Source: an optimization exercise on an open RTL-to-GDS flow (aim: small area and a short achievable clock period). Production flows keep margins and buffers that such runs may drop.
At most, simulation tests tie the RTL to the original design; equivalence was not proved.
Some runs may be left out. An edit can pass the tests and still lose a function that they never use.
No functional check of the RTL was part of runs 5 to 8 and 14 to 16.

--- flow/flow/run.sh ---
#!/bin/bash
set -euo pipefail
MARGIN=$(cat flow/margin.txt)
bash standard.sh SETUP_SLACK_MARGIN=$MARGIN \
  "BUFFER_PORTS_ARGS=-buffer_cell sky130_fd_sc_hd__buf_1" finish > make_finish.log 2>&1
--- flow/flow/margin.txt ---
7
--- flow/standard.sh ---
#!/bin/bash
# synth_recipe.tcl (not shown) runs the flow's synth.tcl, then flattens the netlist and writes it again
# the make line also repeats each setting of config.mk as NAME=value (left out here)
make -C /OpenROAD-flow-scripts/flow DESIGN_CONFIG=/design/flow/config.mk WORK_HOME=/design/flow/orfs CLKGATE_MAP_FILE= SYNTH_SCRIPT=/design/flow/synth_recipe.tcl "${@:-finish}"
--- flow/config.mk ---
export PLATFORM = sky130hd
export DESIGN_NAME = eq_streaming
export DESIGN_NICKNAME = eq_streaming
export VERILOG_FILES = /design/flow/design.v
export SDC_FILE = /design/flow/constraint.sdc
export NUM_CORES = 4
export LEC_CHECK = 0
export CAP_MARGIN = 20
export CORE_MARGIN = 2
export CORE_UTILIZATION = 45
export PLACE_DENSITY = 0.6
export SLEW_MARGIN = 20
--- flow/constraint.sdc ---
create_clock -name core_clock -period 10.0 [get_ports {aclk}]
set_input_delay 2.0000 -clock core_clock [delete_from_list [all_inputs] [get_ports {aclk}]]
set_output_delay 2.0000 -clock core_clock [all_outputs]
set_load 0.01 [all_outputs]
--- flow/design.v ---
`timescale 1ns / 1ps
module eq_streaming #(
	parameter integer C_S_AXI_DATA_WIDTH = 32
)
(
    input aclk,
    input aresetn,
    input [C_S_AXI_DATA_WIDTH-1:0] D_READY,
    input [C_S_AXI_DATA_WIDTH-1:0] FFT_PTNS,
    input [C_S_AXI_DATA_WIDTH-1:0] FFT_BKTS,
    input [C_S_AXI_DATA_WIDTH-1:0] my_reg0,
    input [C_S_AXI_DATA_WIDTH-1:0] my_reg1,
    input [C_S_AXI_DATA_WIDTH-1:0] my_reg2,
    input [C_S_AXI_DATA_WIDTH-1:0] my_reg3,
    input [C_S_AXI_DATA_WIDTH-1:0] my_reg4,
    input [C_S_AXI_DATA_WIDTH-1:0] my_reg5,
    input [C_S_AXI_DATA_WIDTH-1:0] my_reg6,
    input [C_S_AXI_DATA_WIDTH-1:0] my_reg7,
    input [C_S_AXI_DATA_WIDTH-1:0] my_reg8,
    input [C_S_AXI_DATA_WIDTH-1:0] my_reg9,
    input [C_S_AXI_DATA_WIDTH-1:0] my_reg10,
    input [C_S_AXI_DATA_WIDTH-1:0] my_reg11,
    input [C_S_AXI_DATA_WIDTH-1:0] my_reg12,
    input [C_S_AXI_DATA_WIDTH-1:0] s_axis_data,
    output reg s_axis_ready,
    input s_axis_valid,
    output reg [C_S_AXI_DATA_WIDTH-1:0] m_axis_data,
    input m_axis_ready,
    output reg m_axis_valid
);
wire acc = s_axis_valid & m_axis_ready;
reg v0, v1, r0, r1;
always @(posedge aclk) begin
    if (!aresetn) begin
        v0 <= 1'b0; v1 <= 1'b0; m_axis_valid <= 1'b0;
        r0 <= 1'b0; r1 <= 1'b0; s_axis_ready <= 1'b0;
    end else begin
        v0 <= s_axis_valid; v1 <= v0; m_axis_valid <= v1;
        r0 <= m_axis_ready; r1 <= r0; s_axis_ready <= r1;
    end
end
reg [3:0] nb;
always @(posedge aclk) nb <= FFT_BKTS[3:0];
reg [16:0] rem;
reg z;
reg [11:0] n;
wire [12:0] n1 = {1'b0, n} + 13'd1;
wire wrap = n1[nb];
always @(posedge aclk) begin
    if (!aresetn) begin
        rem <= FFT_PTNS[16:0];
        z <= 1'b1;
        n <= 12'd1;
    end else if (acc) begin
        if (rem == 17'd1) begin
            rem <= FFT_PTNS[16:0];
            z <= 1'b1;
        end else begin
            rem <= rem - 17'd1;
            z <= 1'b0;
        end
        if (!z)
            n <= wrap ? 12'd1 : n1[11:0];
    end
end
wire [11:0] lead;
genvar k;
generate for (k = 0; k < 12; k = k + 1) begin : g_lead
    if (k == 11) begin : g_top
        assign lead[k] = n[k];
    end else begin : g_low
        assign lead[k] = n[k] & ~|n[11:k+1];
    end
end endgenerate
wire [12:0] sel = z ? 13'd1 : {lead, 1'b0};
wire [23:0] gsel =
      ({24{sel[0]}}  & my_reg0[23:0])  | ({24{sel[1]}}  & my_reg1[23:0])
    | ({24{sel[2]}}  & my_reg2[23:0])  | ({24{sel[3]}}  & my_reg3[23:0])
    | ({24{sel[4]}}  & my_reg4[23:0])  | ({24{sel[5]}}  & my_reg5[23:0])
    | ({24{sel[6]}}  & my_reg6[23:0])  | ({24{sel[7]}}  & my_reg7[23:0])
    | ({24{sel[8]}}  & my_reg8[23:0])  | ({24{sel[9]}}  & my_reg9[23:0])
    | ({24{sel[10]}} & my_reg10[23:0]) | ({24{sel[11]}} & my_reg11[23:0])
    | ({24{sel[12]}} & my_reg12[23:0]);
reg [23:0] g;
always @(posedge aclk) g <= gsel;
reg [7:0] re_one, re_two, re_neg;
always @(posedge aclk) begin
    re_one[0] <= (s_axis_data[0] ^ 1'b0);
    re_two[0] <= ((s_axis_data[0] & 1'b0 & ~s_axis_data[1]) | (~s_axis_data[0] & ~1'b0 & s_axis_data[1]));
    re_neg[0] <= s_axis_data[1];
    re_one[1] <= (s_axis_data[2] ^ s_axis_data[1]);
    re_two[1] <= ((s_axis_data[2] & s_axis_data[1] & ~s_axis_data[3]) | (~s_axis_data[2] & ~s_axis_data[1] & s_axis_data[3]));
    re_neg[1] <= s_axis_data[3];
    re_one[2] <= (s_axis_data[4] ^ s_axis_data[3]);
    re_two[2] <= ((s_axis_data[4] & s_axis_data[3] & ~s_axis_data[5]) | (~s_axis_data[4] & ~s_axis_data[3] & s_axis_data[5]));
    re_neg[2] <= s_axis_data[5];
    re_one[3] <= (s_axis_data[6] ^ s_axis_data[5]);
    re_two[3] <= ((s_axis_data[6] & s_axis_data[5] & ~s_axis_data[7]) | (~s_axis_data[6] & ~s_axis_data[5] & s_axis_data[7]));
    re_neg[3] <= s_axis_data[7];
    re_one[4] <= (s_axis_data[8] ^ s_axis_data[7]);
    re_two[4] <= ((s_axis_data[8] & s_axis_data[7] & ~s_axis_data[9]) | (~s_axis_data[8] & ~s_axis_data[7] & s_axis_data[9]));
    re_neg[4] <= s_axis_data[9];
    re_one[5] <= (s_axis_data[10] ^ s_axis_data[9]);
    re_two[5] <= ((s_axis_data[10] & s_axis_data[9] & ~s_axis_data[11]) | (~s_axis_data[10] & ~s_axis_data[9] & s_axis_data[11]));
    re_neg[5] <= s_axis_data[11];
    re_one[6] <= (s_axis_data[12] ^ s_axis_data[11]);
    re_two[6] <= ((s_axis_data[12] & s_axis_data[11] & ~s_axis_data[13]) | (~s_axis_data[12] & ~s_axis_data[11] & s_axis_data[13]));
    re_neg[6] <= s_axis_data[13];
    re_one[7] <= (s_axis_data[14] ^ s_axis_data[13]);
    re_two[7] <= ((s_axis_data[14] & s_axis_data[13] & ~s_axis_data[15]) | (~s_axis_data[14] & ~s_axis_data[13] & s_axis_data[15]));
    re_neg[7] <= s_axis_data[15];
end
wire re_w0 = ((re_one[0] & g[0]) ^ re_neg[0]);
wire re_w1 = (((re_one[0] & g[1]) | (re_two[0] & g[0])) ^ re_neg[0]);
wire re_w2 = (((re_one[0] & g[2]) | (re_two[0] & g[1])) ^ re_neg[0]);
wire re_w3 = (((re_one[0] & g[3]) | (re_two[0] & g[2])) ^ re_neg[0]);
wire re_w4 = (((re_one[0] & g[4]) | (re_two[0] & g[3])) ^ re_neg[0]);
wire re_w5 = (((re_one[0] & g[5]) | (re_two[0] & g[4])) ^ re_neg[0]);
wire re_w6 = (((re_one[0] & g[6]) | (re_two[0] & g[5])) ^ re_neg[0]);
wire re_w7 = (((re_one[0] & g[7]) | (re_two[0] & g[6])) ^ re_neg[0]);
wire re_w8 = (((re_one[0] & g[8]) | (re_two[0] & g[7])) ^ re_neg[0]);
wire re_w9 = (((re_one[0] & g[9]) | (re_two[0] & g[8])) ^ re_neg[0]);
wire re_w10 = (((re_one[0] & g[10]) | (re_two[0] & g[9])) ^ re_neg[0]);
wire re_w11 = (((re_one[0] & g[11]) | (re_two[0] & g[10])) ^ re_neg[0]);
wire re_w12 = (((re_one[0] & g[12]) | (re_two[0] & g[11])) ^ re_neg[0]);
wire re_w13 = (((re_one[0] & g[13]) | (re_two[0] & g[12])) ^ re_neg[0]);
wire re_w14 = (((re_one[0] & g[14]) | (re_two[0] & g[13])) ^ re_neg[0]);
wire re_w15 = (((re_one[0] & g[15]) | (re_two[0] & g[14])) ^ re_neg[0]);
wire re_w16 = (((re_one[0] & g[16]) | (re_two[0] & g[15])) ^ re_neg[0]);
wire re_w17 = (((re_one[0] & g[17]) | (re_two[0] & g[16])) ^ re_neg[0]);
wire re_w18 = (((re_one[0] & g[18]) | (re_two[0] & g[17])) ^ re_neg[0]);
wire re_w19 = (((re_one[0] & g[19]) | (re_two[0] & g[18])) ^ re_neg[0]);
wire re_w20 = (((re_one[0] & g[20]) | (re_two[0] & g[19])) ^ re_neg[0]);
wire re_w21 = (((re_one[0] & g[21]) | (re_two[0] & g[20])) ^ re_neg[0]);
wire re_w22 = (((re_one[0] & g[22]) | (re_two[0] & g[21])) ^ re_neg[0]);
wire re_w23 = (((re_one[0] & g[23]) | (re_two[0] & g[22])) ^ re_neg[0]);
wire re_w24 = ((re_one[1] & g[0]) ^ re_neg[1]);
wire re_w25 = (((re_one[1] & g[1]) | (re_two[1] & g[0])) ^ re_neg[1]);
wire re_w26 = (((re_one[1] & g[2]) | (re_two[1] & g[1])) ^ re_neg[1]);
wire re_w27 = (((re_one[1] & g[3]) | (re_two[1] & g[2])) ^ re_neg[1]);
wire re_w28 = (((re_one[1] & g[4]) | (re_two[1] & g[3])) ^ re_neg[1]);
wire re_w29 = (((re_one[1] & g[5]) | (re_two[1] & g[4])) ^ re_neg[1]);
wire re_w30 = (((re_one[1] & g[6]) | (re_two[1] & g[5])) ^ re_neg[1]);
wire re_w31 = (((re_one[1] & g[7]) | (re_two[1] & g[6])) ^ re_neg[1]);
wire re_w32 = (((re_one[1] & g[8]) | (re_two[1] & g[7])) ^ re_neg[1]);
wire re_w33 = (((re_one[1] & g[9]) | (re_two[1] & g[8])) ^ re_neg[1]);
wire re_w34 = (((re_one[1] & g[10]) | (re_two[1] & g[9])) ^ re_neg[1]);
wire re_w35 = (((re_one[1] & g[11]) | (re_two[1] & g[10])) ^ re_neg[1]);
wire re_w36 = (((re_one[1] & g[12]) | (re_two[1] & g[11])) ^ re_neg[1]);
wire re_w37 = (((re_one[1] & g[13]) | (re_two[1] & g[12])) ^ re_neg[1]);
wire re_w38 = (((re_one[1] & g[14]) | (re_two[1] & g[13])) ^ re_neg[1]);
wire re_w39 = (((re_one[1] & g[15]) | (re_two[1] & g[14])) ^ re_neg[1]);
wire re_w40 = (((re_one[1] & g[16]) | (re_two[1] & g[15])) ^ re_neg[1]);
wire re_w41 = (((re_one[1] & g[17]) | (re_two[1] & g[16])) ^ re_neg[1]);
wire re_w42 = (((re_one[1] & g[18]) | (re_two[1] & g[17])) ^ re_neg[1]);
wire re_w43 = (((re_one[1] & g[19]) | (re_two[1] & g[18])) ^ re_neg[1]);
wire re_w44 = (((re_one[1] & g[20]) | (re_two[1] & g[19])) ^ re_neg[1]);
wire re_w45 = (((re_one[1] & g[21]) | (re_two[1] & g[20])) ^ re_neg[1]);
wire re_w46 = ((re_one[2] & g[0]) ^ re_neg[2]);
wire re_w47 = (((re_one[2] & g[1]) | (re_two[2] & g[0])) ^ re_neg[2]);
wire re_w48 = (((re_one[2] & g[2]) | (re_two[2] & g[1])) ^ re_neg[2]);
wire re_w49 = (((re_one[2] & g[3]) | (re_two[2] & g[2])) ^ re_neg[2]);
wire re_w50 = (((re_one[2] & g[4]) | (re_two[2] & g[3])) ^ re_neg[2]);
wire re_w51 = (((re_one[2] & g[5]) | (re_two[2] & g[4])) ^ re_neg[2]);
wire re_w52 = (((re_one[2] & g[6]) | (re_two[2] & g[5])) ^ re_neg[2]);
wire re_w53 = (((re_one[2] & g[7]) | (re_two[2] & g[6])) ^ re_neg[2]);
wire re_w54 = (((re_one[2] & g[8]) | (re_two[2] & g[7])) ^ re_neg[2]);
wire re_w55 = (((re_one[2] & g[9]) | (re_two[2] & g[8])) ^ re_neg[2]);
wire re_w56 = (((re_one[2] & g[10]) | (re_two[2] & g[9])) ^ re_neg[2]);
wire re_w57 = (((re_one[2] & g[11]) | (re_two[2] & g[10])) ^ re_neg[2]);
wire re_w58 = (((re_one[2] & g[12]) | (re_two[2] & g[11])) ^ re_neg[2]);
wire re_w59 = (((re_one[2] & g[13]) | (re_two[2] & g[12])) ^ re_neg[2]);
wire re_w60 = (((re_one[2] & g[14]) | (re_two[2] & g[13])) ^ re_neg[2]);
wire re_w61 = (((re_one[2] & g[15]) | (re_two[2] & g[14])) ^ re_neg[2]);
wire re_w62 = (((re_one[2] & g[16]) | (re_two[2] & g[15])) ^ re_neg[2]);
wire re_w63 = (((re_one[2] & g[17]) | (re_two[2] & g[16])) ^ re_neg[2]);
wire re_w64 = (((re_one[2] & g[18]) | (re_two[2] & g[17])) ^ re_neg[2]);
wire re_w65 = (((re_one[2] & g[19]) | (re_two[2] & g[18])) ^ re_neg[2]);
wire re_w66 = ((re_one[3] & g[0]) ^ re_neg[3]);
wire re_w67 = (((re_one[3] & g[1]) | (re_two[3] & g[0])) ^ re_neg[3]);
wire re_w68 = (((re_one[3] & g[2]) | (re_two[3] & g[1])) ^ re_neg[3]);
wire re_w69 = (((re_one[3] & g[3]) | (re_two[3] & g[2])) ^ re_neg[3]);
wire re_w70 = (((re_one[3] & g[4]) | (re_two[3] & g[3])) ^ re_neg[3]);
wire re_w71 = (((re_one[3] & g[5]) | (re_two[3] & g[4])) ^ re_neg[3]);
wire re_w72 = (((re_one[3] & g[6]) | (re_two[3] & g[5])) ^ re_neg[3]);
wire re_w73 = (((re_one[3] & g[7]) | (re_two[3] & g[6])) ^ re_neg[3]);
wire re_w74 = (((re_one[3] & g[8]) | (re_two[3] & g[7])) ^ re_neg[3]);
wire re_w75 = (((re_one[3] & g[9]) | (re_two[3] & g[8])) ^ re_neg[3]);
wire re_w76 = (((re_one[3] & g[10]) | (re_two[3] & g[9])) ^ re_neg[3]);
wire re_w77 = (((re_one[3] & g[11]) | (re_two[3] & g[10])) ^ re_neg[3]);
wire re_w78 = (((re_one[3] & g[12]) | (re_two[3] & g[11])) ^ re_neg[3]);
wire re_w79 = (((re_one[3] & g[13]) | (re_two[3] & g[12])) ^ re_neg[3]);
wire re_w80 = (((re_one[3] & g[14]) | (re_two[3] & g[13])) ^ re_neg[3]);
wire re_w81 = (((re_one[3] & g[15]) | (re_two[3] & g[14])) ^ re_neg[3]);
wire re_w82 = (((re_one[3] & g[16]) | (re_two[3] & g[15])) ^ re_neg[3]);
wire re_w83 = (((re_one[3] & g[17]) | (re_two[3] & g[16])) ^ re_neg[3]);
wire re_w84 = ((re_one[4] & g[0]) ^ re_neg[4]);
wire re_w85 = (((re_one[4] & g[1]) | (re_two[4] & g[0])) ^ re_neg[4]);
wire re_w86 = (((re_one[4] & g[2]) | (re_two[4] & g[1])) ^ re_neg[4]);
wire re_w87 = (((re_one[4] & g[3]) | (re_two[4] & g[2])) ^ re_neg[4]);
wire re_w88 = (((re_one[4] & g[4]) | (re_two[4] & g[3])) ^ re_neg[4]);
wire re_w89 = (((re_one[4] & g[5]) | (re_two[4] & g[4])) ^ re_neg[4]);
wire re_w90 = (((re_one[4] & g[6]) | (re_two[4] & g[5])) ^ re_neg[4]);
wire re_w91 = (((re_one[4] & g[7]) | (re_two[4] & g[6])) ^ re_neg[4]);
wire re_w92 = (((re_one[4] & g[8]) | (re_two[4] & g[7])) ^ re_neg[4]);
wire re_w93 = (((re_one[4] & g[9]) | (re_two[4] & g[8])) ^ re_neg[4]);
wire re_w94 = (((re_one[4] & g[10]) | (re_two[4] & g[9])) ^ re_neg[4]);
wire re_w95 = (((re_one[4] & g[11]) | (re_two[4] & g[10])) ^ re_neg[4]);
wire re_w96 = (((re_one[4] & g[12]) | (re_two[4] & g[11])) ^ re_neg[4]);
wire re_w97 = (((re_one[4] & g[13]) | (re_two[4] & g[12])) ^ re_neg[4]);
wire re_w98 = (((re_one[4] & g[14]) | (re_two[4] & g[13])) ^ re_neg[4]);
wire re_w99 = (((re_one[4] & g[15]) | (re_two[4] & g[14])) ^ re_neg[4]);
wire re_w100 = ((re_one[5] & g[0]) ^ re_neg[5]);
wire re_w101 = (((re_one[5] & g[1]) | (re_two[5] & g[0])) ^ re_neg[5]);
wire re_w102 = (((re_one[5] & g[2]) | (re_two[5] & g[1])) ^ re_neg[5]);
wire re_w103 = (((re_one[5] & g[3]) | (re_two[5] & g[2])) ^ re_neg[5]);
wire re_w104 = (((re_one[5] & g[4]) | (re_two[5] & g[3])) ^ re_neg[5]);
wire re_w105 = (((re_one[5] & g[5]) | (re_two[5] & g[4])) ^ re_neg[5]);
wire re_w106 = (((re_one[5] & g[6]) | (re_two[5] & g[5])) ^ re_neg[5]);
wire re_w107 = (((re_one[5] & g[7]) | (re_two[5] & g[6])) ^ re_neg[5]);
wire re_w108 = (((re_one[5] & g[8]) | (re_two[5] & g[7])) ^ re_neg[5]);
wire re_w109 = (((re_one[5] & g[9]) | (re_two[5] & g[8])) ^ re_neg[5]);
wire re_w110 = (((re_one[5] & g[10]) | (re_two[5] & g[9])) ^ re_neg[5]);
wire re_w111 = (((re_one[5] & g[11]) | (re_two[5] & g[10])) ^ re_neg[5]);
wire re_w112 = (((re_one[5] & g[12]) | (re_two[5] & g[11])) ^ re_neg[5]);
wire re_w113 = (((re_one[5] & g[13]) | (re_two[5] & g[12])) ^ re_neg[5]);
wire re_w114 = ((re_one[6] & g[0]) ^ re_neg[6]);
wire re_w115 = (((re_one[6] & g[1]) | (re_two[6] & g[0])) ^ re_neg[6]);
wire re_w116 = (((re_one[6] & g[2]) | (re_two[6] & g[1])) ^ re_neg[6]);
wire re_w117 = (((re_one[6] & g[3]) | (re_two[6] & g[2])) ^ re_neg[6]);
wire re_w118 = (((re_one[6] & g[4]) | (re_two[6] & g[3])) ^ re_neg[6]);
wire re_w119 = (((re_one[6] & g[5]) | (re_two[6] & g[4])) ^ re_neg[6]);
wire re_w120 = (((re_one[6] & g[6]) | (re_two[6] & g[5])) ^ re_neg[6]);
wire re_w121 = (((re_one[6] & g[7]) | (re_two[6] & g[6])) ^ re_neg[6]);
wire re_w122 = (((re_one[6] & g[8]) | (re_two[6] & g[7])) ^ re_neg[6]);
wire re_w123 = (((re_one[6] & g[9]) | (re_two[6] & g[8])) ^ re_neg[6]);
wire re_w124 = (((re_one[6] & g[10]) | (re_two[6] & g[9])) ^ re_neg[6]);
wire re_w125 = (((re_one[6] & g[11]) | (re_two[6] & g[10])) ^ re_neg[6]);
wire re_w126 = ((re_one[7] & g[0]) ^ re_neg[7]);
wire re_w127 = (((re_one[7] & g[1]) | (re_two[7] & g[0])) ^ re_neg[7]);
wire re_w128 = (((re_one[7] & g[2]) | (re_two[7] & g[1])) ^ re_neg[7]);
wire re_w129 = (((re_one[7] & g[3]) | (re_two[7] & g[2])) ^ re_neg[7]);
wire re_w130 = (((re_one[7] & g[4]) | (re_two[7] & g[3])) ^ re_neg[7]);
wire re_w131 = (((re_one[7] & g[5]) | (re_two[7] & g[4])) ^ re_neg[7]);
wire re_w132 = (((re_one[7] & g[6]) | (re_two[7] & g[5])) ^ re_neg[7]);
wire re_w133 = (((re_one[7] & g[7]) | (re_two[7] & g[6])) ^ re_neg[7]);
wire re_w134 = (((re_one[7] & g[8]) | (re_two[7] & g[7])) ^ re_neg[7]);
wire re_w135 = (((re_one[7] & g[9]) | (re_two[7] & g[8])) ^ re_neg[7]);
wire re_w136 = re_neg[1] ^ re_w2;
wire re_w137 = re_neg[1] & re_w2;
wire re_w138 = re_w3 ^ re_w25;
wire re_w139 = re_w3 & re_w25;
wire re_w140 = re_neg[2] ^ re_w4 ^ re_w26;
wire re_w141 = (re_neg[2] & re_w4) | (re_neg[2] & re_w26) | (re_w4 & re_w26);
wire re_w142 = re_w46 ^ re_w139;
wire re_w143 = re_w46 & re_w139;
wire re_w144 = re_w5 ^ re_w27 ^ re_w47;
wire re_w145 = (re_w5 & re_w27) | (re_w5 & re_w47) | (re_w27 & re_w47);
wire re_w146 = re_w141 ^ re_w143;
wire re_w147 = re_w141 & re_w143;
wire re_w148 = re_neg[3] ^ re_w6 ^ re_w28;
wire re_w149 = (re_neg[3] & re_w6) | (re_neg[3] & re_w28) | (re_w6 & re_w28);
wire re_w150 = re_w48 ^ re_w66 ^ re_w145;
wire re_w151 = (re_w48 & re_w66) | (re_w48 & re_w145) | (re_w66 & re_w145);
wire re_w152 = re_w148 ^ re_w147;
wire re_w153 = re_w148 & re_w147;
wire re_w154 = re_w7 ^ re_w29 ^ re_w49;
wire re_w155 = (re_w7 & re_w29) | (re_w7 & re_w49) | (re_w29 & re_w49);
wire re_w156 = re_w67 ^ re_w149 ^ re_w154;
wire re_w157 = (re_w67 & re_w149) | (re_w67 & re_w154) | (re_w149 & re_w154);
wire re_w158 = re_w151 ^ re_w153;
wire re_w159 = re_w151 & re_w153;
wire re_w160 = re_neg[4] ^ re_w8 ^ re_w30;
wire re_w161 = (re_neg[4] & re_w8) | (re_neg[4] & re_w30) | (re_w8 & re_w30);
wire re_w162 = re_w50 ^ re_w68 ^ re_w84;
wire re_w163 = (re_w50 & re_w68) | (re_w50 & re_w84) | (re_w68 & re_w84);
wire re_w164 = re_w155 ^ re_w160 ^ re_w162;
wire re_w165 = (re_w155 & re_w160) | (re_w155 & re_w162) | (re_w160 & re_w162);
wire re_w166 = re_w9 ^ re_w31 ^ re_w51;
wire re_w167 = (re_w9 & re_w31) | (re_w9 & re_w51) | (re_w31 & re_w51);
wire re_w168 = re_w69 ^ re_w85 ^ re_w161;
wire re_w169 = (re_w69 & re_w85) | (re_w69 & re_w161) | (re_w85 & re_w161);
wire re_w170 = re_w163 ^ re_w166;
wire re_w171 = re_w163 & re_w166;
wire re_w172 = re_neg[5] ^ re_w10 ^ re_w32;
wire re_w173 = (re_neg[5] & re_w10) | (re_neg[5] & re_w32) | (re_w10 & re_w32);
wire re_w174 = re_w52 ^ re_w70 ^ re_w86;
wire re_w175 = (re_w52 & re_w70) | (re_w52 & re_w86) | (re_w70 & re_w86);
wire re_w176 = re_w100 ^ re_w167 ^ re_w172;
wire re_w177 = (re_w100 & re_w167) | (re_w100 & re_w172) | (re_w167 & re_w172);
wire re_w178 = re_w174 ^ re_w171;
wire re_w179 = re_w174 & re_w171;
wire re_w180 = re_w11 ^ re_w33 ^ re_w53;
wire re_w181 = (re_w11 & re_w33) | (re_w11 & re_w53) | (re_w33 & re_w53);
wire re_w182 = re_w71 ^ re_w87 ^ re_w101;
wire re_w183 = (re_w71 & re_w87) | (re_w71 & re_w101) | (re_w87 & re_w101);
wire re_w184 = re_w173 ^ re_w175 ^ re_w180;
wire re_w185 = (re_w173 & re_w175) | (re_w173 & re_w180) | (re_w175 & re_w180);
wire re_w186 = re_w182 ^ re_w177;
wire re_w187 = re_w182 & re_w177;
wire re_w188 = re_neg[6] ^ re_w12 ^ re_w34;
wire re_w189 = (re_neg[6] & re_w12) | (re_neg[6] & re_w34) | (re_w12 & re_w34);
wire re_w190 = re_w54 ^ re_w72 ^ re_w88;
wire re_w191 = (re_w54 & re_w72) | (re_w54 & re_w88) | (re_w72 & re_w88);
wire re_w192 = re_w102 ^ re_w114 ^ re_w181;
wire re_w193 = (re_w102 & re_w114) | (re_w102 & re_w181) | (re_w114 & re_w181);
wire re_w194 = re_w183 ^ re_w188 ^ re_w190;
wire re_w195 = (re_w183 & re_w188) | (re_w183 & re_w190) | (re_w188 & re_w190);
wire re_w196 = re_w185 ^ re_w192;
wire re_w197 = re_w185 & re_w192;
wire re_w198 = re_w13 ^ re_w35 ^ re_w55;
wire re_w199 = (re_w13 & re_w35) | (re_w13 & re_w55) | (re_w35 & re_w55);
wire re_w200 = re_w73 ^ re_w89 ^ re_w103;
wire re_w201 = (re_w73 & re_w89) | (re_w73 & re_w103) | (re_w89 & re_w103);
wire re_w202 = re_w115 ^ re_w189 ^ re_w191;
wire re_w203 = (re_w115 & re_w189) | (re_w115 & re_w191) | (re_w189 & re_w191);
wire re_w204 = re_w198 ^ re_w200 ^ re_w193;
wire re_w205 = (re_w198 & re_w200) | (re_w198 & re_w193) | (re_w200 & re_w193);
wire re_w206 = re_w195 ^ re_w202;
wire re_w207 = re_w195 & re_w202;
wire re_w208 = re_neg[7] ^ re_w14 ^ re_w36;
wire re_w209 = (re_neg[7] & re_w14) | (re_neg[7] & re_w36) | (re_w14 & re_w36);
wire re_w210 = re_w56 ^ re_w74 ^ re_w90;
wire re_w211 = (re_w56 & re_w74) | (re_w56 & re_w90) | (re_w74 & re_w90);
wire re_w212 = re_w104 ^ re_w116 ^ re_w126;
wire re_w213 = (re_w104 & re_w116) | (re_w104 & re_w126) | (re_w116 & re_w126);
wire re_w214 = re_w199 ^ re_w201 ^ re_w208;
wire re_w215 = (re_w199 & re_w201) | (re_w199 & re_w208) | (re_w201 & re_w208);
wire re_w216 = re_w210 ^ re_w212 ^ re_w203;
wire re_w217 = (re_w210 & re_w212) | (re_w210 & re_w203) | (re_w212 & re_w203);
wire re_w218 = re_w214 ^ re_w207;
wire re_w219 = re_w214 & re_w207;
wire re_w220 = re_w15 ^ re_w37 ^ re_w57;
wire re_w221 = (re_w15 & re_w37) | (re_w15 & re_w57) | (re_w37 & re_w57);
wire re_w222 = re_w75 ^ re_w91 ^ re_w105;
wire re_w223 = (re_w75 & re_w91) | (re_w75 & re_w105) | (re_w91 & re_w105);
wire re_w224 = re_w117 ^ re_w127 ^ re_w209;
wire re_w225 = (re_w117 & re_w127) | (re_w117 & re_w209) | (re_w127 & re_w209);
wire re_w226 = re_w211 ^ re_w213 ^ re_w220;
wire re_w227 = (re_w211 & re_w213) | (re_w211 & re_w220) | (re_w213 & re_w220);
wire re_w228 = re_w222 ^ re_w215 ^ re_w224;
wire re_w229 = (re_w222 & re_w215) | (re_w222 & re_w224) | (re_w215 & re_w224);
wire re_w230 = re_w226 ^ re_w217;
wire re_w231 = re_w226 & re_w217;
wire re_w232 = re_w16 ^ re_w38 ^ re_w58;
wire re_w233 = (re_w16 & re_w38) | (re_w16 & re_w58) | (re_w38 & re_w58);
wire re_w234 = re_w76 ^ re_w92 ^ re_w106;
wire re_w235 = (re_w76 & re_w92) | (re_w76 & re_w106) | (re_w92 & re_w106);
wire re_w236 = re_w118 ^ re_w128 ^ re_w221;
wire re_w237 = (re_w118 & re_w128) | (re_w118 & re_w221) | (re_w128 & re_w221);
wire re_w238 = re_w223 ^ re_w232 ^ re_w234;
wire re_w239 = (re_w223 & re_w232) | (re_w223 & re_w234) | (re_w232 & re_w234);
wire re_w240 = re_w225 ^ re_w227 ^ re_w236;
wire re_w241 = (re_w225 & re_w227) | (re_w225 & re_w236) | (re_w227 & re_w236);
wire re_w242 = re_w238 ^ re_w229;
wire re_w243 = re_w238 & re_w229;
wire re_w244 = re_w17 ^ re_w39 ^ re_w59;
wire re_w245 = (re_w17 & re_w39) | (re_w17 & re_w59) | (re_w39 & re_w59);
wire re_w246 = re_w77 ^ re_w93 ^ re_w107;
wire re_w247 = (re_w77 & re_w93) | (re_w77 & re_w107) | (re_w93 & re_w107);
wire re_w248 = re_w119 ^ re_w129 ^ re_w233;
wire re_w249 = (re_w119 & re_w129) | (re_w119 & re_w233) | (re_w129 & re_w233);
wire re_w250 = re_w235 ^ re_w244 ^ re_w246;
wire re_w251 = (re_w235 & re_w244) | (re_w235 & re_w246) | (re_w244 & re_w246);
wire re_w252 = re_w237 ^ re_w239 ^ re_w248;
wire re_w253 = (re_w237 & re_w239) | (re_w237 & re_w248) | (re_w239 & re_w248);
wire re_w254 = re_w250 ^ re_w241;
wire re_w255 = re_w250 & re_w241;
wire re_w256 = re_w18 ^ re_w40 ^ re_w60;
wire re_w257 = (re_w18 & re_w40) | (re_w18 & re_w60) | (re_w40 & re_w60);
wire re_w258 = re_w78 ^ re_w94 ^ re_w108;
wire re_w259 = (re_w78 & re_w94) | (re_w78 & re_w108) | (re_w94 & re_w108);
wire re_w260 = re_w120 ^ re_w130 ^ re_w245;
wire re_w261 = (re_w120 & re_w130) | (re_w120 & re_w245) | (re_w130 & re_w245);
wire re_w262 = re_w247 ^ re_w256 ^ re_w258;
wire re_w263 = (re_w247 & re_w256) | (re_w247 & re_w258) | (re_w256 & re_w258);
wire re_w264 = re_w249 ^ re_w251 ^ re_w260;
wire re_w265 = (re_w249 & re_w251) | (re_w249 & re_w260) | (re_w251 & re_w260);
wire re_w266 = re_w262 ^ re_w253;
wire re_w267 = re_w262 & re_w253;
wire re_w268 = re_w19 ^ re_w41 ^ re_w61;
wire re_w269 = (re_w19 & re_w41) | (re_w19 & re_w61) | (re_w41 & re_w61);
wire re_w270 = re_w79 ^ re_w95 ^ re_w109;
wire re_w271 = (re_w79 & re_w95) | (re_w79 & re_w109) | (re_w95 & re_w109);
wire re_w272 = re_w121 ^ re_w131 ^ re_w257;
wire re_w273 = (re_w121 & re_w131) | (re_w121 & re_w257) | (re_w131 & re_w257);
wire re_w274 = re_w259 ^ re_w268 ^ re_w270;
wire re_w275 = (re_w259 & re_w268) | (re_w259 & re_w270) | (re_w268 & re_w270);
wire re_w276 = re_w261 ^ re_w263 ^ re_w272;
wire re_w277 = (re_w261 & re_w263) | (re_w261 & re_w272) | (re_w263 & re_w272);
wire re_w278 = re_w274 ^ re_w265;
wire re_w279 = re_w274 & re_w265;
wire re_w280 = re_w20 ^ re_w42 ^ re_w62;
wire re_w281 = (re_w20 & re_w42) | (re_w20 & re_w62) | (re_w42 & re_w62);
wire re_w282 = re_w80 ^ re_w96 ^ re_w110;
wire re_w283 = (re_w80 & re_w96) | (re_w80 & re_w110) | (re_w96 & re_w110);
wire re_w284 = re_w122 ^ re_w132 ^ re_w269;
wire re_w285 = (re_w122 & re_w132) | (re_w122 & re_w269) | (re_w132 & re_w269);
wire re_w286 = re_w271 ^ re_w280 ^ re_w282;
wire re_w287 = (re_w271 & re_w280) | (re_w271 & re_w282) | (re_w280 & re_w282);
wire re_w288 = re_w273 ^ re_w275 ^ re_w284;
wire re_w289 = (re_w273 & re_w275) | (re_w273 & re_w284) | (re_w275 & re_w284);
wire re_w290 = re_w286 ^ re_w277;
wire re_w291 = re_w286 & re_w277;
wire re_w292 = re_w21 ^ re_w43 ^ re_w63;
wire re_w293 = (re_w21 & re_w43) | (re_w21 & re_w63) | (re_w43 & re_w63);
wire re_w294 = re_w81 ^ re_w97 ^ re_w111;
wire re_w295 = (re_w81 & re_w97) | (re_w81 & re_w111) | (re_w97 & re_w111);
wire re_w296 = re_w123 ^ re_w133 ^ re_w281;
wire re_w297 = (re_w123 & re_w133) | (re_w123 & re_w281) | (re_w133 & re_w281);
wire re_w298 = re_w283 ^ re_w292 ^ re_w294;
wire re_w299 = (re_w283 & re_w292) | (re_w283 & re_w294) | (re_w292 & re_w294);
wire re_w300 = re_w285 ^ re_w287 ^ re_w296;
wire re_w301 = (re_w285 & re_w287) | (re_w285 & re_w296) | (re_w287 & re_w296);
wire re_w302 = re_w298 ^ re_w289;
wire re_w303 = re_w298 & re_w289;
wire re_w304 = re_w22 ^ re_w44 ^ re_w64;
wire re_w305 = (re_w22 & re_w44) | (re_w22 & re_w64) | (re_w44 & re_w64);
wire re_w306 = re_w82 ^ re_w98 ^ re_w112;
wire re_w307 = (re_w82 & re_w98) | (re_w82 & re_w112) | (re_w98 & re_w112);
wire re_w308 = re_w124 ^ re_w134 ^ re_w293;
wire re_w309 = (re_w124 & re_w134) | (re_w124 & re_w293) | (re_w134 & re_w293);
wire re_w310 = re_w295 ^ re_w304 ^ re_w306;
wire re_w311 = (re_w295 & re_w304) | (re_w295 & re_w306) | (re_w304 & re_w306);
wire re_w312 = re_w297 ^ re_w299 ^ re_w308;
wire re_w313 = (re_w297 & re_w299) | (re_w297 & re_w308) | (re_w299 & re_w308);
wire re_w314 = re_w310 ^ re_w301;
wire re_w315 = re_w310 & re_w301;
wire re_w316 = re_w23 ^ re_w45 ^ re_w65;
wire re_w317 = (re_w23 & re_w45) | (re_w23 & re_w65) | (re_w45 & re_w65);
wire re_w318 = re_w83 ^ re_w99 ^ re_w113;
wire re_w319 = (re_w83 & re_w99) | (re_w83 & re_w113) | (re_w99 & re_w113);
wire re_w320 = re_w125 ^ re_w135 ^ re_w316;
wire re_w321 = (re_w125 & re_w135) | (re_w125 & re_w316) | (re_w135 & re_w316);
wire re_w322 = re_w318 ^ re_w305 ^ re_w307;
wire re_w323 = (re_w318 & re_w305) | (re_w318 & re_w307) | (re_w305 & re_w307);
wire re_w324 = re_w320 ^ re_w322 ^ re_w309;
wire re_w325 = (re_w320 & re_w322) | (re_w320 & re_w309) | (re_w322 & re_w309);
wire re_w326 = re_w311 ^ re_w324;
wire re_w327 = re_w311 & re_w324;
wire [8:0] re_lo = {1'b0, re_w156, re_w150, re_w144, re_w140, re_w137, re_w24, re_w1, re_w0} + {1'b0, re_w158, re_w152, re_w146, re_w142, re_w138, re_w136, 1'b0, re_neg[0]};
reg re_c8;
reg re_q8_0;
reg re_q8_1;
reg re_q8_2;
reg re_q9_0;
reg re_q9_1;
reg re_q9_2;
reg re_q10_0;
reg re_q10_1;
reg re_q10_2;
reg re_q11_0;
reg re_q11_1;
reg re_q11_2;
reg re_q12_0;
reg re_q12_1;
reg re_q12_2;
reg re_q13_0;
reg re_q13_1;
reg re_q13_2;
reg re_q14_0;
reg re_q14_1;
reg re_q14_2;
reg re_q15_0;
reg re_q15_1;
reg re_q15_2;
reg re_q16_0;
reg re_q16_1;
reg re_q16_2;
reg re_q17_0;
reg re_q17_1;
reg re_q17_2;
reg re_q18_0;
reg re_q18_1;
reg re_q18_2;
reg re_q19_0;
reg re_q19_1;
reg re_q19_2;
reg re_q20_0;
reg re_q20_1;
reg re_q20_2;
reg re_q21_0;
reg re_q21_1;
reg re_q21_2;
reg re_q22_0;
reg re_q22_1;
reg re_q22_2;
reg re_q23_0;
reg re_q23_1;
reg re_q23_2;
always @(posedge aclk) begin
    re_c8 <= re_lo[8];
    re_q8_0 <= re_w157;
    re_q8_1 <= re_w159;
    re_q8_2 <= re_w164;
    re_q9_0 <= re_w165;
    re_q9_1 <= re_w168;
    re_q9_2 <= re_w170;
    re_q10_0 <= re_w169;
    re_q10_1 <= re_w176;
    re_q10_2 <= re_w178;
    re_q11_0 <= re_w179;
    re_q11_1 <= re_w184;
    re_q11_2 <= re_w186;
    re_q12_0 <= re_w194;
    re_q12_1 <= re_w187;
    re_q12_2 <= re_w196;
    re_q13_0 <= re_w197;
    re_q13_1 <= re_w204;
    re_q13_2 <= re_w206;
    re_q14_0 <= re_w205;
    re_q14_1 <= re_w216;
    re_q14_2 <= re_w218;
    re_q15_0 <= re_w219;
    re_q15_1 <= re_w228;
    re_q15_2 <= re_w230;
    re_q16_0 <= re_w240;
    re_q16_1 <= re_w231;
    re_q16_2 <= re_w242;
    re_q17_0 <= re_w252;
    re_q17_1 <= re_w243;
    re_q17_2 <= re_w254;
    re_q18_0 <= re_w264;
    re_q18_1 <= re_w255;
    re_q18_2 <= re_w266;
    re_q19_0 <= re_w276;
    re_q19_1 <= re_w267;
    re_q19_2 <= re_w278;
    re_q20_0 <= re_w288;
    re_q20_1 <= re_w279;
    re_q20_2 <= re_w290;
    re_q21_0 <= re_w300;
    re_q21_1 <= re_w291;
    re_q21_2 <= re_w302;
    re_q22_0 <= re_w312;
    re_q22_1 <= re_w303;
    re_q22_2 <= re_w314;
    re_q23_0 <= re_w313;
    re_q23_1 <= re_w315;
    re_q23_2 <= re_w326;
end
wire re_w328 = re_q8_0 ^ re_q8_1 ^ re_q8_2;
wire re_w329 = (re_q8_0 & re_q8_1) | (re_q8_0 & re_q8_2) | (re_q8_1 & re_q8_2);
wire re_w330 = re_q9_0 ^ re_q9_1 ^ re_q9_2;
wire re_w331 = (re_q9_0 & re_q9_1) | (re_q9_0 & re_q9_2) | (re_q9_1 & re_q9_2);
wire re_w332 = re_q10_0 ^ re_q10_1 ^ re_q10_2;
wire re_w333 = (re_q10_0 & re_q10_1) | (re_q10_0 & re_q10_2) | (re_q10_1 & re_q10_2);
wire re_w334 = re_q11_0 ^ re_q11_1 ^ re_q11_2;
wire re_w335 = (re_q11_0 & re_q11_1) | (re_q11_0 & re_q11_2) | (re_q11_1 & re_q11_2);
wire re_w336 = re_q12_0 ^ re_q12_1 ^ re_q12_2;
wire re_w337 = (re_q12_0 & re_q12_1) | (re_q12_0 & re_q12_2) | (re_q12_1 & re_q12_2);
wire re_w338 = re_q13_0 ^ re_q13_1 ^ re_q13_2;
wire re_w339 = (re_q13_0 & re_q13_1) | (re_q13_0 & re_q13_2) | (re_q13_1 & re_q13_2);
wire re_w340 = re_q14_0 ^ re_q14_1 ^ re_q14_2;
wire re_w341 = (re_q14_0 & re_q14_1) | (re_q14_0 & re_q14_2) | (re_q14_1 & re_q14_2);
wire re_w342 = re_q15_0 ^ re_q15_1 ^ re_q15_2;
wire re_w343 = (re_q15_0 & re_q15_1) | (re_q15_0 & re_q15_2) | (re_q15_1 & re_q15_2);
wire re_w344 = re_q16_0 ^ re_q16_1 ^ re_q16_2;
wire re_w345 = (re_q16_0 & re_q16_1) | (re_q16_0 & re_q16_2) | (re_q16_1 & re_q16_2);
wire re_w346 = re_q17_0 ^ re_q17_1 ^ re_q17_2;
wire re_w347 = (re_q17_0 & re_q17_1) | (re_q17_0 & re_q17_2) | (re_q17_1 & re_q17_2);
wire re_w348 = re_q18_0 ^ re_q18_1 ^ re_q18_2;
wire re_w349 = (re_q18_0 & re_q18_1) | (re_q18_0 & re_q18_2) | (re_q18_1 & re_q18_2);
wire re_w350 = re_q19_0 ^ re_q19_1 ^ re_q19_2;
wire re_w351 = (re_q19_0 & re_q19_1) | (re_q19_0 & re_q19_2) | (re_q19_1 & re_q19_2);
wire re_w352 = re_q20_0 ^ re_q20_1 ^ re_q20_2;
wire re_w353 = (re_q20_0 & re_q20_1) | (re_q20_0 & re_q20_2) | (re_q20_1 & re_q20_2);
wire re_w354 = re_q21_0 ^ re_q21_1 ^ re_q21_2;
wire re_w355 = (re_q21_0 & re_q21_1) | (re_q21_0 & re_q21_2) | (re_q21_1 & re_q21_2);
wire re_w356 = re_q22_0 ^ re_q22_1 ^ re_q22_2;
wire re_w357 = (re_q22_0 & re_q22_1) | (re_q22_0 & re_q22_2) | (re_q22_1 & re_q22_2);
wire re_w358 = re_q23_0 ^ re_q23_1 ^ re_q23_2;
wire re_w359 = (re_q23_0 & re_q23_1) | (re_q23_0 & re_q23_2) | (re_q23_1 & re_q23_2);
wire [15:0] re_sum = {re_w357, re_w355, re_w353, re_w351, re_w349, re_w347, re_w345, re_w343, re_w341, re_w339, re_w337, re_w335, re_w333, re_w331, re_w329, re_c8} + {re_w358, re_w356, re_w354, re_w352, re_w350, re_w348, re_w346, re_w344, re_w342, re_w340, re_w338, re_w336, re_w334, re_w332, re_w330, re_w328};
reg [7:0] im_one, im_two, im_neg;
always @(posedge aclk) begin
    im_one[0] <= (s_axis_data[16] ^ 1'b0);
    im_two[0] <= ((s_axis_data[16] & 1'b0 & ~s_axis_data[17]) | (~s_axis_data[16] & ~1'b0 & s_axis_data[17]));
    im_neg[0] <= s_axis_data[17];
    im_one[1] <= (s_axis_data[18] ^ s_axis_data[17]);
    im_two[1] <= ((s_axis_data[18] & s_axis_data[17] & ~s_axis_data[19]) | (~s_axis_data[18] & ~s_axis_data[17] & s_axis_data[19]));
    im_neg[1] <= s_axis_data[19];
    im_one[2] <= (s_axis_data[20] ^ s_axis_data[19]);
    im_two[2] <= ((s_axis_data[20] & s_axis_data[19] & ~s_axis_data[21]) | (~s_axis_data[20] & ~s_axis_data[19] & s_axis_data[21]));
    im_neg[2] <= s_axis_data[21];
    im_one[3] <= (s_axis_data[22] ^ s_axis_data[21]);
    im_two[3] <= ((s_axis_data[22] & s_axis_data[21] & ~s_axis_data[23]) | (~s_axis_data[22] & ~s_axis_data[21] & s_axis_data[23]));
    im_neg[3] <= s_axis_data[23];
    im_one[4] <= (s_axis_data[24] ^ s_axis_data[23]);
    im_two[4] <= ((s_axis_data[24] & s_axis_data[23] & ~s_axis_data[25]) | (~s_axis_data[24] & ~s_axis_data[23] & s_axis_data[25]));
    im_neg[4] <= s_axis_data[25];
    im_one[5] <= (s_axis_data[26] ^ s_axis_data[25]);
    im_two[5] <= ((s_axis_data[26] & s_axis_data[25] & ~s_axis_data[27]) | (~s_axis_data[26] & ~s_axis_data[25] & s_axis_data[27]));
    im_neg[5] <= s_axis_data[27];
    im_one[6] <= (s_axis_data[28] ^ s_axis_data[27]);
    im_two[6] <= ((s_axis_data[28] & s_axis_data[27] & ~s_axis_data[29]) | (~s_axis_data[28] & ~s_axis_data[27] & s_axis_data[29]));
    im_neg[6] <= s_axis_data[29];
    im_one[7] <= (s_axis_data[30] ^ s_axis_data[29]);
    im_two[7] <= ((s_axis_data[30] & s_axis_data[29] & ~s_axis_data[31]) | (~s_axis_data[30] & ~s_axis_data[29] & s_axis_data[31]));
    im_neg[7] <= s_axis_data[31];
end
wire im_w0 = ((im_one[0] & g[0]) ^ im_neg[0]);
wire im_w1 = (((im_one[0] & g[1]) | (im_two[0] & g[0])) ^ im_neg[0]);
wire im_w2 = (((im_one[0] & g[2]) | (im_two[0] & g[1])) ^ im_neg[0]);
wire im_w3 = (((im_one[0] & g[3]) | (im_two[0] & g[2])) ^ im_neg[0]);
wire im_w4 = (((im_one[0] & g[4]) | (im_two[0] & g[3])) ^ im_neg[0]);
wire im_w5 = (((im_one[0] & g[5]) | (im_two[0] & g[4])) ^ im_neg[0]);
wire im_w6 = (((im_one[0] & g[6]) | (im_two[0] & g[5])) ^ im_neg[0]);
wire im_w7 = (((im_one[0] & g[7]) | (im_two[0] & g[6])) ^ im_neg[0]);
wire im_w8 = (((im_one[0] & g[8]) | (im_two[0] & g[7])) ^ im_neg[0]);
wire im_w9 = (((im_one[0] & g[9]) | (im_two[0] & g[8])) ^ im_neg[0]);
wire im_w10 = (((im_one[0] & g[10]) | (im_two[0] & g[9])) ^ im_neg[0]);
wire im_w11 = (((im_one[0] & g[11]) | (im_two[0] & g[10])) ^ im_neg[0]);
wire im_w12 = (((im_one[0] & g[12]) | (im_two[0] & g[11])) ^ im_neg[0]);
wire im_w13 = (((im_one[0] & g[13]) | (im_two[0] & g[12])) ^ im_neg[0]);
wire im_w14 = (((im_one[0] & g[14]) | (im_two[0] & g[13])) ^ im_neg[0]);
wire im_w15 = (((im_one[0] & g[15]) | (im_two[0] & g[14])) ^ im_neg[0]);
wire im_w16 = (((im_one[0] & g[16]) | (im_two[0] & g[15])) ^ im_neg[0]);
wire im_w17 = (((im_one[0] & g[17]) | (im_two[0] & g[16])) ^ im_neg[0]);
wire im_w18 = (((im_one[0] & g[18]) | (im_two[0] & g[17])) ^ im_neg[0]);
wire im_w19 = (((im_one[0] & g[19]) | (im_two[0] & g[18])) ^ im_neg[0]);
wire im_w20 = (((im_one[0] & g[20]) | (im_two[0] & g[19])) ^ im_neg[0]);
wire im_w21 = (((im_one[0] & g[21]) | (im_two[0] & g[20])) ^ im_neg[0]);
wire im_w22 = (((im_one[0] & g[22]) | (im_two[0] & g[21])) ^ im_neg[0]);
wire im_w23 = (((im_one[0] & g[23]) | (im_two[0] & g[22])) ^ im_neg[0]);
wire im_w24 = ((im_one[1] & g[0]) ^ im_neg[1]);
wire im_w25 = (((im_one[1] & g[1]) | (im_two[1] & g[0])) ^ im_neg[1]);
wire im_w26 = (((im_one[1] & g[2]) | (im_two[1] & g[1])) ^ im_neg[1]);
wire im_w27 = (((im_one[1] & g[3]) | (im_two[1] & g[2])) ^ im_neg[1]);
wire im_w28 = (((im_one[1] & g[4]) | (im_two[1] & g[3])) ^ im_neg[1]);
wire im_w29 = (((im_one[1] & g[5]) | (im_two[1] & g[4])) ^ im_neg[1]);
wire im_w30 = (((im_one[1] & g[6]) | (im_two[1] & g[5])) ^ im_neg[1]);
wire im_w31 = (((im_one[1] & g[7]) | (im_two[1] & g[6])) ^ im_neg[1]);
wire im_w32 = (((im_one[1] & g[8]) | (im_two[1] & g[7])) ^ im_neg[1]);
wire im_w33 = (((im_one[1] & g[9]) | (im_two[1] & g[8])) ^ im_neg[1]);
wire im_w34 = (((im_one[1] & g[10]) | (im_two[1] & g[9])) ^ im_neg[1]);
wire im_w35 = (((im_one[1] & g[11]) | (im_two[1] & g[10])) ^ im_neg[1]);
wire im_w36 = (((im_one[1] & g[12]) | (im_two[1] & g[11])) ^ im_neg[1]);
wire im_w37 = (((im_one[1] & g[13]) | (im_two[1] & g[12])) ^ im_neg[1]);
wire im_w38 = (((im_one[1] & g[14]) | (im_two[1] & g[13])) ^ im_neg[1]);
wire im_w39 = (((im_one[1] & g[15]) | (im_two[1] & g[14])) ^ im_neg[1]);
wire im_w40 = (((im_one[1] & g[16]) | (im_two[1] & g[15])) ^ im_neg[1]);
wire im_w41 = (((im_one[1] & g[17]) | (im_two[1] & g[16])) ^ im_neg[1]);
wire im_w42 = (((im_one[1] & g[18]) | (im_two[1] & g[17])) ^ im_neg[1]);
wire im_w43 = (((im_one[1] & g[19]) | (im_two[1] & g[18])) ^ im_neg[1]);
wire im_w44 = (((im_one[1] & g[20]) | (im_two[1] & g[19])) ^ im_neg[1]);
wire im_w45 = (((im_one[1] & g[21]) | (im_two[1] & g[20])) ^ im_neg[1]);
wire im_w46 = ((im_one[2] & g[0]) ^ im_neg[2]);
wire im_w47 = (((im_one[2] & g[1]) | (im_two[2] & g[0])) ^ im_neg[2]);
wire im_w48 = (((im_one[2] & g[2]) | (im_two[2] & g[1])) ^ im_neg[2]);
wire im_w49 = (((im_one[2] & g[3]) | (im_two[2] & g[2])) ^ im_neg[2]);
wire im_w50 = (((im_one[2] & g[4]) | (im_two[2] & g[3])) ^ im_neg[2]);
wire im_w51 = (((im_one[2] & g[5]) | (im_two[2] & g[4])) ^ im_neg[2]);
wire im_w52 = (((im_one[2] & g[6]) | (im_two[2] & g[5])) ^ im_neg[2]);
wire im_w53 = (((im_one[2] & g[7]) | (im_two[2] & g[6])) ^ im_neg[2]);
wire im_w54 = (((im_one[2] & g[8]) | (im_two[2] & g[7])) ^ im_neg[2]);
wire im_w55 = (((im_one[2] & g[9]) | (im_two[2] & g[8])) ^ im_neg[2]);
wire im_w56 = (((im_one[2] & g[10]) | (im_two[2] & g[9])) ^ im_neg[2]);
wire im_w57 = (((im_one[2] & g[11]) | (im_two[2] & g[10])) ^ im_neg[2]);
wire im_w58 = (((im_one[2] & g[12]) | (im_two[2] & g[11])) ^ im_neg[2]);
wire im_w59 = (((im_one[2] & g[13]) | (im_two[2] & g[12])) ^ im_neg[2]);
wire im_w60 = (((im_one[2] & g[14]) | (im_two[2] & g[13])) ^ im_neg[2]);
wire im_w61 = (((im_one[2] & g[15]) | (im_two[2] & g[14])) ^ im_neg[2]);
wire im_w62 = (((im_one[2] & g[16]) | (im_two[2] & g[15])) ^ im_neg[2]);
wire im_w63 = (((im_one[2] & g[17]) | (im_two[2] & g[16])) ^ im_neg[2]);
wire im_w64 = (((im_one[2] & g[18]) | (im_two[2] & g[17])) ^ im_neg[2]);
wire im_w65 = (((im_one[2] & g[19]) | (im_two[2] & g[18])) ^ im_neg[2]);
wire im_w66 = ((im_one[3] & g[0]) ^ im_neg[3]);
wire im_w67 = (((im_one[3] & g[1]) | (im_two[3] & g[0])) ^ im_neg[3]);
wire im_w68 = (((im_one[3] & g[2]) | (im_two[3] & g[1])) ^ im_neg[3]);
wire im_w69 = (((im_one[3] & g[3]) | (im_two[3] & g[2])) ^ im_neg[3]);
wire im_w70 = (((im_one[3] & g[4]) | (im_two[3] & g[3])) ^ im_neg[3]);
wire im_w71 = (((im_one[3] & g[5]) | (im_two[3] & g[4])) ^ im_neg[3]);
wire im_w72 = (((im_one[3] & g[6]) | (im_two[3] & g[5])) ^ im_neg[3]);
wire im_w73 = (((im_one[3] & g[7]) | (im_two[3] & g[6])) ^ im_neg[3]);
wire im_w74 = (((im_one[3] & g[8]) | (im_two[3] & g[7])) ^ im_neg[3]);
wire im_w75 = (((im_one[3] & g[9]) | (im_two[3] & g[8])) ^ im_neg[3]);
wire im_w76 = (((im_one[3] & g[10]) | (im_two[3] & g[9])) ^ im_neg[3]);
wire im_w77 = (((im_one[3] & g[11]) | (im_two[3] & g[10])) ^ im_neg[3]);
wire im_w78 = (((im_one[3] & g[12]) | (im_two[3] & g[11])) ^ im_neg[3]);
wire im_w79 = (((im_one[3] & g[13]) | (im_two[3] & g[12])) ^ im_neg[3]);
wire im_w80 = (((im_one[3] & g[14]) | (im_two[3] & g[13])) ^ im_neg[3]);
wire im_w81 = (((im_one[3] & g[15]) | (im_two[3] & g[14])) ^ im_neg[3]);
wire im_w82 = (((im_one[3] & g[16]) | (im_two[3] & g[15])) ^ im_neg[3]);
wire im_w83 = (((im_one[3] & g[17]) | (im_two[3] & g[16])) ^ im_neg[3]);
wire im_w84 = ((im_one[4] & g[0]) ^ im_neg[4]);
wire im_w85 = (((im_one[4] & g[1]) | (im_two[4] & g[0])) ^ im_neg[4]);
wire im_w86 = (((im_one[4] & g[2]) | (im_two[4] & g[1])) ^ im_neg[4]);
wire im_w87 = (((im_one[4] & g[3]) | (im_two[4] & g[2])) ^ im_neg[4]);
wire im_w88 = (((im_one[4] & g[4]) | (im_two[4] & g[3])) ^ im_neg[4]);
wire im_w89 = (((im_one[4] & g[5]) | (im_two[4] & g[4])) ^ im_neg[4]);
wire im_w90 = (((im_one[4] & g[6]) | (im_two[4] & g[5])) ^ im_neg[4]);
wire im_w91 = (((im_one[4] & g[7]) | (im_two[4] & g[6])) ^ im_neg[4]);
wire im_w92 = (((im_one[4] & g[8]) | (im_two[4] & g[7])) ^ im_neg[4]);
wire im_w93 = (((im_one[4] & g[9]) | (im_two[4] & g[8])) ^ im_neg[4]);
wire im_w94 = (((im_one[4] & g[10]) | (im_two[4] & g[9])) ^ im_neg[4]);
wire im_w95 = (((im_one[4] & g[11]) | (im_two[4] & g[10])) ^ im_neg[4]);
wire im_w96 = (((im_one[4] & g[12]) | (im_two[4] & g[11])) ^ im_neg[4]);
wire im_w97 = (((im_one[4] & g[13]) | (im_two[4] & g[12])) ^ im_neg[4]);
wire im_w98 = (((im_one[4] & g[14]) | (im_two[4] & g[13])) ^ im_neg[4]);
wire im_w99 = (((im_one[4] & g[15]) | (im_two[4] & g[14])) ^ im_neg[4]);
wire im_w100 = ((im_one[5] & g[0]) ^ im_neg[5]);
wire im_w101 = (((im_one[5] & g[1]) | (im_two[5] & g[0])) ^ im_neg[5]);
wire im_w102 = (((im_one[5] & g[2]) | (im_two[5] & g[1])) ^ im_neg[5]);
wire im_w103 = (((im_one[5] & g[3]) | (im_two[5] & g[2])) ^ im_neg[5]);
wire im_w104 = (((im_one[5] & g[4]) | (im_two[5] & g[3])) ^ im_neg[5]);
wire im_w105 = (((im_one[5] & g[5]) | (im_two[5] & g[4])) ^ im_neg[5]);
wire im_w106 = (((im_one[5] & g[6]) | (im_two[5] & g[5])) ^ im_neg[5]);
wire im_w107 = (((im_one[5] & g[7]) | (im_two[5] & g[6])) ^ im_neg[5]);
wire im_w108 = (((im_one[5] & g[8]) | (im_two[5] & g[7])) ^ im_neg[5]);
wire im_w109 = (((im_one[5] & g[9]) | (im_two[5] & g[8])) ^ im_neg[5]);
wire im_w110 = (((im_one[5] & g[10]) | (im_two[5] & g[9])) ^ im_neg[5]);
wire im_w111 = (((im_one[5] & g[11]) | (im_two[5] & g[10])) ^ im_neg[5]);
wire im_w112 = (((im_one[5] & g[12]) | (im_two[5] & g[11])) ^ im_neg[5]);
wire im_w113 = (((im_one[5] & g[13]) | (im_two[5] & g[12])) ^ im_neg[5]);
wire im_w114 = ((im_one[6] & g[0]) ^ im_neg[6]);
wire im_w115 = (((im_one[6] & g[1]) | (im_two[6] & g[0])) ^ im_neg[6]);
wire im_w116 = (((im_one[6] & g[2]) | (im_two[6] & g[1])) ^ im_neg[6]);
wire im_w117 = (((im_one[6] & g[3]) | (im_two[6] & g[2])) ^ im_neg[6]);
wire im_w118 = (((im_one[6] & g[4]) | (im_two[6] & g[3])) ^ im_neg[6]);
wire im_w119 = (((im_one[6] & g[5]) | (im_two[6] & g[4])) ^ im_neg[6]);
wire im_w120 = (((im_one[6] & g[6]) | (im_two[6] & g[5])) ^ im_neg[6]);
wire im_w121 = (((im_one[6] & g[7]) | (im_two[6] & g[6])) ^ im_neg[6]);
wire im_w122 = (((im_one[6] & g[8]) | (im_two[6] & g[7])) ^ im_neg[6]);
wire im_w123 = (((im_one[6] & g[9]) | (im_two[6] & g[8])) ^ im_neg[6]);
wire im_w124 = (((im_one[6] & g[10]) | (im_two[6] & g[9])) ^ im_neg[6]);
wire im_w125 = (((im_one[6] & g[11]) | (im_two[6] & g[10])) ^ im_neg[6]);
wire im_w126 = ((im_one[7] & g[0]) ^ im_neg[7]);
wire im_w127 = (((im_one[7] & g[1]) | (im_two[7] & g[0])) ^ im_neg[7]);
wire im_w128 = (((im_one[7] & g[2]) | (im_two[7] & g[1])) ^ im_neg[7]);
wire im_w129 = (((im_one[7] & g[3]) | (im_two[7] & g[2])) ^ im_neg[7]);
wire im_w130 = (((im_one[7] & g[4]) | (im_two[7] & g[3])) ^ im_neg[7]);
wire im_w131 = (((im_one[7] & g[5]) | (im_two[7] & g[4])) ^ im_neg[7]);
wire im_w132 = (((im_one[7] & g[6]) | (im_two[7] & g[5])) ^ im_neg[7]);
wire im_w133 = (((im_one[7] & g[7]) | (im_two[7] & g[6])) ^ im_neg[7]);
wire im_w134 = (((im_one[7] & g[8]) | (im_two[7] & g[7])) ^ im_neg[7]);
wire im_w135 = (((im_one[7] & g[9]) | (im_two[7] & g[8])) ^ im_neg[7]);
wire im_w136 = im_neg[1] ^ im_w2;
wire im_w137 = im_neg[1] & im_w2;
wire im_w138 = im_w3 ^ im_w25;
wire im_w139 = im_w3 & im_w25;
wire im_w140 = im_neg[2] ^ im_w4 ^ im_w26;
wire im_w141 = (im_neg[2] & im_w4) | (im_neg[2] & im_w26) | (im_w4 & im_w26);
wire im_w142 = im_w46 ^ im_w139;
wire im_w143 = im_w46 & im_w139;
wire im_w144 = im_w5 ^ im_w27 ^ im_w47;
wire im_w145 = (im_w5 & im_w27) | (im_w5 & im_w47) | (im_w27 & im_w47);
wire im_w146 = im_w141 ^ im_w143;
wire im_w147 = im_w141 & im_w143;
wire im_w148 = im_neg[3] ^ im_w6 ^ im_w28;
wire im_w149 = (im_neg[3] & im_w6) | (im_neg[3] & im_w28) | (im_w6 & im_w28);
wire im_w150 = im_w48 ^ im_w66 ^ im_w145;
wire im_w151 = (im_w48 & im_w66) | (im_w48 & im_w145) | (im_w66 & im_w145);
wire im_w152 = im_w148 ^ im_w147;
wire im_w153 = im_w148 & im_w147;
wire im_w154 = im_w7 ^ im_w29 ^ im_w49;
wire im_w155 = (im_w7 & im_w29) | (im_w7 & im_w49) | (im_w29 & im_w49);
wire im_w156 = im_w67 ^ im_w149 ^ im_w154;
wire im_w157 = (im_w67 & im_w149) | (im_w67 & im_w154) | (im_w149 & im_w154);
wire im_w158 = im_w151 ^ im_w153;
wire im_w159 = im_w151 & im_w153;
wire im_w160 = im_neg[4] ^ im_w8 ^ im_w30;
wire im_w161 = (im_neg[4] & im_w8) | (im_neg[4] & im_w30) | (im_w8 & im_w30);
wire im_w162 = im_w50 ^ im_w68 ^ im_w84;
wire im_w163 = (im_w50 & im_w68) | (im_w50 & im_w84) | (im_w68 & im_w84);
wire im_w164 = im_w155 ^ im_w160 ^ im_w162;
wire im_w165 = (im_w155 & im_w160) | (im_w155 & im_w162) | (im_w160 & im_w162);
wire im_w166 = im_w9 ^ im_w31 ^ im_w51;
wire im_w167 = (im_w9 & im_w31) | (im_w9 & im_w51) | (im_w31 & im_w51);
wire im_w168 = im_w69 ^ im_w85 ^ im_w161;
wire im_w169 = (im_w69 & im_w85) | (im_w69 & im_w161) | (im_w85 & im_w161);
wire im_w170 = im_w163 ^ im_w166;
wire im_w171 = im_w163 & im_w166;
wire im_w172 = im_neg[5] ^ im_w10 ^ im_w32;
wire im_w173 = (im_neg[5] & im_w10) | (im_neg[5] & im_w32) | (im_w10 & im_w32);
wire im_w174 = im_w52 ^ im_w70 ^ im_w86;
wire im_w175 = (im_w52 & im_w70) | (im_w52 & im_w86) | (im_w70 & im_w86);
wire im_w176 = im_w100 ^ im_w167 ^ im_w172;
wire im_w177 = (im_w100 & im_w167) | (im_w100 & im_w172) | (im_w167 & im_w172);
wire im_w178 = im_w174 ^ im_w171;
wire im_w179 = im_w174 & im_w171;
wire im_w180 = im_w11 ^ im_w33 ^ im_w53;
wire im_w181 = (im_w11 & im_w33) | (im_w11 & im_w53) | (im_w33 & im_w53);
wire im_w182 = im_w71 ^ im_w87 ^ im_w101;
wire im_w183 = (im_w71 & im_w87) | (im_w71 & im_w101) | (im_w87 & im_w101);
wire im_w184 = im_w173 ^ im_w175 ^ im_w180;
wire im_w185 = (im_w173 & im_w175) | (im_w173 & im_w180) | (im_w175 & im_w180);
wire im_w186 = im_w182 ^ im_w177;
wire im_w187 = im_w182 & im_w177;
wire im_w188 = im_neg[6] ^ im_w12 ^ im_w34;
wire im_w189 = (im_neg[6] & im_w12) | (im_neg[6] & im_w34) | (im_w12 & im_w34);
wire im_w190 = im_w54 ^ im_w72 ^ im_w88;
wire im_w191 = (im_w54 & im_w72) | (im_w54 & im_w88) | (im_w72 & im_w88);
wire im_w192 = im_w102 ^ im_w114 ^ im_w181;
wire im_w193 = (im_w102 & im_w114) | (im_w102 & im_w181) | (im_w114 & im_w181);
wire im_w194 = im_w183 ^ im_w188 ^ im_w190;
wire im_w195 = (im_w183 & im_w188) | (im_w183 & im_w190) | (im_w188 & im_w190);
wire im_w196 = im_w185 ^ im_w192;
wire im_w197 = im_w185 & im_w192;
wire im_w198 = im_w13 ^ im_w35 ^ im_w55;
wire im_w199 = (im_w13 & im_w35) | (im_w13 & im_w55) | (im_w35 & im_w55);
wire im_w200 = im_w73 ^ im_w89 ^ im_w103;
wire im_w201 = (im_w73 & im_w89) | (im_w73 & im_w103) | (im_w89 & im_w103);
wire im_w202 = im_w115 ^ im_w189 ^ im_w191;
wire im_w203 = (im_w115 & im_w189) | (im_w115 & im_w191) | (im_w189 & im_w191);
wire im_w204 = im_w198 ^ im_w200 ^ im_w193;
wire im_w205 = (im_w198 & im_w200) | (im_w198 & im_w193) | (im_w200 & im_w193);
wire im_w206 = im_w195 ^ im_w202;
wire im_w207 = im_w195 & im_w202;
wire im_w208 = im_neg[7] ^ im_w14 ^ im_w36;
wire im_w209 = (im_neg[7] & im_w14) | (im_neg[7] & im_w36) | (im_w14 & im_w36);
wire im_w210 = im_w56 ^ im_w74 ^ im_w90;
wire im_w211 = (im_w56 & im_w74) | (im_w56 & im_w90) | (im_w74 & im_w90);
wire im_w212 = im_w104 ^ im_w116 ^ im_w126;
wire im_w213 = (im_w104 & im_w116) | (im_w104 & im_w126) | (im_w116 & im_w126);
wire im_w214 = im_w199 ^ im_w201 ^ im_w208;
wire im_w215 = (im_w199 & im_w201) | (im_w199 & im_w208) | (im_w201 & im_w208);
wire im_w216 = im_w210 ^ im_w212 ^ im_w203;
wire im_w217 = (im_w210 & im_w212) | (im_w210 & im_w203) | (im_w212 & im_w203);
wire im_w218 = im_w214 ^ im_w207;
wire im_w219 = im_w214 & im_w207;
wire im_w220 = im_w15 ^ im_w37 ^ im_w57;
wire im_w221 = (im_w15 & im_w37) | (im_w15 & im_w57) | (im_w37 & im_w57);
wire im_w222 = im_w75 ^ im_w91 ^ im_w105;
wire im_w223 = (im_w75 & im_w91) | (im_w75 & im_w105) | (im_w91 & im_w105);
wire im_w224 = im_w117 ^ im_w127 ^ im_w209;
wire im_w225 = (im_w117 & im_w127) | (im_w117 & im_w209) | (im_w127 & im_w209);
wire im_w226 = im_w211 ^ im_w213 ^ im_w220;
wire im_w227 = (im_w211 & im_w213) | (im_w211 & im_w220) | (im_w213 & im_w220);
wire im_w228 = im_w222 ^ im_w215 ^ im_w224;
wire im_w229 = (im_w222 & im_w215) | (im_w222 & im_w224) | (im_w215 & im_w224);
wire im_w230 = im_w226 ^ im_w217;
wire im_w231 = im_w226 & im_w217;
wire im_w232 = im_w16 ^ im_w38 ^ im_w58;
wire im_w233 = (im_w16 & im_w38) | (im_w16 & im_w58) | (im_w38 & im_w58);
wire im_w234 = im_w76 ^ im_w92 ^ im_w106;
wire im_w235 = (im_w76 & im_w92) | (im_w76 & im_w106) | (im_w92 & im_w106);
wire im_w236 = im_w118 ^ im_w128 ^ im_w221;
wire im_w237 = (im_w118 & im_w128) | (im_w118 & im_w221) | (im_w128 & im_w221);
wire im_w238 = im_w223 ^ im_w232 ^ im_w234;
wire im_w239 = (im_w223 & im_w232) | (im_w223 & im_w234) | (im_w232 & im_w234);
wire im_w240 = im_w225 ^ im_w227 ^ im_w236;
wire im_w241 = (im_w225 & im_w227) | (im_w225 & im_w236) | (im_w227 & im_w236);
wire im_w242 = im_w238 ^ im_w229;
wire im_w243 = im_w238 & im_w229;
wire im_w244 = im_w17 ^ im_w39 ^ im_w59;
wire im_w245 = (im_w17 & im_w39) | (im_w17 & im_w59) | (im_w39 & im_w59);
wire im_w246 = im_w77 ^ im_w93 ^ im_w107;
wire im_w247 = (im_w77 & im_w93) | (im_w77 & im_w107) | (im_w93 & im_w107);
wire im_w248 = im_w119 ^ im_w129 ^ im_w233;
wire im_w249 = (im_w119 & im_w129) | (im_w119 & im_w233) | (im_w129 & im_w233);
wire im_w250 = im_w235 ^ im_w244 ^ im_w246;
wire im_w251 = (im_w235 & im_w244) | (im_w235 & im_w246) | (im_w244 & im_w246);
wire im_w252 = im_w237 ^ im_w239 ^ im_w248;
wire im_w253 = (im_w237 & im_w239) | (im_w237 & im_w248) | (im_w239 & im_w248);
wire im_w254 = im_w250 ^ im_w241;
wire im_w255 = im_w250 & im_w241;
wire im_w256 = im_w18 ^ im_w40 ^ im_w60;
wire im_w257 = (im_w18 & im_w40) | (im_w18 & im_w60) | (im_w40 & im_w60);
wire im_w258 = im_w78 ^ im_w94 ^ im_w108;
wire im_w259 = (im_w78 & im_w94) | (im_w78 & im_w108) | (im_w94 & im_w108);
wire im_w260 = im_w120 ^ im_w130 ^ im_w245;
wire im_w261 = (im_w120 & im_w130) | (im_w120 & im_w245) | (im_w130 & im_w245);
wire im_w262 = im_w247 ^ im_w256 ^ im_w258;
wire im_w263 = (im_w247 & im_w256) | (im_w247 & im_w258) | (im_w256 & im_w258);
wire im_w264 = im_w249 ^ im_w251 ^ im_w260;
wire im_w265 = (im_w249 & im_w251) | (im_w249 & im_w260) | (im_w251 & im_w260);
wire im_w266 = im_w262 ^ im_w253;
wire im_w267 = im_w262 & im_w253;
wire im_w268 = im_w19 ^ im_w41 ^ im_w61;
wire im_w269 = (im_w19 & im_w41) | (im_w19 & im_w61) | (im_w41 & im_w61);
wire im_w270 = im_w79 ^ im_w95 ^ im_w109;
wire im_w271 = (im_w79 & im_w95) | (im_w79 & im_w109) | (im_w95 & im_w109);
wire im_w272 = im_w121 ^ im_w131 ^ im_w257;
wire im_w273 = (im_w121 & im_w131) | (im_w121 & im_w257) | (im_w131 & im_w257);
wire im_w274 = im_w259 ^ im_w268 ^ im_w270;
wire im_w275 = (im_w259 & im_w268) | (im_w259 & im_w270) | (im_w268 & im_w270);
wire im_w276 = im_w261 ^ im_w263 ^ im_w272;
wire im_w277 = (im_w261 & im_w263) | (im_w261 & im_w272) | (im_w263 & im_w272);
wire im_w278 = im_w274 ^ im_w265;
wire im_w279 = im_w274 & im_w265;
wire im_w280 = im_w20 ^ im_w42 ^ im_w62;
wire im_w281 = (im_w20 & im_w42) | (im_w20 & im_w62) | (im_w42 & im_w62);
wire im_w282 = im_w80 ^ im_w96 ^ im_w110;
wire im_w283 = (im_w80 & im_w96) | (im_w80 & im_w110) | (im_w96 & im_w110);
wire im_w284 = im_w122 ^ im_w132 ^ im_w269;
wire im_w285 = (im_w122 & im_w132) | (im_w122 & im_w269) | (im_w132 & im_w269);
wire im_w286 = im_w271 ^ im_w280 ^ im_w282;
wire im_w287 = (im_w271 & im_w280) | (im_w271 & im_w282) | (im_w280 & im_w282);
wire im_w288 = im_w273 ^ im_w275 ^ im_w284;
wire im_w289 = (im_w273 & im_w275) | (im_w273 & im_w284) | (im_w275 & im_w284);
wire im_w290 = im_w286 ^ im_w277;
wire im_w291 = im_w286 & im_w277;
wire im_w292 = im_w21 ^ im_w43 ^ im_w63;
wire im_w293 = (im_w21 & im_w43) | (im_w21 & im_w63) | (im_w43 & im_w63);
wire im_w294 = im_w81 ^ im_w97 ^ im_w111;
wire im_w295 = (im_w81 & im_w97) | (im_w81 & im_w111) | (im_w97 & im_w111);
wire im_w296 = im_w123 ^ im_w133 ^ im_w281;
wire im_w297 = (im_w123 & im_w133) | (im_w123 & im_w281) | (im_w133 & im_w281);
wire im_w298 = im_w283 ^ im_w292 ^ im_w294;
wire im_w299 = (im_w283 & im_w292) | (im_w283 & im_w294) | (im_w292 & im_w294);
wire im_w300 = im_w285 ^ im_w287 ^ im_w296;
wire im_w301 = (im_w285 & im_w287) | (im_w285 & im_w296) | (im_w287 & im_w296);
wire im_w302 = im_w298 ^ im_w289;
wire im_w303 = im_w298 & im_w289;
wire im_w304 = im_w22 ^ im_w44 ^ im_w64;
wire im_w305 = (im_w22 & im_w44) | (im_w22 & im_w64) | (im_w44 & im_w64);
wire im_w306 = im_w82 ^ im_w98 ^ im_w112;
wire im_w307 = (im_w82 & im_w98) | (im_w82 & im_w112) | (im_w98 & im_w112);
wire im_w308 = im_w124 ^ im_w134 ^ im_w293;
wire im_w309 = (im_w124 & im_w134) | (im_w124 & im_w293) | (im_w134 & im_w293);
wire im_w310 = im_w295 ^ im_w304 ^ im_w306;
wire im_w311 = (im_w295 & im_w304) | (im_w295 & im_w306) | (im_w304 & im_w306);
wire im_w312 = im_w297 ^ im_w299 ^ im_w308;
wire im_w313 = (im_w297 & im_w299) | (im_w297 & im_w308) | (im_w299 & im_w308);
wire im_w314 = im_w310 ^ im_w301;
wire im_w315 = im_w310 & im_w301;
wire im_w316 = im_w23 ^ im_w45 ^ im_w65;
wire im_w317 = (im_w23 & im_w45) | (im_w23 & im_w65) | (im_w45 & im_w65);
wire im_w318 = im_w83 ^ im_w99 ^ im_w113;
wire im_w319 = (im_w83 & im_w99) | (im_w83 & im_w113) | (im_w99 & im_w113);
wire im_w320 = im_w125 ^ im_w135 ^ im_w316;
wire im_w321 = (im_w125 & im_w135) | (im_w125 & im_w316) | (im_w135 & im_w316);
wire im_w322 = im_w318 ^ im_w305 ^ im_w307;
wire im_w323 = (im_w318 & im_w305) | (im_w318 & im_w307) | (im_w305 & im_w307);
wire im_w324 = im_w320 ^ im_w322 ^ im_w309;
wire im_w325 = (im_w320 & im_w322) | (im_w320 & im_w309) | (im_w322 & im_w309);
wire im_w326 = im_w311 ^ im_w324;
wire im_w327 = im_w311 & im_w324;
wire [8:0] im_lo = {1'b0, im_w156, im_w150, im_w144, im_w140, im_w137, im_w24, im_w1, im_w0} + {1'b0, im_w158, im_w152, im_w146, im_w142, im_w138, im_w136, 1'b0, im_neg[0]};
reg im_c8;
reg im_q8_0;
reg im_q8_1;
reg im_q8_2;
reg im_q9_0;
reg im_q9_1;
reg im_q9_2;
reg im_q10_0;
reg im_q10_1;
reg im_q10_2;
reg im_q11_0;
reg im_q11_1;
reg im_q11_2;
reg im_q12_0;
reg im_q12_1;
reg im_q12_2;
reg im_q13_0;
reg im_q13_1;
reg im_q13_2;
reg im_q14_0;
reg im_q14_1;
reg im_q14_2;
reg im_q15_0;
reg im_q15_1;
reg im_q15_2;
reg im_q16_0;
reg im_q16_1;
reg im_q16_2;
reg im_q17_0;
reg im_q17_1;
reg im_q17_2;
reg im_q18_0;
reg im_q18_1;
reg im_q18_2;
reg im_q19_0;
reg im_q19_1;
reg im_q19_2;
reg im_q20_0;
reg im_q20_1;
reg im_q20_2;
reg im_q21_0;
reg im_q21_1;
reg im_q21_2;
reg im_q22_0;
reg im_q22_1;
reg im_q22_2;
reg im_q23_0;
reg im_q23_1;
reg im_q23_2;
always @(posedge aclk) begin
    im_c8 <= im_lo[8];
    im_q8_0 <= im_w157;
    im_q8_1 <= im_w159;
    im_q8_2 <= im_w164;
    im_q9_0 <= im_w165;
    im_q9_1 <= im_w168;
    im_q9_2 <= im_w170;
    im_q10_0 <= im_w169;
    im_q10_1 <= im_w176;
    im_q10_2 <= im_w178;
    im_q11_0 <= im_w179;
    im_q11_1 <= im_w184;
    im_q11_2 <= im_w186;
    im_q12_0 <= im_w194;
    im_q12_1 <= im_w187;
    im_q12_2 <= im_w196;
    im_q13_0 <= im_w197;
    im_q13_1 <= im_w204;
    im_q13_2 <= im_w206;
    im_q14_0 <= im_w205;
    im_q14_1 <= im_w216;
    im_q14_2 <= im_w218;
    im_q15_0 <= im_w219;
    im_q15_1 <= im_w228;
    im_q15_2 <= im_w230;
    im_q16_0 <= im_w240;
    im_q16_1 <= im_w231;
    im_q16_2 <= im_w242;
    im_q17_0 <= im_w252;
    im_q17_1 <= im_w243;
    im_q17_2 <= im_w254;
    im_q18_0 <= im_w264;
    im_q18_1 <= im_w255;
    im_q18_2 <= im_w266;
    im_q19_0 <= im_w276;
    im_q19_1 <= im_w267;
    im_q19_2 <= im_w278;
    im_q20_0 <= im_w288;
    im_q20_1 <= im_w279;
    im_q20_2 <= im_w290;
    im_q21_0 <= im_w300;
    im_q21_1 <= im_w291;
    im_q21_2 <= im_w302;
    im_q22_0 <= im_w312;
    im_q22_1 <= im_w303;
    im_q22_2 <= im_w314;
    im_q23_0 <= im_w313;
    im_q23_1 <= im_w315;
    im_q23_2 <= im_w326;
end
wire im_w328 = im_q8_0 ^ im_q8_1 ^ im_q8_2;
wire im_w329 = (im_q8_0 & im_q8_1) | (im_q8_0 & im_q8_2) | (im_q8_1 & im_q8_2);
wire im_w330 = im_q9_0 ^ im_q9_1 ^ im_q9_2;
wire im_w331 = (im_q9_0 & im_q9_1) | (im_q9_0 & im_q9_2) | (im_q9_1 & im_q9_2);
wire im_w332 = im_q10_0 ^ im_q10_1 ^ im_q10_2;
wire im_w333 = (im_q10_0 & im_q10_1) | (im_q10_0 & im_q10_2) | (im_q10_1 & im_q10_2);
wire im_w334 = im_q11_0 ^ im_q11_1 ^ im_q11_2;
wire im_w335 = (im_q11_0 & im_q11_1) | (im_q11_0 & im_q11_2) | (im_q11_1 & im_q11_2);
wire im_w336 = im_q12_0 ^ im_q12_1 ^ im_q12_2;
wire im_w337 = (im_q12_0 & im_q12_1) | (im_q12_0 & im_q12_2) | (im_q12_1 & im_q12_2);
wire im_w338 = im_q13_0 ^ im_q13_1 ^ im_q13_2;
wire im_w339 = (im_q13_0 & im_q13_1) | (im_q13_0 & im_q13_2) | (im_q13_1 & im_q13_2);
wire im_w340 = im_q14_0 ^ im_q14_1 ^ im_q14_2;
wire im_w341 = (im_q14_0 & im_q14_1) | (im_q14_0 & im_q14_2) | (im_q14_1 & im_q14_2);
wire im_w342 = im_q15_0 ^ im_q15_1 ^ im_q15_2;
wire im_w343 = (im_q15_0 & im_q15_1) | (im_q15_0 & im_q15_2) | (im_q15_1 & im_q15_2);
wire im_w344 = im_q16_0 ^ im_q16_1 ^ im_q16_2;
wire im_w345 = (im_q16_0 & im_q16_1) | (im_q16_0 & im_q16_2) | (im_q16_1 & im_q16_2);
wire im_w346 = im_q17_0 ^ im_q17_1 ^ im_q17_2;
wire im_w347 = (im_q17_0 & im_q17_1) | (im_q17_0 & im_q17_2) | (im_q17_1 & im_q17_2);
wire im_w348 = im_q18_0 ^ im_q18_1 ^ im_q18_2;
wire im_w349 = (im_q18_0 & im_q18_1) | (im_q18_0 & im_q18_2) | (im_q18_1 & im_q18_2);
wire im_w350 = im_q19_0 ^ im_q19_1 ^ im_q19_2;
wire im_w351 = (im_q19_0 & im_q19_1) | (im_q19_0 & im_q19_2) | (im_q19_1 & im_q19_2);
wire im_w352 = im_q20_0 ^ im_q20_1 ^ im_q20_2;
wire im_w353 = (im_q20_0 & im_q20_1) | (im_q20_0 & im_q20_2) | (im_q20_1 & im_q20_2);
wire im_w354 = im_q21_0 ^ im_q21_1 ^ im_q21_2;
wire im_w355 = (im_q21_0 & im_q21_1) | (im_q21_0 & im_q21_2) | (im_q21_1 & im_q21_2);
wire im_w356 = im_q22_0 ^ im_q22_1 ^ im_q22_2;
wire im_w357 = (im_q22_0 & im_q22_1) | (im_q22_0 & im_q22_2) | (im_q22_1 & im_q22_2);
wire im_w358 = im_q23_0 ^ im_q23_1 ^ im_q23_2;
wire im_w359 = (im_q23_0 & im_q23_1) | (im_q23_0 & im_q23_2) | (im_q23_1 & im_q23_2);
wire [15:0] im_sum = {im_w357, im_w355, im_w353, im_w351, im_w349, im_w347, im_w345, im_w343, im_w341, im_w339, im_w337, im_w335, im_w333, im_w331, im_w329, im_c8} + {im_w358, im_w356, im_w354, im_w352, im_w350, im_w348, im_w346, im_w344, im_w342, im_w340, im_w338, im_w336, im_w334, im_w332, im_w330, im_w328};
always @(posedge aclk) begin
    if (!aresetn)
        m_axis_data <= 32'd0;
    else if (v1 & r1)
        m_axis_data <= {im_sum, re_sum};
end
endmodule
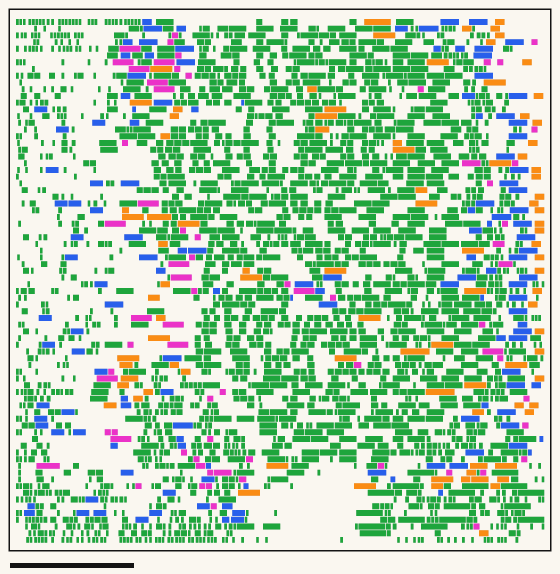
*Cell sizes after repair, run 1*
The bar under the picture is 50 um long.
[magenta] _3 and _4 cells | cells: 69 | share: 2.7% | most used: buf_4
[orange] _6 and larger | cells: 91 | share: 3.6% | most used: buf_6
[blue] _2 cells | cells: 135 | share: 5.3% | most used: dfxtp_2
[green] _0 and _1 cells | cells: 2,243 | share: 88% | most used: buf_1
layout overhead on the synthesized area: 17.1%
post-route design area: 24,200 um2

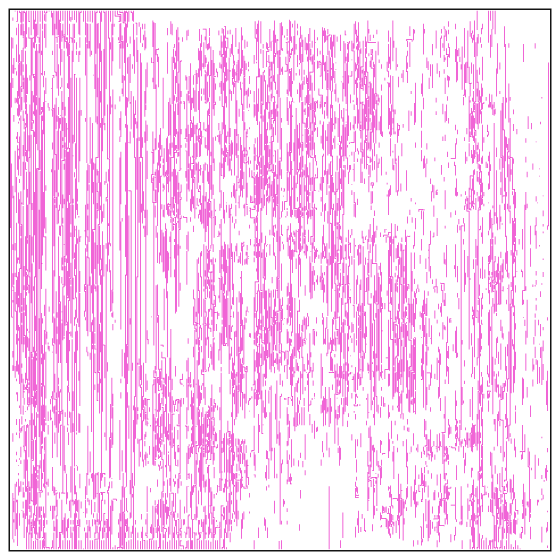
*Metal 2, run 1*
longest straight run: 132 um
share of all routed wire: 43%
met2 Use GR: 0.489
vias post-DR: 18.5k
DRT Wirelength: 78.3 mm

==> results.sh, run 1 <==
export IMPL_status="complete, no violations"
export IMPL_syn_cell_area_um2=20700
export IMPL_fill_cells=4258
export IMPL_worstSetupPathType="primary input to register"
export IMPL_critPathRequiredTime_ns=10.40
export IMPL_hold_viol_final=0
export IMPL_clock_latency_ns=0.58
export IMPL_synthAdderAreaFrac=0.235
export IMPL_globalRoute_busiestLayer="met2"
export IMPL_hold_end="r1$_SDFF_PN0_"
export IMPL_seq_area_frac_synth=0.243
export IMPL_crit_start="my_reg12[1]"
export IMPL_antenna_found_initial=16
export IMPL_r2r_start="g[2]$_DFF_P_"
export IMPL_r2r_slack_ns=7.00
export IMPL_cts_root_buf="clkbuf_16"
export IMPL_synth_xor_area_frac=0.135
export IMPL_largestRegisters="m_axis_data: 32 flops, g: 24 flops, rem: 17 flops"
export IMPL_use_met3=0.0843
export IMPL_hold_buffers=0
export IMPL_yosysMostFrequentCell="a22oi_1"
export IMPL_dpl_hpwl_mm=59.0
export IMPL_endpoint_kind="register"
export IMPL_synth_compound_area_frac=0.223
export IMPL_grt_total_usage=0.323
export IMPL_die_width_um=218
export IMPL_ys_flop_type="dfxtp_1"
export IMPL_fin_crit_sh=0.304
export IMPL_htreeDepth=1
export IMPL_synthesis_nets=3071
export IMPL_ys_top_cells_by_count="a22oi_1 (326), dfxtp_1 (225), fa_1 (172)"
export IMPL_dp_slack_ns=5.78
export IMPL_io_pins=582
export IMPL_drv_slew=0
export IMPL_worst_path_buf_inv=1
export IMPL_synthMuxAreaShare=0.0116
export IMPL_row_count=78
export IMPL_place_congestion=1.02
export IMPL_hold_depth=1
export IMPL_cts_sink_count=242
export IMPL_drtIter0Drc=1740
export IMPL_drc=0
export IMPL_synthSimpleGateAreaFrac=0.0810
export IMPL_die_h_um=218
export IMPL_hold_class="register to register"
export IMPL_min_from="r0$_SDFF_PN0_"
export IMPL_ys_top_cells_by_area="dfxtp_1 (22%), fa_1 (17%), a22oi_1 (12%), xnor2_1 (7.2%), ha_1 (6.8%)"
export IMPL_grt_first_pass_wirelength_mm=115
export IMPL_clock_fmax_mhz=329
export IMPL_ys_types=66
export IMPL_endpoint="g[1]$_DFF_P_"
export IMPL_nets=3349
export IMPL_synth_avg_cell_area_um2=9.24
export IMPL_critPathTopFamily="compound AO/OA/AOI/OAI gates"
export IMPL_grt_max_degree=60
export IMPL_final_common_cell="buf_1"
export IMPL_cts_buffers=28
export IMPL_yosysTopAreaCellShare=0.218
export IMPL_synthCells=2238
export IMPL_cp_max_fo=1
export IMPL_synthArstFlopShare=0
export IMPL_cts_tree="done"
export IMPL_hold_ws_ns=0.435
export IMPL_tightestPinTransition_ns=0.959
export IMPL_mostFrequentLayoutCells="buf_1 (366), a22oi_1 (324), xnor2_1 (171), fa_1 (170), inv_1 (166)"
export IMPL_postPlaceCellArea_um2=22400
export IMPL_routedWlPerCell_um=24.9
export IMPL_ant_nets=0
export IMPL_path_clk_slew_ns=0.06
export IMPL_dp_cells=3071
export IMPL_die_area_um2=47700
export IMPL_rr_endpoint="im_c8$_DFF_P_"
export IMPL_drive_above_1_share=0.116
export IMPL_grt_util_met1=0.422
export IMPL_overflow=0
export IMPL_synth_edff_count=17
export IMPL_reg2reg_depth=10
export IMPL_vias_per_cell=5.87
export IMPL_clockBufferDepth=3
export IMPL_max_stage_delay_ns=0.43
export IMPL_io_buffers=402
export IMPL_synth_seq_cells=242
export IMPL_grt_pass1_vias=18400
export IMPL_fp_coreArea_um2=45400
export IMPL_slew_headroom=0.358
export IMPL_rsz0062_at_grt="yes"
export IMPL_largest_register_ffs=32
export IMPL_drv_cap=0
export IMPL_crit_path_cell_trace="buf_1 > a22oi_1 > o21ai_1 > a221oi_2 > o211ai_1 > a221oi_2 > o21ai_1"
export IMPL_setup_violations=0
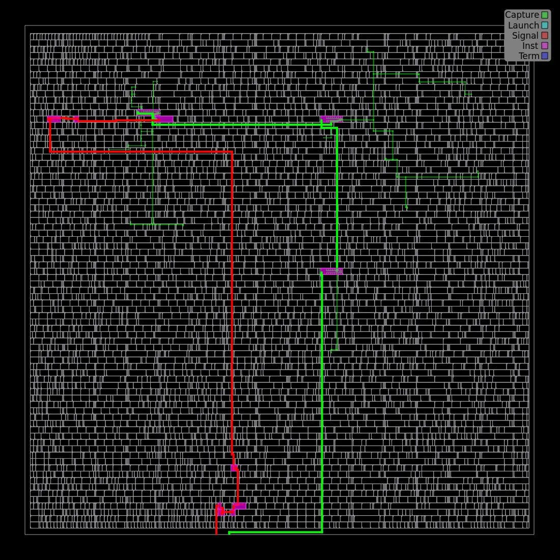
*The worst timing path, run 1*
setup TNS: 0 ns
Non-Filler Instances: 3,144
Final Util: 0.533
Setup WS post-layout: 6.96 ns
Tmin final: 3.04 ns

## run 1: metal layers
metal / wire length, um / share of wire
met2: 34000 / 0.43
met3: 7930 / 0.10
met4: 4590 / 0.059
met1: 31800 / 0.41
met5: 72 / 0.00092
## run 1: repair_timing
item	4_1_cts	5_1_grt
gates resized for setup	150	69
gates cloned	2	0
endpoints found under the setup margin	140	93
buffers inserted	2	11
pin swaps	9	22
## run 1: final cells by class
cell class / instances / area [um2] / share of cell area
timing repair buffer: 457 / 2320 / 0.0960
clock inverter: 14 / 145 / 0.00599
clock buffer: 38 / 798 / 0.0330
inverter: 168 / 631 / 0.0260
sequential: 242 / 5140 / 0.212
antenna: 6 / 15.0 / 0.000620
multi-input combinational: 1619 / 14400 / 0.595
tap: 600 / 751 / 0.0310
### Sequential cells coloured by netlist name, run 1

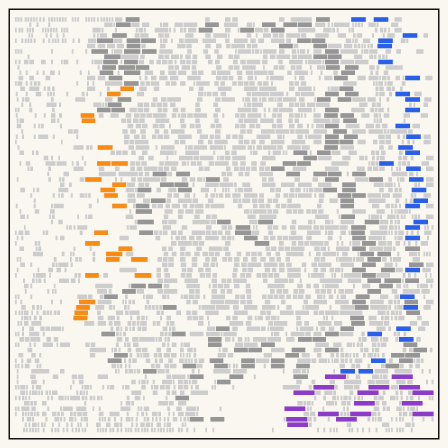

==> run 1 -> run 2 <==
==> flow/flow/margin.txt (replaced) <==
7.4
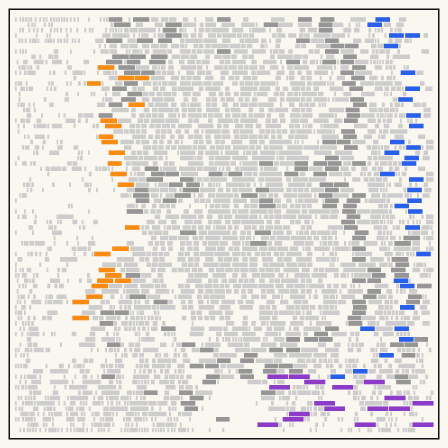
*Sequential cells coloured by netlist name, run 2*
[blue] `m_axis_data` | flops: 32 | where: a vertical strip on the right
[purple] `rem` | flops: 17 | where: bottom right
[orange] `g` | flops: 24
not coloured: 169

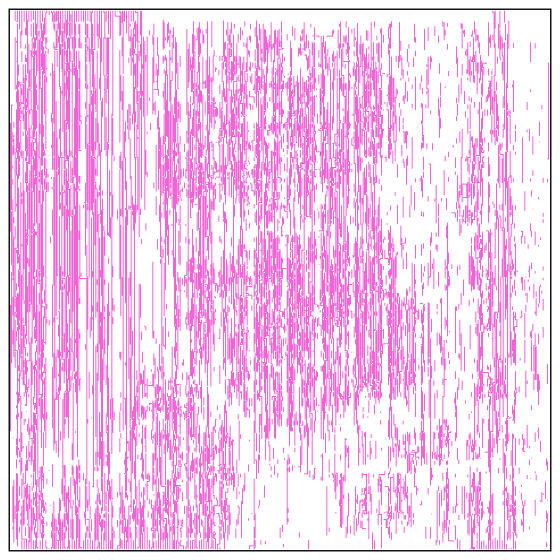
*Metal 2, run 2*
main direction: vertical
wire length on this layer: 38.7 mm
longest straight run: 143 um

==> run 2 against run 1 <==
Compared with the run above: core utilization is 8.6 points higher; hold slack better by 0.0027 ns; first-iteration DRC count is 22% higher; routed wire length is 13% higher; count of clock-buffer cells in the layout is 1 lower; critical path depth is 2 lower; clock skew is 0.014 ns lower; sequential share of layout area is 2.6 points lower; global-route usage is 3.2 points higher.
==> results.sh, run 2 <==
export IMPL_fp_coreArea_um2=45400
export IMPL_path_clk_slew_ns=0.06
export IMPL_hold_viol_final=0
export IMPL_hold_end="r1$_SDFF_PN0_"
export IMPL_crit_start="my_reg9[7]"
export IMPL_r2r_start="im_q8_2$_DFF_P_"
export IMPL_syn_cell_area_um2=20700
export IMPL_io_pins=582
export IMPL_worst_slack_ns=6.97
export IMPL_final_common_cell="buf_1"
export IMPL_hold_buffers=0
export IMPL_crit_path_cell_trace="buf_1 > a221oi_4 > o211ai_1 > a221oi_2 > o21ai_1"
export IMPL_cp_max_fo=1
export IMPL_synth_avg_cell_area_um2=9.24
export IMPL_seq_area_frac_synth=0.243
export IMPL_critPathRequiredTime_ns=10.44
export IMPL_nets=3502
export IMPL_postPlaceCellArea_um2=22700
export IMPL_hold_ws_ns=0.437
export IMPL_synthArstFlopShare=0
export IMPL_status="complete, no violations"
export IMPL_synthCells=2238
export IMPL_cts_buffers=28
export IMPL_drc=0
export IMPL_largest_register_ffs=32
export IMPL_grt_max_degree=60
export IMPL_drv_slew=0
export IMPL_routed_top_layer="met5"
export IMPL_die_h_um=218
export IMPL_routedWlPerCell_um=26.8
export IMPL_r2r_slack_ns=7.27
export IMPL_grt_pass1_vias=19700
export IMPL_dp_cells=3071
export IMPL_vias=19900
export IMPL_mostFrequentLayoutCells="buf_1 (358), a22oi_1 (203), inv_1 (146), xnor2_1 (145), nand2_1 (142)"
export IMPL_fin_area_um2=28100
export IMPL_drive_above_1_share=0.299
export IMPL_fin_crit_sh=0.303
export IMPL_cts_tree="done"
export IMPL_clockBufferDepth=3
export IMPL_grt_util_met1=0.441
export IMPL_postCtsSetupRepairBufs=104
export IMPL_synth_edff_count=17
export IMPL_htreeDepth=1
export IMPL_clock_fmax_mhz=330
export IMPL_cts_resized=457
export IMPL_worstSetupPathType="primary input to register"
export IMPL_reg2reg_depth=11
export IMPL_tightestPinTransition_ns=0.667
export IMPL_ys_types=66
export IMPL_slew_headroom=0.553
export IMPL_worst_path_buf_inv=1
export IMPL_vias_per_cell=6.04
export IMPL_drv_cap=0
export IMPL_yosysMostFrequentCell="a22oi_1"
export IMPL_clock_latency_ns=0.58
export IMPL_setup_violations=0
export IMPL_instances_no_fill=3296
export IMPL_die_width_um=218
export IMPL_yosysTopAreaCellShare=0.218
export IMPL_globalRoute_busiestLayer="met2"
export IMPL_area_delta_synth_final_pct=36.1
export IMPL_synthesis_nets=3071
export IMPL_use_met2=0.543
export IMPL_wl_met3_mm=10.8
export IMPL_rsz0062_at_grt="yes"
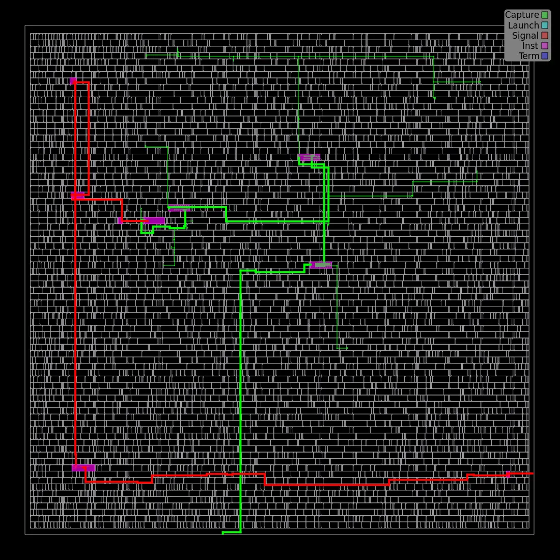
*The worst timing path, run 2*
Tmin final: 3.03 ns
Final Util: 0.620

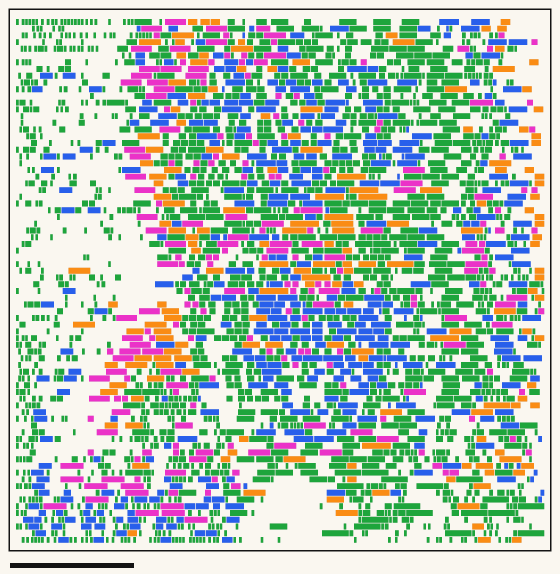
*Cell sizes after repair, run 2*
The bar under the picture is 50 um long.
[green] _0 and _1 cells | cells: 1,885 | share: 70% | most used: buf_1
[magenta] _3 and _4 cells | cells: 216 | share: 8.0% | most used: buf_4
[blue] _2 cells | cells: 416 | share: 15% | most used: a22oi_2
[orange] _6 and larger | cells: 171 | share: 6.4% | most used: buf_6

-- run 2: cell counts after synthesis --
No cell type changed its count.
-- run 2: kinds of logic after synthesis --
group / after synthesis / share of synthesized area
AO/OA/AOI/OAI: 641 / 0.223
XOR/XNOR: 319 / 0.135
adder cells (fa/ha/maj): 285 / 0.235
buffers and inverters: 377 / 0.0718
flip-flops: 242 / 0.243
multiplexers: 21 / 0.0116
AND/OR/NAND/NOR: 353 / 0.0810
-- run 2: worst reg2reg max path, delay by kind of cell, from the launching register on --
family / cells / cell delay [ns]
AOI/OAI and AO/OA: 4 / 0.72
muxes: 1 / 0.21
adders and majority gates: 3 / 1.12
and+or+nand+nor: 2 / 0.19
DFF: 1 / 0.32
buffers and inverters: 1 / 0.04
-- run 2: layout make-up --
| type | count | area (um2) |
|---|---|---|
| diodes | 8 | 20.0 |
| clock buffers | 37 | 796 |
| clock inverters | 12 | 119 |
| fillers | 3747 | 17200 |
| inverters | 168 | 638 |
| multi-input cells | 1620 | 16200 |
| flip-flops and latches | 242 | 5250 |
| well taps | 600 | 751 |
| repair buffers | 609 | 4350 |
### Signal wires by layer, run 2

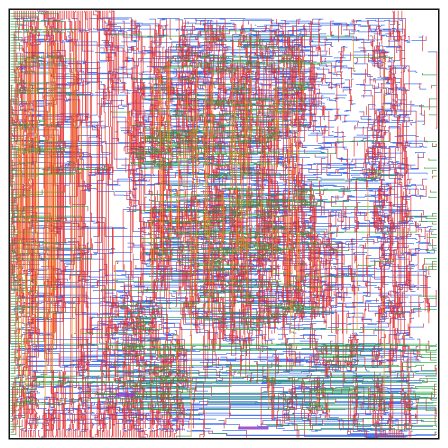

==> run 2 -> run 3 <==
==> flow/flow/margin.txt (replaced) <==
7
--- a/flow/config.mk
+++ b/flow/config.mk
@@ -10,3 +10,4 @@
 export CORE_UTILIZATION = 45
 export PLACE_DENSITY = 0.6
 export SLEW_MARGIN = 20
+export TNS_END_PERCENT = 10
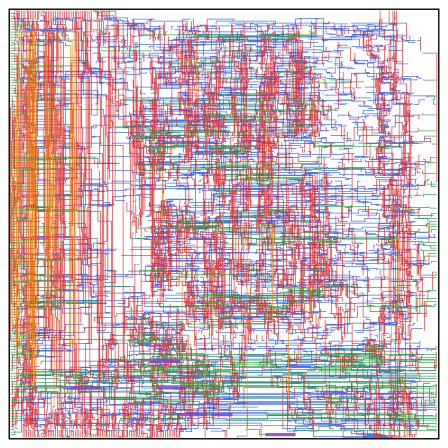
*Signal wires by layer, run 3*
[red] metal 2 | wire length: 34.6 mm
[orange] metal 4 | wire length: 4,200 um
[blue] metal 1 | wire length: 31.2 mm
[green] metal 3 | wire length: 8,770 um
[purple] metal 5 | wire length: 77.3 um

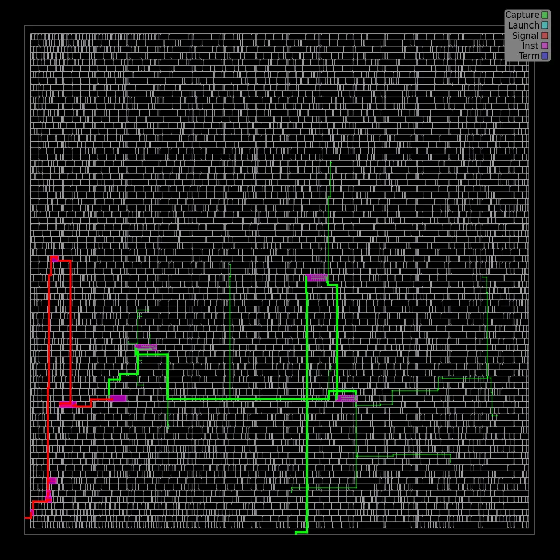
*The worst timing path, run 3*
Setup WS post-layout: 6.83 ns
Tmin final: 3.17 ns

==> run 3 against run 2 <==
Compared with the run above: setup slack worse by 0.13 ns; synthesized cell count stayed put; via count decreased by 7.3%; core utilization shrank 9.5 points; clock skew up 0.0010 ns; routed wire length decreased by 11%; design area down 15%; still clean on timing, DRC and antenna; non-clock buffer count down 161.
==> results.sh, run 3 <==
export IMPL_die_width_um=218
export IMPL_antenna_found_initial=25
export IMPL_cp_depth=7
export IMPL_synthArstFlopShare=0
export IMPL_clockBufferCount=44
export IMPL_die_h_um=218
export IMPL_dp_slack_ns=5.99
export IMPL_io_pins=582
export IMPL_seq_area_frac_synth=0.243
export IMPL_yosysMostFrequentCell="a22oi_1"
export IMPL_final_clk_cell_share=0.0401
export IMPL_seq_area_um2=5120
export IMPL_num_nonclk_inverters=168
export IMPL_use_met3=0.0941
export IMPL_vias_per_cell=5.87
export IMPL_nets=3340
export IMPL_synthesis_nets=3071
export IMPL_top_register="m_axis_data"
export IMPL_hold_viol_final=0
export IMPL_io_buffers=402
export IMPL_setup_tns_ns=0
export IMPL_die_area_um2=47700
export IMPL_fill_cells=4350
export IMPL_instances_no_fill=3142
export IMPL_fin_util=0.525
export IMPL_grt_total_usage=0.320
export IMPL_crit_path_cell_trace="buf_1 > a22oi_1 > o21ai_0 > a221oi_1 > o211ai_1 > a221oi_2 > o21ai_1"
export IMPL_cts_resized=10
export IMPL_max_stage_delay_ns=0.56
export IMPL_ys_types=66
export IMPL_grt_util_met1=0.411
export IMPL_ys_top_cells_by_count="a22oi_1 (326), dfxtp_1 (225), fa_1 (172)"
export IMPL_setup_violations=0
export IMPL_m1WireLength_mm=31.2
export IMPL_critPathRequiredTime_ns=10.42
export IMPL_htreeDepth=1
export IMPL_worstSetupPathType="primary input to register"
export IMPL_ant_nets=0
export IMPL_drc=0
export IMPL_globalRoute_busiestLayer="met2"
export IMPL_cp_max_fo=1
export IMPL_multi_input_area_share=0.601
export IMPL_hold_class="register to register"
export IMPL_drv_cap=0
export IMPL_clockBufferDepth=3
export IMPL_drv_slew=0
export IMPL_cts_buffers=28
export IMPL_cp_slowest_cell="a221oi_1"
export IMPL_multi_input_cells=1619
export IMPL_fin_area_um2=23800
export IMPL_drtIter0Drc=1885
export IMPL_routedWlPerCell_um=25.1
export IMPL_path_clk_slew_ns=0.06
export IMPL_synth_edff_count=17
export IMPL_ys_flop_type="dfxtp_1"
export IMPL_sh_seq_area=0.215
export IMPL_area_delta_synth_final_pct=15.3
export IMPL_drtPass1Iterations=6
export IMPL_cts_sink_count=242
export IMPL_cts_tree="done"
export IMPL_overflow=0
export IMPL_rsz0062_at_grt="yes"
export IMPL_wl_met2_mm=34.6
export IMPL_endpoint_kind="register"
export IMPL_fp_coreArea_um2=45400
export IMPL_slew_headroom=0.374
export IMPL_start_util=0.456
export IMPL_crit_start="my_reg12[8]"
export IMPL_critPathTopFamily="compound AO/OA/AOI/OAI gates"
export IMPL_wl_met3_mm=8.77
export IMPL_rr_endpoint="im_c8$_DFF_P_"
export IMPL_grt_pass1_vias=18000
export IMPL_hold_buffers=0
export IMPL_largest_register_ffs=32
export IMPL_fin_crit_sh=0.317
export IMPL_worst_path_buf_inv=1
export IMPL_multiInputGateArea_um2=14300
export IMPL_row_count=78
export IMPL_postPlaceCellArea_um2=22400
export IMPL_yosysTopAreaCellShare=0.218
export IMPL_status="complete, no violations"
export IMPL_grt_first_pass_wirelength_mm=114
export IMPL_clock_skew_ns=0.0194
export IMPL_n_antenna_cell=13
export IMPL_synth_seq_cells=242
export IMPL_buf_share=0.0847
export IMPL_reg2reg_depth=7
export IMPL_postCtsSetupRepairBufs=0
export IMPL_clock_fmax_mhz=316
export IMPL_mostFrequentLayoutCells="buf_1 (401), a22oi_1 (326), dfxtp_1 (185), fa_1 (172), xnor2_1 (171)"
export IMPL_nWellTaps=600
export IMPL_endpoint="g[8]$_DFF_P_"
export IMPL_clock_latency_ns=0.57
export IMPL_dominant_cells="multi-input combinational cells"
export IMPL_synth_avg_cell_area_um2=9.24
export IMPL_largestRegisters="m_axis_data: 32 flops, g: 24 flops, rem: 17 flops"
export IMPL_ys_top_cells_by_area="dfxtp_1 (22%), fa_1 (17%), a22oi_1 (12%), xnor2_1 (7.2%), ha_1 (6.8%)"
export IMPL_syn_cell_area_um2=20700
export IMPL_nFlopsAndLatches=242
export IMPL_dp_cells=3067
export IMPL_cts_root_buf="clkbuf_16"
export IMPL_routed_top_layer="met5"
export IMPL_grt_max_degree=60
export IMPL_non_clock_buffer_count=448
export IMPL_yosysTopAreaCell="dfxtp_1"
export IMPL_dpl_hpwl_mm=59.2
export IMPL_tightestPinTransition_ns=0.937
export IMPL_r2r_slack_ns=6.94
export IMPL_drive_above_1_share=0.0826
export IMPL_place_congestion=1.06
export IMPL_synthCells=2238
export IMPL_hold_ws_ns=0.435
export IMPL_final_common_cell="buf_1"
export IMPL_r2r_start="g[5]$_DFF_P_"
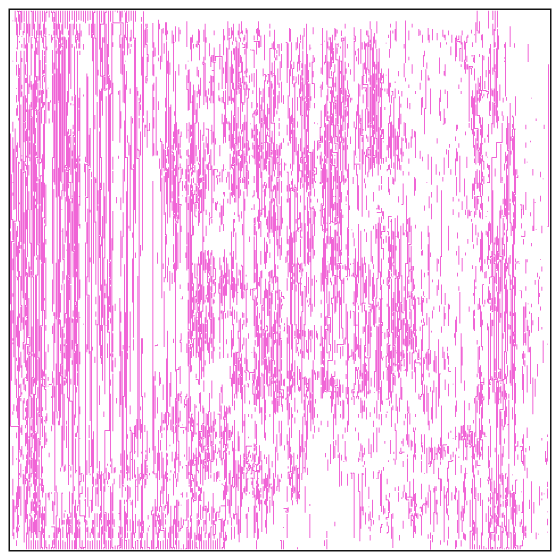
*Metal 2, run 3*
longest straight run: 116 um
wire length on this layer: 34.6 mm
nets with wire on the layer: 2,589
vias post-DR: 18.4k
DRT Wirelength: 78.9 mm
met2 Use GR: 0.493

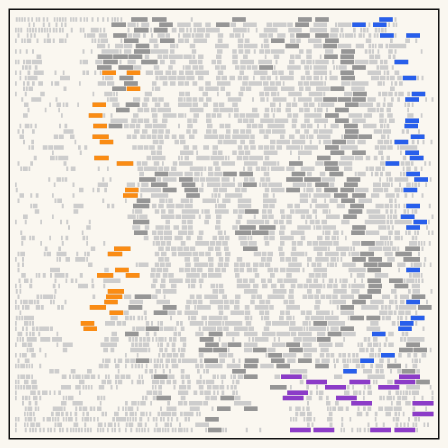
*Sequential cells coloured by netlist name, run 3*
[blue] `m_axis_data` | flops: 32 | where: a vertical strip on the right
[purple] `rem` | flops: 17 | where: bottom right
[orange] `g` | flops: 24
not coloured: 169

-- run 3: cell count changes in the layout (fill, tap and decap cells not counted), sizes merged --
cell | previous run | this run
buf | 589 | 444
clkbuf | 46 | 48
bufbuf | 11 | 0
clkinvlp | 2 | 1
inv | 169 | 170
clkinv | 7 | 3
diode | 8 | 13
o22ai | 4 | 3
-- run 3: cells by family after synthesis --
group,after synthesis,share of synthesized area
AOI/OAI and AO/OA,641,0.223
buffers and inverters,377,0.0718
and+or+nand+nor,353,0.0810
xor gates and xnor gates,319,0.135
adders and majority gates,285,0.235
DFF,242,0.243
muxes,21,0.0116
-- run 3: how the worst min path moves through the flow --
stage | start | to | slack (ns) | depth (start not counted)
global route | m_axis_data[16]$_SDFFE_PN0P_ | m_axis_data[16]$_SDFFE_PN0P_ | 0.47 | 2
finish | r0$_SDFF_PN0_ | r1$_SDFF_PN0_ | 0.44 | 1
detailed placement | r0$_SDFF_PN0_ | r1$_SDFF_PN0_ | 0.43 | 1
CTS | r0$_SDFF_PN0_ | r1$_SDFF_PN0_ | 0.44 | 1
global placement | v0$_SDFF_PN0_ | v1$_SDFF_PN0_ | 0.41 | 1
floorplan | r0$_SDFF_PN0_ | r1$_SDFF_PN0_ | 0.41 | 1
### Cell sizes after repair, run 3

The bar under the picture is 50 um long.
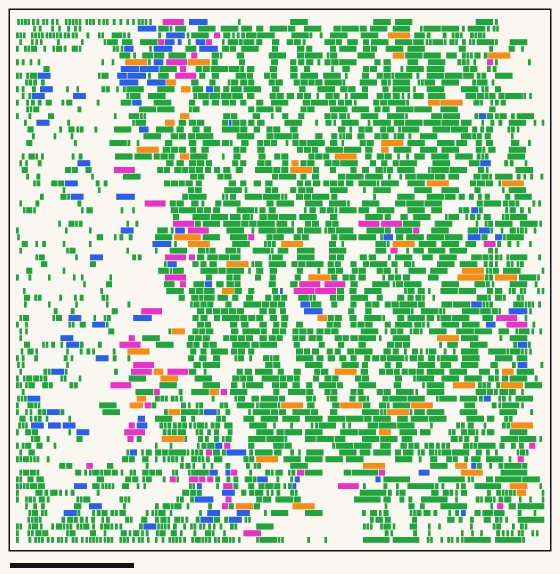

==> run 3 -> run 4 <==
==> flow/flow/run.sh (replaced) <==
#!/bin/bash
set -euo pipefail
MARGIN=$(cat flow/margin.txt)
bash standard.sh SETUP_SLACK_MARGIN=$MARGIN finish > make_finish.log 2>&1
--- a/flow/config.mk
+++ b/flow/config.mk
@@ -10,4 +10,3 @@
 export CORE_UTILIZATION = 45
 export PLACE_DENSITY = 0.6
 export SLEW_MARGIN = 20
-export TNS_END_PERCENT = 10
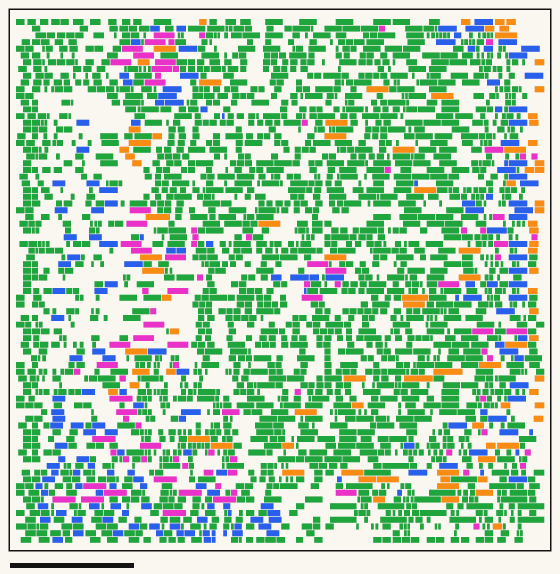
*Cell sizes after repair, run 4*
The bar under the picture is 50 um long.
[orange] _6 and larger | cells: 89 | share: 3.5% | most used: buf_6
[green] _0 and _1 cells | cells: 2,182 | share: 86% | most used: a22oi_1
[blue] _2 cells | cells: 175 | share: 6.9% | most used: dfxtp_2
[magenta] _3 and _4 cells | cells: 91 | share: 3.6% | most used: buf_4

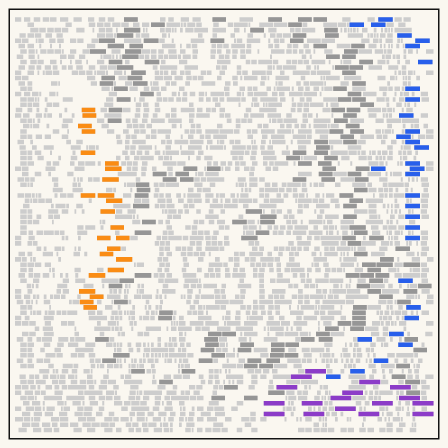
*Sequential cells coloured by netlist name, run 4*
[purple] `rem` | flops: 17 | where: bottom right
[orange] `g` | flops: 24 | where: left middle
[blue] `m_axis_data` | flops: 32 | where: a vertical strip on the right
not coloured: 169

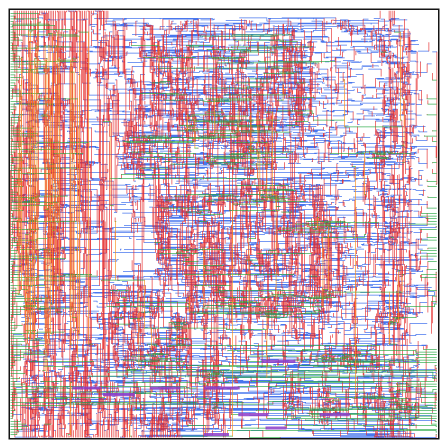
*Signal wires by layer, run 4*
[purple] metal 5 | wire length: 121 um
[blue] metal 1 | wire length: 32.1 mm
[green] metal 3 | wire length: 8,060 um
[orange] metal 4 | wire length: 4,260 um
[red] metal 2 | wire length: 35.3 mm
DRT Wirelength: 79.8 mm
global-route usage over all layers: 0.324

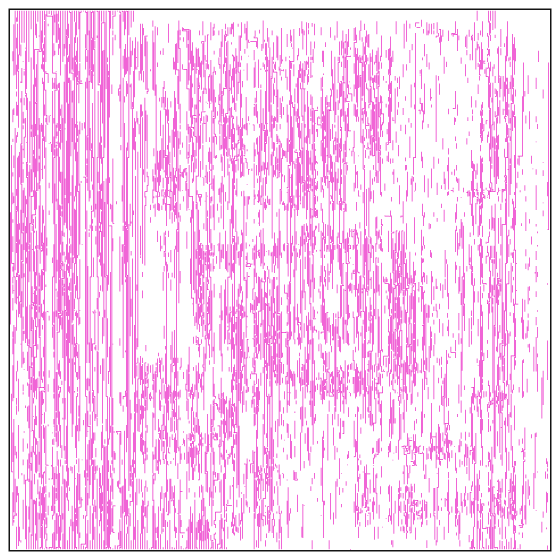
*Metal 2, run 4*
nets with wire on the layer: 2,623
wire length on this layer: 35.3 mm
share of all routed wire: 44%

==> run 4 against run 3 <==
Compared with the run above: still clean; first-iteration DRC count shrank 1.0%; hold slack improved by 0.011 ns; global-route usage is 0.32 points higher; synthesized cell count unchanged; design area is 13% higher; setup slack improved by 0.13 ns; die area unchanged; area after synthesis unchanged; clock skew fell by 0.0017 ns; critical endpoint is now g[11]$_DFF_P_.
==> results.sh, run 4 <==
export IMPL_routedWlPerCell_um=25.4
export IMPL_min_from="v0$_SDFF_PN0_"
export IMPL_grt_first_pass_wirelength_mm=116
export IMPL_row_count=78
export IMPL_synth_avg_cell_area_um2=9.24
export IMPL_rsz0062_at_grt="yes"
export IMPL_ys_types=66
export IMPL_routed_top_layer="met5"
export IMPL_drv_slew=0
export IMPL_yosysTopAreaCellShare=0.218
export IMPL_synthArstFlopShare=0
export IMPL_fin_util=0.594
export IMPL_crit_path_cell_trace="clkdlybuf4s50_1 > a221oi_2 > o211ai_1 > a221oi_2 > o21ai_1"
export IMPL_drive_above_1_share=0.140
export IMPL_clock_fmax_mhz=330
export IMPL_yosysTopAreaCell="dfxtp_1"
export IMPL_drc=0
export IMPL_ys_top_cells_by_count="a22oi_1 (326), dfxtp_1 (225), fa_1 (172)"
export IMPL_setup_violations=0
export IMPL_ys_flop_type="dfxtp_1"
export IMPL_use_met2=0.496
export IMPL_clock_latency_ns=0.58
export IMPL_grt_util_met1=0.432
export IMPL_reg2reg_depth=7
export IMPL_cts_tree="done"
export IMPL_cts_sink_count=242
export IMPL_vias_per_cell=5.90
export IMPL_cts_root_buf="clkbuf_16"
export IMPL_synthesis_nets=3071
export IMPL_synthMuxAreaShare=0.0116
export IMPL_r2r_slack_ns=7.12
export IMPL_grt_pass1_vias=18400
export IMPL_io_pins=582
export IMPL_ant_nets=0
export IMPL_use_met3=0.0710
export IMPL_nets=3348
export IMPL_dp_slack_ns=5.83
export IMPL_drv_cap=0
export IMPL_max_stage_delay_ns=0.62
export IMPL_overflow=0
export IMPL_largest_register_ffs=32
export IMPL_setup_tns_ns=0
export IMPL_synthSimpleGateAreaFrac=0.0810
export IMPL_globalRoute_busiestLayer="met2"
export IMPL_status="complete, no violations"
export IMPL_slew_headroom=0.364
export IMPL_crit_top_cell="a221oi_2"
export IMPL_m1WireLength_mm=32.1
export IMPL_finalCriticalPeriod_ns=3.03
export IMPL_antenna_found_initial=20
export IMPL_io_buffers=402
export IMPL_fp_coreArea_um2=45400
export IMPL_largestRegisters="m_axis_data: 32 flops, g: 24 flops, rem: 17 flops"
export IMPL_postPlaceCellArea_um2=24900
export IMPL_drtPass1Iterations=6
export IMPL_cts_resized=361
export IMPL_wl_met3_mm=8.06
export IMPL_fin_crit_sh=0.303
export IMPL_die_width_um=218
export IMPL_tightestPinTransition_ns=0.953
export IMPL_clock_skew_ns=0.0177
export IMPL_die_area_um2=47700
export IMPL_mostFrequentLayoutCells="a22oi_1 (305), clkdlybuf4s50_1 (291), xnor2_1 (171), fa_1 (170), inv_1 (166)"
export IMPL_yosysMostFrequentCell="a22oi_1"
export IMPL_synth_seq_cells=242
export IMPL_hold_buffers=0
export IMPL_hold_viol_final=0
export IMPL_endpoint_kind="register"
export IMPL_vias=18600
export IMPL_die_h_um=218
export IMPL_synth_top_family_by_area="adder cells"
export IMPL_top_register="m_axis_data"
export IMPL_path_clk_slew_ns=0.06
export IMPL_grt_max_degree=58
export IMPL_ys_top_cells_by_area="dfxtp_1 (22%), fa_1 (17%), a22oi_1 (12%), xnor2_1 (7.2%), ha_1 (6.8%)"
export IMPL_critPathRequiredTime_ns=10.42
export IMPL_worstSetupPathType="primary input to register"
export IMPL_worst_slack_ns=6.97
export IMPL_start_util=0.456
export IMPL_area_delta_synth_final_pct=30.5
export IMPL_r2r_start="g[9]$_DFF_P_"
export IMPL_hold_end="v1$_SDFF_PN0_"
export IMPL_htreeDepth=1
export IMPL_seq_area_frac_synth=0.243
export IMPL_synthAdderAreaFrac=0.235
export IMPL_cp_max_fo=1
export IMPL_cp_slowest_cell="clkdlybuf4s50_1"
export IMPL_synthCells=2238
export IMPL_clockBufferDepth=3
export IMPL_rr_endpoint="re_q18_2$_DFF_P_"
export IMPL_critPathTopFamily="compound AO/OA/AOI/OAI gates"
export IMPL_final_common_cell="a22oi_1"
export IMPL_cts_buffers=28
export IMPL_place_congestion=1.01
export IMPL_synth_xor_area_frac=0.135
export IMPL_hold_ws_ns=0.446
export IMPL_hold_depth=1
export IMPL_postCtsSetupRepairBufs=2
==> run 4: changes by cell type in the layout (fill, tap and decap cells not counted), sizes merged <==
cell           delta
bufbuf            +2
clkdlybuf4s15     +4
buf             -355
clkdlybuf4s50   +291
diode             -3
clkbuf            -6
dlymetal6s2s     +39
inv               -1
bufinv            -1
clkinv            +2
dlygate4sd2      +27
clkinvlp          +6
==> run 4: layout make-up <==
type | instances | area [um2]
clock buffer | 38 | 841
antenna | 10 | 25.0
tap | 600 | 751
sequential | 242 | 5170
timing repair buffer | 456 | 4670
fill | 4056 | 18400
multi-input combinational | 1619 | 14800
clock inverter | 14 | 120
inverter | 168 | 631
==> run 4: worst max path at each step <==
stage          cells past startpoint  slack, ns                 end                    startpoint
6_report                           5       6.97       g[11]$_DFF_P_                   my_reg9[11]
5_1_grt                            1       6.96     m_axis_data[30]  m_axis_data[30]$_SDFFE_PN0P_
4_1_cts                            7       6.92       g[14]$_DFF_P_                  my_reg12[14]
3_5_place_dp                       7       5.83       g[18]$_DFF_P_                  my_reg12[18]
3_3_place_gp                       7       5.85       g[18]$_DFF_P_                  my_reg12[18]
2_1_floorplan                      7       6.83  n[11]$_SDFFE_PN0P_                  s_axis_valid
### The worst timing path, run 4

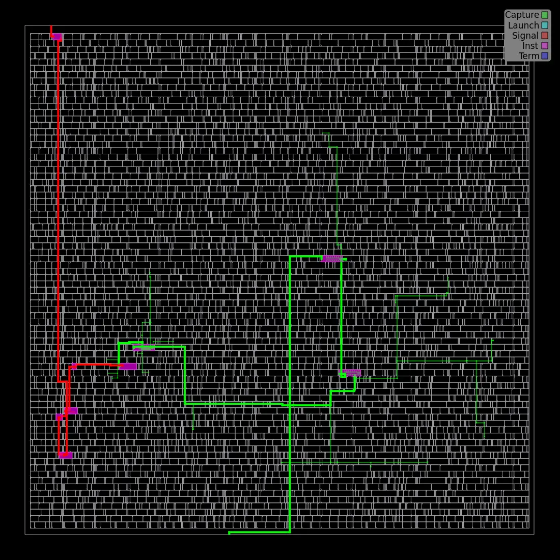

==> run 4 -> run 5 <==
--- a/flow/design.v
+++ b/flow/design.v
@@ -41,22 +41,22 @@
 end
 reg [3:0] nb;
 always @(posedge aclk) nb <= FFT_BKTS[3:0];
-reg [16:0] rem;
+reg [15:0] rem;
 reg z;
 reg [11:0] n;
 wire [12:0] n1 = {1'b0, n} + 13'd1;
 wire wrap = n1[nb];
 always @(posedge aclk) begin
     if (!aresetn) begin
-        rem <= FFT_PTNS[16:0];
+        rem <= FFT_PTNS[15:0];
         z <= 1'b1;
         n <= 12'd1;
     end else if (acc) begin
-        if (rem == 17'd1) begin
-            rem <= FFT_PTNS[16:0];
+        if (rem == 16'd1) begin
+            rem <= FFT_PTNS[15:0];
             z <= 1'b1;
         end else begin
-            rem <= rem - 17'd1;
+            rem <= rem - 16'd1;
             z <= 1'b0;
         end
         if (!z)
==> flow/flow/run.sh (replaced) <==
#!/bin/bash
set -euo pipefail
MARGIN=$(cat flow/margin.txt)
bash standard.sh SETUP_SLACK_MARGIN=$MARGIN \
  "BUFFER_PORTS_ARGS=-buffer_cell sky130_fd_sc_hd__buf_1" finish > make_finish.log 2>&1
--- a/flow/config.mk
+++ b/flow/config.mk
@@ -7,6 +7,6 @@
 export LEC_CHECK = 0
 export CAP_MARGIN = 20
 export CORE_MARGIN = 2
-export CORE_UTILIZATION = 45
-export PLACE_DENSITY = 0.6
+export CORE_UTILIZATION = 65
+export PLACE_DENSITY = 0.75
 export SLEW_MARGIN = 20
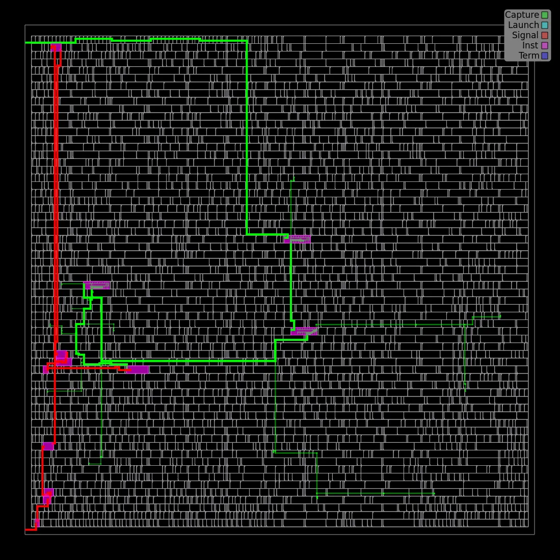
*The worst timing path, run 5*
Non-Filler Instances: 2,875
Tmin final: 3.26 ns
Final Util: 0.776

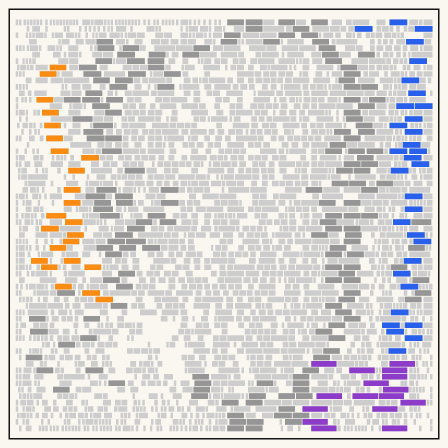
*Sequential cells coloured by netlist name, run 5*
[orange] `g` | flops: 24 | where: left middle
[purple] `rem` | flops: 16 | where: bottom right
[blue] `m_axis_data` | flops: 32 | where: a vertical strip on the right

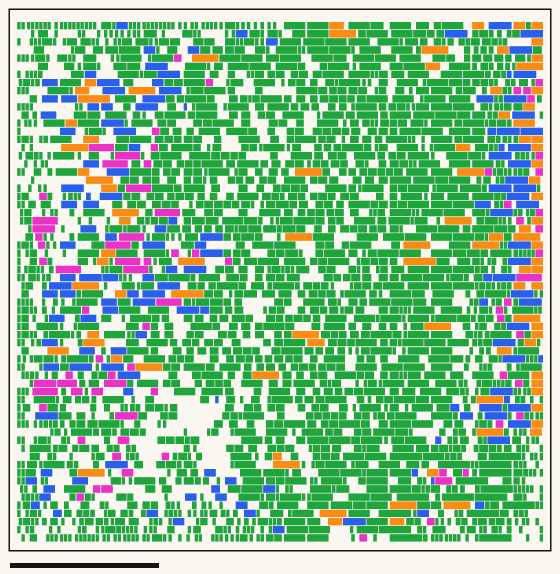
*Cell sizes after repair, run 5*
The bar under the picture is 50 um long.
[magenta] _3 and _4 cells | cells: 75 | share: 3.0% | most used: buf_4
[green] _0 and _1 cells | cells: 2,160 | share: 88% | most used: buf_1
[orange] _6 and larger | cells: 90 | share: 3.7% | most used: buf_6
[blue] _2 cells | cells: 139 | share: 5.6% | most used: dfxtp_2
Setup WS post-layout: 6.74 ns
post-route design area: 23,800 um2

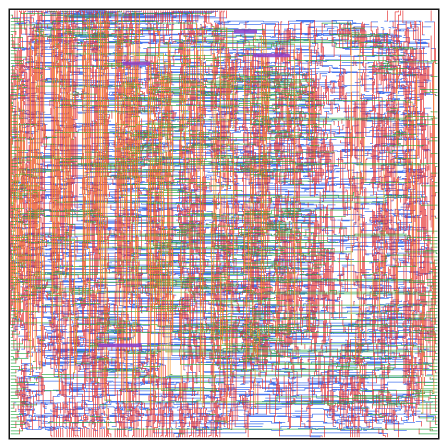
*Signal wires by layer, run 5*
[green] metal 3 | wire length: 10,800 um
[blue] metal 1 | wire length: 26.8 mm
[purple] metal 5 | wire length: 48.8 um
[orange] metal 4 | wire length: 8,820 um
[red] metal 2 | wire length: 33.6 mm

==> run 5 against run 4 <==
Compared with the run above: clock skew rose by 0.0095 ns; synthesized cell count fell by 4.1%; final cell count fell by 8.6%; area after synthesis fell by 1.9%; via count rose by 3.7%; sequential share of layout area rose by 2.3 points; critical path type unchanged; highest routed layer unchanged; design area fell by 12%; sequential cell count fell by 1; maximum frequency fell by 6.8%; core utilization rose by 18 points.
==> results.sh, run 5 <==
export IMPL_hold_ws_ns=0.443
export IMPL_hold_class="register to register"
export IMPL_crit_start="my_reg11[16]"
export IMPL_endpoint="g[16]$_DFF_P_"
export IMPL_fin_crit_sh=0.326
export IMPL_final_common_cell="buf_1"
export IMPL_largest_register_ffs=32
export IMPL_crit_top_cell="a221o_1"
export IMPL_synth_xor_area_frac=0.139
export IMPL_overflow=0
export IMPL_die_h_um=181
export IMPL_io_pins=582
export IMPL_cts_tree="done"
export IMPL_endpoint_kind="register"
export IMPL_yosysTopAreaCellShare=0.222
export IMPL_setup_violations=0
export IMPL_r2r_start="im_two[0]$_DFF_P_"
export IMPL_row_count=64
export IMPL_crit_arrival_ns=3.67
export IMPL_worst_setup_path_start_kind="primary input"
export IMPL_ys_flop_type="dfxtp_1"
export IMPL_cp_depth=8
export IMPL_synth_edff_count=16
export IMPL_area_delta_synth_final_pct=17.2
export IMPL_drtPass1Iterations=7
export IMPL_max_stage_delay_ns=0.42
export IMPL_worst_path_buf_inv=1
export IMPL_top_register="m_axis_data"
export IMPL_crit_path_cell_trace="buf_1 > nand3b_1 > a21oi_2 > a221o_1 > a221o_1 > a221o_1 > a221oi_2 > nand3_1"
export IMPL_reg2reg_depth=9
export IMPL_yosysMostFrequentCell="a22oi_1"
export IMPL_critPathTopFamily="compound AO/OA/AOI/OAI gates"
export IMPL_grt_first_pass_wirelength_mm=115
export IMPL_cts_sink_count=241
export IMPL_dpl_hpwl_mm=59.5
export IMPL_ys_top_cells_by_count="a22oi_1 (278), dfxtp_1 (225), xnor2_1 (175)"
export IMPL_multiInputGateArea_um2=14200
export IMPL_grt_total_usage=0.470
export IMPL_largestRegisters="m_axis_data: 32 flops, g: 24 flops, rem: 16 flops"
export IMPL_tightestPinTransition_ns=0.877
export IMPL_grt_pass1_vias=18700
export IMPL_ant_nets=0
export IMPL_clock_skew_ns=0.0272
export IMPL_io_buffers=401
export IMPL_cts_root_buf="clkbuf_16"
export IMPL_hold_end="v1$_SDFF_PN0_"
export IMPL_hold_viol_final=0
export IMPL_cts_buffers=26
export IMPL_rsz0062_at_grt="yes"
export IMPL_cts_resized=160
export IMPL_grt_max_degree=56
export IMPL_path_clk_slew_ns=0.07
export IMPL_fill_cells=2100
export IMPL_worstSetupPathType="primary input to register"
export IMPL_synthAdderAreaFrac=0.239
export IMPL_postPlaceCellArea_um2=22000
export IMPL_synth_compound_area_frac=0.210
export IMPL_cp_max_fo=1
export IMPL_rr_endpoint="im_q23_2$_DFF_P_"
export IMPL_syn_cell_area_um2=20300
export IMPL_slew_headroom=0.414
export IMPL_fp_coreArea_um2=30700
export IMPL_min_from="v0$_SDFF_PN0_"
export IMPL_dp_cells=2782
export IMPL_drv_cap=0
export IMPL_htreeDepth=1
export IMPL_yosys_warnings=1
export IMPL_clockBufferDepth=3
export IMPL_yosysTopAreaCell="dfxtp_1"
export IMPL_status="complete, no violations"
export IMPL_vias=19200
export IMPL_drive_above_1_share=0.123
export IMPL_synthArstFlopShare=0
export IMPL_vias_per_cell=6.69
export IMPL_nets=3277
export IMPL_synth_avg_cell_area_um2=9.45
export IMPL_hold_depth=1
export IMPL_dp_slack_ns=6.07
export IMPL_critPathRequiredTime_ns=10.42
export IMPL_synthMuxAreaShare=0.0108
export IMPL_clock_fmax_mhz=307
export IMPL_drc=0
export IMPL_place_congestion=1.12
export IMPL_seq_area_frac_synth=0.246
export IMPL_synthSimpleGateAreaFrac=0.0867
export IMPL_synth_top_family_by_area="adder cells"
export IMPL_start_util=0.662
export IMPL_ys_types=67
export IMPL_totalWireLength_mm=80.0
export IMPL_routedWlPerCell_um=27.8
export IMPL_setup_tns_ns=0
export IMPL_synthesis_nets=2979
export IMPL_antenna_found_initial=18
export IMPL_seq_area_um2=5100
export IMPL_clock_latency_ns=0.57
export IMPL_synth_seq_cells=241
export IMPL_postCtsSetupRepairBufs=10
export IMPL_cp_slowest_cell="a221o_1"
export IMPL_drtIter0Drc=2495
export IMPL_hold_buffers=0
export IMPL_r2r_slack_ns=6.96
export IMPL_drv_slew=0
export IMPL_mostFrequentLayoutCells="buf_1 (366), a22oi_1 (278), xnor2_1 (175), fa_1 (172), inv_1 (166)"
export IMPL_die_width_um=181
export IMPL_synthCells=2146
export IMPL_die_area_um2=32600
export IMPL_ys_top_cells_by_area="dfxtp_1 (22%), fa_1 (17%), a22oi_1 (10%), xnor2_1 (7.6%), ha_1 (7.0%)"
[run 5: cell types whose count changed after synthesis, sizes merged, moves of 21 or more]
cell,change
nand3,+25
o211ai,-28
a22oi,-48
nand2,-25
a221oi,-21
nor2,-24
a221o,+67
o21ai,-72
[run 5: metal layers]
| metal | global-route usage | up-vias | share of wire |
|---|---|---|---|
| met5 | 0 | - | 0.00060 |
| met2 | 0.691 | 1419 | 0.42 |
| met4 | 0.404 | 8 | 0.11 |
| met1 | 0.549 | 9273 | 0.34 |
| met3 | 0.160 | 361 | 0.13 |
| li1 | - | 8179 | - |
[run 5: layout make-up]
type / count / area share
timing repair buffer: 462 / 0.0985
tap: 396 / 0.0208
sequential: 241 / 0.215
clock inverter: 11 / 0.00647
inverter: 169 / 0.0267
multi-input combinational: 1544 / 0.598
clock buffer: 37 / 0.0334
antenna: 15 / 0.00158
### Metal 2, run 5

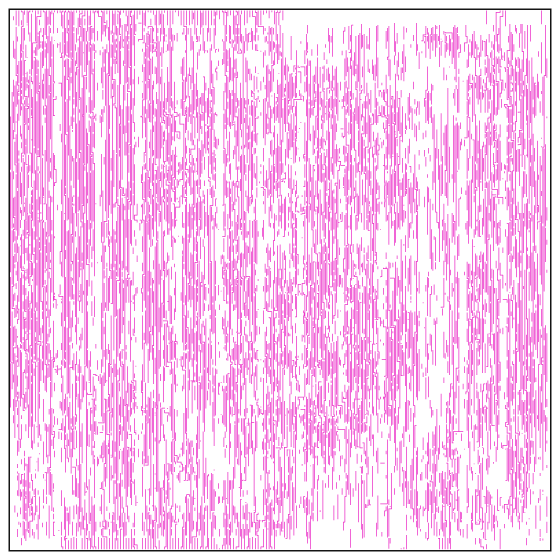

==> run 5 -> run 6 <==
--- a/flow/config.mk
+++ b/flow/config.mk
@@ -8,5 +8,7 @@
 export CAP_MARGIN = 20
 export CORE_MARGIN = 2
 export CORE_UTILIZATION = 65
+export CTS_CLUSTER_DIAMETER = 120
+export CTS_CLUSTER_SIZE = 30
 export PLACE_DENSITY = 0.75
 export SLEW_MARGIN = 20
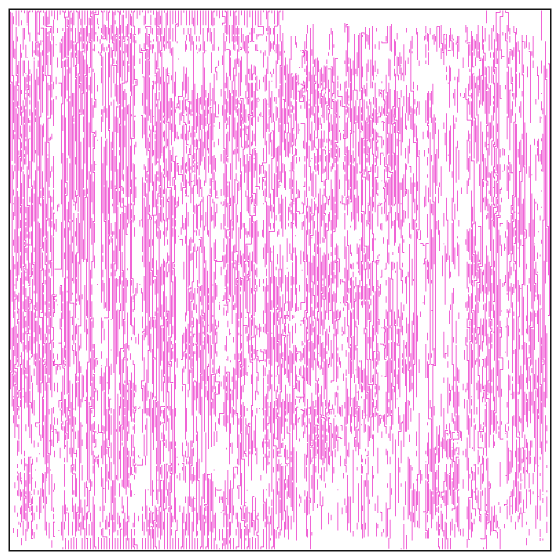
*Metal 2, run 6*
main direction: vertical
nets with wire on the layer: 2,604
wire length on this layer: 33.1 mm
share of all routed wire: 43%

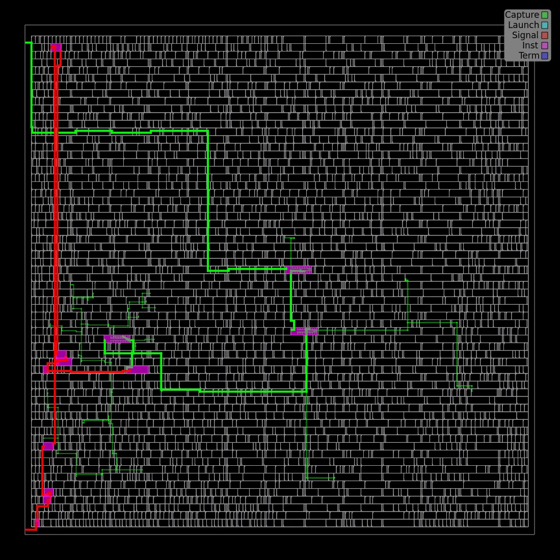
*The worst timing path, run 6*
Final Util: 0.747
Non-Filler Instances: 2,830
Tmin final: 3.29 ns
Setup WS post-layout: 6.71 ns

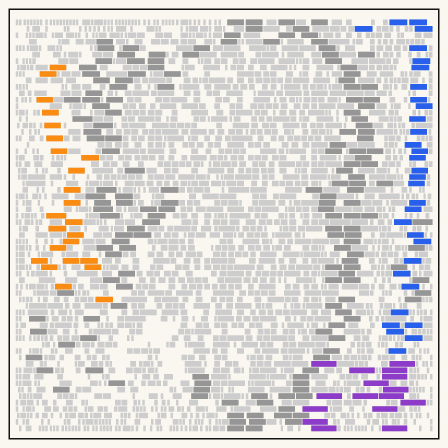
*Sequential cells coloured by netlist name, run 6*
[orange] `g` | flops: 24 | where: left middle
[purple] `rem` | flops: 16 | where: bottom right
[blue] `m_axis_data` | flops: 32 | where: a vertical strip on the right
not coloured: 169

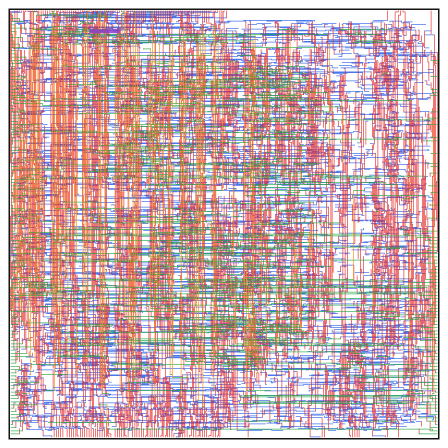
*Signal wires by layer, run 6*
[orange] metal 4 | wire length: 7,620 um
[blue] metal 1 | wire length: 26.8 mm
[green] metal 3 | wire length: 10,300 um
[red] metal 2 | wire length: 33.1 mm
[purple] metal 5 | wire length: 11.0 um
global-route usage over all layers: 0.460
vias post-DR: 18.7k
wire per inst: 27.5 um
DRT Wirelength: 77.9 mm

==> run 6 against run 5 <==
Compared with the run above: register-to-register slack got worse by 0.04 ns; non-clock buffer count is 12 lower; hold slack gained 0.011 ns; global-route usage down 0.97 points; setup slack lost 0.032 ns; sequential share of layout area up 0.70 points; highest routed layer unchanged.
==> results.sh, run 6 <==
export IMPL_status="complete, no violations"
export IMPL_crit_start="my_reg11[16]"
export IMPL_final_common_cell="buf_1"
export IMPL_clockBufferDepth=3
export IMPL_grt_pass1_vias=18100
export IMPL_min_from="r0$_SDFF_PN0_"
export IMPL_synthArstFlopShare=0
export IMPL_cts_tree="done"
export IMPL_ys_top_cells_by_area="dfxtp_1 (22%), fa_1 (17%), a22oi_1 (10%), xnor2_1 (7.6%), ha_1 (7.0%)"
export IMPL_ys_top_cells_by_count="a22oi_1 (278), dfxtp_1 (225), xnor2_1 (175)"
export IMPL_drv_cap=0
export IMPL_setup_violations=0
export IMPL_r2r_slack_ns=6.92
export IMPL_mostFrequentLayoutCells="buf_1 (367), a22oi_1 (278), xnor2_1 (175), fa_1 (172), dfxtp_1 (170)"
export IMPL_place_congestion=1.12
export IMPL_endpoint_kind="register"
export IMPL_synth_edff_count=16
export IMPL_overflow=0
export IMPL_top_register="m_axis_data"
export IMPL_drtIter0Drc=2419
export IMPL_worst_path_buf_inv=1
export IMPL_nets=3251
export IMPL_yosysTopAreaCellShare=0.222
export IMPL_cts_sink_count=241
export IMPL_clock_skew_ns=0.0451
export IMPL_synthCells=2146
export IMPL_reg2reg_depth=9
export IMPL_hold_buffers=0
export IMPL_syn_cell_area_um2=20300
export IMPL_hold_viol_final=0
export IMPL_cts_root_buf="clkbuf_16"
export IMPL_drv_slew=0
export IMPL_rr_endpoint="im_q23_2$_DFF_P_"
export IMPL_drc=0
export IMPL_area_delta_synth_final_pct=12.9
export IMPL_fin_area_um2=22900
export IMPL_io_buffers=401
export IMPL_endpoint="g[16]$_DFF_P_"
export IMPL_cts_buffers=12
export IMPL_yosysTopAreaCell="dfxtp_1"
export IMPL_hold_class="register to register"
export IMPL_crit_top_cell="a221o_1"
export IMPL_yosys_warnings=1
export IMPL_postPlaceCellArea_um2=22000
export IMPL_die_h_um=181
export IMPL_synth_seq_cells=241
export IMPL_rsz0062_at_grt="yes"
export IMPL_start_util=0.662
export IMPL_hold_end="r1$_SDFF_PN0_"
export IMPL_hold_ws_ns=0.454
export IMPL_dp_cells=2782
export IMPL_fin_crit_sh=0.329
export IMPL_cp_max_fo=1
export IMPL_grt_first_pass_wirelength_mm=113
export IMPL_io_pins=582
export IMPL_grt_max_degree=56
export IMPL_tightestPinTransition_ns=0.945
export IMPL_worstSetupPathType="primary input to register"
export IMPL_hold_depth=1
export IMPL_worst_setup_path_start_kind="primary input"
export IMPL_path_clk_slew_ns=0.12
export IMPL_htreeDepth=1
export IMPL_cp_slowest_cell="a221o_1"
export IMPL_drtPass1Iterations=8
export IMPL_crit_arrival_ns=3.67
export IMPL_clock_fmax_mhz=304
export IMPL_die_area_um2=32600
export IMPL_critPathTopFamily="compound AO/OA/AOI/OAI gates"
export IMPL_row_count=64
export IMPL_largestRegisters="m_axis_data: 32 flops, g: 24 flops, rem: 16 flops"
export IMPL_antenna_found_initial=15
export IMPL_cp_depth=8
export IMPL_drive_above_1_share=0.0987
export IMPL_yosysMostFrequentCell="a22oi_1"
export IMPL_critPathRequiredTime_ns=10.38
export IMPL_synth_avg_cell_area_um2=9.45
export IMPL_dp_slack_ns=6.07
export IMPL_ys_types=67
export IMPL_ys_flop_type="dfxtp_1"
export IMPL_ant_nets=0
export IMPL_largest_register_ffs=32
export IMPL_clock_latency_ns=0.51
export IMPL_slew_headroom=0.370
export IMPL_r2r_start="g[19]$_DFF_P_"
export IMPL_crit_path_cell_trace="buf_1 > nand3b_1 > a21oi_2 > a221o_1 > a221o_1 > a221o_1 > a221oi_2 > nand3_1"
export IMPL_dpl_hpwl_mm=59.5
export IMPL_fp_coreArea_um2=30700
export IMPL_seq_area_frac_synth=0.246
export IMPL_vias_per_cell=6.62
export IMPL_die_width_um=181
export IMPL_synthesis_nets=2979
export IMPL_setup_tns_ns=0
export IMPL_max_stage_delay_ns=0.42
[run 6: cells by family (layout without fill, tap and decap cells)]
kind of cell | after synthesis | after routing | synth area share
AOI/OAI and AO/OA | 574 | 575 | 0.210
other | 0 | 13 | 0
xor gates and xnor gates | 321 | 321 | 0.139
adders and majority gates | 285 | 285 | 0.239
muxes | 20 | 20 | 0.0108
DFF | 241 | 241 | 0.246
and+or+nand+nor | 341 | 343 | 0.0867
buffers and inverters | 364 | 636 | 0.0692
[run 6: timing repair]
action                                  in CTS  in global routing
endpoints found under the hold margin        0                  0
endpoints found under the setup margin     128                 98
setup buffers                                5                  8
gates cloned                                 3                  2
resized for setup                           89                 70
pin swaps                                    3                  9
[run 6: area by class of cell]
type                    instances  area (um2)
multi-input cells            1544       14200
fillers                      2280        7760
flip-flops and latches        241        5080
repair buffers                450        2100
inverters                     169         634
well taps                     396         495
clock buffers                  16         337
diodes                         13        32.5
clock inverters                 1        30.0
[run 6: per-layer routing]
metal,global-route usage,part of all wire,vias to the layer above
met3,0.135,0.13,311
met4,0.352,0.098,2
met2,0.685,0.43,1332
met1,0.563,0.34,8976
met5,0,0.00014,-
li1,-,-,8112
### Cell sizes after repair, run 6

The bar under the picture is 50 um long.
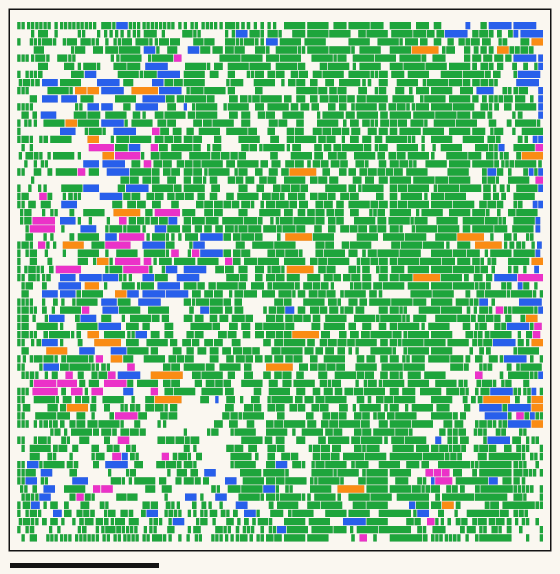

==> run 6 -> run 7 <==
--- a/flow/config.mk
+++ b/flow/config.mk
@@ -8,7 +8,7 @@
 export CAP_MARGIN = 20
 export CORE_MARGIN = 2
 export CORE_UTILIZATION = 65
-export CTS_CLUSTER_DIAMETER = 120
-export CTS_CLUSTER_SIZE = 30
+export CTS_CLUSTER_DIAMETER = 100
+export CTS_CLUSTER_SIZE = 25
 export PLACE_DENSITY = 0.75
 export SLEW_MARGIN = 20
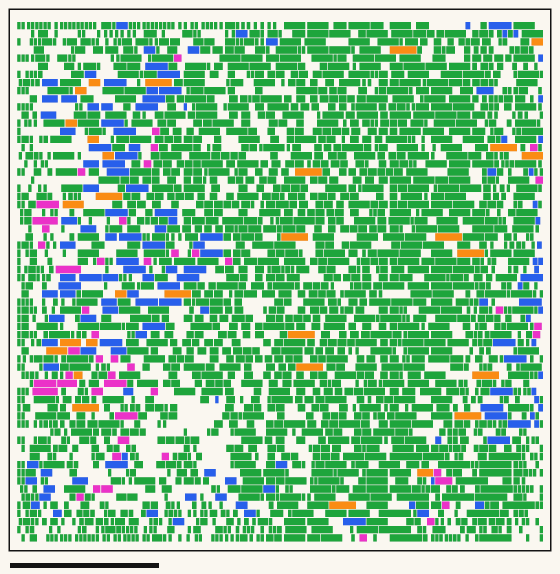
*Cell sizes after repair, run 7*
The bar under the picture is 50 um long.
[orange] _6 and larger | cells: 29 | share: 1.2% | most used: clkbuf_16
[blue] _2 cells | cells: 137 | share: 5.7% | most used: dfxtp_2
[green] _0 and _1 cells | cells: 2,205 | share: 91% | most used: buf_1
[magenta] _3 and _4 cells | cells: 47 | share: 1.9% | most used: buf_4
Non-CTS buffers: 447
Setup WS post-layout: 6.69 ns
layout overhead on the synthesized area: 12.1%
post-route design area: 22,700 um2

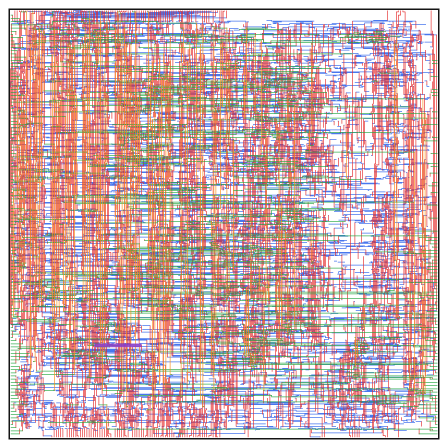
*Signal wires by layer, run 7*
[red] metal 2 | wire length: 32.5 mm
[orange] metal 4 | wire length: 8,290 um
[green] metal 3 | wire length: 10,900 um
[blue] metal 1 | wire length: 26.0 mm
[purple] metal 5 | wire length: 18.4 um
wire per inst: 27.5 um
vias post-DR: 18.9k
global-route usage over all layers: 0.459

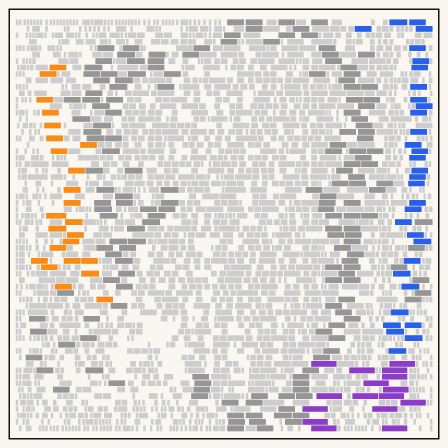
*Sequential cells coloured by netlist name, run 7*
[blue] `m_axis_data` | flops: 32 | where: a vertical strip on the right
[purple] `rem` | flops: 16 | where: bottom right
[orange] `g` | flops: 24 | where: left middle

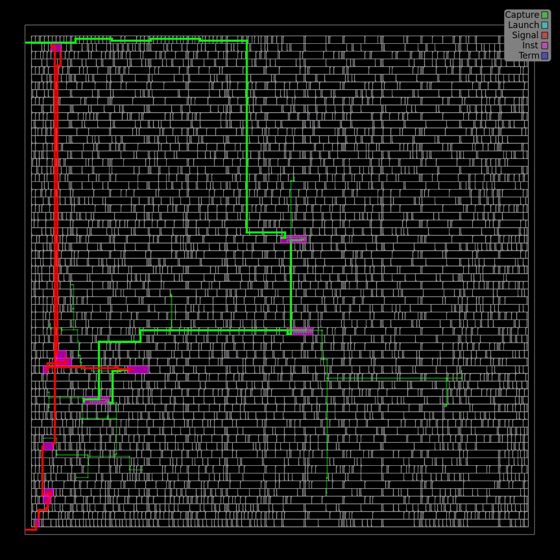
*The worst timing path, run 7*
Final Util: 0.742
Non-Filler Instances: 2,824
Tmin final: 3.31 ns

==> run 7 against run 6 <==
Compared with the run above: maximum frequency decreased by 0.52%; routed wire length decreased by 0.26%; core utilization decreased by 0.52 points; first-iteration DRC count increased by 7.9%; register-to-register slack got worse by 0.11 ns; area after synthesis unchanged; global-route usage decreased by 0.17 points; final cell count decreased by 0.21%; clock skew decreased by 0.030 ns; critical path type unchanged.
==> results.sh, run 7 <==
export IMPL_status="complete, no violations"
export IMPL_worstSetupPathType="primary input to register"
export IMPL_postPlaceCellArea_um2=22000
export IMPL_row_count=64
export IMPL_m1WireLength_mm=26.0
export IMPL_hold_end="r1$_SDFF_PN0_"
export IMPL_use_met2=0.663
export IMPL_synth_seq_cells=241
export IMPL_cp_slowest_cell="a221o_1"
export IMPL_synth_compound_area_frac=0.210
export IMPL_drtPass1Iterations=7
export IMPL_yosys_warnings=1
export IMPL_multi_input_area_share=0.624
export IMPL_min_from="r0$_SDFF_PN0_"
export IMPL_grt_pass1_vias=18200
export IMPL_seq_area_um2=5040
export IMPL_rr_endpoint="im_q23_2$_DFF_P_"
export IMPL_r2r_slack_ns=6.81
export IMPL_multi_input_cells=1544
export IMPL_clockBufferDepth=3
export IMPL_synth_top_family_by_area="adder cells"
export IMPL_cts_sink_count=241
export IMPL_yosysTopAreaCell="dfxtp_1"
export IMPL_r2r_start="g[16]$_DFF_P_"
export IMPL_top_register="m_axis_data"
export IMPL_dpl_hpwl_mm=59.5
export IMPL_yosysTopAreaCellShare=0.222
export IMPL_grt_max_degree=56
export IMPL_worst_setup_path_start_kind="primary input"
export IMPL_buf_share=0.0883
export IMPL_io_buffers=401
export IMPL_mostFrequentLayoutCells="buf_1 (376), a22oi_1 (278), dfxtp_1 (182), xnor2_1 (175), fa_1 (172)"
export IMPL_synthArstFlopShare=0
export IMPL_grt_first_pass_wirelength_mm=112
export IMPL_final_clk_cell_share=0.0152
export IMPL_start_util=0.662
export IMPL_hold_ws_ns=0.446
export IMPL_sh_seq_area=0.222
export IMPL_die_area_um2=32600
export IMPL_crit_path_cell_trace="buf_1 > nand3b_1 > a21oi_2 > a221o_1 > a221o_1 > a221o_1 > a221oi_2 > nand3_1"
export IMPL_clock_skew_ns=0.0153
export IMPL_hold_buffers=0
export IMPL_cts_buffers=13
export IMPL_synthSimpleGateAreaFrac=0.0867
export IMPL_path_clk_slew_ns=0.10
export IMPL_yosysMostFrequentCell="a22oi_1"
export IMPL_fill_cells=2310
export IMPL_ys_top_cells_by_area="dfxtp_1 (22%), fa_1 (17%), a22oi_1 (10%), xnor2_1 (7.6%), ha_1 (7.0%)"
export IMPL_place_congestion=1.12
export IMPL_totalWireLength_mm=77.7
export IMPL_clock_fmax_mhz=302
export IMPL_ys_top_cells_by_count="a22oi_1 (278), dfxtp_1 (225), xnor2_1 (175)"
export IMPL_critPathRequiredTime_ns=10.37
export IMPL_hold_class="register to register"
export IMPL_crit_arrival_ns=3.67
export IMPL_dp_slack_ns=6.07
export IMPL_n_antenna_cell=10
export IMPL_fin_crit_sh=0.331
export IMPL_synth_avg_cell_area_um2=9.45
export IMPL_nWellTaps=396
==> run 7: cell counts after synthesis <==
Identical to the previous run, type by type.
==> run 7: worst max-delay path by stage <==
| stage | start | to | slack (ns) | cells after the start |
|---|---|---|---|---|
| 6_report | my_reg11[16] | g[16]$_DFF_P_ | 6.69 | 8 |
| 5_1_grt | my_reg11[20] | g[20]$_DFF_P_ | 6.70 | 8 |
| 4_1_cts | my_reg11[16] | g[16]$_DFF_P_ | 6.74 | 8 |
| 3_5_place_dp | s_axis_valid | n[2]$_SDFFE_PN0P_ | 6.07 | 6 |
| 3_3_place_gp | s_axis_valid | n[2]$_SDFFE_PN0P_ | 6.03 | 6 |
| 2_1_floorplan | my_reg11[10] | g[10]$_DFF_P_ | 6.76 | 7 |
==> run 7: timing repair <==
item,in CTS,in global routing
setup buffers,4,6
gates cloned,3,2
gates resized for setup,66,50
pin swaps,3,7
setup endpoints to repair,109,90
==> run 7: kinds of logic after synthesis <==
logic type | after synthesis
xor+xnor | 321
mux | 20
compound gates | 574
simple gates | 341
fa+ha+maj | 285
flops | 241
buf+inv | 364
### Metal 2, run 7

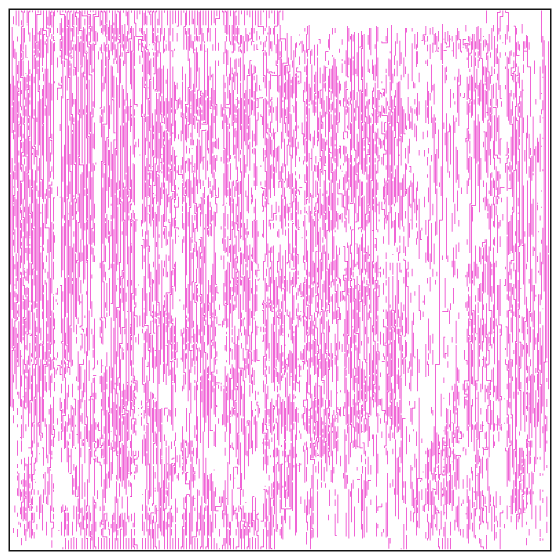

==> run 7 -> run 8 <==
--- a/flow/design.v
+++ b/flow/design.v
@@ -28,7 +28,6 @@
     input m_axis_ready,
     output reg m_axis_valid
 );
-wire acc = s_axis_valid & m_axis_ready;
 reg v0, v1, r0, r1;
 always @(posedge aclk) begin
     if (!aresetn) begin
@@ -41,38 +40,37 @@
 end
 reg [3:0] nb;
 always @(posedge aclk) nb <= FFT_BKTS[3:0];
+wire a0 = v0 & r0;
 reg [15:0] rem;
 reg z;
+wire last = (rem == 16'd1);
+wire z_e = a0 ? last : z;
 reg [11:0] n;
 wire [12:0] n1 = {1'b0, n} + 13'd1;
 wire wrap = n1[nb];
+wire [11:0] n_e = (a0 & ~z) ? (wrap ? 12'd1 : n1[11:0]) : n;
 always @(posedge aclk) begin
     if (!aresetn) begin
         rem <= FFT_PTNS[15:0];
         z <= 1'b1;
         n <= 12'd1;
-    end else if (acc) begin
-        if (rem == 16'd1) begin
-            rem <= FFT_PTNS[15:0];
-            z <= 1'b1;
-        end else begin
-            rem <= rem - 16'd1;
-            z <= 1'b0;
-        end
-        if (!z)
-            n <= wrap ? 12'd1 : n1[11:0];
+    end else begin
+        if (a0)
+            rem <= last ? FFT_PTNS[15:0] : rem - 16'd1;
+        z <= z_e;
+        n <= n_e;
     end
 end
 wire [11:0] lead;
 genvar k;
 generate for (k = 0; k < 12; k = k + 1) begin : g_lead
     if (k == 11) begin : g_top
-        assign lead[k] = n[k];
+        assign lead[k] = n_e[k];
     end else begin : g_low
-        assign lead[k] = n[k] & ~|n[11:k+1];
+        assign lead[k] = n_e[k] & ~|n_e[11:k+1];
     end
 end endgenerate
-wire [12:0] sel = z ? 13'd1 : {lead, 1'b0};
+wire [12:0] sel = z_e ? 13'd1 : {lead, 1'b0};
 wire [23:0] gsel =
       ({24{sel[0]}}  & my_reg0[23:0])  | ({24{sel[1]}}  & my_reg1[23:0])
     | ({24{sel[2]}}  & my_reg2[23:0])  | ({24{sel[3]}}  & my_reg3[23:0])
--- a/flow/config.mk
+++ b/flow/config.mk
@@ -7,8 +7,6 @@
 export LEC_CHECK = 0
 export CAP_MARGIN = 20
 export CORE_MARGIN = 2
-export CORE_UTILIZATION = 65
-export CTS_CLUSTER_DIAMETER = 100
-export CTS_CLUSTER_SIZE = 25
-export PLACE_DENSITY = 0.75
+export CORE_UTILIZATION = 45
+export PLACE_DENSITY = 0.6
 export SLEW_MARGIN = 20
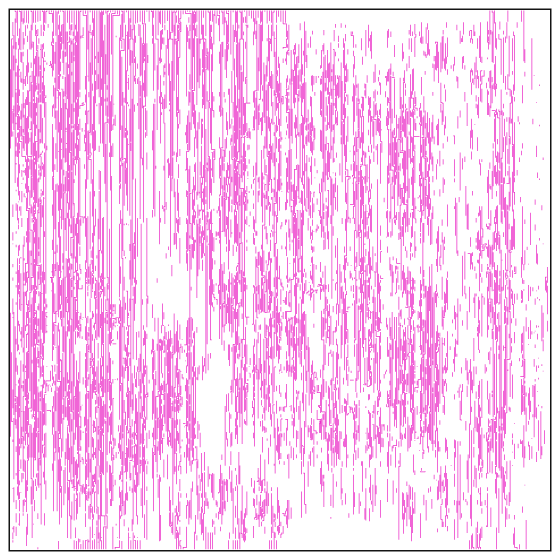
*Metal 2, run 8*
wire length on this layer: 37.1 mm
main direction: vertical
nets with wire on the layer: 2,733
share of all routed wire: 44%
DRT Wirelength: 83.6 mm
vias post-DR: 19.3k

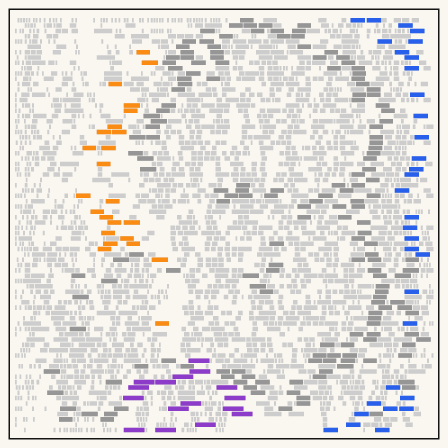
*Sequential cells coloured by netlist name, run 8*
[blue] `m_axis_data` | flops: 32 | where: a vertical strip on the right
[orange] `g` | flops: 24
[purple] `rem` | flops: 16 | where: bottom middle

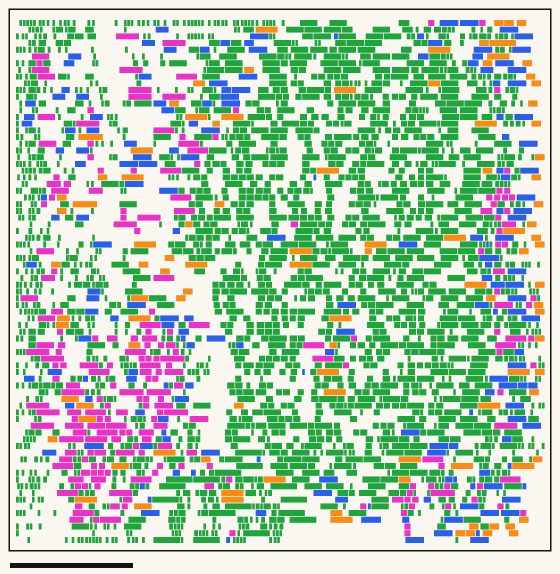
*Cell sizes after repair, run 8*
The bar under the picture is 50 um long.
[magenta] _3 and _4 cells | cells: 222 | share: 8.4% | most used: buf_4
[blue] _2 cells | cells: 176 | share: 6.6% | most used: dfxtp_2
[green] _0 and _1 cells | cells: 2,154 | share: 81% | most used: buf_1
[orange] _6 and larger | cells: 102 | share: 3.8% | most used: buf_6

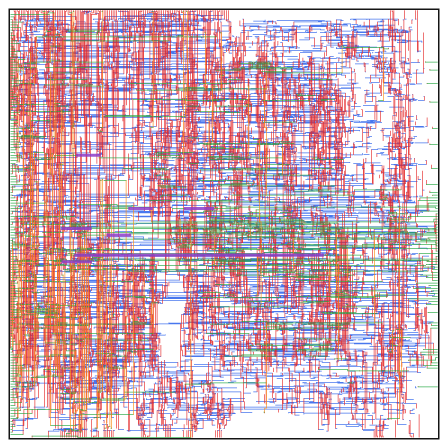
*Signal wires by layer, run 8*
[blue] metal 1 | wire length: 32.9 mm
[red] metal 2 | wire length: 37.1 mm
[green] metal 3 | wire length: 8,330 um
[purple] metal 5 | wire length: 201 um
[orange] metal 4 | wire length: 5,020 um

==> run 8 against run 7 <==
Compared with the run above: global-route usage down 11 points; core utilization decreased by 16 points; setup slack got worse by 0.28 ns; synthesized cell count is 4.5% higher; routed wire length increased by 7.5%; critical path type is now register to register; die area rose by 47%; critical path depth up 3; first-iteration DRC count decreased by 32%; clock skew rose by 0.00062 ns.
==> results.sh, run 8 <==
export IMPL_rr_endpoint="g[5]$_DFF_P_"
export IMPL_min_from="m_axis_data[0]$_SDFFE_PN0P_"
export IMPL_synth_compound_area_frac=0.199
export IMPL_cts_tree="done"
export IMPL_place_congestion=0.996
export IMPL_cts_sink_count=241
export IMPL_rsz0062_at_grt="yes"
export IMPL_die_area_um2=47900
export IMPL_fill_cells=4173
export IMPL_r2r_start="n[0]$_SDFF_PN1_"
export IMPL_finalCriticalPeriod_ns=3.59
export IMPL_antenna_found_initial=19
export IMPL_io_buffers=401
export IMPL_tightestPinTransition_ns=1.06
export IMPL_synthMuxAreaShare=0.00922
export IMPL_postCtsSetupRepairBufs=79
export IMPL_setup_violations=0
export IMPL_ys_types=75
export IMPL_cts_root_buf="clkbuf_16"
export IMPL_ys_top_cells_by_area="dfxtp_1 (22%), fa_1 (17%), a22oi_1 (9.5%), xnor2_1 (7.3%), ha_1 (6.8%)"
export IMPL_hold_depth=2
export IMPL_yosysTopAreaCell="dfxtp_1"
export IMPL_grt_first_pass_wirelength_mm=123
export IMPL_largest_register_ffs=32
export IMPL_top_register="m_axis_data"
export IMPL_crit_arrival_ns=4.03
export IMPL_row_count=78
export IMPL_fp_coreArea_um2=45500
export IMPL_ant_nets=0
export IMPL_cp_max_fo=9
export IMPL_clock_latency_ns=0.59
export IMPL_final_common_cell="buf_1"
export IMPL_nets=3463
export IMPL_crit_start="n[0]$_SDFF_PN1_"
export IMPL_mostFrequentLayoutCells="buf_1 (366), a22oi_1 (254), inv_1 (175), xnor2_1 (172), fa_1 (170)"
export IMPL_yosysTopAreaCellShare=0.217
export IMPL_synth_avg_cell_area_um2=9.26
export IMPL_critPathTopFamily="simple AND/OR/NAND/NOR gates"
export IMPL_reg2reg_depth=11
export IMPL_endpoint="g[5]$_DFF_P_"
export IMPL_crit_path_cell_trace="ha_4 > nand2b_4 > nand2_1 > mux4_2 > o211a_4 > or4b_4 > o221a_4 > and2_2 > a22o_1 > a211oi_4 > nand4_1"
export IMPL_hold_buffers=0
export IMPL_drtPass1Iterations=8
export IMPL_seq_area_um2=5160
export IMPL_clockBufferDepth=3
export IMPL_critPathRequiredTime_ns=10.45
export IMPL_largestRegisters="m_axis_data: 32 flops, g: 24 flops, rem: 16 flops"
export IMPL_cts_resized=323
export IMPL_fin_crit_sh=0.359
export IMPL_drv_cap=0
export IMPL_ys_flop_type="dfxtp_1"
export IMPL_io_pins=582
export IMPL_yosysMostFrequentCell="a22oi_1"
export IMPL_synth_top_family_by_area="adder cells"
export IMPL_die_width_um=219
export IMPL_fin_util=0.577
export IMPL_multiInputGateArea_um2=15600
export IMPL_cts_buffers=30
export IMPL_drv_slew=0
export IMPL_hold_class="register to register"
export IMPL_start_util=0.456
export IMPL_yosys_warnings=1
export IMPL_syn_cell_area_um2=20800
export IMPL_synth_seq_cells=241
export IMPL_cp_depth=11
export IMPL_overflow=0
export IMPL_synthAdderAreaFrac=0.234
export IMPL_drc=0
export IMPL_slew_headroom=0.295
export IMPL_drtIter0Drc=1775
export IMPL_dpl_hpwl_mm=60.0
export IMPL_clock_fmax_mhz=279
export IMPL_cp_slowest_cell="or4b_4"
export IMPL_clock_skew_ns=0.0159
export IMPL_grt_pass1_vias=19400
export IMPL_drive_above_1_share=0.188
export IMPL_synthSimpleGateAreaFrac=0.104
export IMPL_routedWlPerCell_um=25.6
export IMPL_status="complete, no violations"
export IMPL_die_h_um=219
export IMPL_worst_path_buf_inv=0
export IMPL_hold_end="m_axis_data[0]$_SDFFE_PN0P_"
export IMPL_synth_edff_count=16
export IMPL_instances_no_fill=3268
export IMPL_fin_area_um2=26200
export IMPL_worstSetupPathType="register to register"
export IMPL_synthArstFlopShare=0
export IMPL_hold_viol_final=0
export IMPL_postPlaceCellArea_um2=22500
export IMPL_dp_cells=3075
export IMPL_vias_per_cell=5.91
export IMPL_grt_total_usage=0.344
export IMPL_area_delta_synth_final_pct=26.5
export IMPL_grt_max_degree=58
export IMPL_r2r_slack_ns=6.41
export IMPL_synthCells=2242
export IMPL_max_stage_delay_ns=0.63
export IMPL_ys_top_cells_by_count="a22oi_1 (262), dfxtp_1 (225), inv_1 (177)"
export IMPL_hold_ws_ns=0.471
export IMPL_setup_tns_ns=0
export IMPL_worst_slack_ns=6.41
export IMPL_htreeDepth=1
==> run 8: cell count changes after synthesis, sizes merged, moves of 14 or more <==
cell    change
a22o       +28
and2       +27
xor2       +14
nor3       +26
nand3      -21
nand4      +17
buf        +14
o21ai      +32
nand2      +25
nand3b     -22
a221o      -43
a21oi      -51
nor2       +43
a22oi      -16
==> run 8: metal layers <==
metal / vias up / wire length (um) / global-route usage
li1: 8624 / - / -
met1: 9399 / 32900 / 0.438
met2: 1039 / 37100 / 0.527
met3: 227 / 8330 / 0.0998
met4: 14 / 5020 / 0.183
met5: - / 200 / 0
==> run 8: area by class of cell <==
type | count | area share
repair buffers | 540 | 0.114
clock buffers | 40 | 0.0336
flip-flops and latches | 241 | 0.196
diodes | 14 | 0.00133
well taps | 600 | 0.0286
inverters | 179 | 0.0256
clock inverters | 16 | 0.00515
multi-input cells | 1638 | 0.595
==> run 8: kinds of logic after synthesis <==
family / after synthesis
fa+ha+maj: 285
mux: 16
compound gates: 547
flops: 241
xor+xnor: 334
buf+inv: 375
simple gates: 444
### The worst timing path, run 8

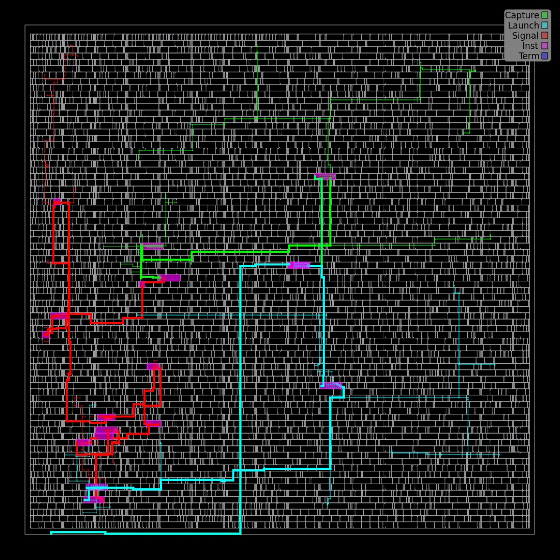

==> run 8 -> run 9 <==
--- a/flow/design.v
+++ b/flow/design.v
@@ -28,6 +28,7 @@
     input m_axis_ready,
     output reg m_axis_valid
 );
+wire acc = s_axis_valid & m_axis_ready;
 reg v0, v1, r0, r1;
 always @(posedge aclk) begin
     if (!aresetn) begin
@@ -40,45 +41,46 @@
 end
 reg [3:0] nb;
 always @(posedge aclk) nb <= FFT_BKTS[3:0];
-wire a0 = v0 & r0;
 reg [15:0] rem;
 reg z;
-wire last = (rem == 16'd1);
-wire z_e = a0 ? last : z;
 reg [11:0] n;
 wire [12:0] n1 = {1'b0, n} + 13'd1;
 wire wrap = n1[nb];
-wire [11:0] n_e = (a0 & ~z) ? (wrap ? 12'd1 : n1[11:0]) : n;
 always @(posedge aclk) begin
     if (!aresetn) begin
         rem <= FFT_PTNS[15:0];
         z <= 1'b1;
         n <= 12'd1;
-    end else begin
-        if (a0)
-            rem <= last ? FFT_PTNS[15:0] : rem - 16'd1;
-        z <= z_e;
-        n <= n_e;
+    end else if (acc) begin
+        if (rem == 16'd1) begin
+            rem <= FFT_PTNS[15:0];
+            z <= 1'b1;
+        end else begin
+            rem <= rem - 16'd1;
+            z <= 1'b0;
+        end
+        if (!z)
+            n <= wrap ? 12'd1 : n1[11:0];
     end
 end
 wire [11:0] lead;
 genvar k;
 generate for (k = 0; k < 12; k = k + 1) begin : g_lead
     if (k == 11) begin : g_top
-        assign lead[k] = n_e[k];
+        assign lead[k] = n[k];
     end else begin : g_low
-        assign lead[k] = n_e[k] & ~|n_e[11:k+1];
+        assign lead[k] = n[k] & ~|n[11:k+1];
     end
 end endgenerate
-wire [12:0] sel = z_e ? 13'd1 : {lead, 1'b0};
-wire [23:0] gsel =
-      ({24{sel[0]}}  & my_reg0[23:0])  | ({24{sel[1]}}  & my_reg1[23:0])
-    | ({24{sel[2]}}  & my_reg2[23:0])  | ({24{sel[3]}}  & my_reg3[23:0])
-    | ({24{sel[4]}}  & my_reg4[23:0])  | ({24{sel[5]}}  & my_reg5[23:0])
-    | ({24{sel[6]}}  & my_reg6[23:0])  | ({24{sel[7]}}  & my_reg7[23:0])
-    | ({24{sel[8]}}  & my_reg8[23:0])  | ({24{sel[9]}}  & my_reg9[23:0])
-    | ({24{sel[10]}} & my_reg10[23:0]) | ({24{sel[11]}} & my_reg11[23:0])
-    | ({24{sel[12]}} & my_reg12[23:0]);
+wire [12:0] sel = z ? 13'd1 : {lead, 1'b0};
+wire [23:0] gsel;
+eq_gmux13 u_gmux (
+    .sel(sel),
+    .d0(my_reg0[23:0]), .d1(my_reg1[23:0]), .d2(my_reg2[23:0]), .d3(my_reg3[23:0]),
+    .d4(my_reg4[23:0]), .d5(my_reg5[23:0]), .d6(my_reg6[23:0]), .d7(my_reg7[23:0]),
+    .d8(my_reg8[23:0]), .d9(my_reg9[23:0]), .d10(my_reg10[23:0]), .d11(my_reg11[23:0]),
+    .d12(my_reg12[23:0]),
+    .y(gsel));
 reg [23:0] g;
 always @(posedge aclk) g <= gsel;
 reg [7:0] re_one, re_two, re_neg;
@@ -1066,3 +1068,15 @@
         m_axis_data <= {im_sum, re_sum};
 end
 endmodule
+module eq_gmux13 (
+    input [12:0] sel,
+    input [23:0] d0, d1, d2, d3, d4, d5, d6, d7, d8, d9, d10, d11, d12,
+    output [23:0] y
+);
+assign y =
+      ({24{sel[0]}}  & d0)  | ({24{sel[1]}}  & d1)  | ({24{sel[2]}}  & d2)
+    | ({24{sel[3]}}  & d3)  | ({24{sel[4]}}  & d4)  | ({24{sel[5]}}  & d5)
+    | ({24{sel[6]}}  & d6)  | ({24{sel[7]}}  & d7)  | ({24{sel[8]}}  & d8)
+    | ({24{sel[9]}}  & d9)  | ({24{sel[10]}} & d10) | ({24{sel[11]}} & d11)
+    | ({24{sel[12]}} & d12);
+endmodule
--- a/flow/config.mk
+++ b/flow/config.mk
@@ -10,3 +10,4 @@
 export CORE_UTILIZATION = 45
 export PLACE_DENSITY = 0.6
 export SLEW_MARGIN = 20
+export SYNTH_HIERARCHICAL = 1
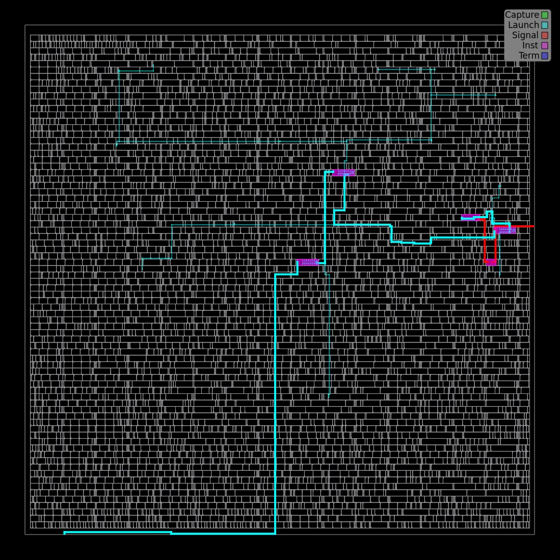
*The worst timing path, run 9*
Setup WS post-layout: 6.98 ns
Final Util: 0.533
Tmin final: 3.02 ns
Non-Filler Instances: 3,039

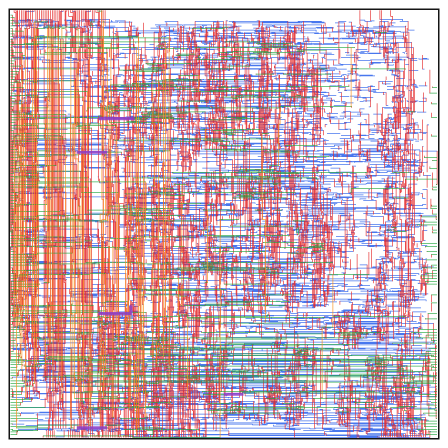
*Signal wires by layer, run 9*
[purple] metal 5 | wire length: 71.5 um
[red] metal 2 | wire length: 37.0 mm
[orange] metal 4 | wire length: 7,040 um
[blue] metal 1 | wire length: 33.8 mm
[green] metal 3 | wire length: 9,960 um
wire per inst: 28.9 um
DRT Wirelength: 87.9 mm

==> run 9 against run 8 <==
Compared with the run above: first-iteration DRC count is 30% higher; die area is 2.1% lower; critical path depth is 10 lower; register-to-register slack better by 0.64 ns; final cell count is 7.0% lower; maximum frequency is 19% higher; critical endpoint is now m_axis_data[31]; largest cell class unchanged; highest routed layer unchanged.
==> results.sh, run 9 <==
export IMPL_status="complete, no violations"
export IMPL_cp_max_fo=2
export IMPL_ys_flop_type="dfxtp_1"
export IMPL_hold_buffers=0
export IMPL_htreeDepth=1
export IMPL_postCtsSetupRepairBufs=3
export IMPL_grt_pass1_vias=18100
export IMPL_largestRegisters="m_axis_data: 32 flops, g: 24 flops, rem: 16 flops"
export IMPL_top_register="m_axis_data"
export IMPL_row_count=77
export IMPL_path_clk_slew_ns=0.06
export IMPL_cts_tree="done"
export IMPL_io_pins=582
export IMPL_critPathTopFamily="flip-flops"
export IMPL_yosysMostFrequentCell="a22oi_1"
export IMPL_area_delta_synth_final_pct=16.7
export IMPL_largest_register_ffs=32
export IMPL_max_stage_delay_ns=0.33
export IMPL_yosys_warnings=7
export IMPL_cp_slowest_cell="dfxtp_2"
export IMPL_slew_headroom=0.197
export IMPL_place_congestion=1.10
export IMPL_synth_avg_cell_area_um2=9.54
export IMPL_syn_cell_area_um2=20300
export IMPL_postPlaceCellArea_um2=22000
export IMPL_hold_viol_final=0
export IMPL_synthCells=2129
export IMPL_rsz0062_at_grt="yes"
export IMPL_setup_violations=0
export IMPL_dp_cells=2969
export IMPL_fill_cells=4157
export IMPL_critPathRequiredTime_ns=8.00
export IMPL_drive_above_1_share=0.117
export IMPL_vias_per_cell=6.02
export IMPL_synthesis_nets=2962
export IMPL_yosysTopAreaCellShare=0.222
export IMPL_hold_class="register to register"
export IMPL_dpl_hpwl_mm=68.2
export IMPL_setup_tns_ns=0
export IMPL_cts_sink_count=241
export IMPL_cts_resized=157
export IMPL_seq_area_frac_synth=0.246
export IMPL_synthArstFlopShare=0
export IMPL_yosysTopAreaCell="dfxtp_1"
export IMPL_crit_path_cell_trace="buf_6"
export IMPL_ant_nets=0
export IMPL_fp_coreArea_um2=44400
export IMPL_ys_types=76
export IMPL_clock_skew_ns=0.0288
export IMPL_start_util=0.457
export IMPL_mostFrequentLayoutCells="a22oi_1 (372), buf_1 (366), xnor2_1 (223), inv_1 (185), fa_1 (171)"
export IMPL_drc=0
export IMPL_grt_max_degree=42
export IMPL_worst_path_buf_inv=1
export IMPL_cts_buffers=29
export IMPL_hold_ws_ns=0.440
export IMPL_fin_area_um2=23700
export IMPL_nets=3252
export IMPL_crit_arrival_ns=1.02
export IMPL_ys_top_cells_by_count="a22oi_1 (372), dfxtp_1 (225), xnor2_1 (223)"
export IMPL_vias=18300
export IMPL_die_h_um=216
export IMPL_antenna_found_initial=14
export IMPL_worst_setup_path_start_kind="register"
export IMPL_clockBufferDepth=3
export IMPL_ys_top_cells_by_area="dfxtp_1 (22%), fa_1 (17%), a22oi_1 (14%), xnor2_1 (9.6%), ha_1 (7.0%)"
export IMPL_clock_fmax_mhz=331
export IMPL_grt_first_pass_wirelength_mm=125
export IMPL_synth_seq_cells=241
export IMPL_synth_compound_area_frac=0.211
export IMPL_drtIter0Drc=2313
export IMPL_grt_total_usage=0.367
export IMPL_tightestPinTransition_ns=1.20
export IMPL_drtPass1Iterations=10
export IMPL_drv_cap=0
export IMPL_die_width_um=216
export IMPL_synthAdderAreaFrac=0.239
export IMPL_overflow=0
export IMPL_synthMuxAreaShare=0.00875
export IMPL_endpoint_kind="output port"
export IMPL_clock_latency_ns=0.58
export IMPL_synth_xor_area_frac=0.139
export IMPL_dp_slack_ns=5.72
export IMPL_io_buffers=401
export IMPL_synth_edff_count=16
export IMPL_multiInputGateArea_um2=13900
export IMPL_synth_top_family_by_area="adder cells"
export IMPL_drv_slew=0
export IMPL_worstSetupPathType="register to output port"
export IMPL_cts_root_buf="clkbuf_16"
export IMPL_fin_crit_sh=0.302
export IMPL_final_common_cell="a22oi_1"
export IMPL_synthSimpleGateAreaFrac=0.0796
export IMPL_die_area_um2=46800
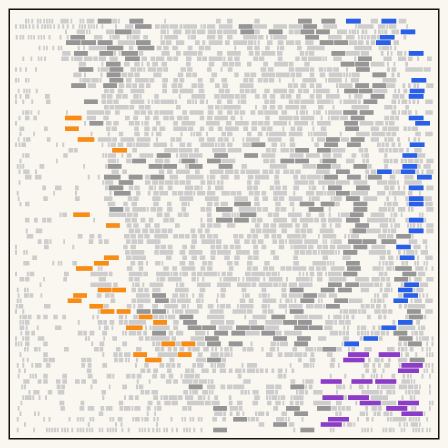
*Sequential cells coloured by netlist name, run 9*
[purple] `rem` | flops: 16 | where: bottom right
[blue] `m_axis_data` | flops: 32 | where: a vertical strip on the right
[orange] `g` | flops: 24
not coloured: 169
Reg area: 5120 um2

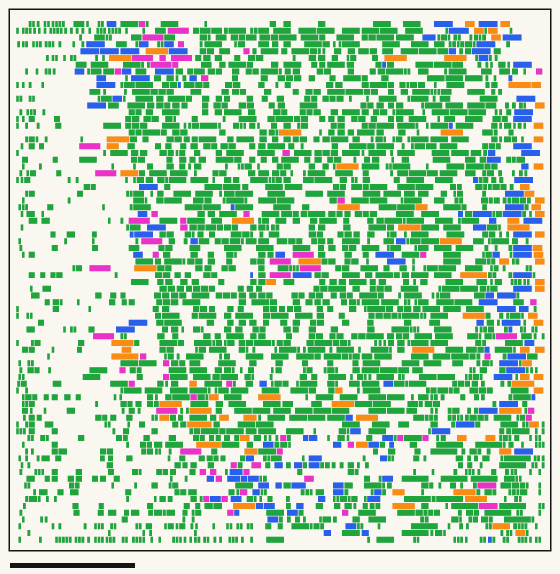
*Cell sizes after repair, run 9*
The bar under the picture is 50 um long.
[orange] _6 and larger | cells: 86 | share: 3.5% | most used: buf_6
[blue] _2 cells | cells: 135 | share: 5.5% | most used: dfxtp_2
[green] _0 and _1 cells | cells: 2,156 | share: 88% | most used: a22oi_1
[magenta] _3 and _4 cells | cells: 64 | share: 2.6% | most used: buf_4

-- run 9: final timing paths --
check	startpoint	endpoint	slack [ns]	depth (start not counted)
max reg2reg	z$_SDFFE_PN1P_	g[8]$_DFF_P_	7.05	10
min reg2reg	v0$_SDFF_PN0_	v1$_SDFF_PN0_	0.44	1
min	v0$_SDFF_PN0_	v1$_SDFF_PN0_	0.44	1
max	m_axis_data[31]$_SDFFE_PN0P_	m_axis_data[31]	6.98	1
-- run 9: kinds of logic after synthesis --
group | after synthesis
adders and majority gates | 285
muxes | 16
and+or+nand+nor | 311
AOI/OAI and AO/OA | 574
DFF | 241
buffers and inverters | 380
xor gates and xnor gates | 322
-- run 9: per-module statistics from Yosys (local to each module, per instance) --
module / flops+latches / copies in the design / area, um2
eq_gmux13: 0 / 1 / 1600
eq_streaming: 241 / 1 / 18700
-- run 9: cell type report --
cell class	instances	area share
well taps	592	0.0313
diodes	6	0.000634
repair buffers	449	0.0936
multi-input cells	1509	0.586
inverters	189	0.0304
clock buffers	38	0.0355
flip-flops and latches	241	0.216
clock inverters	15	0.00644
-- run 9: metal layers --
layer,global-route usage,share of wire
met1,0.470,0.38
met3,0.108,0.11
met5,0,0.00081
met4,0.250,0.080
met2,0.535,0.42
### Metal 2, run 9

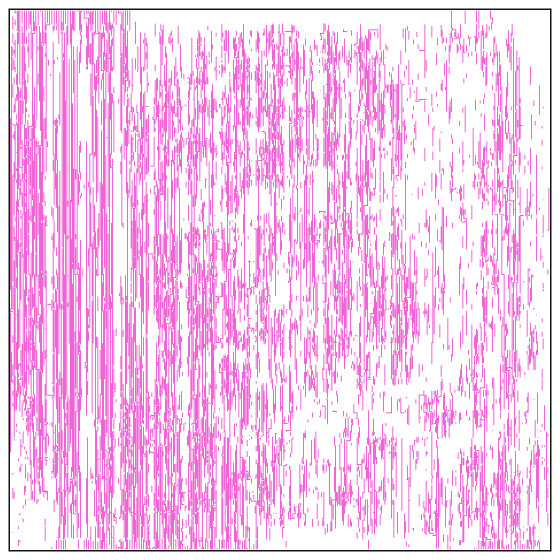

==> run 9 -> run 10 <==
==> flow/flow/margin.txt (replaced) <==
6.85
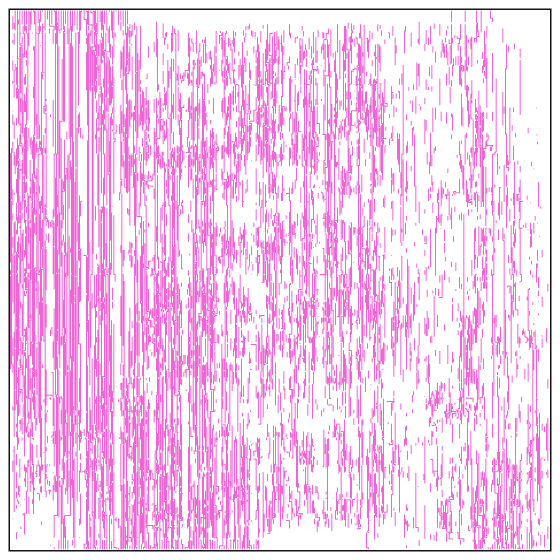
*Metal 2, run 10*
share of all routed wire: 42%
wire length on this layer: 36.0 mm
longest straight run: 107 um
main direction: vertical
met2 Use GR: 0.525
DRT Wirelength: 86.5 mm
vias post-DR: 18.4k

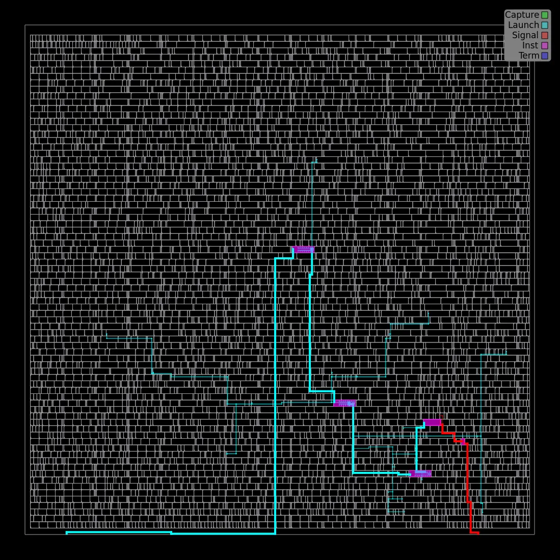
*The worst timing path, run 10*
Final Util: 0.522
Non-Filler Instances: 3,033

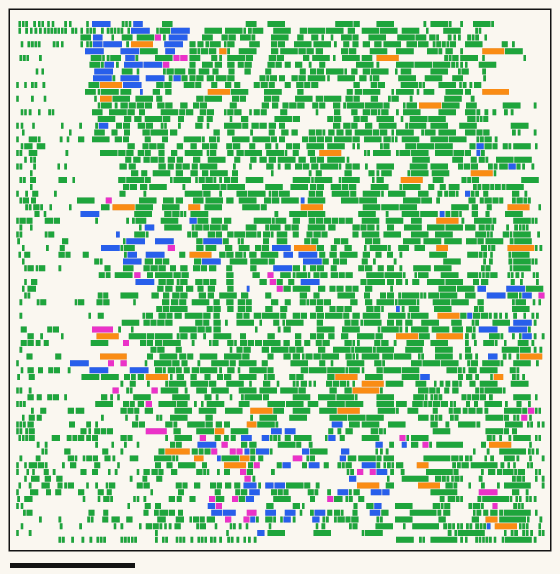
*Cell sizes after repair, run 10*
The bar under the picture is 50 um long.
[magenta] _3 and _4 cells | cells: 43 | share: 1.8% | most used: buf_4
[orange] _6 and larger | cells: 46 | share: 1.9% | most used: clkbuf_16
[blue] _2 cells | cells: 106 | share: 4.4% | most used: dfxtp_2
[green] _0 and _1 cells | cells: 2,235 | share: 92% | most used: buf_1
Setup WS post-layout: 6.88 ns
layout overhead on the synthesized area: 14.3%
post-route design area: 23,200 um2
Non-CTS buffers: 441

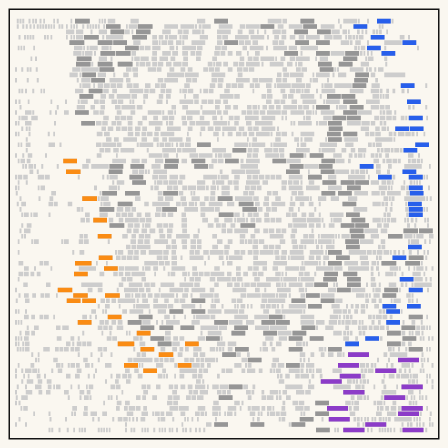
*Sequential cells coloured by netlist name, run 10*
[blue] `m_axis_data` | flops: 32 | where: a vertical strip on the right
[orange] `g` | flops: 24
[purple] `rem` | flops: 16 | where: bottom right

==> run 10 against run 9 <==
Compared with the run above: non-clock buffer count is 8 lower; routed wire length down 1.5%; hold slack lost 0.0056 ns; setup slack worse by 0.10 ns; register-to-register slack got worse by 0.12 ns; core utilization down 1.1 points; still clean; first-iteration DRC count shrank 14%; clock skew is 0.0092 ns lower; maximum frequency down 3.3%.
==> results.sh, run 10 <==
export IMPL_reg2reg_depth=9
export IMPL_synthAdderAreaFrac=0.239
export IMPL_vias_per_cell=6.05
export IMPL_routed_top_layer="met5"
export IMPL_r2r_start="g[5]$_DFF_P_"
export IMPL_grt_pass1_vias=18200
export IMPL_ys_top_cells_by_count="a22oi_1 (372), dfxtp_1 (225), xnor2_1 (223)"
export IMPL_endpoint_kind="output port"
export IMPL_die_h_um=216
export IMPL_worst_path_buf_inv=1
export IMPL_cts_sink_count=241
export IMPL_hold_ws_ns=0.434
export IMPL_ant_nets=0
export IMPL_row_count=77
export IMPL_grt_max_degree=42
export IMPL_synth_seq_cells=241
export IMPL_hold_class="register to register"
export IMPL_status="complete, no violations"
export IMPL_synth_avg_cell_area_um2=9.54
export IMPL_clock_latency_ns=0.58
export IMPL_yosysMostFrequentCell="a22oi_1"
export IMPL_yosysTopAreaCellShare=0.222
export IMPL_clockBufferDepth=3
export IMPL_finalCriticalPeriod_ns=3.12
export IMPL_nets=3242
export IMPL_cts_tree="done"
export IMPL_drv_cap=0
export IMPL_synth_top_family_by_area="adder cells"
export IMPL_yosysTopAreaCell="dfxtp_1"
export IMPL_antenna_found_initial=17
export IMPL_wl_met2_mm=36.0
export IMPL_fill_cells=4284
export IMPL_setup_tns_ns=0
export IMPL_m1WireLength_mm=32.8
export IMPL_worst_setup_path_start_kind="register"
export IMPL_synthesis_nets=2962
export IMPL_r2r_slack_ns=6.93
export IMPL_path_clk_slew_ns=0.06
export IMPL_io_pins=582
export IMPL_routedWlPerCell_um=28.5
export IMPL_ys_flop_type="dfxtp_1"
export IMPL_yosys_warnings=7
export IMPL_cp_max_fo=2
export IMPL_rsz0062_at_grt="yes"
export IMPL_synth_xor_area_frac=0.139
export IMPL_mostFrequentLayoutCells="buf_1 (400), a22oi_1 (372), xnor2_1 (223), inv_1 (185), dfxtp_1 (185)"
export IMPL_grt_total_usage=0.363
export IMPL_synthArstFlopShare=0
export IMPL_cts_resized=33
export IMPL_grt_first_pass_wirelength_mm=124
export IMPL_largestRegisters="m_axis_data: 32 flops, g: 24 flops, rem: 16 flops"
export IMPL_dpl_hpwl_mm=67.7
export IMPL_slew_headroom=0.358
export IMPL_worstSetupPathType="register to output port"
export IMPL_dp_cells=2970
export IMPL_hold_end="v1$_SDFF_PN0_"
export IMPL_drive_above_1_share=0.0802
export IMPL_place_congestion=1.13
export IMPL_ys_top_cells_by_area="dfxtp_1 (22%), fa_1 (17%), a22oi_1 (14%), xnor2_1 (9.6%), ha_1 (7.0%)"
export IMPL_cts_buffers=28
export IMPL_drc=0
export IMPL_crit_path_cell_trace="buf_1"
export IMPL_drv_slew=0
export IMPL_seq_area_frac_synth=0.246
export IMPL_top_register="m_axis_data"
export IMPL_drtPass1Iterations=6
export IMPL_min_from="v0$_SDFF_PN0_"
export IMPL_cp_slowest_cell="dfxtp_1"
export IMPL_tightestPinTransition_ns=0.963
export IMPL_use_met3=0.116
export IMPL_overflow=0
export IMPL_drtIter0Drc=1988
export IMPL_synthCells=2129
export IMPL_clock_skew_ns=0.0196
export IMPL_dp_slack_ns=5.77
export IMPL_rr_endpoint="im_c8$_DFF_P_"
export IMPL_fin_crit_sh=0.312
export IMPL_io_buffers=401
export IMPL_synth_compound_area_frac=0.211
export IMPL_critPathTopFamily="flip-flops"
export IMPL_syn_cell_area_um2=20300
export IMPL_hold_buffers=0
export IMPL_postCtsSetupRepairBufs=0
export IMPL_hold_viol_final=0
export IMPL_final_common_cell="buf_1"
export IMPL_start_util=0.457
export IMPL_globalRoute_busiestLayer="met2"
export IMPL_ys_types=76
export IMPL_largest_register_ffs=32
export IMPL_synth_edff_count=16
export IMPL_htreeDepth=1
export IMPL_synthSimpleGateAreaFrac=0.0796
export IMPL_hold_depth=1
export IMPL_grt_util_met1=0.459
export IMPL_max_stage_delay_ns=0.34
export IMPL_clock_fmax_mhz=320
export IMPL_die_area_um2=46800
export IMPL_crit_arrival_ns=1.12
export IMPL_cts_root_buf="clkbuf_16"
export IMPL_fp_coreArea_um2=44400
export IMPL_setup_violations=0
export IMPL_critPathRequiredTime_ns=8.00
run 10: changes by cell type in the layout (fill, tap and decap cells not counted), sizes merged:
cell / delta
a41o: -1
buf: -9
bufinv: +3
clkbuf: -2
clkinv: -2
clkinvlp: +1
diode: +5
inv: -1
run 10: layout make-up:
class | instances | area, um2 | area share
flip-flops and latches | 241 | 5040 | 0.217
inverters | 189 | 719 | 0.0310
diodes | 11 | 27.5 | 0.00119
multi-input cells | 1508 | 13800 | 0.596
repair buffers | 441 | 1850 | 0.0798
well taps | 592 | 741 | 0.0319
clock buffers | 35 | 788 | 0.0340
clock inverters | 16 | 213 | 0.00917
run 10: how the worst max path moves through the flow:
stage / startpoint / endpoint / slack (ns) / cells past startpoint
final: m_axis_data[15]$_SDFFE_PN0P_ / m_axis_data[15] / 6.88 / 1
after global routing: re_neg[1]$_DFF_P_ / re_q23_2$_DFF_P_ / 6.79 / 10
after CTS: re_neg[3]$_DFF_P_ / re_q23_2$_DFF_P_ / 6.81 / 9
after detailed placement: aresetn / rem[5]$_DFFE_PP_ / 5.77 / 6
after global placement: aresetn / rem[5]$_DFFE_PP_ / 5.78 / 6
after floorplan: s_axis_valid / n[10]$_SDFFE_PN0P_ / 6.96 / 6
### Signal wires by layer, run 10

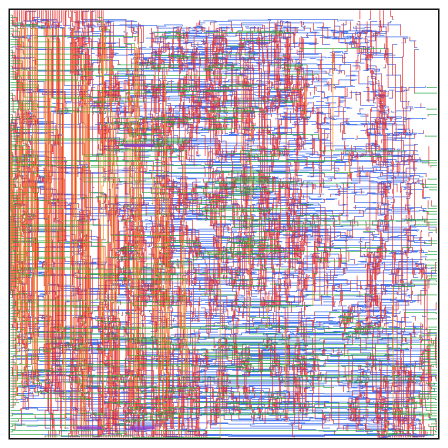

==> run 10 -> run 11 <==
==> flow/flow/margin.txt (replaced) <==
7
--- a/flow/config.mk
+++ b/flow/config.mk
@@ -8,6 +8,8 @@
 export CAP_MARGIN = 20
 export CORE_MARGIN = 2
 export CORE_UTILIZATION = 45
+export CTS_CLUSTER_DIAMETER = 80
+export CTS_CLUSTER_SIZE = 20
 export PLACE_DENSITY = 0.6
 export SLEW_MARGIN = 20
 export SYNTH_HIERARCHICAL = 1
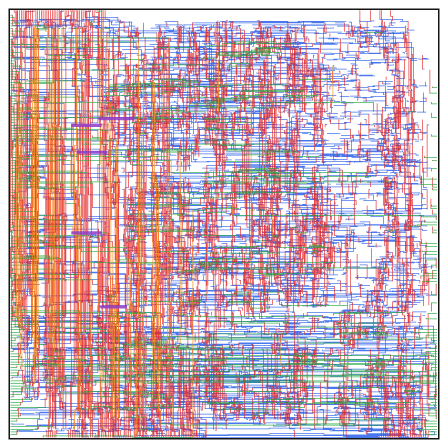
*Signal wires by layer, run 11*
[blue] metal 1 | wire length: 34.3 mm
[orange] metal 4 | wire length: 7,100 um
[green] metal 3 | wire length: 9,480 um
[red] metal 2 | wire length: 36.6 mm
[purple] metal 5 | wire length: 69.9 um

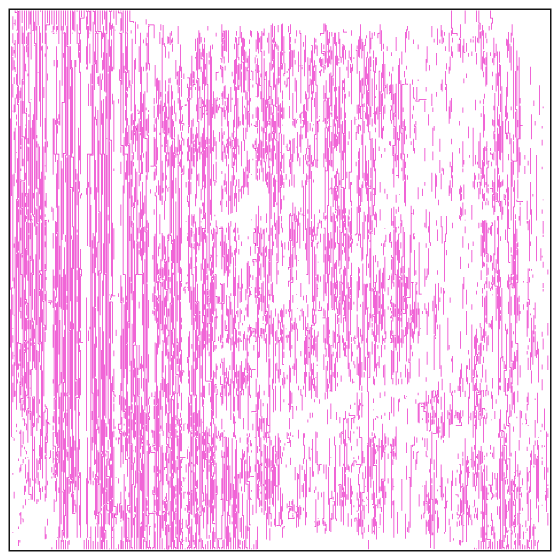
*Metal 2, run 11*
longest straight run: 140 um
main direction: vertical

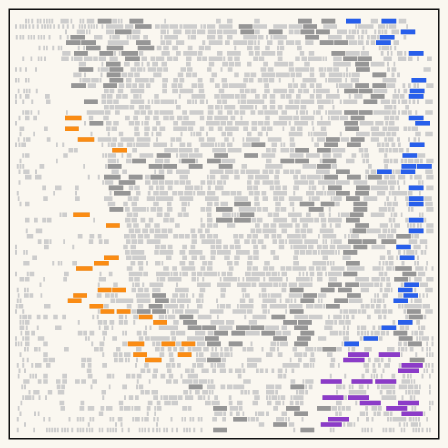
*Sequential cells coloured by netlist name, run 11*
[purple] `rem` | flops: 16 | where: bottom right
[orange] `g` | flops: 24
[blue] `m_axis_data` | flops: 32 | where: a vertical strip on the right
Final Util: 0.524
Reg area: 5120 um2
Seq/total area: 0.220

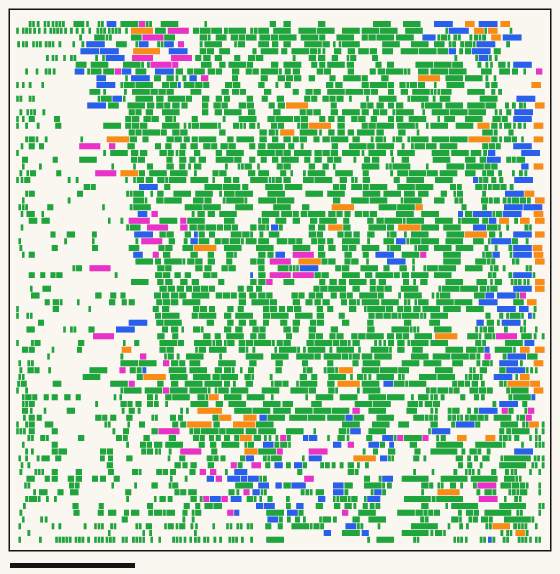
*Cell sizes after repair, run 11*
The bar under the picture is 50 um long.
[magenta] _3 and _4 cells | cells: 62 | share: 2.6% | most used: buf_4
[blue] _2 cells | cells: 132 | share: 5.5% | most used: dfxtp_2
[orange] _6 and larger | cells: 67 | share: 2.8% | most used: buf_6
[green] _0 and _1 cells | cells: 2,155 | share: 89% | most used: a22oi_1

==> run 11 against run 10 <==
Compared with the run above: sequential share of layout area increased by 0.27 points; hold slack improved by 0.012 ns; global-route usage increased by 0.27 points; highest routed layer unchanged; largest cell class unchanged; still clean on timing, DRC and antenna; critical path type unchanged; register-to-register slack improved by 0.16 ns; sequential cell count unchanged; synthesized cell count unchanged.
==> results.sh, run 11 <==
export IMPL_cts_sink_count=241
export IMPL_buf_share=0.0941
export IMPL_hold_class="register to register"
export IMPL_setup_tns_ns=0
export IMPL_place_congestion=1.10
export IMPL_cp_depth=1
export IMPL_io_pins=582
export IMPL_crit_arrival_ns=0.99
export IMPL_row_count=77
export IMPL_cts_root_buf="clkbuf_16"
export IMPL_clockBufferCount=22
export IMPL_drtPass1Iterations=8
export IMPL_reg2reg_depth=9
export IMPL_synthArstFlopShare=0
export IMPL_synth_top_family_by_area="adder cells"
export IMPL_status="complete, no violations"
export IMPL_worst_setup_path_start_kind="register"
export IMPL_yosys_warnings=7
export IMPL_use_met3=0.106
export IMPL_cts_buffers=18
export IMPL_cp_max_fo=2
export IMPL_io_buffers=401
export IMPL_tightestPinTransition_ns=1.17
export IMPL_synth_avg_cell_area_um2=9.54
export IMPL_grt_max_degree=42
export IMPL_ys_top_cells_by_count="a22oi_1 (372), dfxtp_1 (225), xnor2_1 (223)"
export IMPL_dpl_hpwl_mm=68.2
export IMPL_seq_area_frac_synth=0.246
export IMPL_final_common_cell="a22oi_1"
export IMPL_worst_path_buf_inv=1
export IMPL_dp_cells=2969
export IMPL_rsz0062_at_grt="yes"
export IMPL_dominant_cells="multi-input combinational cells"
export IMPL_drv_slew=0
export IMPL_nWellTaps=592
export IMPL_wl_met3_mm=9.48
export IMPL_worstSetupPathType="register to output port"
export IMPL_wl_met2_mm=36.6
export IMPL_overflow=0
export IMPL_multiInputGateArea_um2=13900
export IMPL_routedWlPerCell_um=29.1
export IMPL_ys_top_cells_by_area="dfxtp_1 (22%), fa_1 (17%), a22oi_1 (14%), xnor2_1 (9.6%), ha_1 (7.0%)"
export IMPL_synth_compound_area_frac=0.211
export IMPL_multi_input_area_share=0.597
export IMPL_fin_area_um2=23300
export IMPL_crit_path_cell_trace="buf_6"
export IMPL_mostFrequentLayoutCells="a22oi_1 (372), buf_1 (366), xnor2_1 (223), inv_1 (185), fa_1 (170)"
export IMPL_largestRegisters="m_axis_data: 32 flops, g: 24 flops, rem: 16 flops"
export IMPL_final_clk_cell_share=0.0253
export IMPL_grt_pass1_vias=18000
export IMPL_die_h_um=216
export IMPL_grt_total_usage=0.366
export IMPL_yosysTopAreaCellShare=0.222
export IMPL_critPathTopFamily="flip-flops"
export IMPL_antenna_found_initial=13
export IMPL_drive_above_1_share=0.108
export IMPL_totalWireLength_mm=87.6
export IMPL_num_nonclk_inverters=189
export IMPL_cp_slowest_cell="dfxtp_2"
export IMPL_syn_cell_area_um2=20300
export IMPL_synthAdderAreaFrac=0.239
export IMPL_synthCells=2129
export IMPL_vias=18300
export IMPL_globalRoute_busiestLayer="met2"
export IMPL_synth_xor_area_frac=0.139
export IMPL_clock_latency_ns=0.55
export IMPL_path_clk_slew_ns=0.08
export IMPL_synth_seq_cells=241
export IMPL_area_delta_synth_final_pct=14.6
export IMPL_multi_input_cells=1509
export IMPL_top_register="m_axis_data"
export IMPL_synth_edff_count=16
export IMPL_htreeDepth=1
export IMPL_non_clock_buffer_count=446
export IMPL_clock_fmax_mhz=335
export IMPL_clock_skew_ns=0.0292
export IMPL_start_util=0.457
export IMPL_grt_util_met1=0.471
export IMPL_ys_types=76
export IMPL_drc=0
export IMPL_synthSimpleGateAreaFrac=0.0796
export IMPL_hold_depth=1
export IMPL_largest_register_ffs=32
export IMPL_die_width_um=216
export IMPL_max_stage_delay_ns=0.34
export IMPL_grt_first_pass_wirelength_mm=124
export IMPL_use_met2=0.529
export IMPL_clockBufferDepth=3
export IMPL_m1WireLength_mm=34.3
export IMPL_ant_nets=0
export IMPL_slew_headroom=0.217
export IMPL_synthesis_nets=2962
export IMPL_n_antenna_cell=5
export IMPL_drtIter0Drc=2329
export IMPL_postPlaceCellArea_um2=22000
export IMPL_hold_viol_final=0
export IMPL_synthMuxAreaShare=0.00875
export IMPL_critPathRequiredTime_ns=8.00
export IMPL_nets=3238
export IMPL_nFlopsAndLatches=241
export IMPL_endpoint_kind="output port"
export IMPL_fin_crit_sh=0.299
export IMPL_die_area_um2=46800
export IMPL_drv_cap=0
export IMPL_vias_per_cell=6.08
export IMPL_finalCriticalPeriod_ns=2.99
export IMPL_cts_tree="done"
export IMPL_fp_coreArea_um2=44400
export IMPL_ys_flop_type="dfxtp_1"
export IMPL_yosysTopAreaCell="dfxtp_1"
export IMPL_instances_no_fill=3013
export IMPL_yosysMostFrequentCell="a22oi_1"
==> run 11: cell counts after synthesis <==
Identical to the previous run, type by type.
==> run 11: per-module statistics from Yosys (local to each module, per instance) <==
module	flip-flops and latches	cell area [um2]	cells
eq_streaming	241	18700	1911
eq_gmux13	0	1600	218
==> run 11: worst paths after layout <==
path | startpoint | end | slack, ns
worst max register to register | im_neg[2]$_DFF_P_ | im_q23_2$_DFF_P_ | 7.09
worst min-delay path | v0$_SDFF_PN0_ | v1$_SDFF_PN0_ | 0.45
worst max-delay path | m_axis_data[25]$_SDFFE_PN0P_ | m_axis_data[25] | 7.01
worst min register to register | v0$_SDFF_PN0_ | v1$_SDFF_PN0_ | 0.45
==> run 11: timing repair <==
action / in CTS / in global routing
setup endpoints to repair: 162 / 88
hold endpoints to repair: 0 / 0
gates resized for setup: 149 / 55
hold buffers: 0 / 0
pin swaps: 0 / 8
gates cloned: 0 / 1
buffers inserted: 2 / 5
==> run 11: metrics by stage <==
step                setup WS (ns)  hold WS [ns]
floorplan                    6.96         0.412
global placement             5.77         0.414
detailed placement           5.72         0.426
CTS                          6.95         0.445
global route                 6.90         0.478
finish                       7.01         0.446
### The worst timing path, run 11

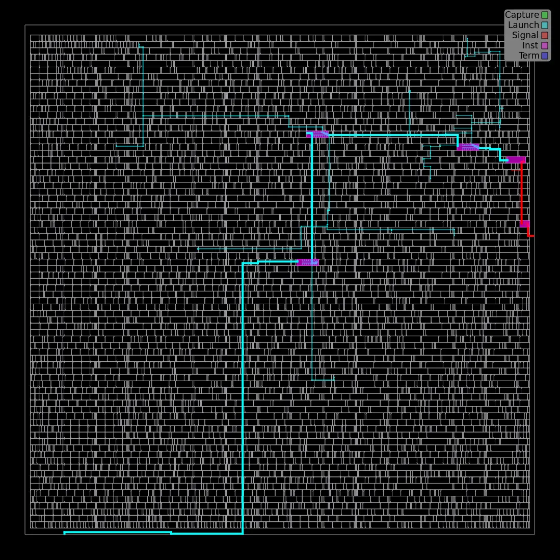

==> run 11 -> run 12 <==
--- a/flow/config.mk
+++ b/flow/config.mk
@@ -8,8 +8,8 @@
 export CAP_MARGIN = 20
 export CORE_MARGIN = 2
 export CORE_UTILIZATION = 45
-export CTS_CLUSTER_DIAMETER = 80
-export CTS_CLUSTER_SIZE = 20
+export CTS_CLUSTER_DIAMETER = 100
+export CTS_CLUSTER_SIZE = 30
 export PLACE_DENSITY = 0.6
 export SLEW_MARGIN = 20
 export SYNTH_HIERARCHICAL = 1
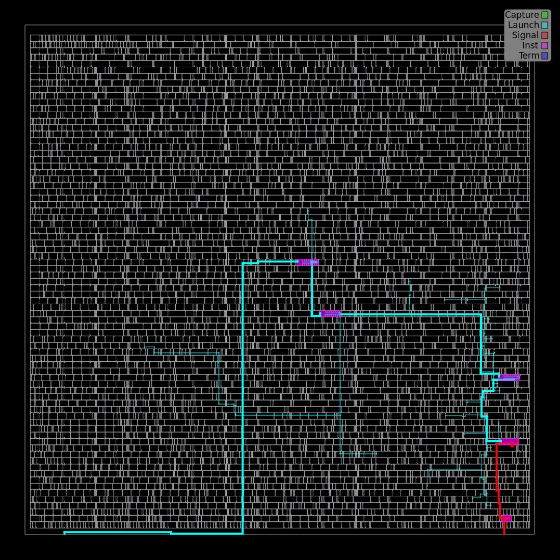
*The worst timing path, run 12*
Setup WS post-layout: 7.02 ns
Non-Filler Instances: 3,011
Final Util: 0.520

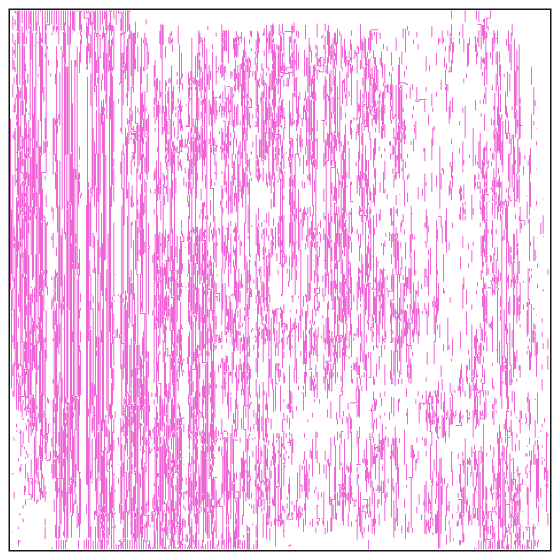
*Metal 2, run 12*
main direction: vertical
longest straight run: 164 um
share of all routed wire: 42%
wire length on this layer: 36.9 mm
nets with wire on the layer: 2,542

==> run 12 against run 11 <==
Compared with the run above: critical path type unchanged; critical endpoint is now m_axis_valid; core utilization fell by 0.43 points; still clean.
==> results.sh, run 12 <==
export IMPL_status="complete, no violations"
export IMPL_mostFrequentLayoutCells="a22oi_1 (372), buf_1 (366), xnor2_1 (223), inv_1 (185), fa_1 (171)"
export IMPL_crit_start="m_axis_valid$_SDFF_PN0_"
export IMPL_drive_above_1_share=0.106
export IMPL_synthesis_nets=2962
export IMPL_hold_class="register to register"
export IMPL_cp_max_fo=1
export IMPL_fin_crit_sh=0.298
export IMPL_grt_first_pass_wirelength_mm=124
export IMPL_drv_slew=0
export IMPL_worstSetupPathType="register to output port"
export IMPL_largestRegisters="m_axis_data: 32 flops, g: 24 flops, rem: 16 flops"
export IMPL_reg2reg_depth=9
export IMPL_cp_slowest_cell="dfxtp_2"
export IMPL_io_pins=582
export IMPL_rr_endpoint="re_c8$_DFF_P_"
export IMPL_dp_slack_ns=5.72
export IMPL_r2r_start="g[3]$_DFF_P_"
export IMPL_use_met3=0.104
export IMPL_postCtsSetupRepairBufs=2
export IMPL_drtPass1Iterations=7
export IMPL_hold_ws_ns=0.451
export IMPL_max_stage_delay_ns=0.35
export IMPL_cts_resized=112
export IMPL_fp_coreArea_um2=44400
export IMPL_synth_compound_area_frac=0.211
export IMPL_yosysTopAreaCell="dfxtp_1"
export IMPL_synthCells=2129
export IMPL_htreeDepth=1
export IMPL_yosysMostFrequentCell="a22oi_1"
export IMPL_hold_viol_final=0
export IMPL_cts_root_buf="clkbuf_16"
export IMPL_grt_total_usage=0.365
export IMPL_start_util=0.457
export IMPL_endpoint="m_axis_valid"
export IMPL_place_congestion=1.10
export IMPL_grt_pass1_vias=18000
export IMPL_fin_area_um2=23100
export IMPL_grt_util_met1=0.471
export IMPL_synth_seq_cells=241
export IMPL_clock_fmax_mhz=335
export IMPL_grt_max_degree=43
export IMPL_die_width_um=216
export IMPL_rsz0062_at_grt="yes"
export IMPL_synth_avg_cell_area_um2=9.54
export IMPL_totalWireLength_mm=87.6
export IMPL_synth_edff_count=16
export IMPL_dp_cells=2969
export IMPL_final_common_cell="a22oi_1"
export IMPL_hold_buffers=0
export IMPL_ys_types=76
export IMPL_synthArstFlopShare=0
export IMPL_m1WireLength_mm=34.2
export IMPL_vias=18200
export IMPL_cp_depth=1
export IMPL_ys_top_cells_by_area="dfxtp_1 (22%), fa_1 (17%), a22oi_1 (14%), xnor2_1 (9.6%), ha_1 (7.0%)"
export IMPL_synth_xor_area_frac=0.139
export IMPL_top_register="m_axis_data"
export IMPL_crit_path_cell_trace="buf_6"
export IMPL_critPathRequiredTime_ns=8.00
export IMPL_area_delta_synth_final_pct=13.7
export IMPL_io_buffers=401
export IMPL_yosys_warnings=7
export IMPL_ys_top_cells_by_count="a22oi_1 (372), dfxtp_1 (225), xnor2_1 (223)"
export IMPL_cts_sink_count=241
export IMPL_path_clk_slew_ns=0.12
export IMPL_ant_nets=0
export IMPL_yosysTopAreaCellShare=0.222
export IMPL_wl_met2_mm=36.9
export IMPL_globalRoute_busiestLayer="met2"
export IMPL_cts_tree="done"
export IMPL_tightestPinTransition_ns=1.20
export IMPL_clock_latency_ns=0.51
export IMPL_ys_flop_type="dfxtp_1"
export IMPL_worst_path_buf_inv=1
export IMPL_vias_per_cell=6.05
export IMPL_cts_buffers=13
export IMPL_synthAdderAreaFrac=0.239
export IMPL_synth_top_family_by_area="adder cells"
export IMPL_die_area_um2=46800
export IMPL_largest_register_ffs=32
export IMPL_setup_violations=0
export IMPL_clockBufferDepth=3
export IMPL_drv_cap=0
export IMPL_nets=3239
export IMPL_die_h_um=216
export IMPL_routedWlPerCell_um=29.1
export IMPL_drtIter0Drc=2131
export IMPL_setup_tns_ns=0
export IMPL_clock_skew_ns=0.0204
export IMPL_endpoint_kind="output port"
export IMPL_synthSimpleGateAreaFrac=0.0796
export IMPL_r2r_slack_ns=7.05
export IMPL_worst_setup_path_start_kind="register"
export IMPL_seq_area_frac_synth=0.246
export IMPL_syn_cell_area_um2=20300
export IMPL_crit_arrival_ns=0.98
export IMPL_synthMuxAreaShare=0.00875
export IMPL_antenna_found_initial=12
export IMPL_drc=0
export IMPL_fill_cells=4212
export IMPL_slew_headroom=0.200
export IMPL_use_met2=0.527
export IMPL_routed_top_layer="met5"
export IMPL_critPathTopFamily="flip-flops"
export IMPL_row_count=77
export IMPL_postPlaceCellArea_um2=22000
export IMPL_dpl_hpwl_mm=68.2
export IMPL_finalCriticalPeriod_ns=2.98
export IMPL_overflow=0
export IMPL_wl_met3_mm=9.38
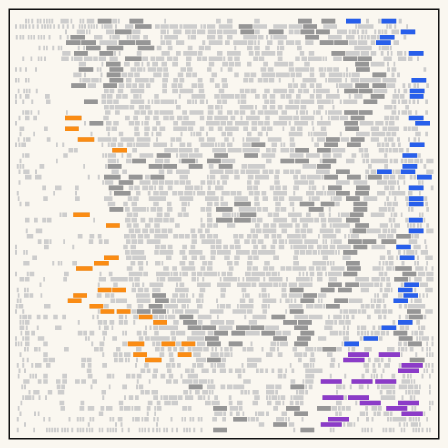
*Sequential cells coloured by netlist name, run 12*
[blue] `m_axis_data` | flops: 32 | where: a vertical strip on the right
[purple] `rem` | flops: 16 | where: bottom right
[orange] `g` | flops: 24
not coloured: 169

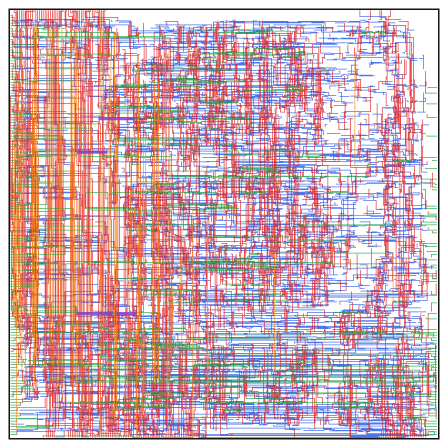
*Signal wires by layer, run 12*
[green] metal 3 | wire length: 9,380 um
[red] metal 2 | wire length: 36.9 mm
[blue] metal 1 | wire length: 34.2 mm
[orange] metal 4 | wire length: 7,140 um
[purple] metal 5 | wire length: 55.2 um

run 12: cell counts after synthesis:
No cell type changed its count.
run 12: worst min-delay path by stage:
stage / start / to / slack, ns / cells after the start
2_1_floorplan: r0$_SDFF_PN0_ / r1$_SDFF_PN0_ / 0.41 / 1
3_3_place_gp: v0$_SDFF_PN0_ / v1$_SDFF_PN0_ / 0.41 / 1
3_5_place_dp: v0$_SDFF_PN0_ / v1$_SDFF_PN0_ / 0.43 / 1
4_1_cts: v0$_SDFF_PN0_ / v1$_SDFF_PN0_ / 0.45 / 1
5_1_grt: m_axis_data[4]$_SDFFE_PN0P_ / m_axis_data[4]$_SDFFE_PN0P_ / 0.48 / 2
6_report: v0$_SDFF_PN0_ / v1$_SDFF_PN0_ / 0.45 / 1
run 12: layout make-up:
type / count / area (um2) / area share
Clock inverter: 5 / 93.8 / 0.00407
Tap cell: 592 / 741 / 0.0321
Antenna cell: 7 / 17.5 / 0.000759
Timing Repair Buffer: 452 / 2140 / 0.0928
Clock buffer: 16 / 347 / 0.0150
Multi-Input combinational cell: 1509 / 13900 / 0.602
Inverter: 189 / 719 / 0.0312
Sequential cell: 241 / 5120 / 0.222
### Cell sizes after repair, run 12

The bar under the picture is 50 um long.
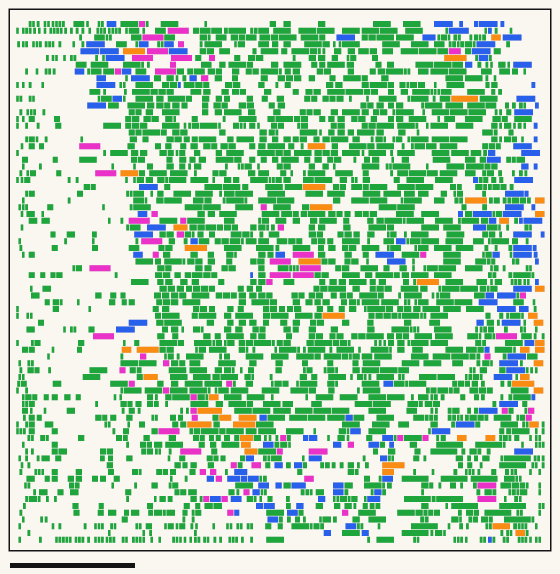

==> run 12 -> run 13 <==
--- a/flow/config.mk
+++ b/flow/config.mk
@@ -7,9 +7,7 @@
 export LEC_CHECK = 0
 export CAP_MARGIN = 20
 export CORE_MARGIN = 2
-export CORE_UTILIZATION = 45
-export CTS_CLUSTER_DIAMETER = 100
-export CTS_CLUSTER_SIZE = 30
-export PLACE_DENSITY = 0.6
+export CORE_UTILIZATION = 60
+export PLACE_DENSITY = 0.7
 export SLEW_MARGIN = 20
 export SYNTH_HIERARCHICAL = 1
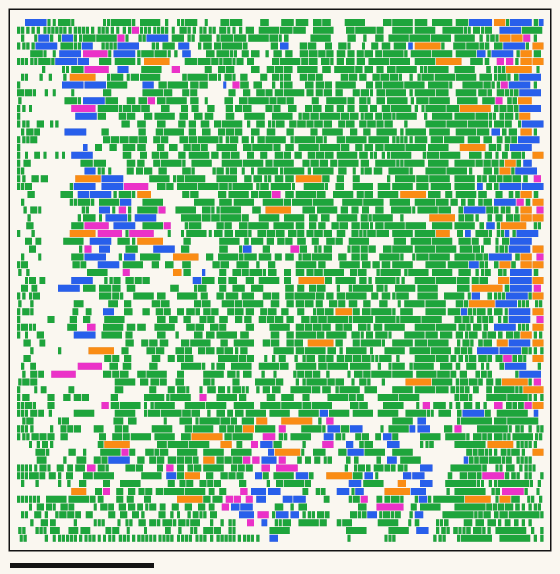
*Cell sizes after repair, run 13*
The bar under the picture is 50 um long.
[green] _0 and _1 cells | cells: 2,155 | share: 88% | most used: a22oi_1
[magenta] _3 and _4 cells | cells: 66 | share: 2.7% | most used: buf_4
[orange] _6 and larger | cells: 79 | share: 3.2% | most used: buf_6
[blue] _2 cells | cells: 141 | share: 5.8% | most used: dfxtp_2

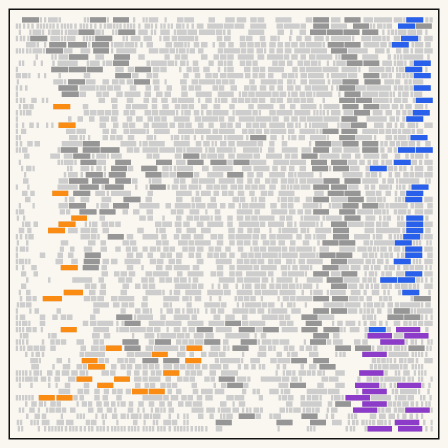
*Sequential cells coloured by netlist name, run 13*
[blue] `m_axis_data` | flops: 32
[orange] `g` | flops: 24
[purple] `rem` | flops: 16 | where: bottom right
not coloured: 169

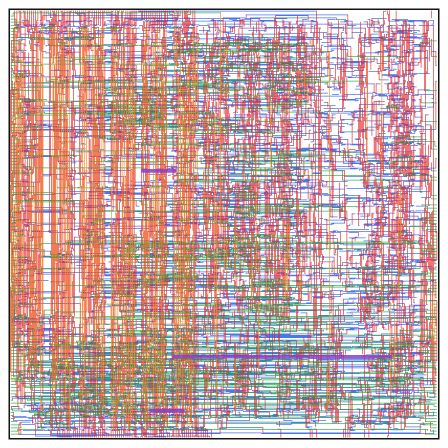
*Signal wires by layer, run 13*
[purple] metal 5 | wire length: 122 um
[orange] metal 4 | wire length: 9,650 um
[blue] metal 1 | wire length: 28.3 mm
[red] metal 2 | wire length: 35.9 mm
[green] metal 3 | wire length: 13,200 um
vias post-DR: 19.3k
wire per inst: 30.0 um
DRT Wirelength: 87.1 mm

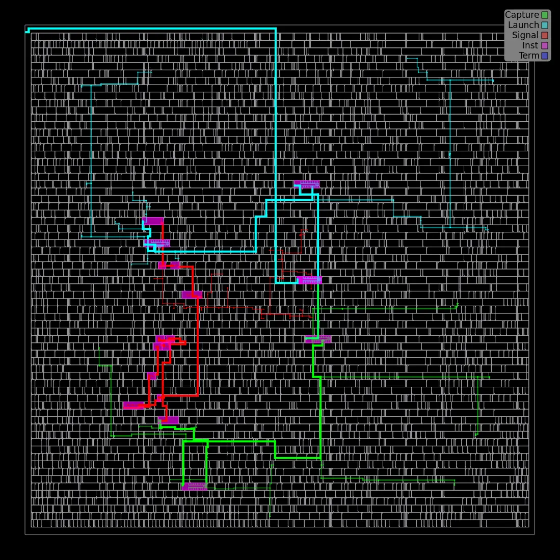
*The worst timing path, run 13*
Setup WS post-layout: 6.94 ns
Final Util: 0.702
Non-Filler Instances: 2,902
Tmin final: 3.06 ns

==> run 13 against run 12 <==
Compared with the run above: critical path depth is 9 higher; first-iteration DRC count is 49% higher; critical path type is now register to register; design area rose by 1.8%; synthesized cell count unchanged; still clean; via count increased by 6.1%; die area fell by 25%.
==> results.sh, run 13 <==
export IMPL_hold_viol_final=0
export IMPL_crit_path_cell_trace="a22oi_1 > xnor2_1 > fa_1 > inv_1 > fa_1 > xnor2_1 > xnor2_1 > xnor2_1 > xnor2_1 > xnor2_1"
export IMPL_drive_above_1_share=0.117
export IMPL_mostFrequentLayoutCells="a22oi_1 (372), buf_1 (366), xnor2_1 (223), inv_1 (185), fa_1 (170)"
export IMPL_clockBufferDepth=3
export IMPL_drv_slew=0
export IMPL_synthSimpleGateAreaFrac=0.0796
export IMPL_globalRoute_busiestLayer="met2"
export IMPL_antenna_found_initial=17
export IMPL_die_width_um=188
export IMPL_largestRegisters="m_axis_data: 32 flops, g: 24 flops, rem: 16 flops"
export IMPL_top_register="m_axis_data"
export IMPL_rr_endpoint="re_q23_2$_DFF_P_"
export IMPL_cts_tree="done"
export IMPL_slew_headroom=0.370
export IMPL_grt_total_usage=0.484
export IMPL_m1WireLength_mm=28.3
export IMPL_use_met2=0.698
export IMPL_cp_max_fo=23
export IMPL_crit_top_cell="xnor2_1"
export IMPL_postPlaceCellArea_um2=21800
export IMPL_yosysTopAreaCellShare=0.222
export IMPL_final_common_cell="a22oi_1"
export IMPL_place_congestion=1.05
export IMPL_grt_max_degree=42
export IMPL_fin_area_um2=23500
export IMPL_clock_latency_ns=0.58
export IMPL_use_met3=0.197
export IMPL_r2r_start="re_two[0]$_DFF_P_"
export IMPL_seq_area_frac_synth=0.246
export IMPL_tightestPinTransition_ns=0.936
export IMPL_grt_util_met1=0.559
export IMPL_crit_start="re_two[0]$_DFF_P_"
export IMPL_synth_avg_cell_area_um2=9.54
export IMPL_synthCells=2129
export IMPL_wl_met2_mm=35.9
export IMPL_reg2reg_depth=10
export IMPL_drc=0
export IMPL_worstSetupPathType="register to register"
export IMPL_routed_top_layer="met5"
export IMPL_die_area_um2=35300
export IMPL_ys_top_cells_by_count="a22oi_1 (372), dfxtp_1 (225), xnor2_1 (223)"
export IMPL_vias_per_cell=6.66
export IMPL_drv_cap=0
export IMPL_start_util=0.607
export IMPL_dpl_hpwl_mm=64.9
export IMPL_rsz0062_at_grt="yes"
export IMPL_hold_class="register to register"
export IMPL_r2r_slack_ns=6.94
export IMPL_syn_cell_area_um2=20300
export IMPL_min_from="r0$_SDFF_PN0_"
export IMPL_setup_tns_ns=0
export IMPL_die_h_um=188
export IMPL_wl_met3_mm=13.2
export IMPL_path_clk_slew_ns=0.07
export IMPL_drtPass1Iterations=12
export IMPL_setup_violations=0
export IMPL_grt_first_pass_wirelength_mm=123
export IMPL_drtIter0Drc=3180
export IMPL_yosys_warnings=7
export IMPL_cp_slowest_cell="dfxtp_2"
export IMPL_area_delta_synth_final_pct=15.7
export IMPL_synth_edff_count=16
export IMPL_grt_pass1_vias=18400
export IMPL_yosysMostFrequentCell="a22oi_1"
export IMPL_row_count=67
export IMPL_max_stage_delay_ns=0.63
export IMPL_dp_cells=2821
export IMPL_synth_seq_cells=241
export IMPL_htreeDepth=1
export IMPL_synth_compound_area_frac=0.211
export IMPL_ys_types=76
export IMPL_synthAdderAreaFrac=0.239
export IMPL_ys_flop_type="dfxtp_1"
export IMPL_dp_slack_ns=5.86
export IMPL_overflow=0
export IMPL_yosysTopAreaCell="dfxtp_1"
export IMPL_cts_sink_count=241
export IMPL_critPathRequiredTime_ns=10.48
export IMPL_synth_xor_area_frac=0.139
export IMPL_fin_crit_sh=0.306
export IMPL_endpoint="re_q23_2$_DFF_P_"
export IMPL_ys_top_cells_by_area="dfxtp_1 (22%), fa_1 (17%), a22oi_1 (14%), xnor2_1 (9.6%), ha_1 (7.0%)"
export IMPL_ant_nets=0
export IMPL_worst_setup_path_start_kind="register"
export IMPL_hold_ws_ns=0.441
export IMPL_clock_fmax_mhz=327
export IMPL_largest_register_ffs=32
export IMPL_hold_buffers=0
export IMPL_hold_depth=1
export IMPL_cts_buffers=28
export IMPL_synth_top_family_by_area="adder cells"
export IMPL_synthMuxAreaShare=0.00875
export IMPL_fp_coreArea_um2=33400
export IMPL_synthArstFlopShare=0
export IMPL_crit_arrival_ns=3.54
export IMPL_endpoint_kind="register"
export IMPL_cts_root_buf="clkbuf_16"
export IMPL_synthesis_nets=2962
export IMPL_io_buffers=401
export IMPL_io_pins=582
export IMPL_hold_end="r1$_SDFF_PN0_"
export IMPL_clock_skew_ns=0.0235
export IMPL_nets=3252
export IMPL_status="complete, no violations"
[run 13: cell counts after synthesis]
No cell type changed its count.
[run 13: worst max-delay path: cells and delay by family, from the launching register on]
kind            cells  cell delay [ns]
xor+xnor            6             1.09
compound gates      1             0.19
fa+ha+maj           2             0.98
flops               1             0.63
buf+inv             1             0.08
[run 13: logic make-up (layout without fill, tap and decap cells)]
logic type               count (synthesis)  count (layout)
AO/OA/AOI/OAI                          574             575
XOR/XNOR                               322             322
adder cells (fa/ha/maj)                285             285
buffers and inverters                  380             689
flip-flops                             241             241
multiplexers                            16              16
other                                    0              13
AND/OR/NAND/NOR                        311             313
[run 13: area by class of cell]
class	count	area (um2)
diodes	13	32.5
clock buffers	33	749
clock inverters	19	240
fillers	2635	9960
inverters	189	719
multi-input cells	1511	13900
flip-flops and latches	241	5090
well taps	448	561
repair buffers	448	2150
[run 13: Yosys stat by module, one instance, submodules excluded]
module        cell area, um2  cells inside  copies in the design  flip-flops and latches
eq_gmux13               1600           218                     1                       0
eq_streaming           18700          1911                     1                     241
[run 13: timing repair]
item	CTS	global route
gates resized for setup	146	46
gates cloned	0	3
pin swaps	0	6
setup endpoints to repair	161	103
buffers inserted	4	9
### Metal 2, run 13

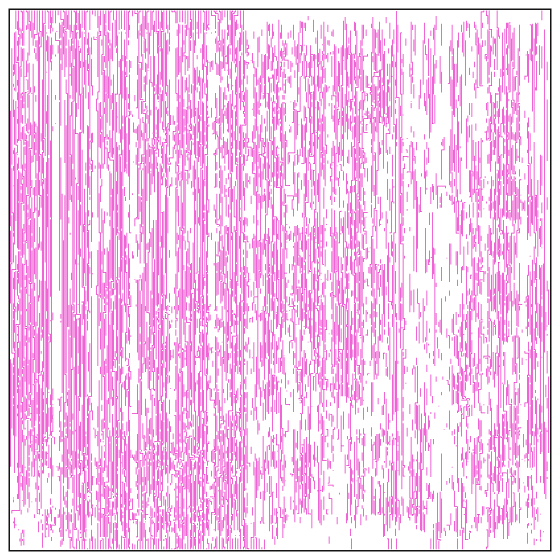

--- run 14 (changed files replaced; the others as in run 13) ---
removed: flow/flow/run.sh
removed: flow/flow/margin.txt
removed: flow/standard.sh
==> flow/design.v <==
`timescale 1ns / 1ps
module eq_streaming #(
	parameter integer C_S_AXI_DATA_WIDTH = 32
)
(
    input aclk,
    input aresetn,
    input [C_S_AXI_DATA_WIDTH-1:0] D_READY,
    input [C_S_AXI_DATA_WIDTH-1:0] FFT_PTNS,
    input [C_S_AXI_DATA_WIDTH-1:0] FFT_BKTS,
    input [C_S_AXI_DATA_WIDTH-1:0] my_reg0,
    input [C_S_AXI_DATA_WIDTH-1:0] my_reg1,
    input [C_S_AXI_DATA_WIDTH-1:0] my_reg2,
    input [C_S_AXI_DATA_WIDTH-1:0] my_reg3,
    input [C_S_AXI_DATA_WIDTH-1:0] my_reg4,
    input [C_S_AXI_DATA_WIDTH-1:0] my_reg5,
    input [C_S_AXI_DATA_WIDTH-1:0] my_reg6,
    input [C_S_AXI_DATA_WIDTH-1:0] my_reg7,
    input [C_S_AXI_DATA_WIDTH-1:0] my_reg8,
    input [C_S_AXI_DATA_WIDTH-1:0] my_reg9,
    input [C_S_AXI_DATA_WIDTH-1:0] my_reg10,
    input [C_S_AXI_DATA_WIDTH-1:0] my_reg11,
    input [C_S_AXI_DATA_WIDTH-1:0] my_reg12,
    input [C_S_AXI_DATA_WIDTH-1:0] s_axis_data,
    output reg s_axis_ready,
    input s_axis_valid,
    output reg [C_S_AXI_DATA_WIDTH-1:0] m_axis_data,
    input m_axis_ready,
    output reg m_axis_valid
);
reg [7:0] j;
reg [31:0] my_bkts;
reg [31:0] bkt_c;
reg [31:0] eq_data;
reg [31:0] count;
reg [31:0] d_count;
reg signed [23:0] my_regA [12:0];
reg r0;
reg v0;
reg r1;
reg v1;
reg signed [47:0] re_result;
reg signed [47:0] img_result;
wire signed [23:0] real_P = {eq_data[15:0],8'd0};
wire signed [23:0] img_P = {eq_data[31:16],8'd0};
always @(posedge aclk )
begin
    if ( aresetn == 1'b0 )
    begin
        my_regA[0] <= 0;
        my_regA[1] <= 0;
        my_regA[2] <= 0;
        my_regA[3] <= 0;
        my_regA[4] <= 0;
        my_regA[5] <= 0;
        my_regA[6] <= 0;
        my_regA[7] <= 0;
        my_regA[8] <= 0;
        my_regA[9] <= 0;
        my_regA[10] <= 0;
        my_regA[11] <= 0;
        my_regA[12] <= 0;
    end
    else begin
        my_regA[0] <= my_reg0[23:0];
        my_regA[1] <= my_reg1[23:0];
        my_regA[2] <= my_reg2[23:0];
        my_regA[3] <= my_reg3[23:0];
        my_regA[4] <= my_reg4[23:0];
        my_regA[5] <= my_reg5[23:0];
        my_regA[6] <= my_reg6[23:0];
        my_regA[7] <= my_reg7[23:0];
        my_regA[8] <= my_reg8[23:0];
        my_regA[9] <= my_reg9[23:0];
        my_regA[10] <= my_reg10[23:0];
        my_regA[11] <= my_reg11[23:0];
        my_regA[12] <= my_reg12[23:0];
    end
end
always @(posedge aclk )
begin
    if ( aresetn == 1'b0 )
    begin
        v0 <= 1'b0;
        v1 <= 1'b0;
        m_axis_valid <= 1'b0;
    end
    else begin
        v0 <= s_axis_valid;
        v1  <= v0;
        m_axis_valid <= v1;
    end
end
always @(posedge aclk )
begin
    if ( aresetn == 1'b0 )
    begin
        r0 <= 1'b0;
        r1 <= 1'b0;
        s_axis_ready <= 1'b0;
    end
    else begin
        r0 <= m_axis_ready;
        r1  <= r0;
        s_axis_ready <= r1;
    end
end
always @(posedge aclk )
begin
    if ( aresetn == 1'b0 )
    begin
        d_count <= 1'b0;
    end
    else begin
        d_count <= count;
    end
end
always @(posedge aclk )
begin
    if ( aresetn == 1'b0 )
    begin
        count <= 32'd0;
        eq_data <= 32'd0;
        m_axis_data <= 32'd0;
        j <= 8'd1;
        my_bkts <= 32'd1;
        bkt_c <= 32'd1;
    end
    else begin
        if(s_axis_valid & m_axis_ready) 
        begin
            if (count == (FFT_PTNS-1))
            begin 
                count <= 32'd0;
            end 
            else begin 
                count <= count + 1'b1;
            end
            eq_data <= s_axis_data;
        end 
		if(v0 & r0)
		begin 
		    if(d_count == 0)
		    begin 
		      re_result <= (real_P*my_regA[0]);
              img_result <= (img_P*my_regA[0]);
		    end 
		    else begin
		      re_result <= (real_P*my_regA[j]);
		      img_result <= (img_P*my_regA[j]);
              if(my_bkts == bkt_c) 
                begin 
                    bkt_c <= 32'd1;
                    if (j == (FFT_BKTS))
                    begin 
                        my_bkts <= 32'd1;
                        j <= 8'd1;
                    end 
                    else begin 
                        j <= j + 8'd1;
                        my_bkts <= (my_bkts) << 1;
                    end 
                end 
                else begin 
                    bkt_c <= bkt_c + 1'b1;
                end
		     end
		end
		if(v1 & r1)
		begin 
		    m_axis_data[15:0] <= re_result[31:16];
            m_axis_data[31:16] <= img_result[31:16];
		end	
    end
end    
endmodule
==> flow/run.sh <==
#!/bin/bash
# synth_recipe.tcl (not shown) runs the flow's synth.tcl, then flattens the netlist and writes it again
# the make line also repeats each setting of config.mk as NAME=value (left out here)
make -C /OpenROAD-flow-scripts/flow DESIGN_CONFIG=/design/flow/config.mk WORK_HOME=/design/flow/orfs CLKGATE_MAP_FILE= SYNTH_SCRIPT=/design/flow/synth_recipe.tcl finish
==> flow/config.mk <==
export PLATFORM = sky130hd
export DESIGN_NAME = eq_streaming
export DESIGN_NICKNAME = eq_streaming
export VERILOG_FILES = /design/flow/design.v
export SDC_FILE = /design/flow/constraint.sdc
export NUM_CORES = 4
export LEC_CHECK = 0
export CAP_MARGIN = 20
export CORE_MARGIN = 2
export CORE_UTILIZATION = 45
export PLACE_DENSITY = 0.6
export SLEW_MARGIN = 20
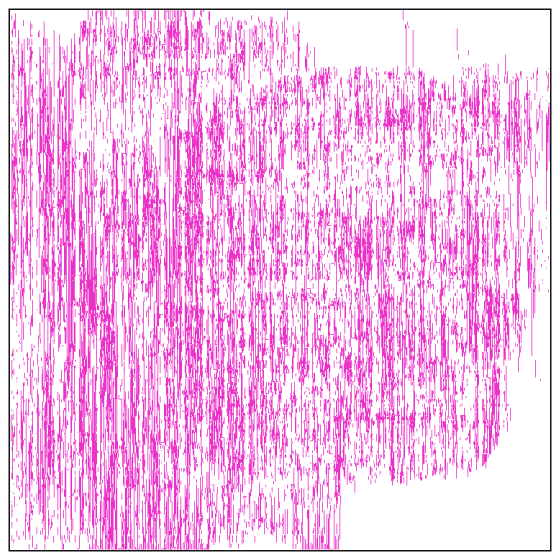
*Metal 2, run 14*
nets with wire on the layer: 6,258
share of all routed wire: 47%
wire length on this layer: 73.6 mm
main direction: vertical
longest straight run: 201 um

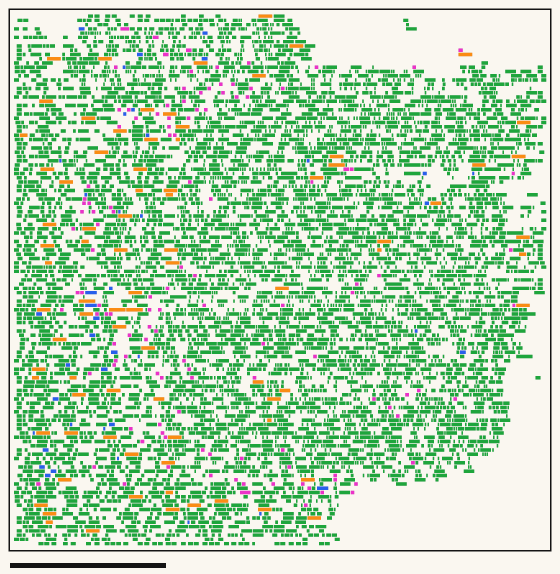
*Cell sizes after repair, run 14*
The bar under the picture is 100 um long.
[magenta] _3 and _4 cells | cells: 124 | share: 2.0% | most used: buf_4
[blue] _2 cells | cells: 41 | share: 0.67% | most used: mux2_2
[green] _0 and _1 cells | cells: 5,893 | share: 96% | most used: inv_1
[orange] _6 and larger | cells: 83 | share: 1.4% | most used: clkbuf_16
post-route design area: 60,400 um2
Setup WS post-layout: 0.940 ns
layout overhead on the synthesized area: 15.2%
Non-CTS buffers: 559

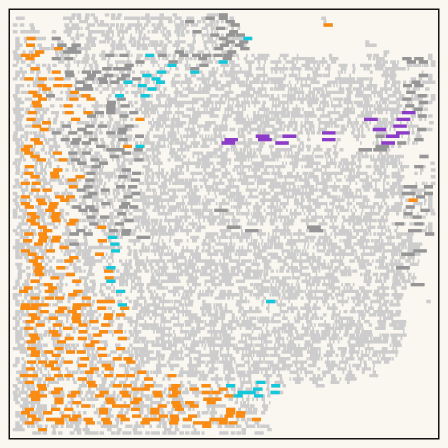
*Sequential cells coloured by netlist name, run 14*
[cyan] `eq_data` | flops: 32
[purple] `re_result` | flops: 16
[orange] `my_regA` | flops: 312
Final Util: 0.521
Reg area: 11,300 um2
Seq/total area: 0.188

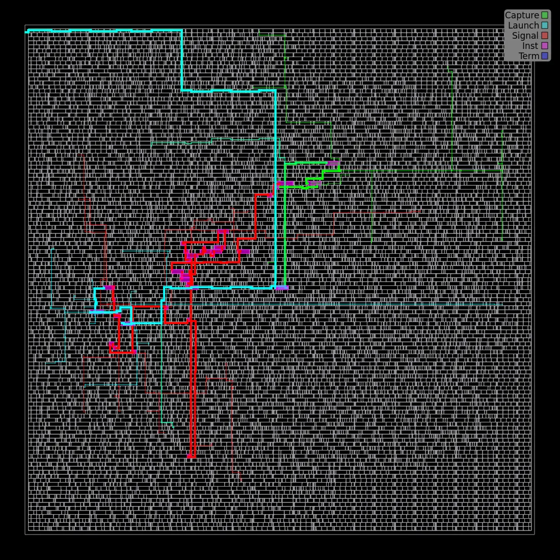
*The worst timing path, run 14*
Non-Filler Instances: 7,669
Tmin final: 9.06 ns

==> run 14 against run 13 <==
Compared with the run above: final cell count increased to 2.6 times the previous value; register-to-register slack got worse by 6.0 ns; hold slack improved by 0.023 ns; non-clock buffer count rose by 111; critical path depth increased by 17.
==> results.sh, run 14 <==
export IMPL_vias=39300
export IMPL_endpoint_kind="register"
export IMPL_dp_slack_ns=0.954
export IMPL_synthAdderAreaFrac=0.363
export IMPL_hold_depth=2
export IMPL_crit_arrival_ns=9.45
export IMPL_die_width_um=345
export IMPL_wl_met2_mm=73.6
export IMPL_cts_buffers=61
export IMPL_cp_slowest_cell="a211o_1"
export IMPL_synth_top_family_by_area="adder cells"
export IMPL_status="complete, no violations"
export IMPL_syn_cell_area_um2=52400
export IMPL_yosys_warnings=2
export IMPL_reg2reg_depth=27
export IMPL_m1WireLength_mm=67.1
export IMPL_drv_cap=0
export IMPL_use_met3=0.0459
export IMPL_hold_buffers=0
export IMPL_cts_resized=0
export IMPL_worst_setup_path_start_kind="register"
export IMPL_routed_top_layer="met5"
export IMPL_routedWlPerCell_um=20.5
export IMPL_cp_max_fo=13
export IMPL_slew_headroom=0.234
export IMPL_io_buffers=445
export IMPL_grt_max_degree=125
export IMPL_hold_viol_final=0
export IMPL_ys_top_cells_by_area="fa_1 (29%), dfxtp_1 (20%), and2_1 (9.5%), ha_1 (7.1%), inv_1 (7.1%)"
export IMPL_mostFrequentLayoutCells="inv_1 (996), nand2_1 (820), and2_1 (791), fa_1 (764), dfxtp_1 (515)"
export IMPL_die_h_um=345
export IMPL_ys_types=78
export IMPL_setup_tns_ns=0
export IMPL_top_register="my_regA"
export IMPL_grt_total_usage=0.268
export IMPL_crit_top_cell="fa_1"
export IMPL_drc=0
export IMPL_row_count=125
export IMPL_worst_path_buf_inv=5
export IMPL_cts_sink_count=550
export IMPL_final_common_cell="inv_1"
export IMPL_clock_fmax_mhz=110
export IMPL_hold_ws_ns=0.464
export IMPL_synth_edff_count=32
export IMPL_cp_depth=27
export IMPL_synth_avg_cell_area_um2=9.01
export IMPL_max_stage_delay_ns=0.66
export IMPL_largest_register_ffs=312
export IMPL_drive_above_1_share=0.0404
export IMPL_fill_cells=10900
export IMPL_postPlaceCellArea_um2=58400
export IMPL_vias_per_cell=5.12
export IMPL_rsz0062_at_grt="no"
export IMPL_totalWireLength_mm=157
export IMPL_clock_latency_ns=0.70
export IMPL_overflow=0
export IMPL_die_area_um2=119000
export IMPL_place_congestion=0.867
export IMPL_ys_top_cells_by_count="inv_1 (996), nand2_1 (820), and2_1 (793)"
export IMPL_ant_nets=0
export IMPL_yosysMostFrequentCell="inv_1"
export IMPL_worstSetupPathType="register to register"
export IMPL_synthCells=5815
export IMPL_tightestPinTransition_ns=1.15
export IMPL_htreeDepth=2
export IMPL_drtIter0Drc=2135
export IMPL_fin_crit_sh=0.906
export IMPL_ys_flop_type="dfxtp_1"
export IMPL_globalRoute_busiestLayer="met2"
export IMPL_hold_class="register to register"
export IMPL_grt_pass1_vias=41100
export IMPL_clock_skew_ns=0.0493
export IMPL_postCtsSetupRepairBufs=0
export IMPL_seq_area_frac_synth=0.216
export IMPL_yosysTopAreaCell="fa_1"
export IMPL_fp_coreArea_um2=116000
export IMPL_synthesis_nets=7426
export IMPL_antenna_found_initial=16
export IMPL_clockBufferDepth=3
export IMPL_nets=7708
export IMPL_wl_met3_mm=10.1
export IMPL_cts_root_buf="clkbuf_16"
export IMPL_path_clk_slew_ns=0.06
export IMPL_synthMuxAreaShare=0.00525
export IMPL_grt_first_pass_wirelength_mm=245
export IMPL_synth_seq_cells=550
export IMPL_io_pins=582
export IMPL_cts_tree="done"
export IMPL_dpl_hpwl_mm=119
export IMPL_synth_xor_area_frac=0.0524
export IMPL_synthArstFlopShare=0
export IMPL_use_met2=0.446
export IMPL_start_util=0.452
export IMPL_drv_slew=0
export IMPL_synthSimpleGateAreaFrac=0.204
export IMPL_yosysTopAreaCellShare=0.292
export IMPL_critPathTopFamily="adder cells"
export IMPL_setup_violations=0
export IMPL_dp_cells=7558
export IMPL_critPathRequiredTime_ns=10.39
export IMPL_grt_util_met1=0.353
export IMPL_drtPass1Iterations=5
export IMPL_synth_compound_area_frac=0.0625
==> run 14: final timing paths <==
check / start / end / slack, ns
setup / recovery: j[0]$_SDFFE_PN1P_ / re_result[31]$_DFFE_PP_ / 0.94
hold / removal: eq_data[12]$_SDFFE_PN0P_ / eq_data[12]$_SDFFE_PN0P_ / 0.46
setup reg to reg: j[0]$_SDFFE_PN1P_ / re_result[31]$_DFFE_PP_ / 0.94
hold reg to reg: eq_data[12]$_SDFFE_PN0P_ / eq_data[12]$_SDFFE_PN0P_ / 0.46
==> run 14: final cells by class <==
class | instances | area (um2) | share of cell area
sequential | 550 | 11300 | 0.188
clock inverter | 25 | 255 | 0.00423
tap | 1524 | 1910 | 0.0316
inverter | 997 | 3740 | 0.0620
multi-input combinational | 3928 | 36100 | 0.597
timing repair buffer | 559 | 5370 | 0.0888
clock buffer | 82 | 1720 | 0.0284
antenna | 4 | 10.0 | 0.000166
### Signal wires by layer, run 14

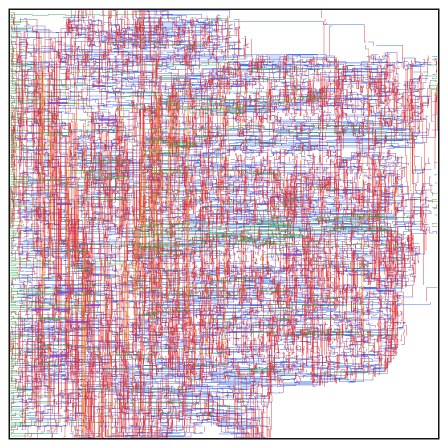

==> run 14 -> run 15 <==
==> flow/design.v (replaced) <==
`timescale 1ns / 1ps
module eq_streaming #(
	parameter integer C_S_AXI_DATA_WIDTH = 32
)
(
    input aclk,
    input aresetn,
    input [C_S_AXI_DATA_WIDTH-1:0] D_READY,
    input [C_S_AXI_DATA_WIDTH-1:0] FFT_PTNS,
    input [C_S_AXI_DATA_WIDTH-1:0] FFT_BKTS,
    input [C_S_AXI_DATA_WIDTH-1:0] my_reg0,
    input [C_S_AXI_DATA_WIDTH-1:0] my_reg1,
    input [C_S_AXI_DATA_WIDTH-1:0] my_reg2,
    input [C_S_AXI_DATA_WIDTH-1:0] my_reg3,
    input [C_S_AXI_DATA_WIDTH-1:0] my_reg4,
    input [C_S_AXI_DATA_WIDTH-1:0] my_reg5,
    input [C_S_AXI_DATA_WIDTH-1:0] my_reg6,
    input [C_S_AXI_DATA_WIDTH-1:0] my_reg7,
    input [C_S_AXI_DATA_WIDTH-1:0] my_reg8,
    input [C_S_AXI_DATA_WIDTH-1:0] my_reg9,
    input [C_S_AXI_DATA_WIDTH-1:0] my_reg10,
    input [C_S_AXI_DATA_WIDTH-1:0] my_reg11,
    input [C_S_AXI_DATA_WIDTH-1:0] my_reg12,
    input [C_S_AXI_DATA_WIDTH-1:0] s_axis_data,
    output reg s_axis_ready,
    input s_axis_valid,
    output reg [C_S_AXI_DATA_WIDTH-1:0] m_axis_data,
    input m_axis_ready,
    output reg m_axis_valid
);
wire acc = s_axis_valid & m_axis_ready;
reg v0, v1, r0, r1;
always @(posedge aclk) begin
    if (!aresetn) begin
        v0 <= 1'b0; v1 <= 1'b0; m_axis_valid <= 1'b0;
        r0 <= 1'b0; r1 <= 1'b0; s_axis_ready <= 1'b0;
    end else begin
        v0 <= s_axis_valid; v1 <= v0; m_axis_valid <= v1;
        r0 <= m_axis_ready; r1 <= r0; s_axis_ready <= r1;
    end
end
reg [3:0] nb;
always @(posedge aclk) nb <= FFT_BKTS[3:0];
reg [16:0] rem;
reg z;
reg [11:0] n;
wire [12:0] n1 = {1'b0, n} + 13'd1;
wire wrap = n1[nb];
always @(posedge aclk) begin
    if (!aresetn) begin
        rem <= FFT_PTNS[16:0];
        z <= 1'b1;
        n <= 12'd1;
    end else if (acc) begin
        if (rem == 17'd1) begin
            rem <= FFT_PTNS[16:0];
            z <= 1'b1;
        end else begin
            rem <= rem - 17'd1;
            z <= 1'b0;
        end
        if (!z)
            n <= wrap ? 12'd1 : n1[11:0];
    end
end
wire [11:0] lead;
genvar k;
generate for (k = 0; k < 12; k = k + 1) begin : g_lead
    if (k == 11) begin : g_top
        assign lead[k] = n[k];
    end else begin : g_low
        assign lead[k] = n[k] & ~|n[11:k+1];
    end
end endgenerate
wire [12:0] sel = z ? 13'd1 : {lead, 1'b0};
wire [23:0] gsel =
      ({24{sel[0]}}  & my_reg0[23:0])  | ({24{sel[1]}}  & my_reg1[23:0])
    | ({24{sel[2]}}  & my_reg2[23:0])  | ({24{sel[3]}}  & my_reg3[23:0])
    | ({24{sel[4]}}  & my_reg4[23:0])  | ({24{sel[5]}}  & my_reg5[23:0])
    | ({24{sel[6]}}  & my_reg6[23:0])  | ({24{sel[7]}}  & my_reg7[23:0])
    | ({24{sel[8]}}  & my_reg8[23:0])  | ({24{sel[9]}}  & my_reg9[23:0])
    | ({24{sel[10]}} & my_reg10[23:0]) | ({24{sel[11]}} & my_reg11[23:0])
    | ({24{sel[12]}} & my_reg12[23:0]);
reg [31:0] xd;
reg [23:0] g;
always @(posedge aclk) begin
    xd <= s_axis_data;
    g <= gsel;
end
wire [23:0] pr = {{8{xd[15]}}, xd[15:0]} * g;
wire [23:0] pi = {{8{xd[31]}}, xd[31:16]} * g;
reg [15:0] rr, ri;
always @(posedge aclk) begin
    rr <= pr[23:8];
    ri <= pi[23:8];
end
always @(posedge aclk) begin
    if (!aresetn)
        m_axis_data <= 32'd0;
    else if (v1 & r1)
        m_axis_data <= {ri, rr};
end
endmodule
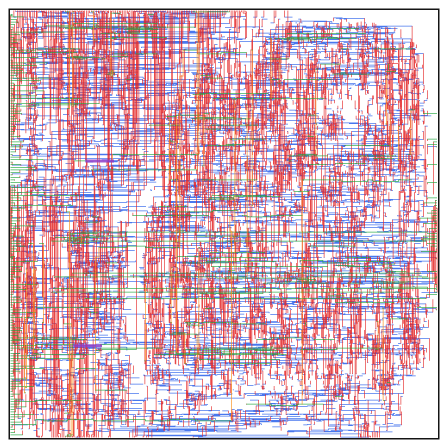
*Signal wires by layer, run 15*
[red] metal 2 | wire length: 39.3 mm
[purple] metal 5 | wire length: 27.6 um
[orange] metal 4 | wire length: 2,050 um
[blue] metal 1 | wire length: 31.1 mm
[green] metal 3 | wire length: 5,780 um
DRT Wirelength: 78.3 mm
global-route usage over all layers: 0.309
wire per inst: 21.7 um

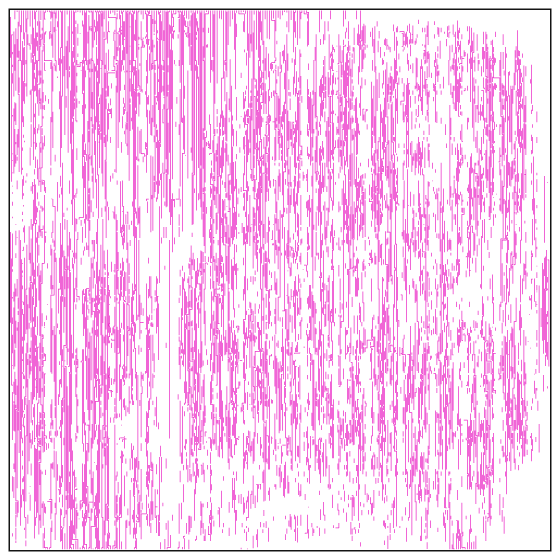
*Metal 2, run 15*
nets with wire on the layer: 3,233
wire length on this layer: 39.3 mm
longest straight run: 94.0 um
vias post-DR: 19.0k
met2 Use GR: 0.540

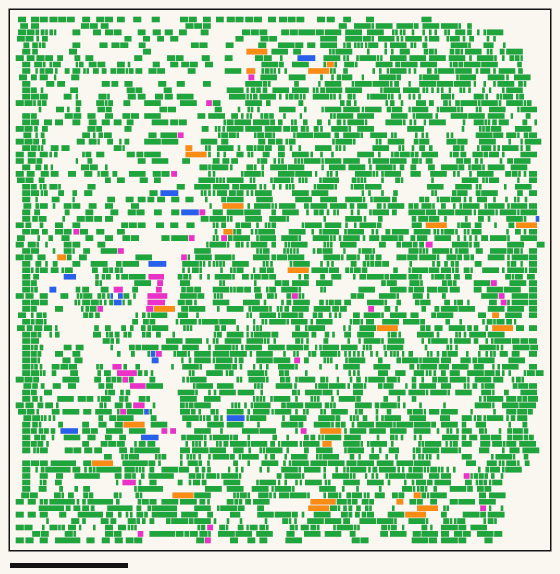
*Cell sizes after repair, run 15*
The bar under the picture is 50 um long.
[orange] _6 and larger | cells: 27 | share: 0.92% | most used: clkbuf_16
[blue] _2 cells | cells: 16 | share: 0.55% | most used: dfxtp_2
[green] _0 and _1 cells | cells: 2,849 | share: 97% | most used: inv_1
[magenta] _3 and _4 cells | cells: 41 | share: 1.4% | most used: buf_4

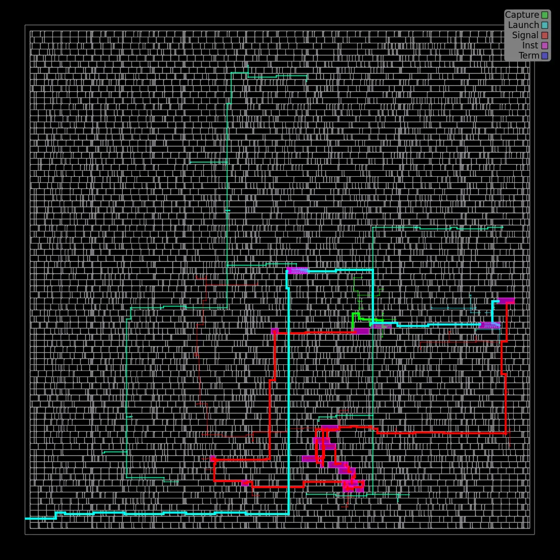
*The worst timing path, run 15*
Non-Filler Instances: 3,611
Final Util: 0.556
Tmin final: 6.50 ns
Setup WS post-layout: 3.50 ns

==> run 15 against run 14 <==
Compared with the run above: still clean on timing, DRC and antenna; via count shrank 52%; core utilization rose by 3.5 points; synthesized cell count down 55%; sequential share of layout area down 6.6 points; maximum frequency up 39%; sequential cell count down 390; die area is 56% lower; critical path depth down 8; non-clock buffer count shrank 128; critical path type unchanged.
==> results.sh, run 15 <==
export IMPL_endpoint="ri[15]$_DFF_P_"
export IMPL_yosysTopAreaCellShare=0.337
export IMPL_io_pins=582
export IMPL_die_h_um=228
export IMPL_grt_max_degree=54
export IMPL_critPathRequiredTime_ns=10.39
export IMPL_ys_top_cells_by_count="inv_1 (523), nand2_1 (475), fa_1 (382)"
export IMPL_synthAdderAreaFrac=0.420
export IMPL_hold_end="m_axis_data[20]$_SDFFE_PN0P_"
export IMPL_dpl_hpwl_mm=62.1
export IMPL_synth_seq_cells=160
export IMPL_drtPass1Iterations=6
export IMPL_cts_sink_count=160
export IMPL_cts_root_buf="clkbuf_16"
export IMPL_tightestPinTransition_ns=1.11
export IMPL_wl_met3_mm=5.78
export IMPL_synthArstFlopShare=0
export IMPL_hold_class="register to register"
export IMPL_critPathTopFamily="adder cells"
export IMPL_antenna_found_initial=9
export IMPL_crit_arrival_ns=6.89
export IMPL_globalRoute_busiestLayer="met2"
export IMPL_hold_depth=2
export IMPL_start_util=0.454
export IMPL_drv_slew=0
export IMPL_slew_headroom=0.261
export IMPL_crit_top_cell="fa_1"
export IMPL_drtIter0Drc=1097
export IMPL_io_buffers=402
export IMPL_drv_cap=0
export IMPL_synth_avg_cell_area_um2=8.65
export IMPL_fp_coreArea_um2=50000
export IMPL_dp_slack_ns=3.49
export IMPL_worstSetupPathType="register to register"
export IMPL_worst_path_buf_inv=3
export IMPL_rr_endpoint="ri[15]$_DFF_P_"
export IMPL_place_congestion=1.05
export IMPL_crit_path_cell_trace="nand2_1 > fa_1 > fa_1 > fa_1 > inv_1 > fa_1 > fa_1 > inv_1 > fa_1 > inv_1 > ha_1 > a21o_1 > a21oi_1 > nor2b_1 > a311oi_1 > nand2_1 > a41oi_1 > a21oi_1 > xnor2_1"
export IMPL_ys_types=68
export IMPL_endpoint_kind="register"
export IMPL_nets=3999
export IMPL_hold_viol_final=0
export IMPL_clockBufferDepth=2
export IMPL_setup_violations=0
export IMPL_overflow=0
export IMPL_row_count=82
export IMPL_synth_xor_area_frac=0.0406
export IMPL_r2r_start="xd[18]$_DFF_P_"
export IMPL_synth_top_family_by_area="adder cells"
export IMPL_ant_nets=0
export IMPL_use_met3=0.0745
export IMPL_synthesis_nets=3698
export IMPL_yosys_warnings=1
export IMPL_synth_compound_area_frac=0.0952
export IMPL_yosysMostFrequentCell="inv_1"
export IMPL_m1WireLength_mm=31.1
export IMPL_setup_tns_ns=0
export IMPL_hold_buffers=0
export IMPL_die_width_um=228
export IMPL_grt_pass1_vias=20300
export IMPL_worst_setup_path_start_kind="register"
export IMPL_reg2reg_depth=19
export IMPL_rsz0062_at_grt="no"
export IMPL_status="complete, no violations"
export IMPL_clock_skew_ns=0.0216
export IMPL_min_from="ri[4]$_DFF_P_"
export IMPL_cts_resized=0
export IMPL_clock_latency_ns=0.50
export IMPL_crit_start="xd[18]$_DFF_P_"
export IMPL_max_stage_delay_ns=1.04
export IMPL_r2r_slack_ns=3.50
export IMPL_path_clk_slew_ns=0.07
export IMPL_largestRegisters="m_axis_data: 32 flops, xd: 32 flops, g: 24 flops"
export IMPL_ys_top_cells_by_area="fa_1 (34%), dfxtp_1 (13%), inv_1 (8.7%), ha_1 (8.2%), nand2_1 (7.9%)"
export IMPL_fin_crit_sh=0.650
export IMPL_area_delta_synth_final_pct=22.7
export IMPL_postCtsSetupRepairBufs=0
export IMPL_seq_area_frac_synth=0.149
export IMPL_cp_slowest_cell="dfxtp_1"
export IMPL_routed_top_layer="met5"
export IMPL_vias_per_cell=5.26
export IMPL_cp_max_fo=22
export IMPL_syn_cell_area_um2=22700
export IMPL_die_area_um2=52200
export IMPL_clock_fmax_mhz=154
export IMPL_drive_above_1_share=0.0286
export IMPL_wl_met2_mm=39.3
export IMPL_ys_flop_type="dfxtp_1"
export IMPL_synthMuxAreaShare=0.000442
export IMPL_drc=0
export IMPL_synth_edff_count=17
export IMPL_htreeDepth=4
export IMPL_grt_util_met1=0.378
export IMPL_cts_tree="done"
export IMPL_synthSimpleGateAreaFrac=0.182
export IMPL_cp_depth=19
export IMPL_cts_buffers=17
export IMPL_final_common_cell="inv_1"
export IMPL_synthCells=2619
export IMPL_grt_first_pass_wirelength_mm=121
export IMPL_mostFrequentLayoutCells="inv_1 (523), nand2_1 (475), clkdlybuf4s50_1 (402), fa_1 (382), and2_1 (226)"
export IMPL_yosysTopAreaCell="fa_1"
-- run 15: cell types whose count changed in the layout (fill, tap and decap cells not counted), sizes merged, moves of 86 or more --
cell,delta
and2,-567
inv,-470
dfxtp,-375
fa,-382
xnor2,-132
ha,-150
nor2,-99
nand2,-346
buf,-86
-- run 15: final cells by class --
cell class | count | area, um2
fill | 4625 | 22200
multi-input combinational | 1786 | 16800
timing repair buffer | 431 | 4250
sequential | 160 | 3380
inverter | 524 | 1970
tap | 672 | 841
clock buffer | 18 | 429
clock inverter | 14 | 145
antenna | 6 | 15.0
-- run 15: metrics by stage --
step | util | cell area, um2 | cells | hold slack (ns)
2_1_floorplan | - | 22700 | 2619 | 0.412
3_3_place_gp | 0.544 | 27200 | 3572 | 0.416
3_5_place_dp | 0.545 | 27200 | 3573 | 0.434
4_1_cts | 0.556 | 27800 | 3605 | 0.449
5_1_grt | 0.556 | 27800 | 3609 | 0.463
6_report | 0.556 | 27800 | 3611 | 0.444
### Sequential cells coloured by netlist name, run 15

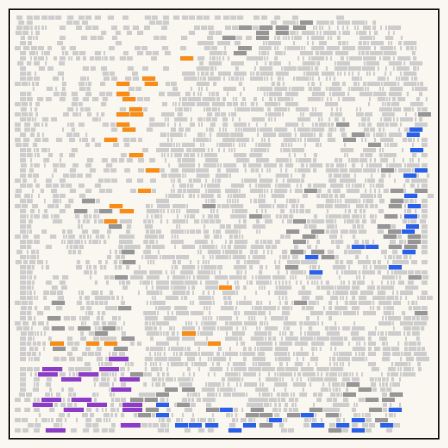

## Run 16: large edit since run 15, in outline
flow/design.v: 103 -> 1030 lines; modules unchanged: 0
  eq_streaming: edited, 102 -> 1029 lines
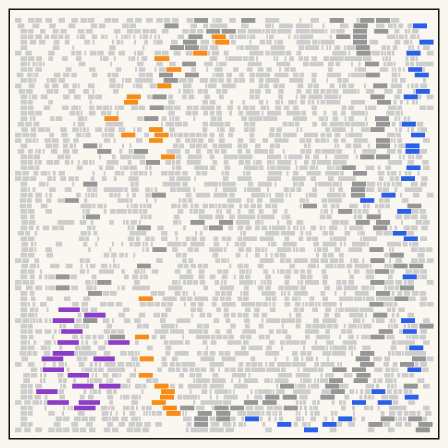
*Sequential cells coloured by netlist name, run 16*
[purple] `rem` | flops: 17 | where: bottom left
[orange] `g` | flops: 24
[blue] `m_axis_data` | flops: 32 | where: a vertical strip on the right
Final Util: 0.567
Seq/total area: 0.164
Reg area: 4020 um2

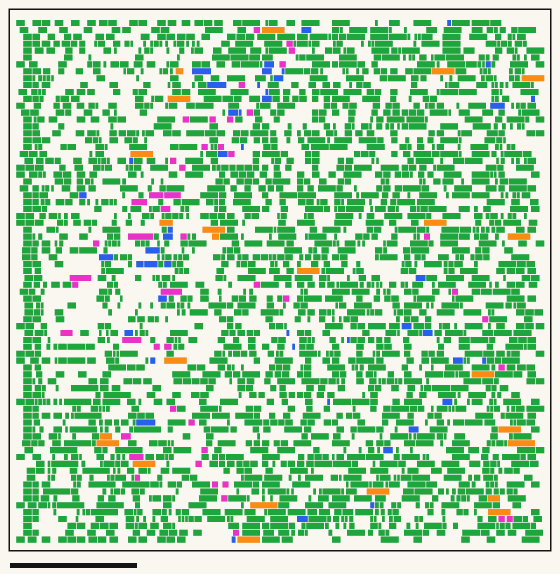
*Cell sizes after repair, run 16*
The bar under the picture is 50 um long.
[magenta] _3 and _4 cells | cells: 47 | share: 1.9% | most used: buf_4
[orange] _6 and larger | cells: 24 | share: 0.97% | most used: clkbuf_16
[blue] _2 cells | cells: 46 | share: 1.9% | most used: mux2_2
[green] _0 and _1 cells | cells: 2,365 | share: 95% | most used: clkdlybuf4s50_1
Setup WS post-layout: 3.83 ns
Non-CTS buffers: 435
layout overhead on the synthesized area: 24.3%
post-route design area: 24,500 um2

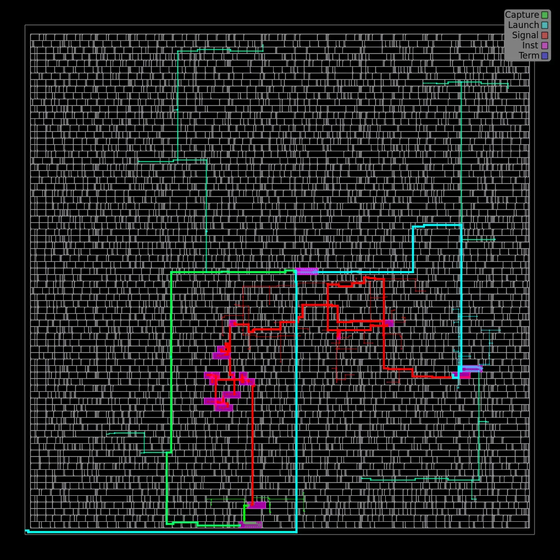
*The worst timing path, run 16*
Non-Filler Instances: 3,076
Tmin final: 6.17 ns

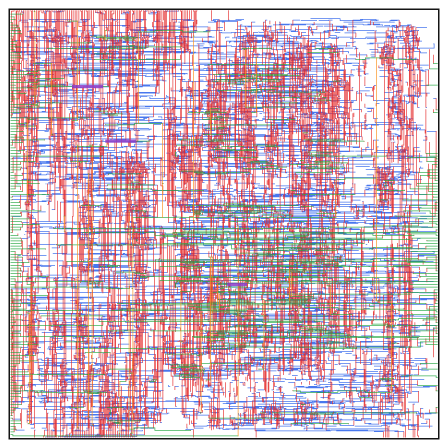
*Signal wires by layer, run 16*
[green] metal 3 | wire length: 8,610 um
[red] metal 2 | wire length: 34.2 mm
[purple] metal 5 | wire length: 35.9 um
[orange] metal 4 | wire length: 1,770 um
[blue] metal 1 | wire length: 31.0 mm

==> run 16 against run 15 <==
Compared with the run above: still clean; area after synthesis fell by 13%; setup slack improved by 0.33 ns; count of clock-buffer cells in the layout rose by 1; critical path type unchanged; largest cell class unchanged.
==> results.sh, run 16 <==
export IMPL_ys_top_cells_by_area="fa_1 (18%), dfxtp_1 (18%), xnor2_1 (11%), a22oi_1 (9.9%), ha_1 (5.7%)"
export IMPL_crit_path_cell_trace="clkinv_1 > ha_1 > a22oi_1 > xnor2_1 > fa_1 > inv_1 > fa_1 > inv_1 > fa_1 > fa_1 > xor2_1 > xnor2_1 > xnor2_1 > xnor2_1 > xnor2_1 > xnor2_1"
export IMPL_largestRegisters="m_axis_data: 32 flops, g: 24 flops, rem: 17 flops"
export IMPL_die_h_um=213
export IMPL_rsz0062_at_grt="no"
export IMPL_final_clk_cell_share=0.0239
export IMPL_cts_tree="done"
export IMPL_start_util=0.456
export IMPL_worstSetupPathType="register to register"
export IMPL_clockBufferDepth=2
export IMPL_crit_arrival_ns=6.55
export IMPL_dominant_cells="multi-input combinational cells"
export IMPL_clock_latency_ns=0.50
export IMPL_endpoint_kind="register"
export IMPL_row_count=76
export IMPL_drtIter0Drc=1747
export IMPL_vias_per_cell=5.88
export IMPL_fill_cells=4072
export IMPL_status="complete, no violations"
export IMPL_tightestPinTransition_ns=1.06
export IMPL_drv_cap=0
export IMPL_cp_depth=16
export IMPL_drive_above_1_share=0.0471
export IMPL_yosysMostFrequentCell="a22oi_1"
export IMPL_cts_resized=0
export IMPL_nWellTaps=585
export IMPL_cp_max_fo=20
export IMPL_max_stage_delay_ns=1.06
export IMPL_path_clk_slew_ns=0.07
export IMPL_ys_flop_type="dfxtp_1"
export IMPL_synthArstFlopShare=0
export IMPL_ant_nets=0
export IMPL_crit_start="im_x[3]$_DFF_P_"
export IMPL_yosysTopAreaCell="fa_1"
export IMPL_worst_setup_path_start_kind="register"
export IMPL_routedWlPerCell_um=24.6
export IMPL_io_pins=582
export IMPL_hold_buffers=0
export IMPL_cts_root_buf="clkbuf_16"
export IMPL_grt_total_usage=0.334
export IMPL_nFlopsAndLatches=192
export IMPL_mostFrequentLayoutCells="clkdlybuf4s50_1 (401), a22oi_1 (260), xnor2_1 (237), nand2_1 (197), inv_1 (196)"
export IMPL_die_area_um2=45500
export IMPL_ys_types=88
export IMPL_hold_depth=1
export IMPL_slew_headroom=0.290
export IMPL_fp_coreArea_um2=43200
export IMPL_grt_first_pass_wirelength_mm=112
export IMPL_buf_share=0.175
export IMPL_htreeDepth=4
export IMPL_io_buffers=402
export IMPL_clockBufferCount=19
export IMPL_rr_endpoint="im_q23_1$_DFF_P_"
export IMPL_final_common_cell="clkdlybuf4s50_1"
export IMPL_grt_max_degree=54
export IMPL_yosysTopAreaCellShare=0.185
export IMPL_multi_input_area_share=0.575
export IMPL_synth_avg_cell_area_um2=8.90
export IMPL_fin_crit_sh=0.617
export IMPL_clock_skew_ns=0.0152
export IMPL_synthesis_nets=3032
export IMPL_hold_end="v1$_SDFF_PN0_"
export IMPL_cts_sink_count=192
export IMPL_drc=0
export IMPL_endpoint="im_q23_1$_DFF_P_"
export IMPL_synthCells=2213
export IMPL_num_nonclk_inverters=208
export IMPL_totalWireLength_mm=75.6
export IMPL_n_antenna_cell=9
export IMPL_drtPass1Iterations=5
export IMPL_critPathRequiredTime_ns=10.39
export IMPL_grt_pass1_vias=17800
export IMPL_ys_top_cells_by_count="a22oi_1 (260), xnor2_1 (237), nand2_1 (197)"
export IMPL_min_from="v0$_SDFF_PN0_"
export IMPL_yosys_warnings=1
export IMPL_hold_viol_final=0
export IMPL_clock_fmax_mhz=162
export IMPL_crit_top_cell="xnor2_1"
export IMPL_top_register="m_axis_data"
export IMPL_cts_buffers=17
export IMPL_critPathTopFamily="adder cells"
export IMPL_place_congestion=0.959
export IMPL_setup_tns_ns=0
export IMPL_hold_class="register to register"
export IMPL_dpl_hpwl_mm=58.4
export IMPL_drv_slew=0
export IMPL_multi_input_cells=1615
export IMPL_antenna_found_initial=14
export IMPL_overflow=0
export IMPL_multiInputGateArea_um2=14100
export IMPL_vias=18100
export IMPL_nets=3288
export IMPL_die_width_um=213
export IMPL_setup_violations=0
export IMPL_synth_seq_cells=192
export IMPL_reg2reg_depth=16
export IMPL_seq_area_frac_synth=0.204
export IMPL_cp_slowest_cell="ha_1"
export IMPL_r2r_slack_ns=3.83
export IMPL_largest_register_ffs=32
export IMPL_worst_path_buf_inv=3
export IMPL_synth_edff_count=17
export IMPL_postCtsSetupRepairBufs=0
export IMPL_syn_cell_area_um2=19700
export IMPL_r2r_start="im_x[3]$_DFF_P_"
-- run 16: through the flow --
step | hold WS (ns) | std cells | setup slack, ns | area, um2
2_1_floorplan | 0.412 | 2213 | 4.92 | 19700
3_3_place_gp | 0.425 | 3034 | 3.99 | 23900
3_5_place_dp | 0.431 | 3034 | 3.94 | 23900
4_1_cts | 0.450 | 3066 | 3.94 | 24400
5_1_grt | 0.469 | 3069 | 3.64 | 24500
6_report | 0.440 | 3076 | 3.83 | 24500
-- run 16: cells by family (layout without fill, tap and decap cells) --
family                   after synthesis  count (layout)  synth area share
adder cells (fa/ha/maj)              271             271             0.241
flip-flops                           192             192             0.204
AO/OA/AOI/OAI                        573             573             0.211
multiplexers                          18              18            0.0100
other                                  0               9                 0
XOR/XNOR                             315             315             0.140
AND/OR/NAND/NOR                      438             438             0.111
buffers and inverters                406             675            0.0829
-- run 16: layer usage --
metal,track usage,part of all wire,vias up
met2,0.523,0.45,948
met1,0.437,0.41,8853
met5,0,0.00046,-
met4,0.101,0.023,6
met3,0.114,0.11,88
li1,-,-,8200

==> what the ideal ports hide <==
The results above use ideal ports. As a check the final layouts listed here were re-extracted and re-timed, cells and wires unchanged. Step 1 sets driving cells, clkbuf_16 on the clock port and buf_2 on the other inputs (assumed; they add their load-dependent delay and slew). Step 2 moves the port delays by t, midway between the first and last clock arrival at a register: inputs arrive t later, outputs are due t later. That takes back most of the time a late clock gives input paths. Three values: no drivers, after step 1, after step 2; two values: the first two.
run	shift t [ns]	setup WS [ns]	latest minus earliest clock arrival (ns)	worst register clock-pin slew, ns	worst slew at a driven data input, ns
run 1	0.613	6.959 / 6.920 / 6.366	0.033 / 0.033	0.07 / 0.07	0.23
run 2	0.621	6.968 / 6.921 / 6.369	0.021 / 0.021	0.07 / 0.07	0.22
run 3	0.605	6.833 / 6.850 / 6.244	0.019 / 0.019	0.07 / 0.07	0.24
run 4	0.618	6.967 / 6.932 / 6.368	0.018 / 0.018	0.07 / 0.07	0.20
run 5	0.607	6.744 / 6.777 / 6.170	0.028 / 0.027	0.07 / 0.07	0.17
run 6	0.550	6.711 / 6.750 / 6.200	0.045 / 0.045	0.12 / 0.12	0.17
run 7	0.548	6.694 / 6.729 / 6.181	0.019 / 0.019	0.10 / 0.10	0.16
run 8	0.635	6.413 / 6.413 / 6.413	0.019 / 0.018	0.07 / 0.07	0.24
run 9	0.624	6.980 / 6.923 / 6.495	0.029 / 0.028	0.06 / 0.06	0.18
run 10	0.626	6.876 / 6.817 / 6.373	0.023 / 0.022	0.07 / 0.07	0.15
run 11	0.595	7.011 / 6.952 / 6.512	0.029 / 0.029	0.09 / 0.09	0.18
run 12	0.561	7.018 / 6.959 / 6.523	0.022 / 0.023	0.12 / 0.12	0.18
run 13	0.622	6.945 / 6.932 / 6.417	0.023 / 0.024	0.07 / 0.07	0.27
run 14	0.754	0.940 / 0.940 / 0.940	0.050 / 0.050	0.08 / 0.08	0.12
run 15	0.554	3.502 / 3.502 / 3.502	0.023 / 0.023	0.09 / 0.09	0.16
run 16	0.554	3.832 / 3.832 / 3.832	0.016 / 0.016	0.08 / 0.08	0.20
After both steps setup and hold are still met in every run listed.
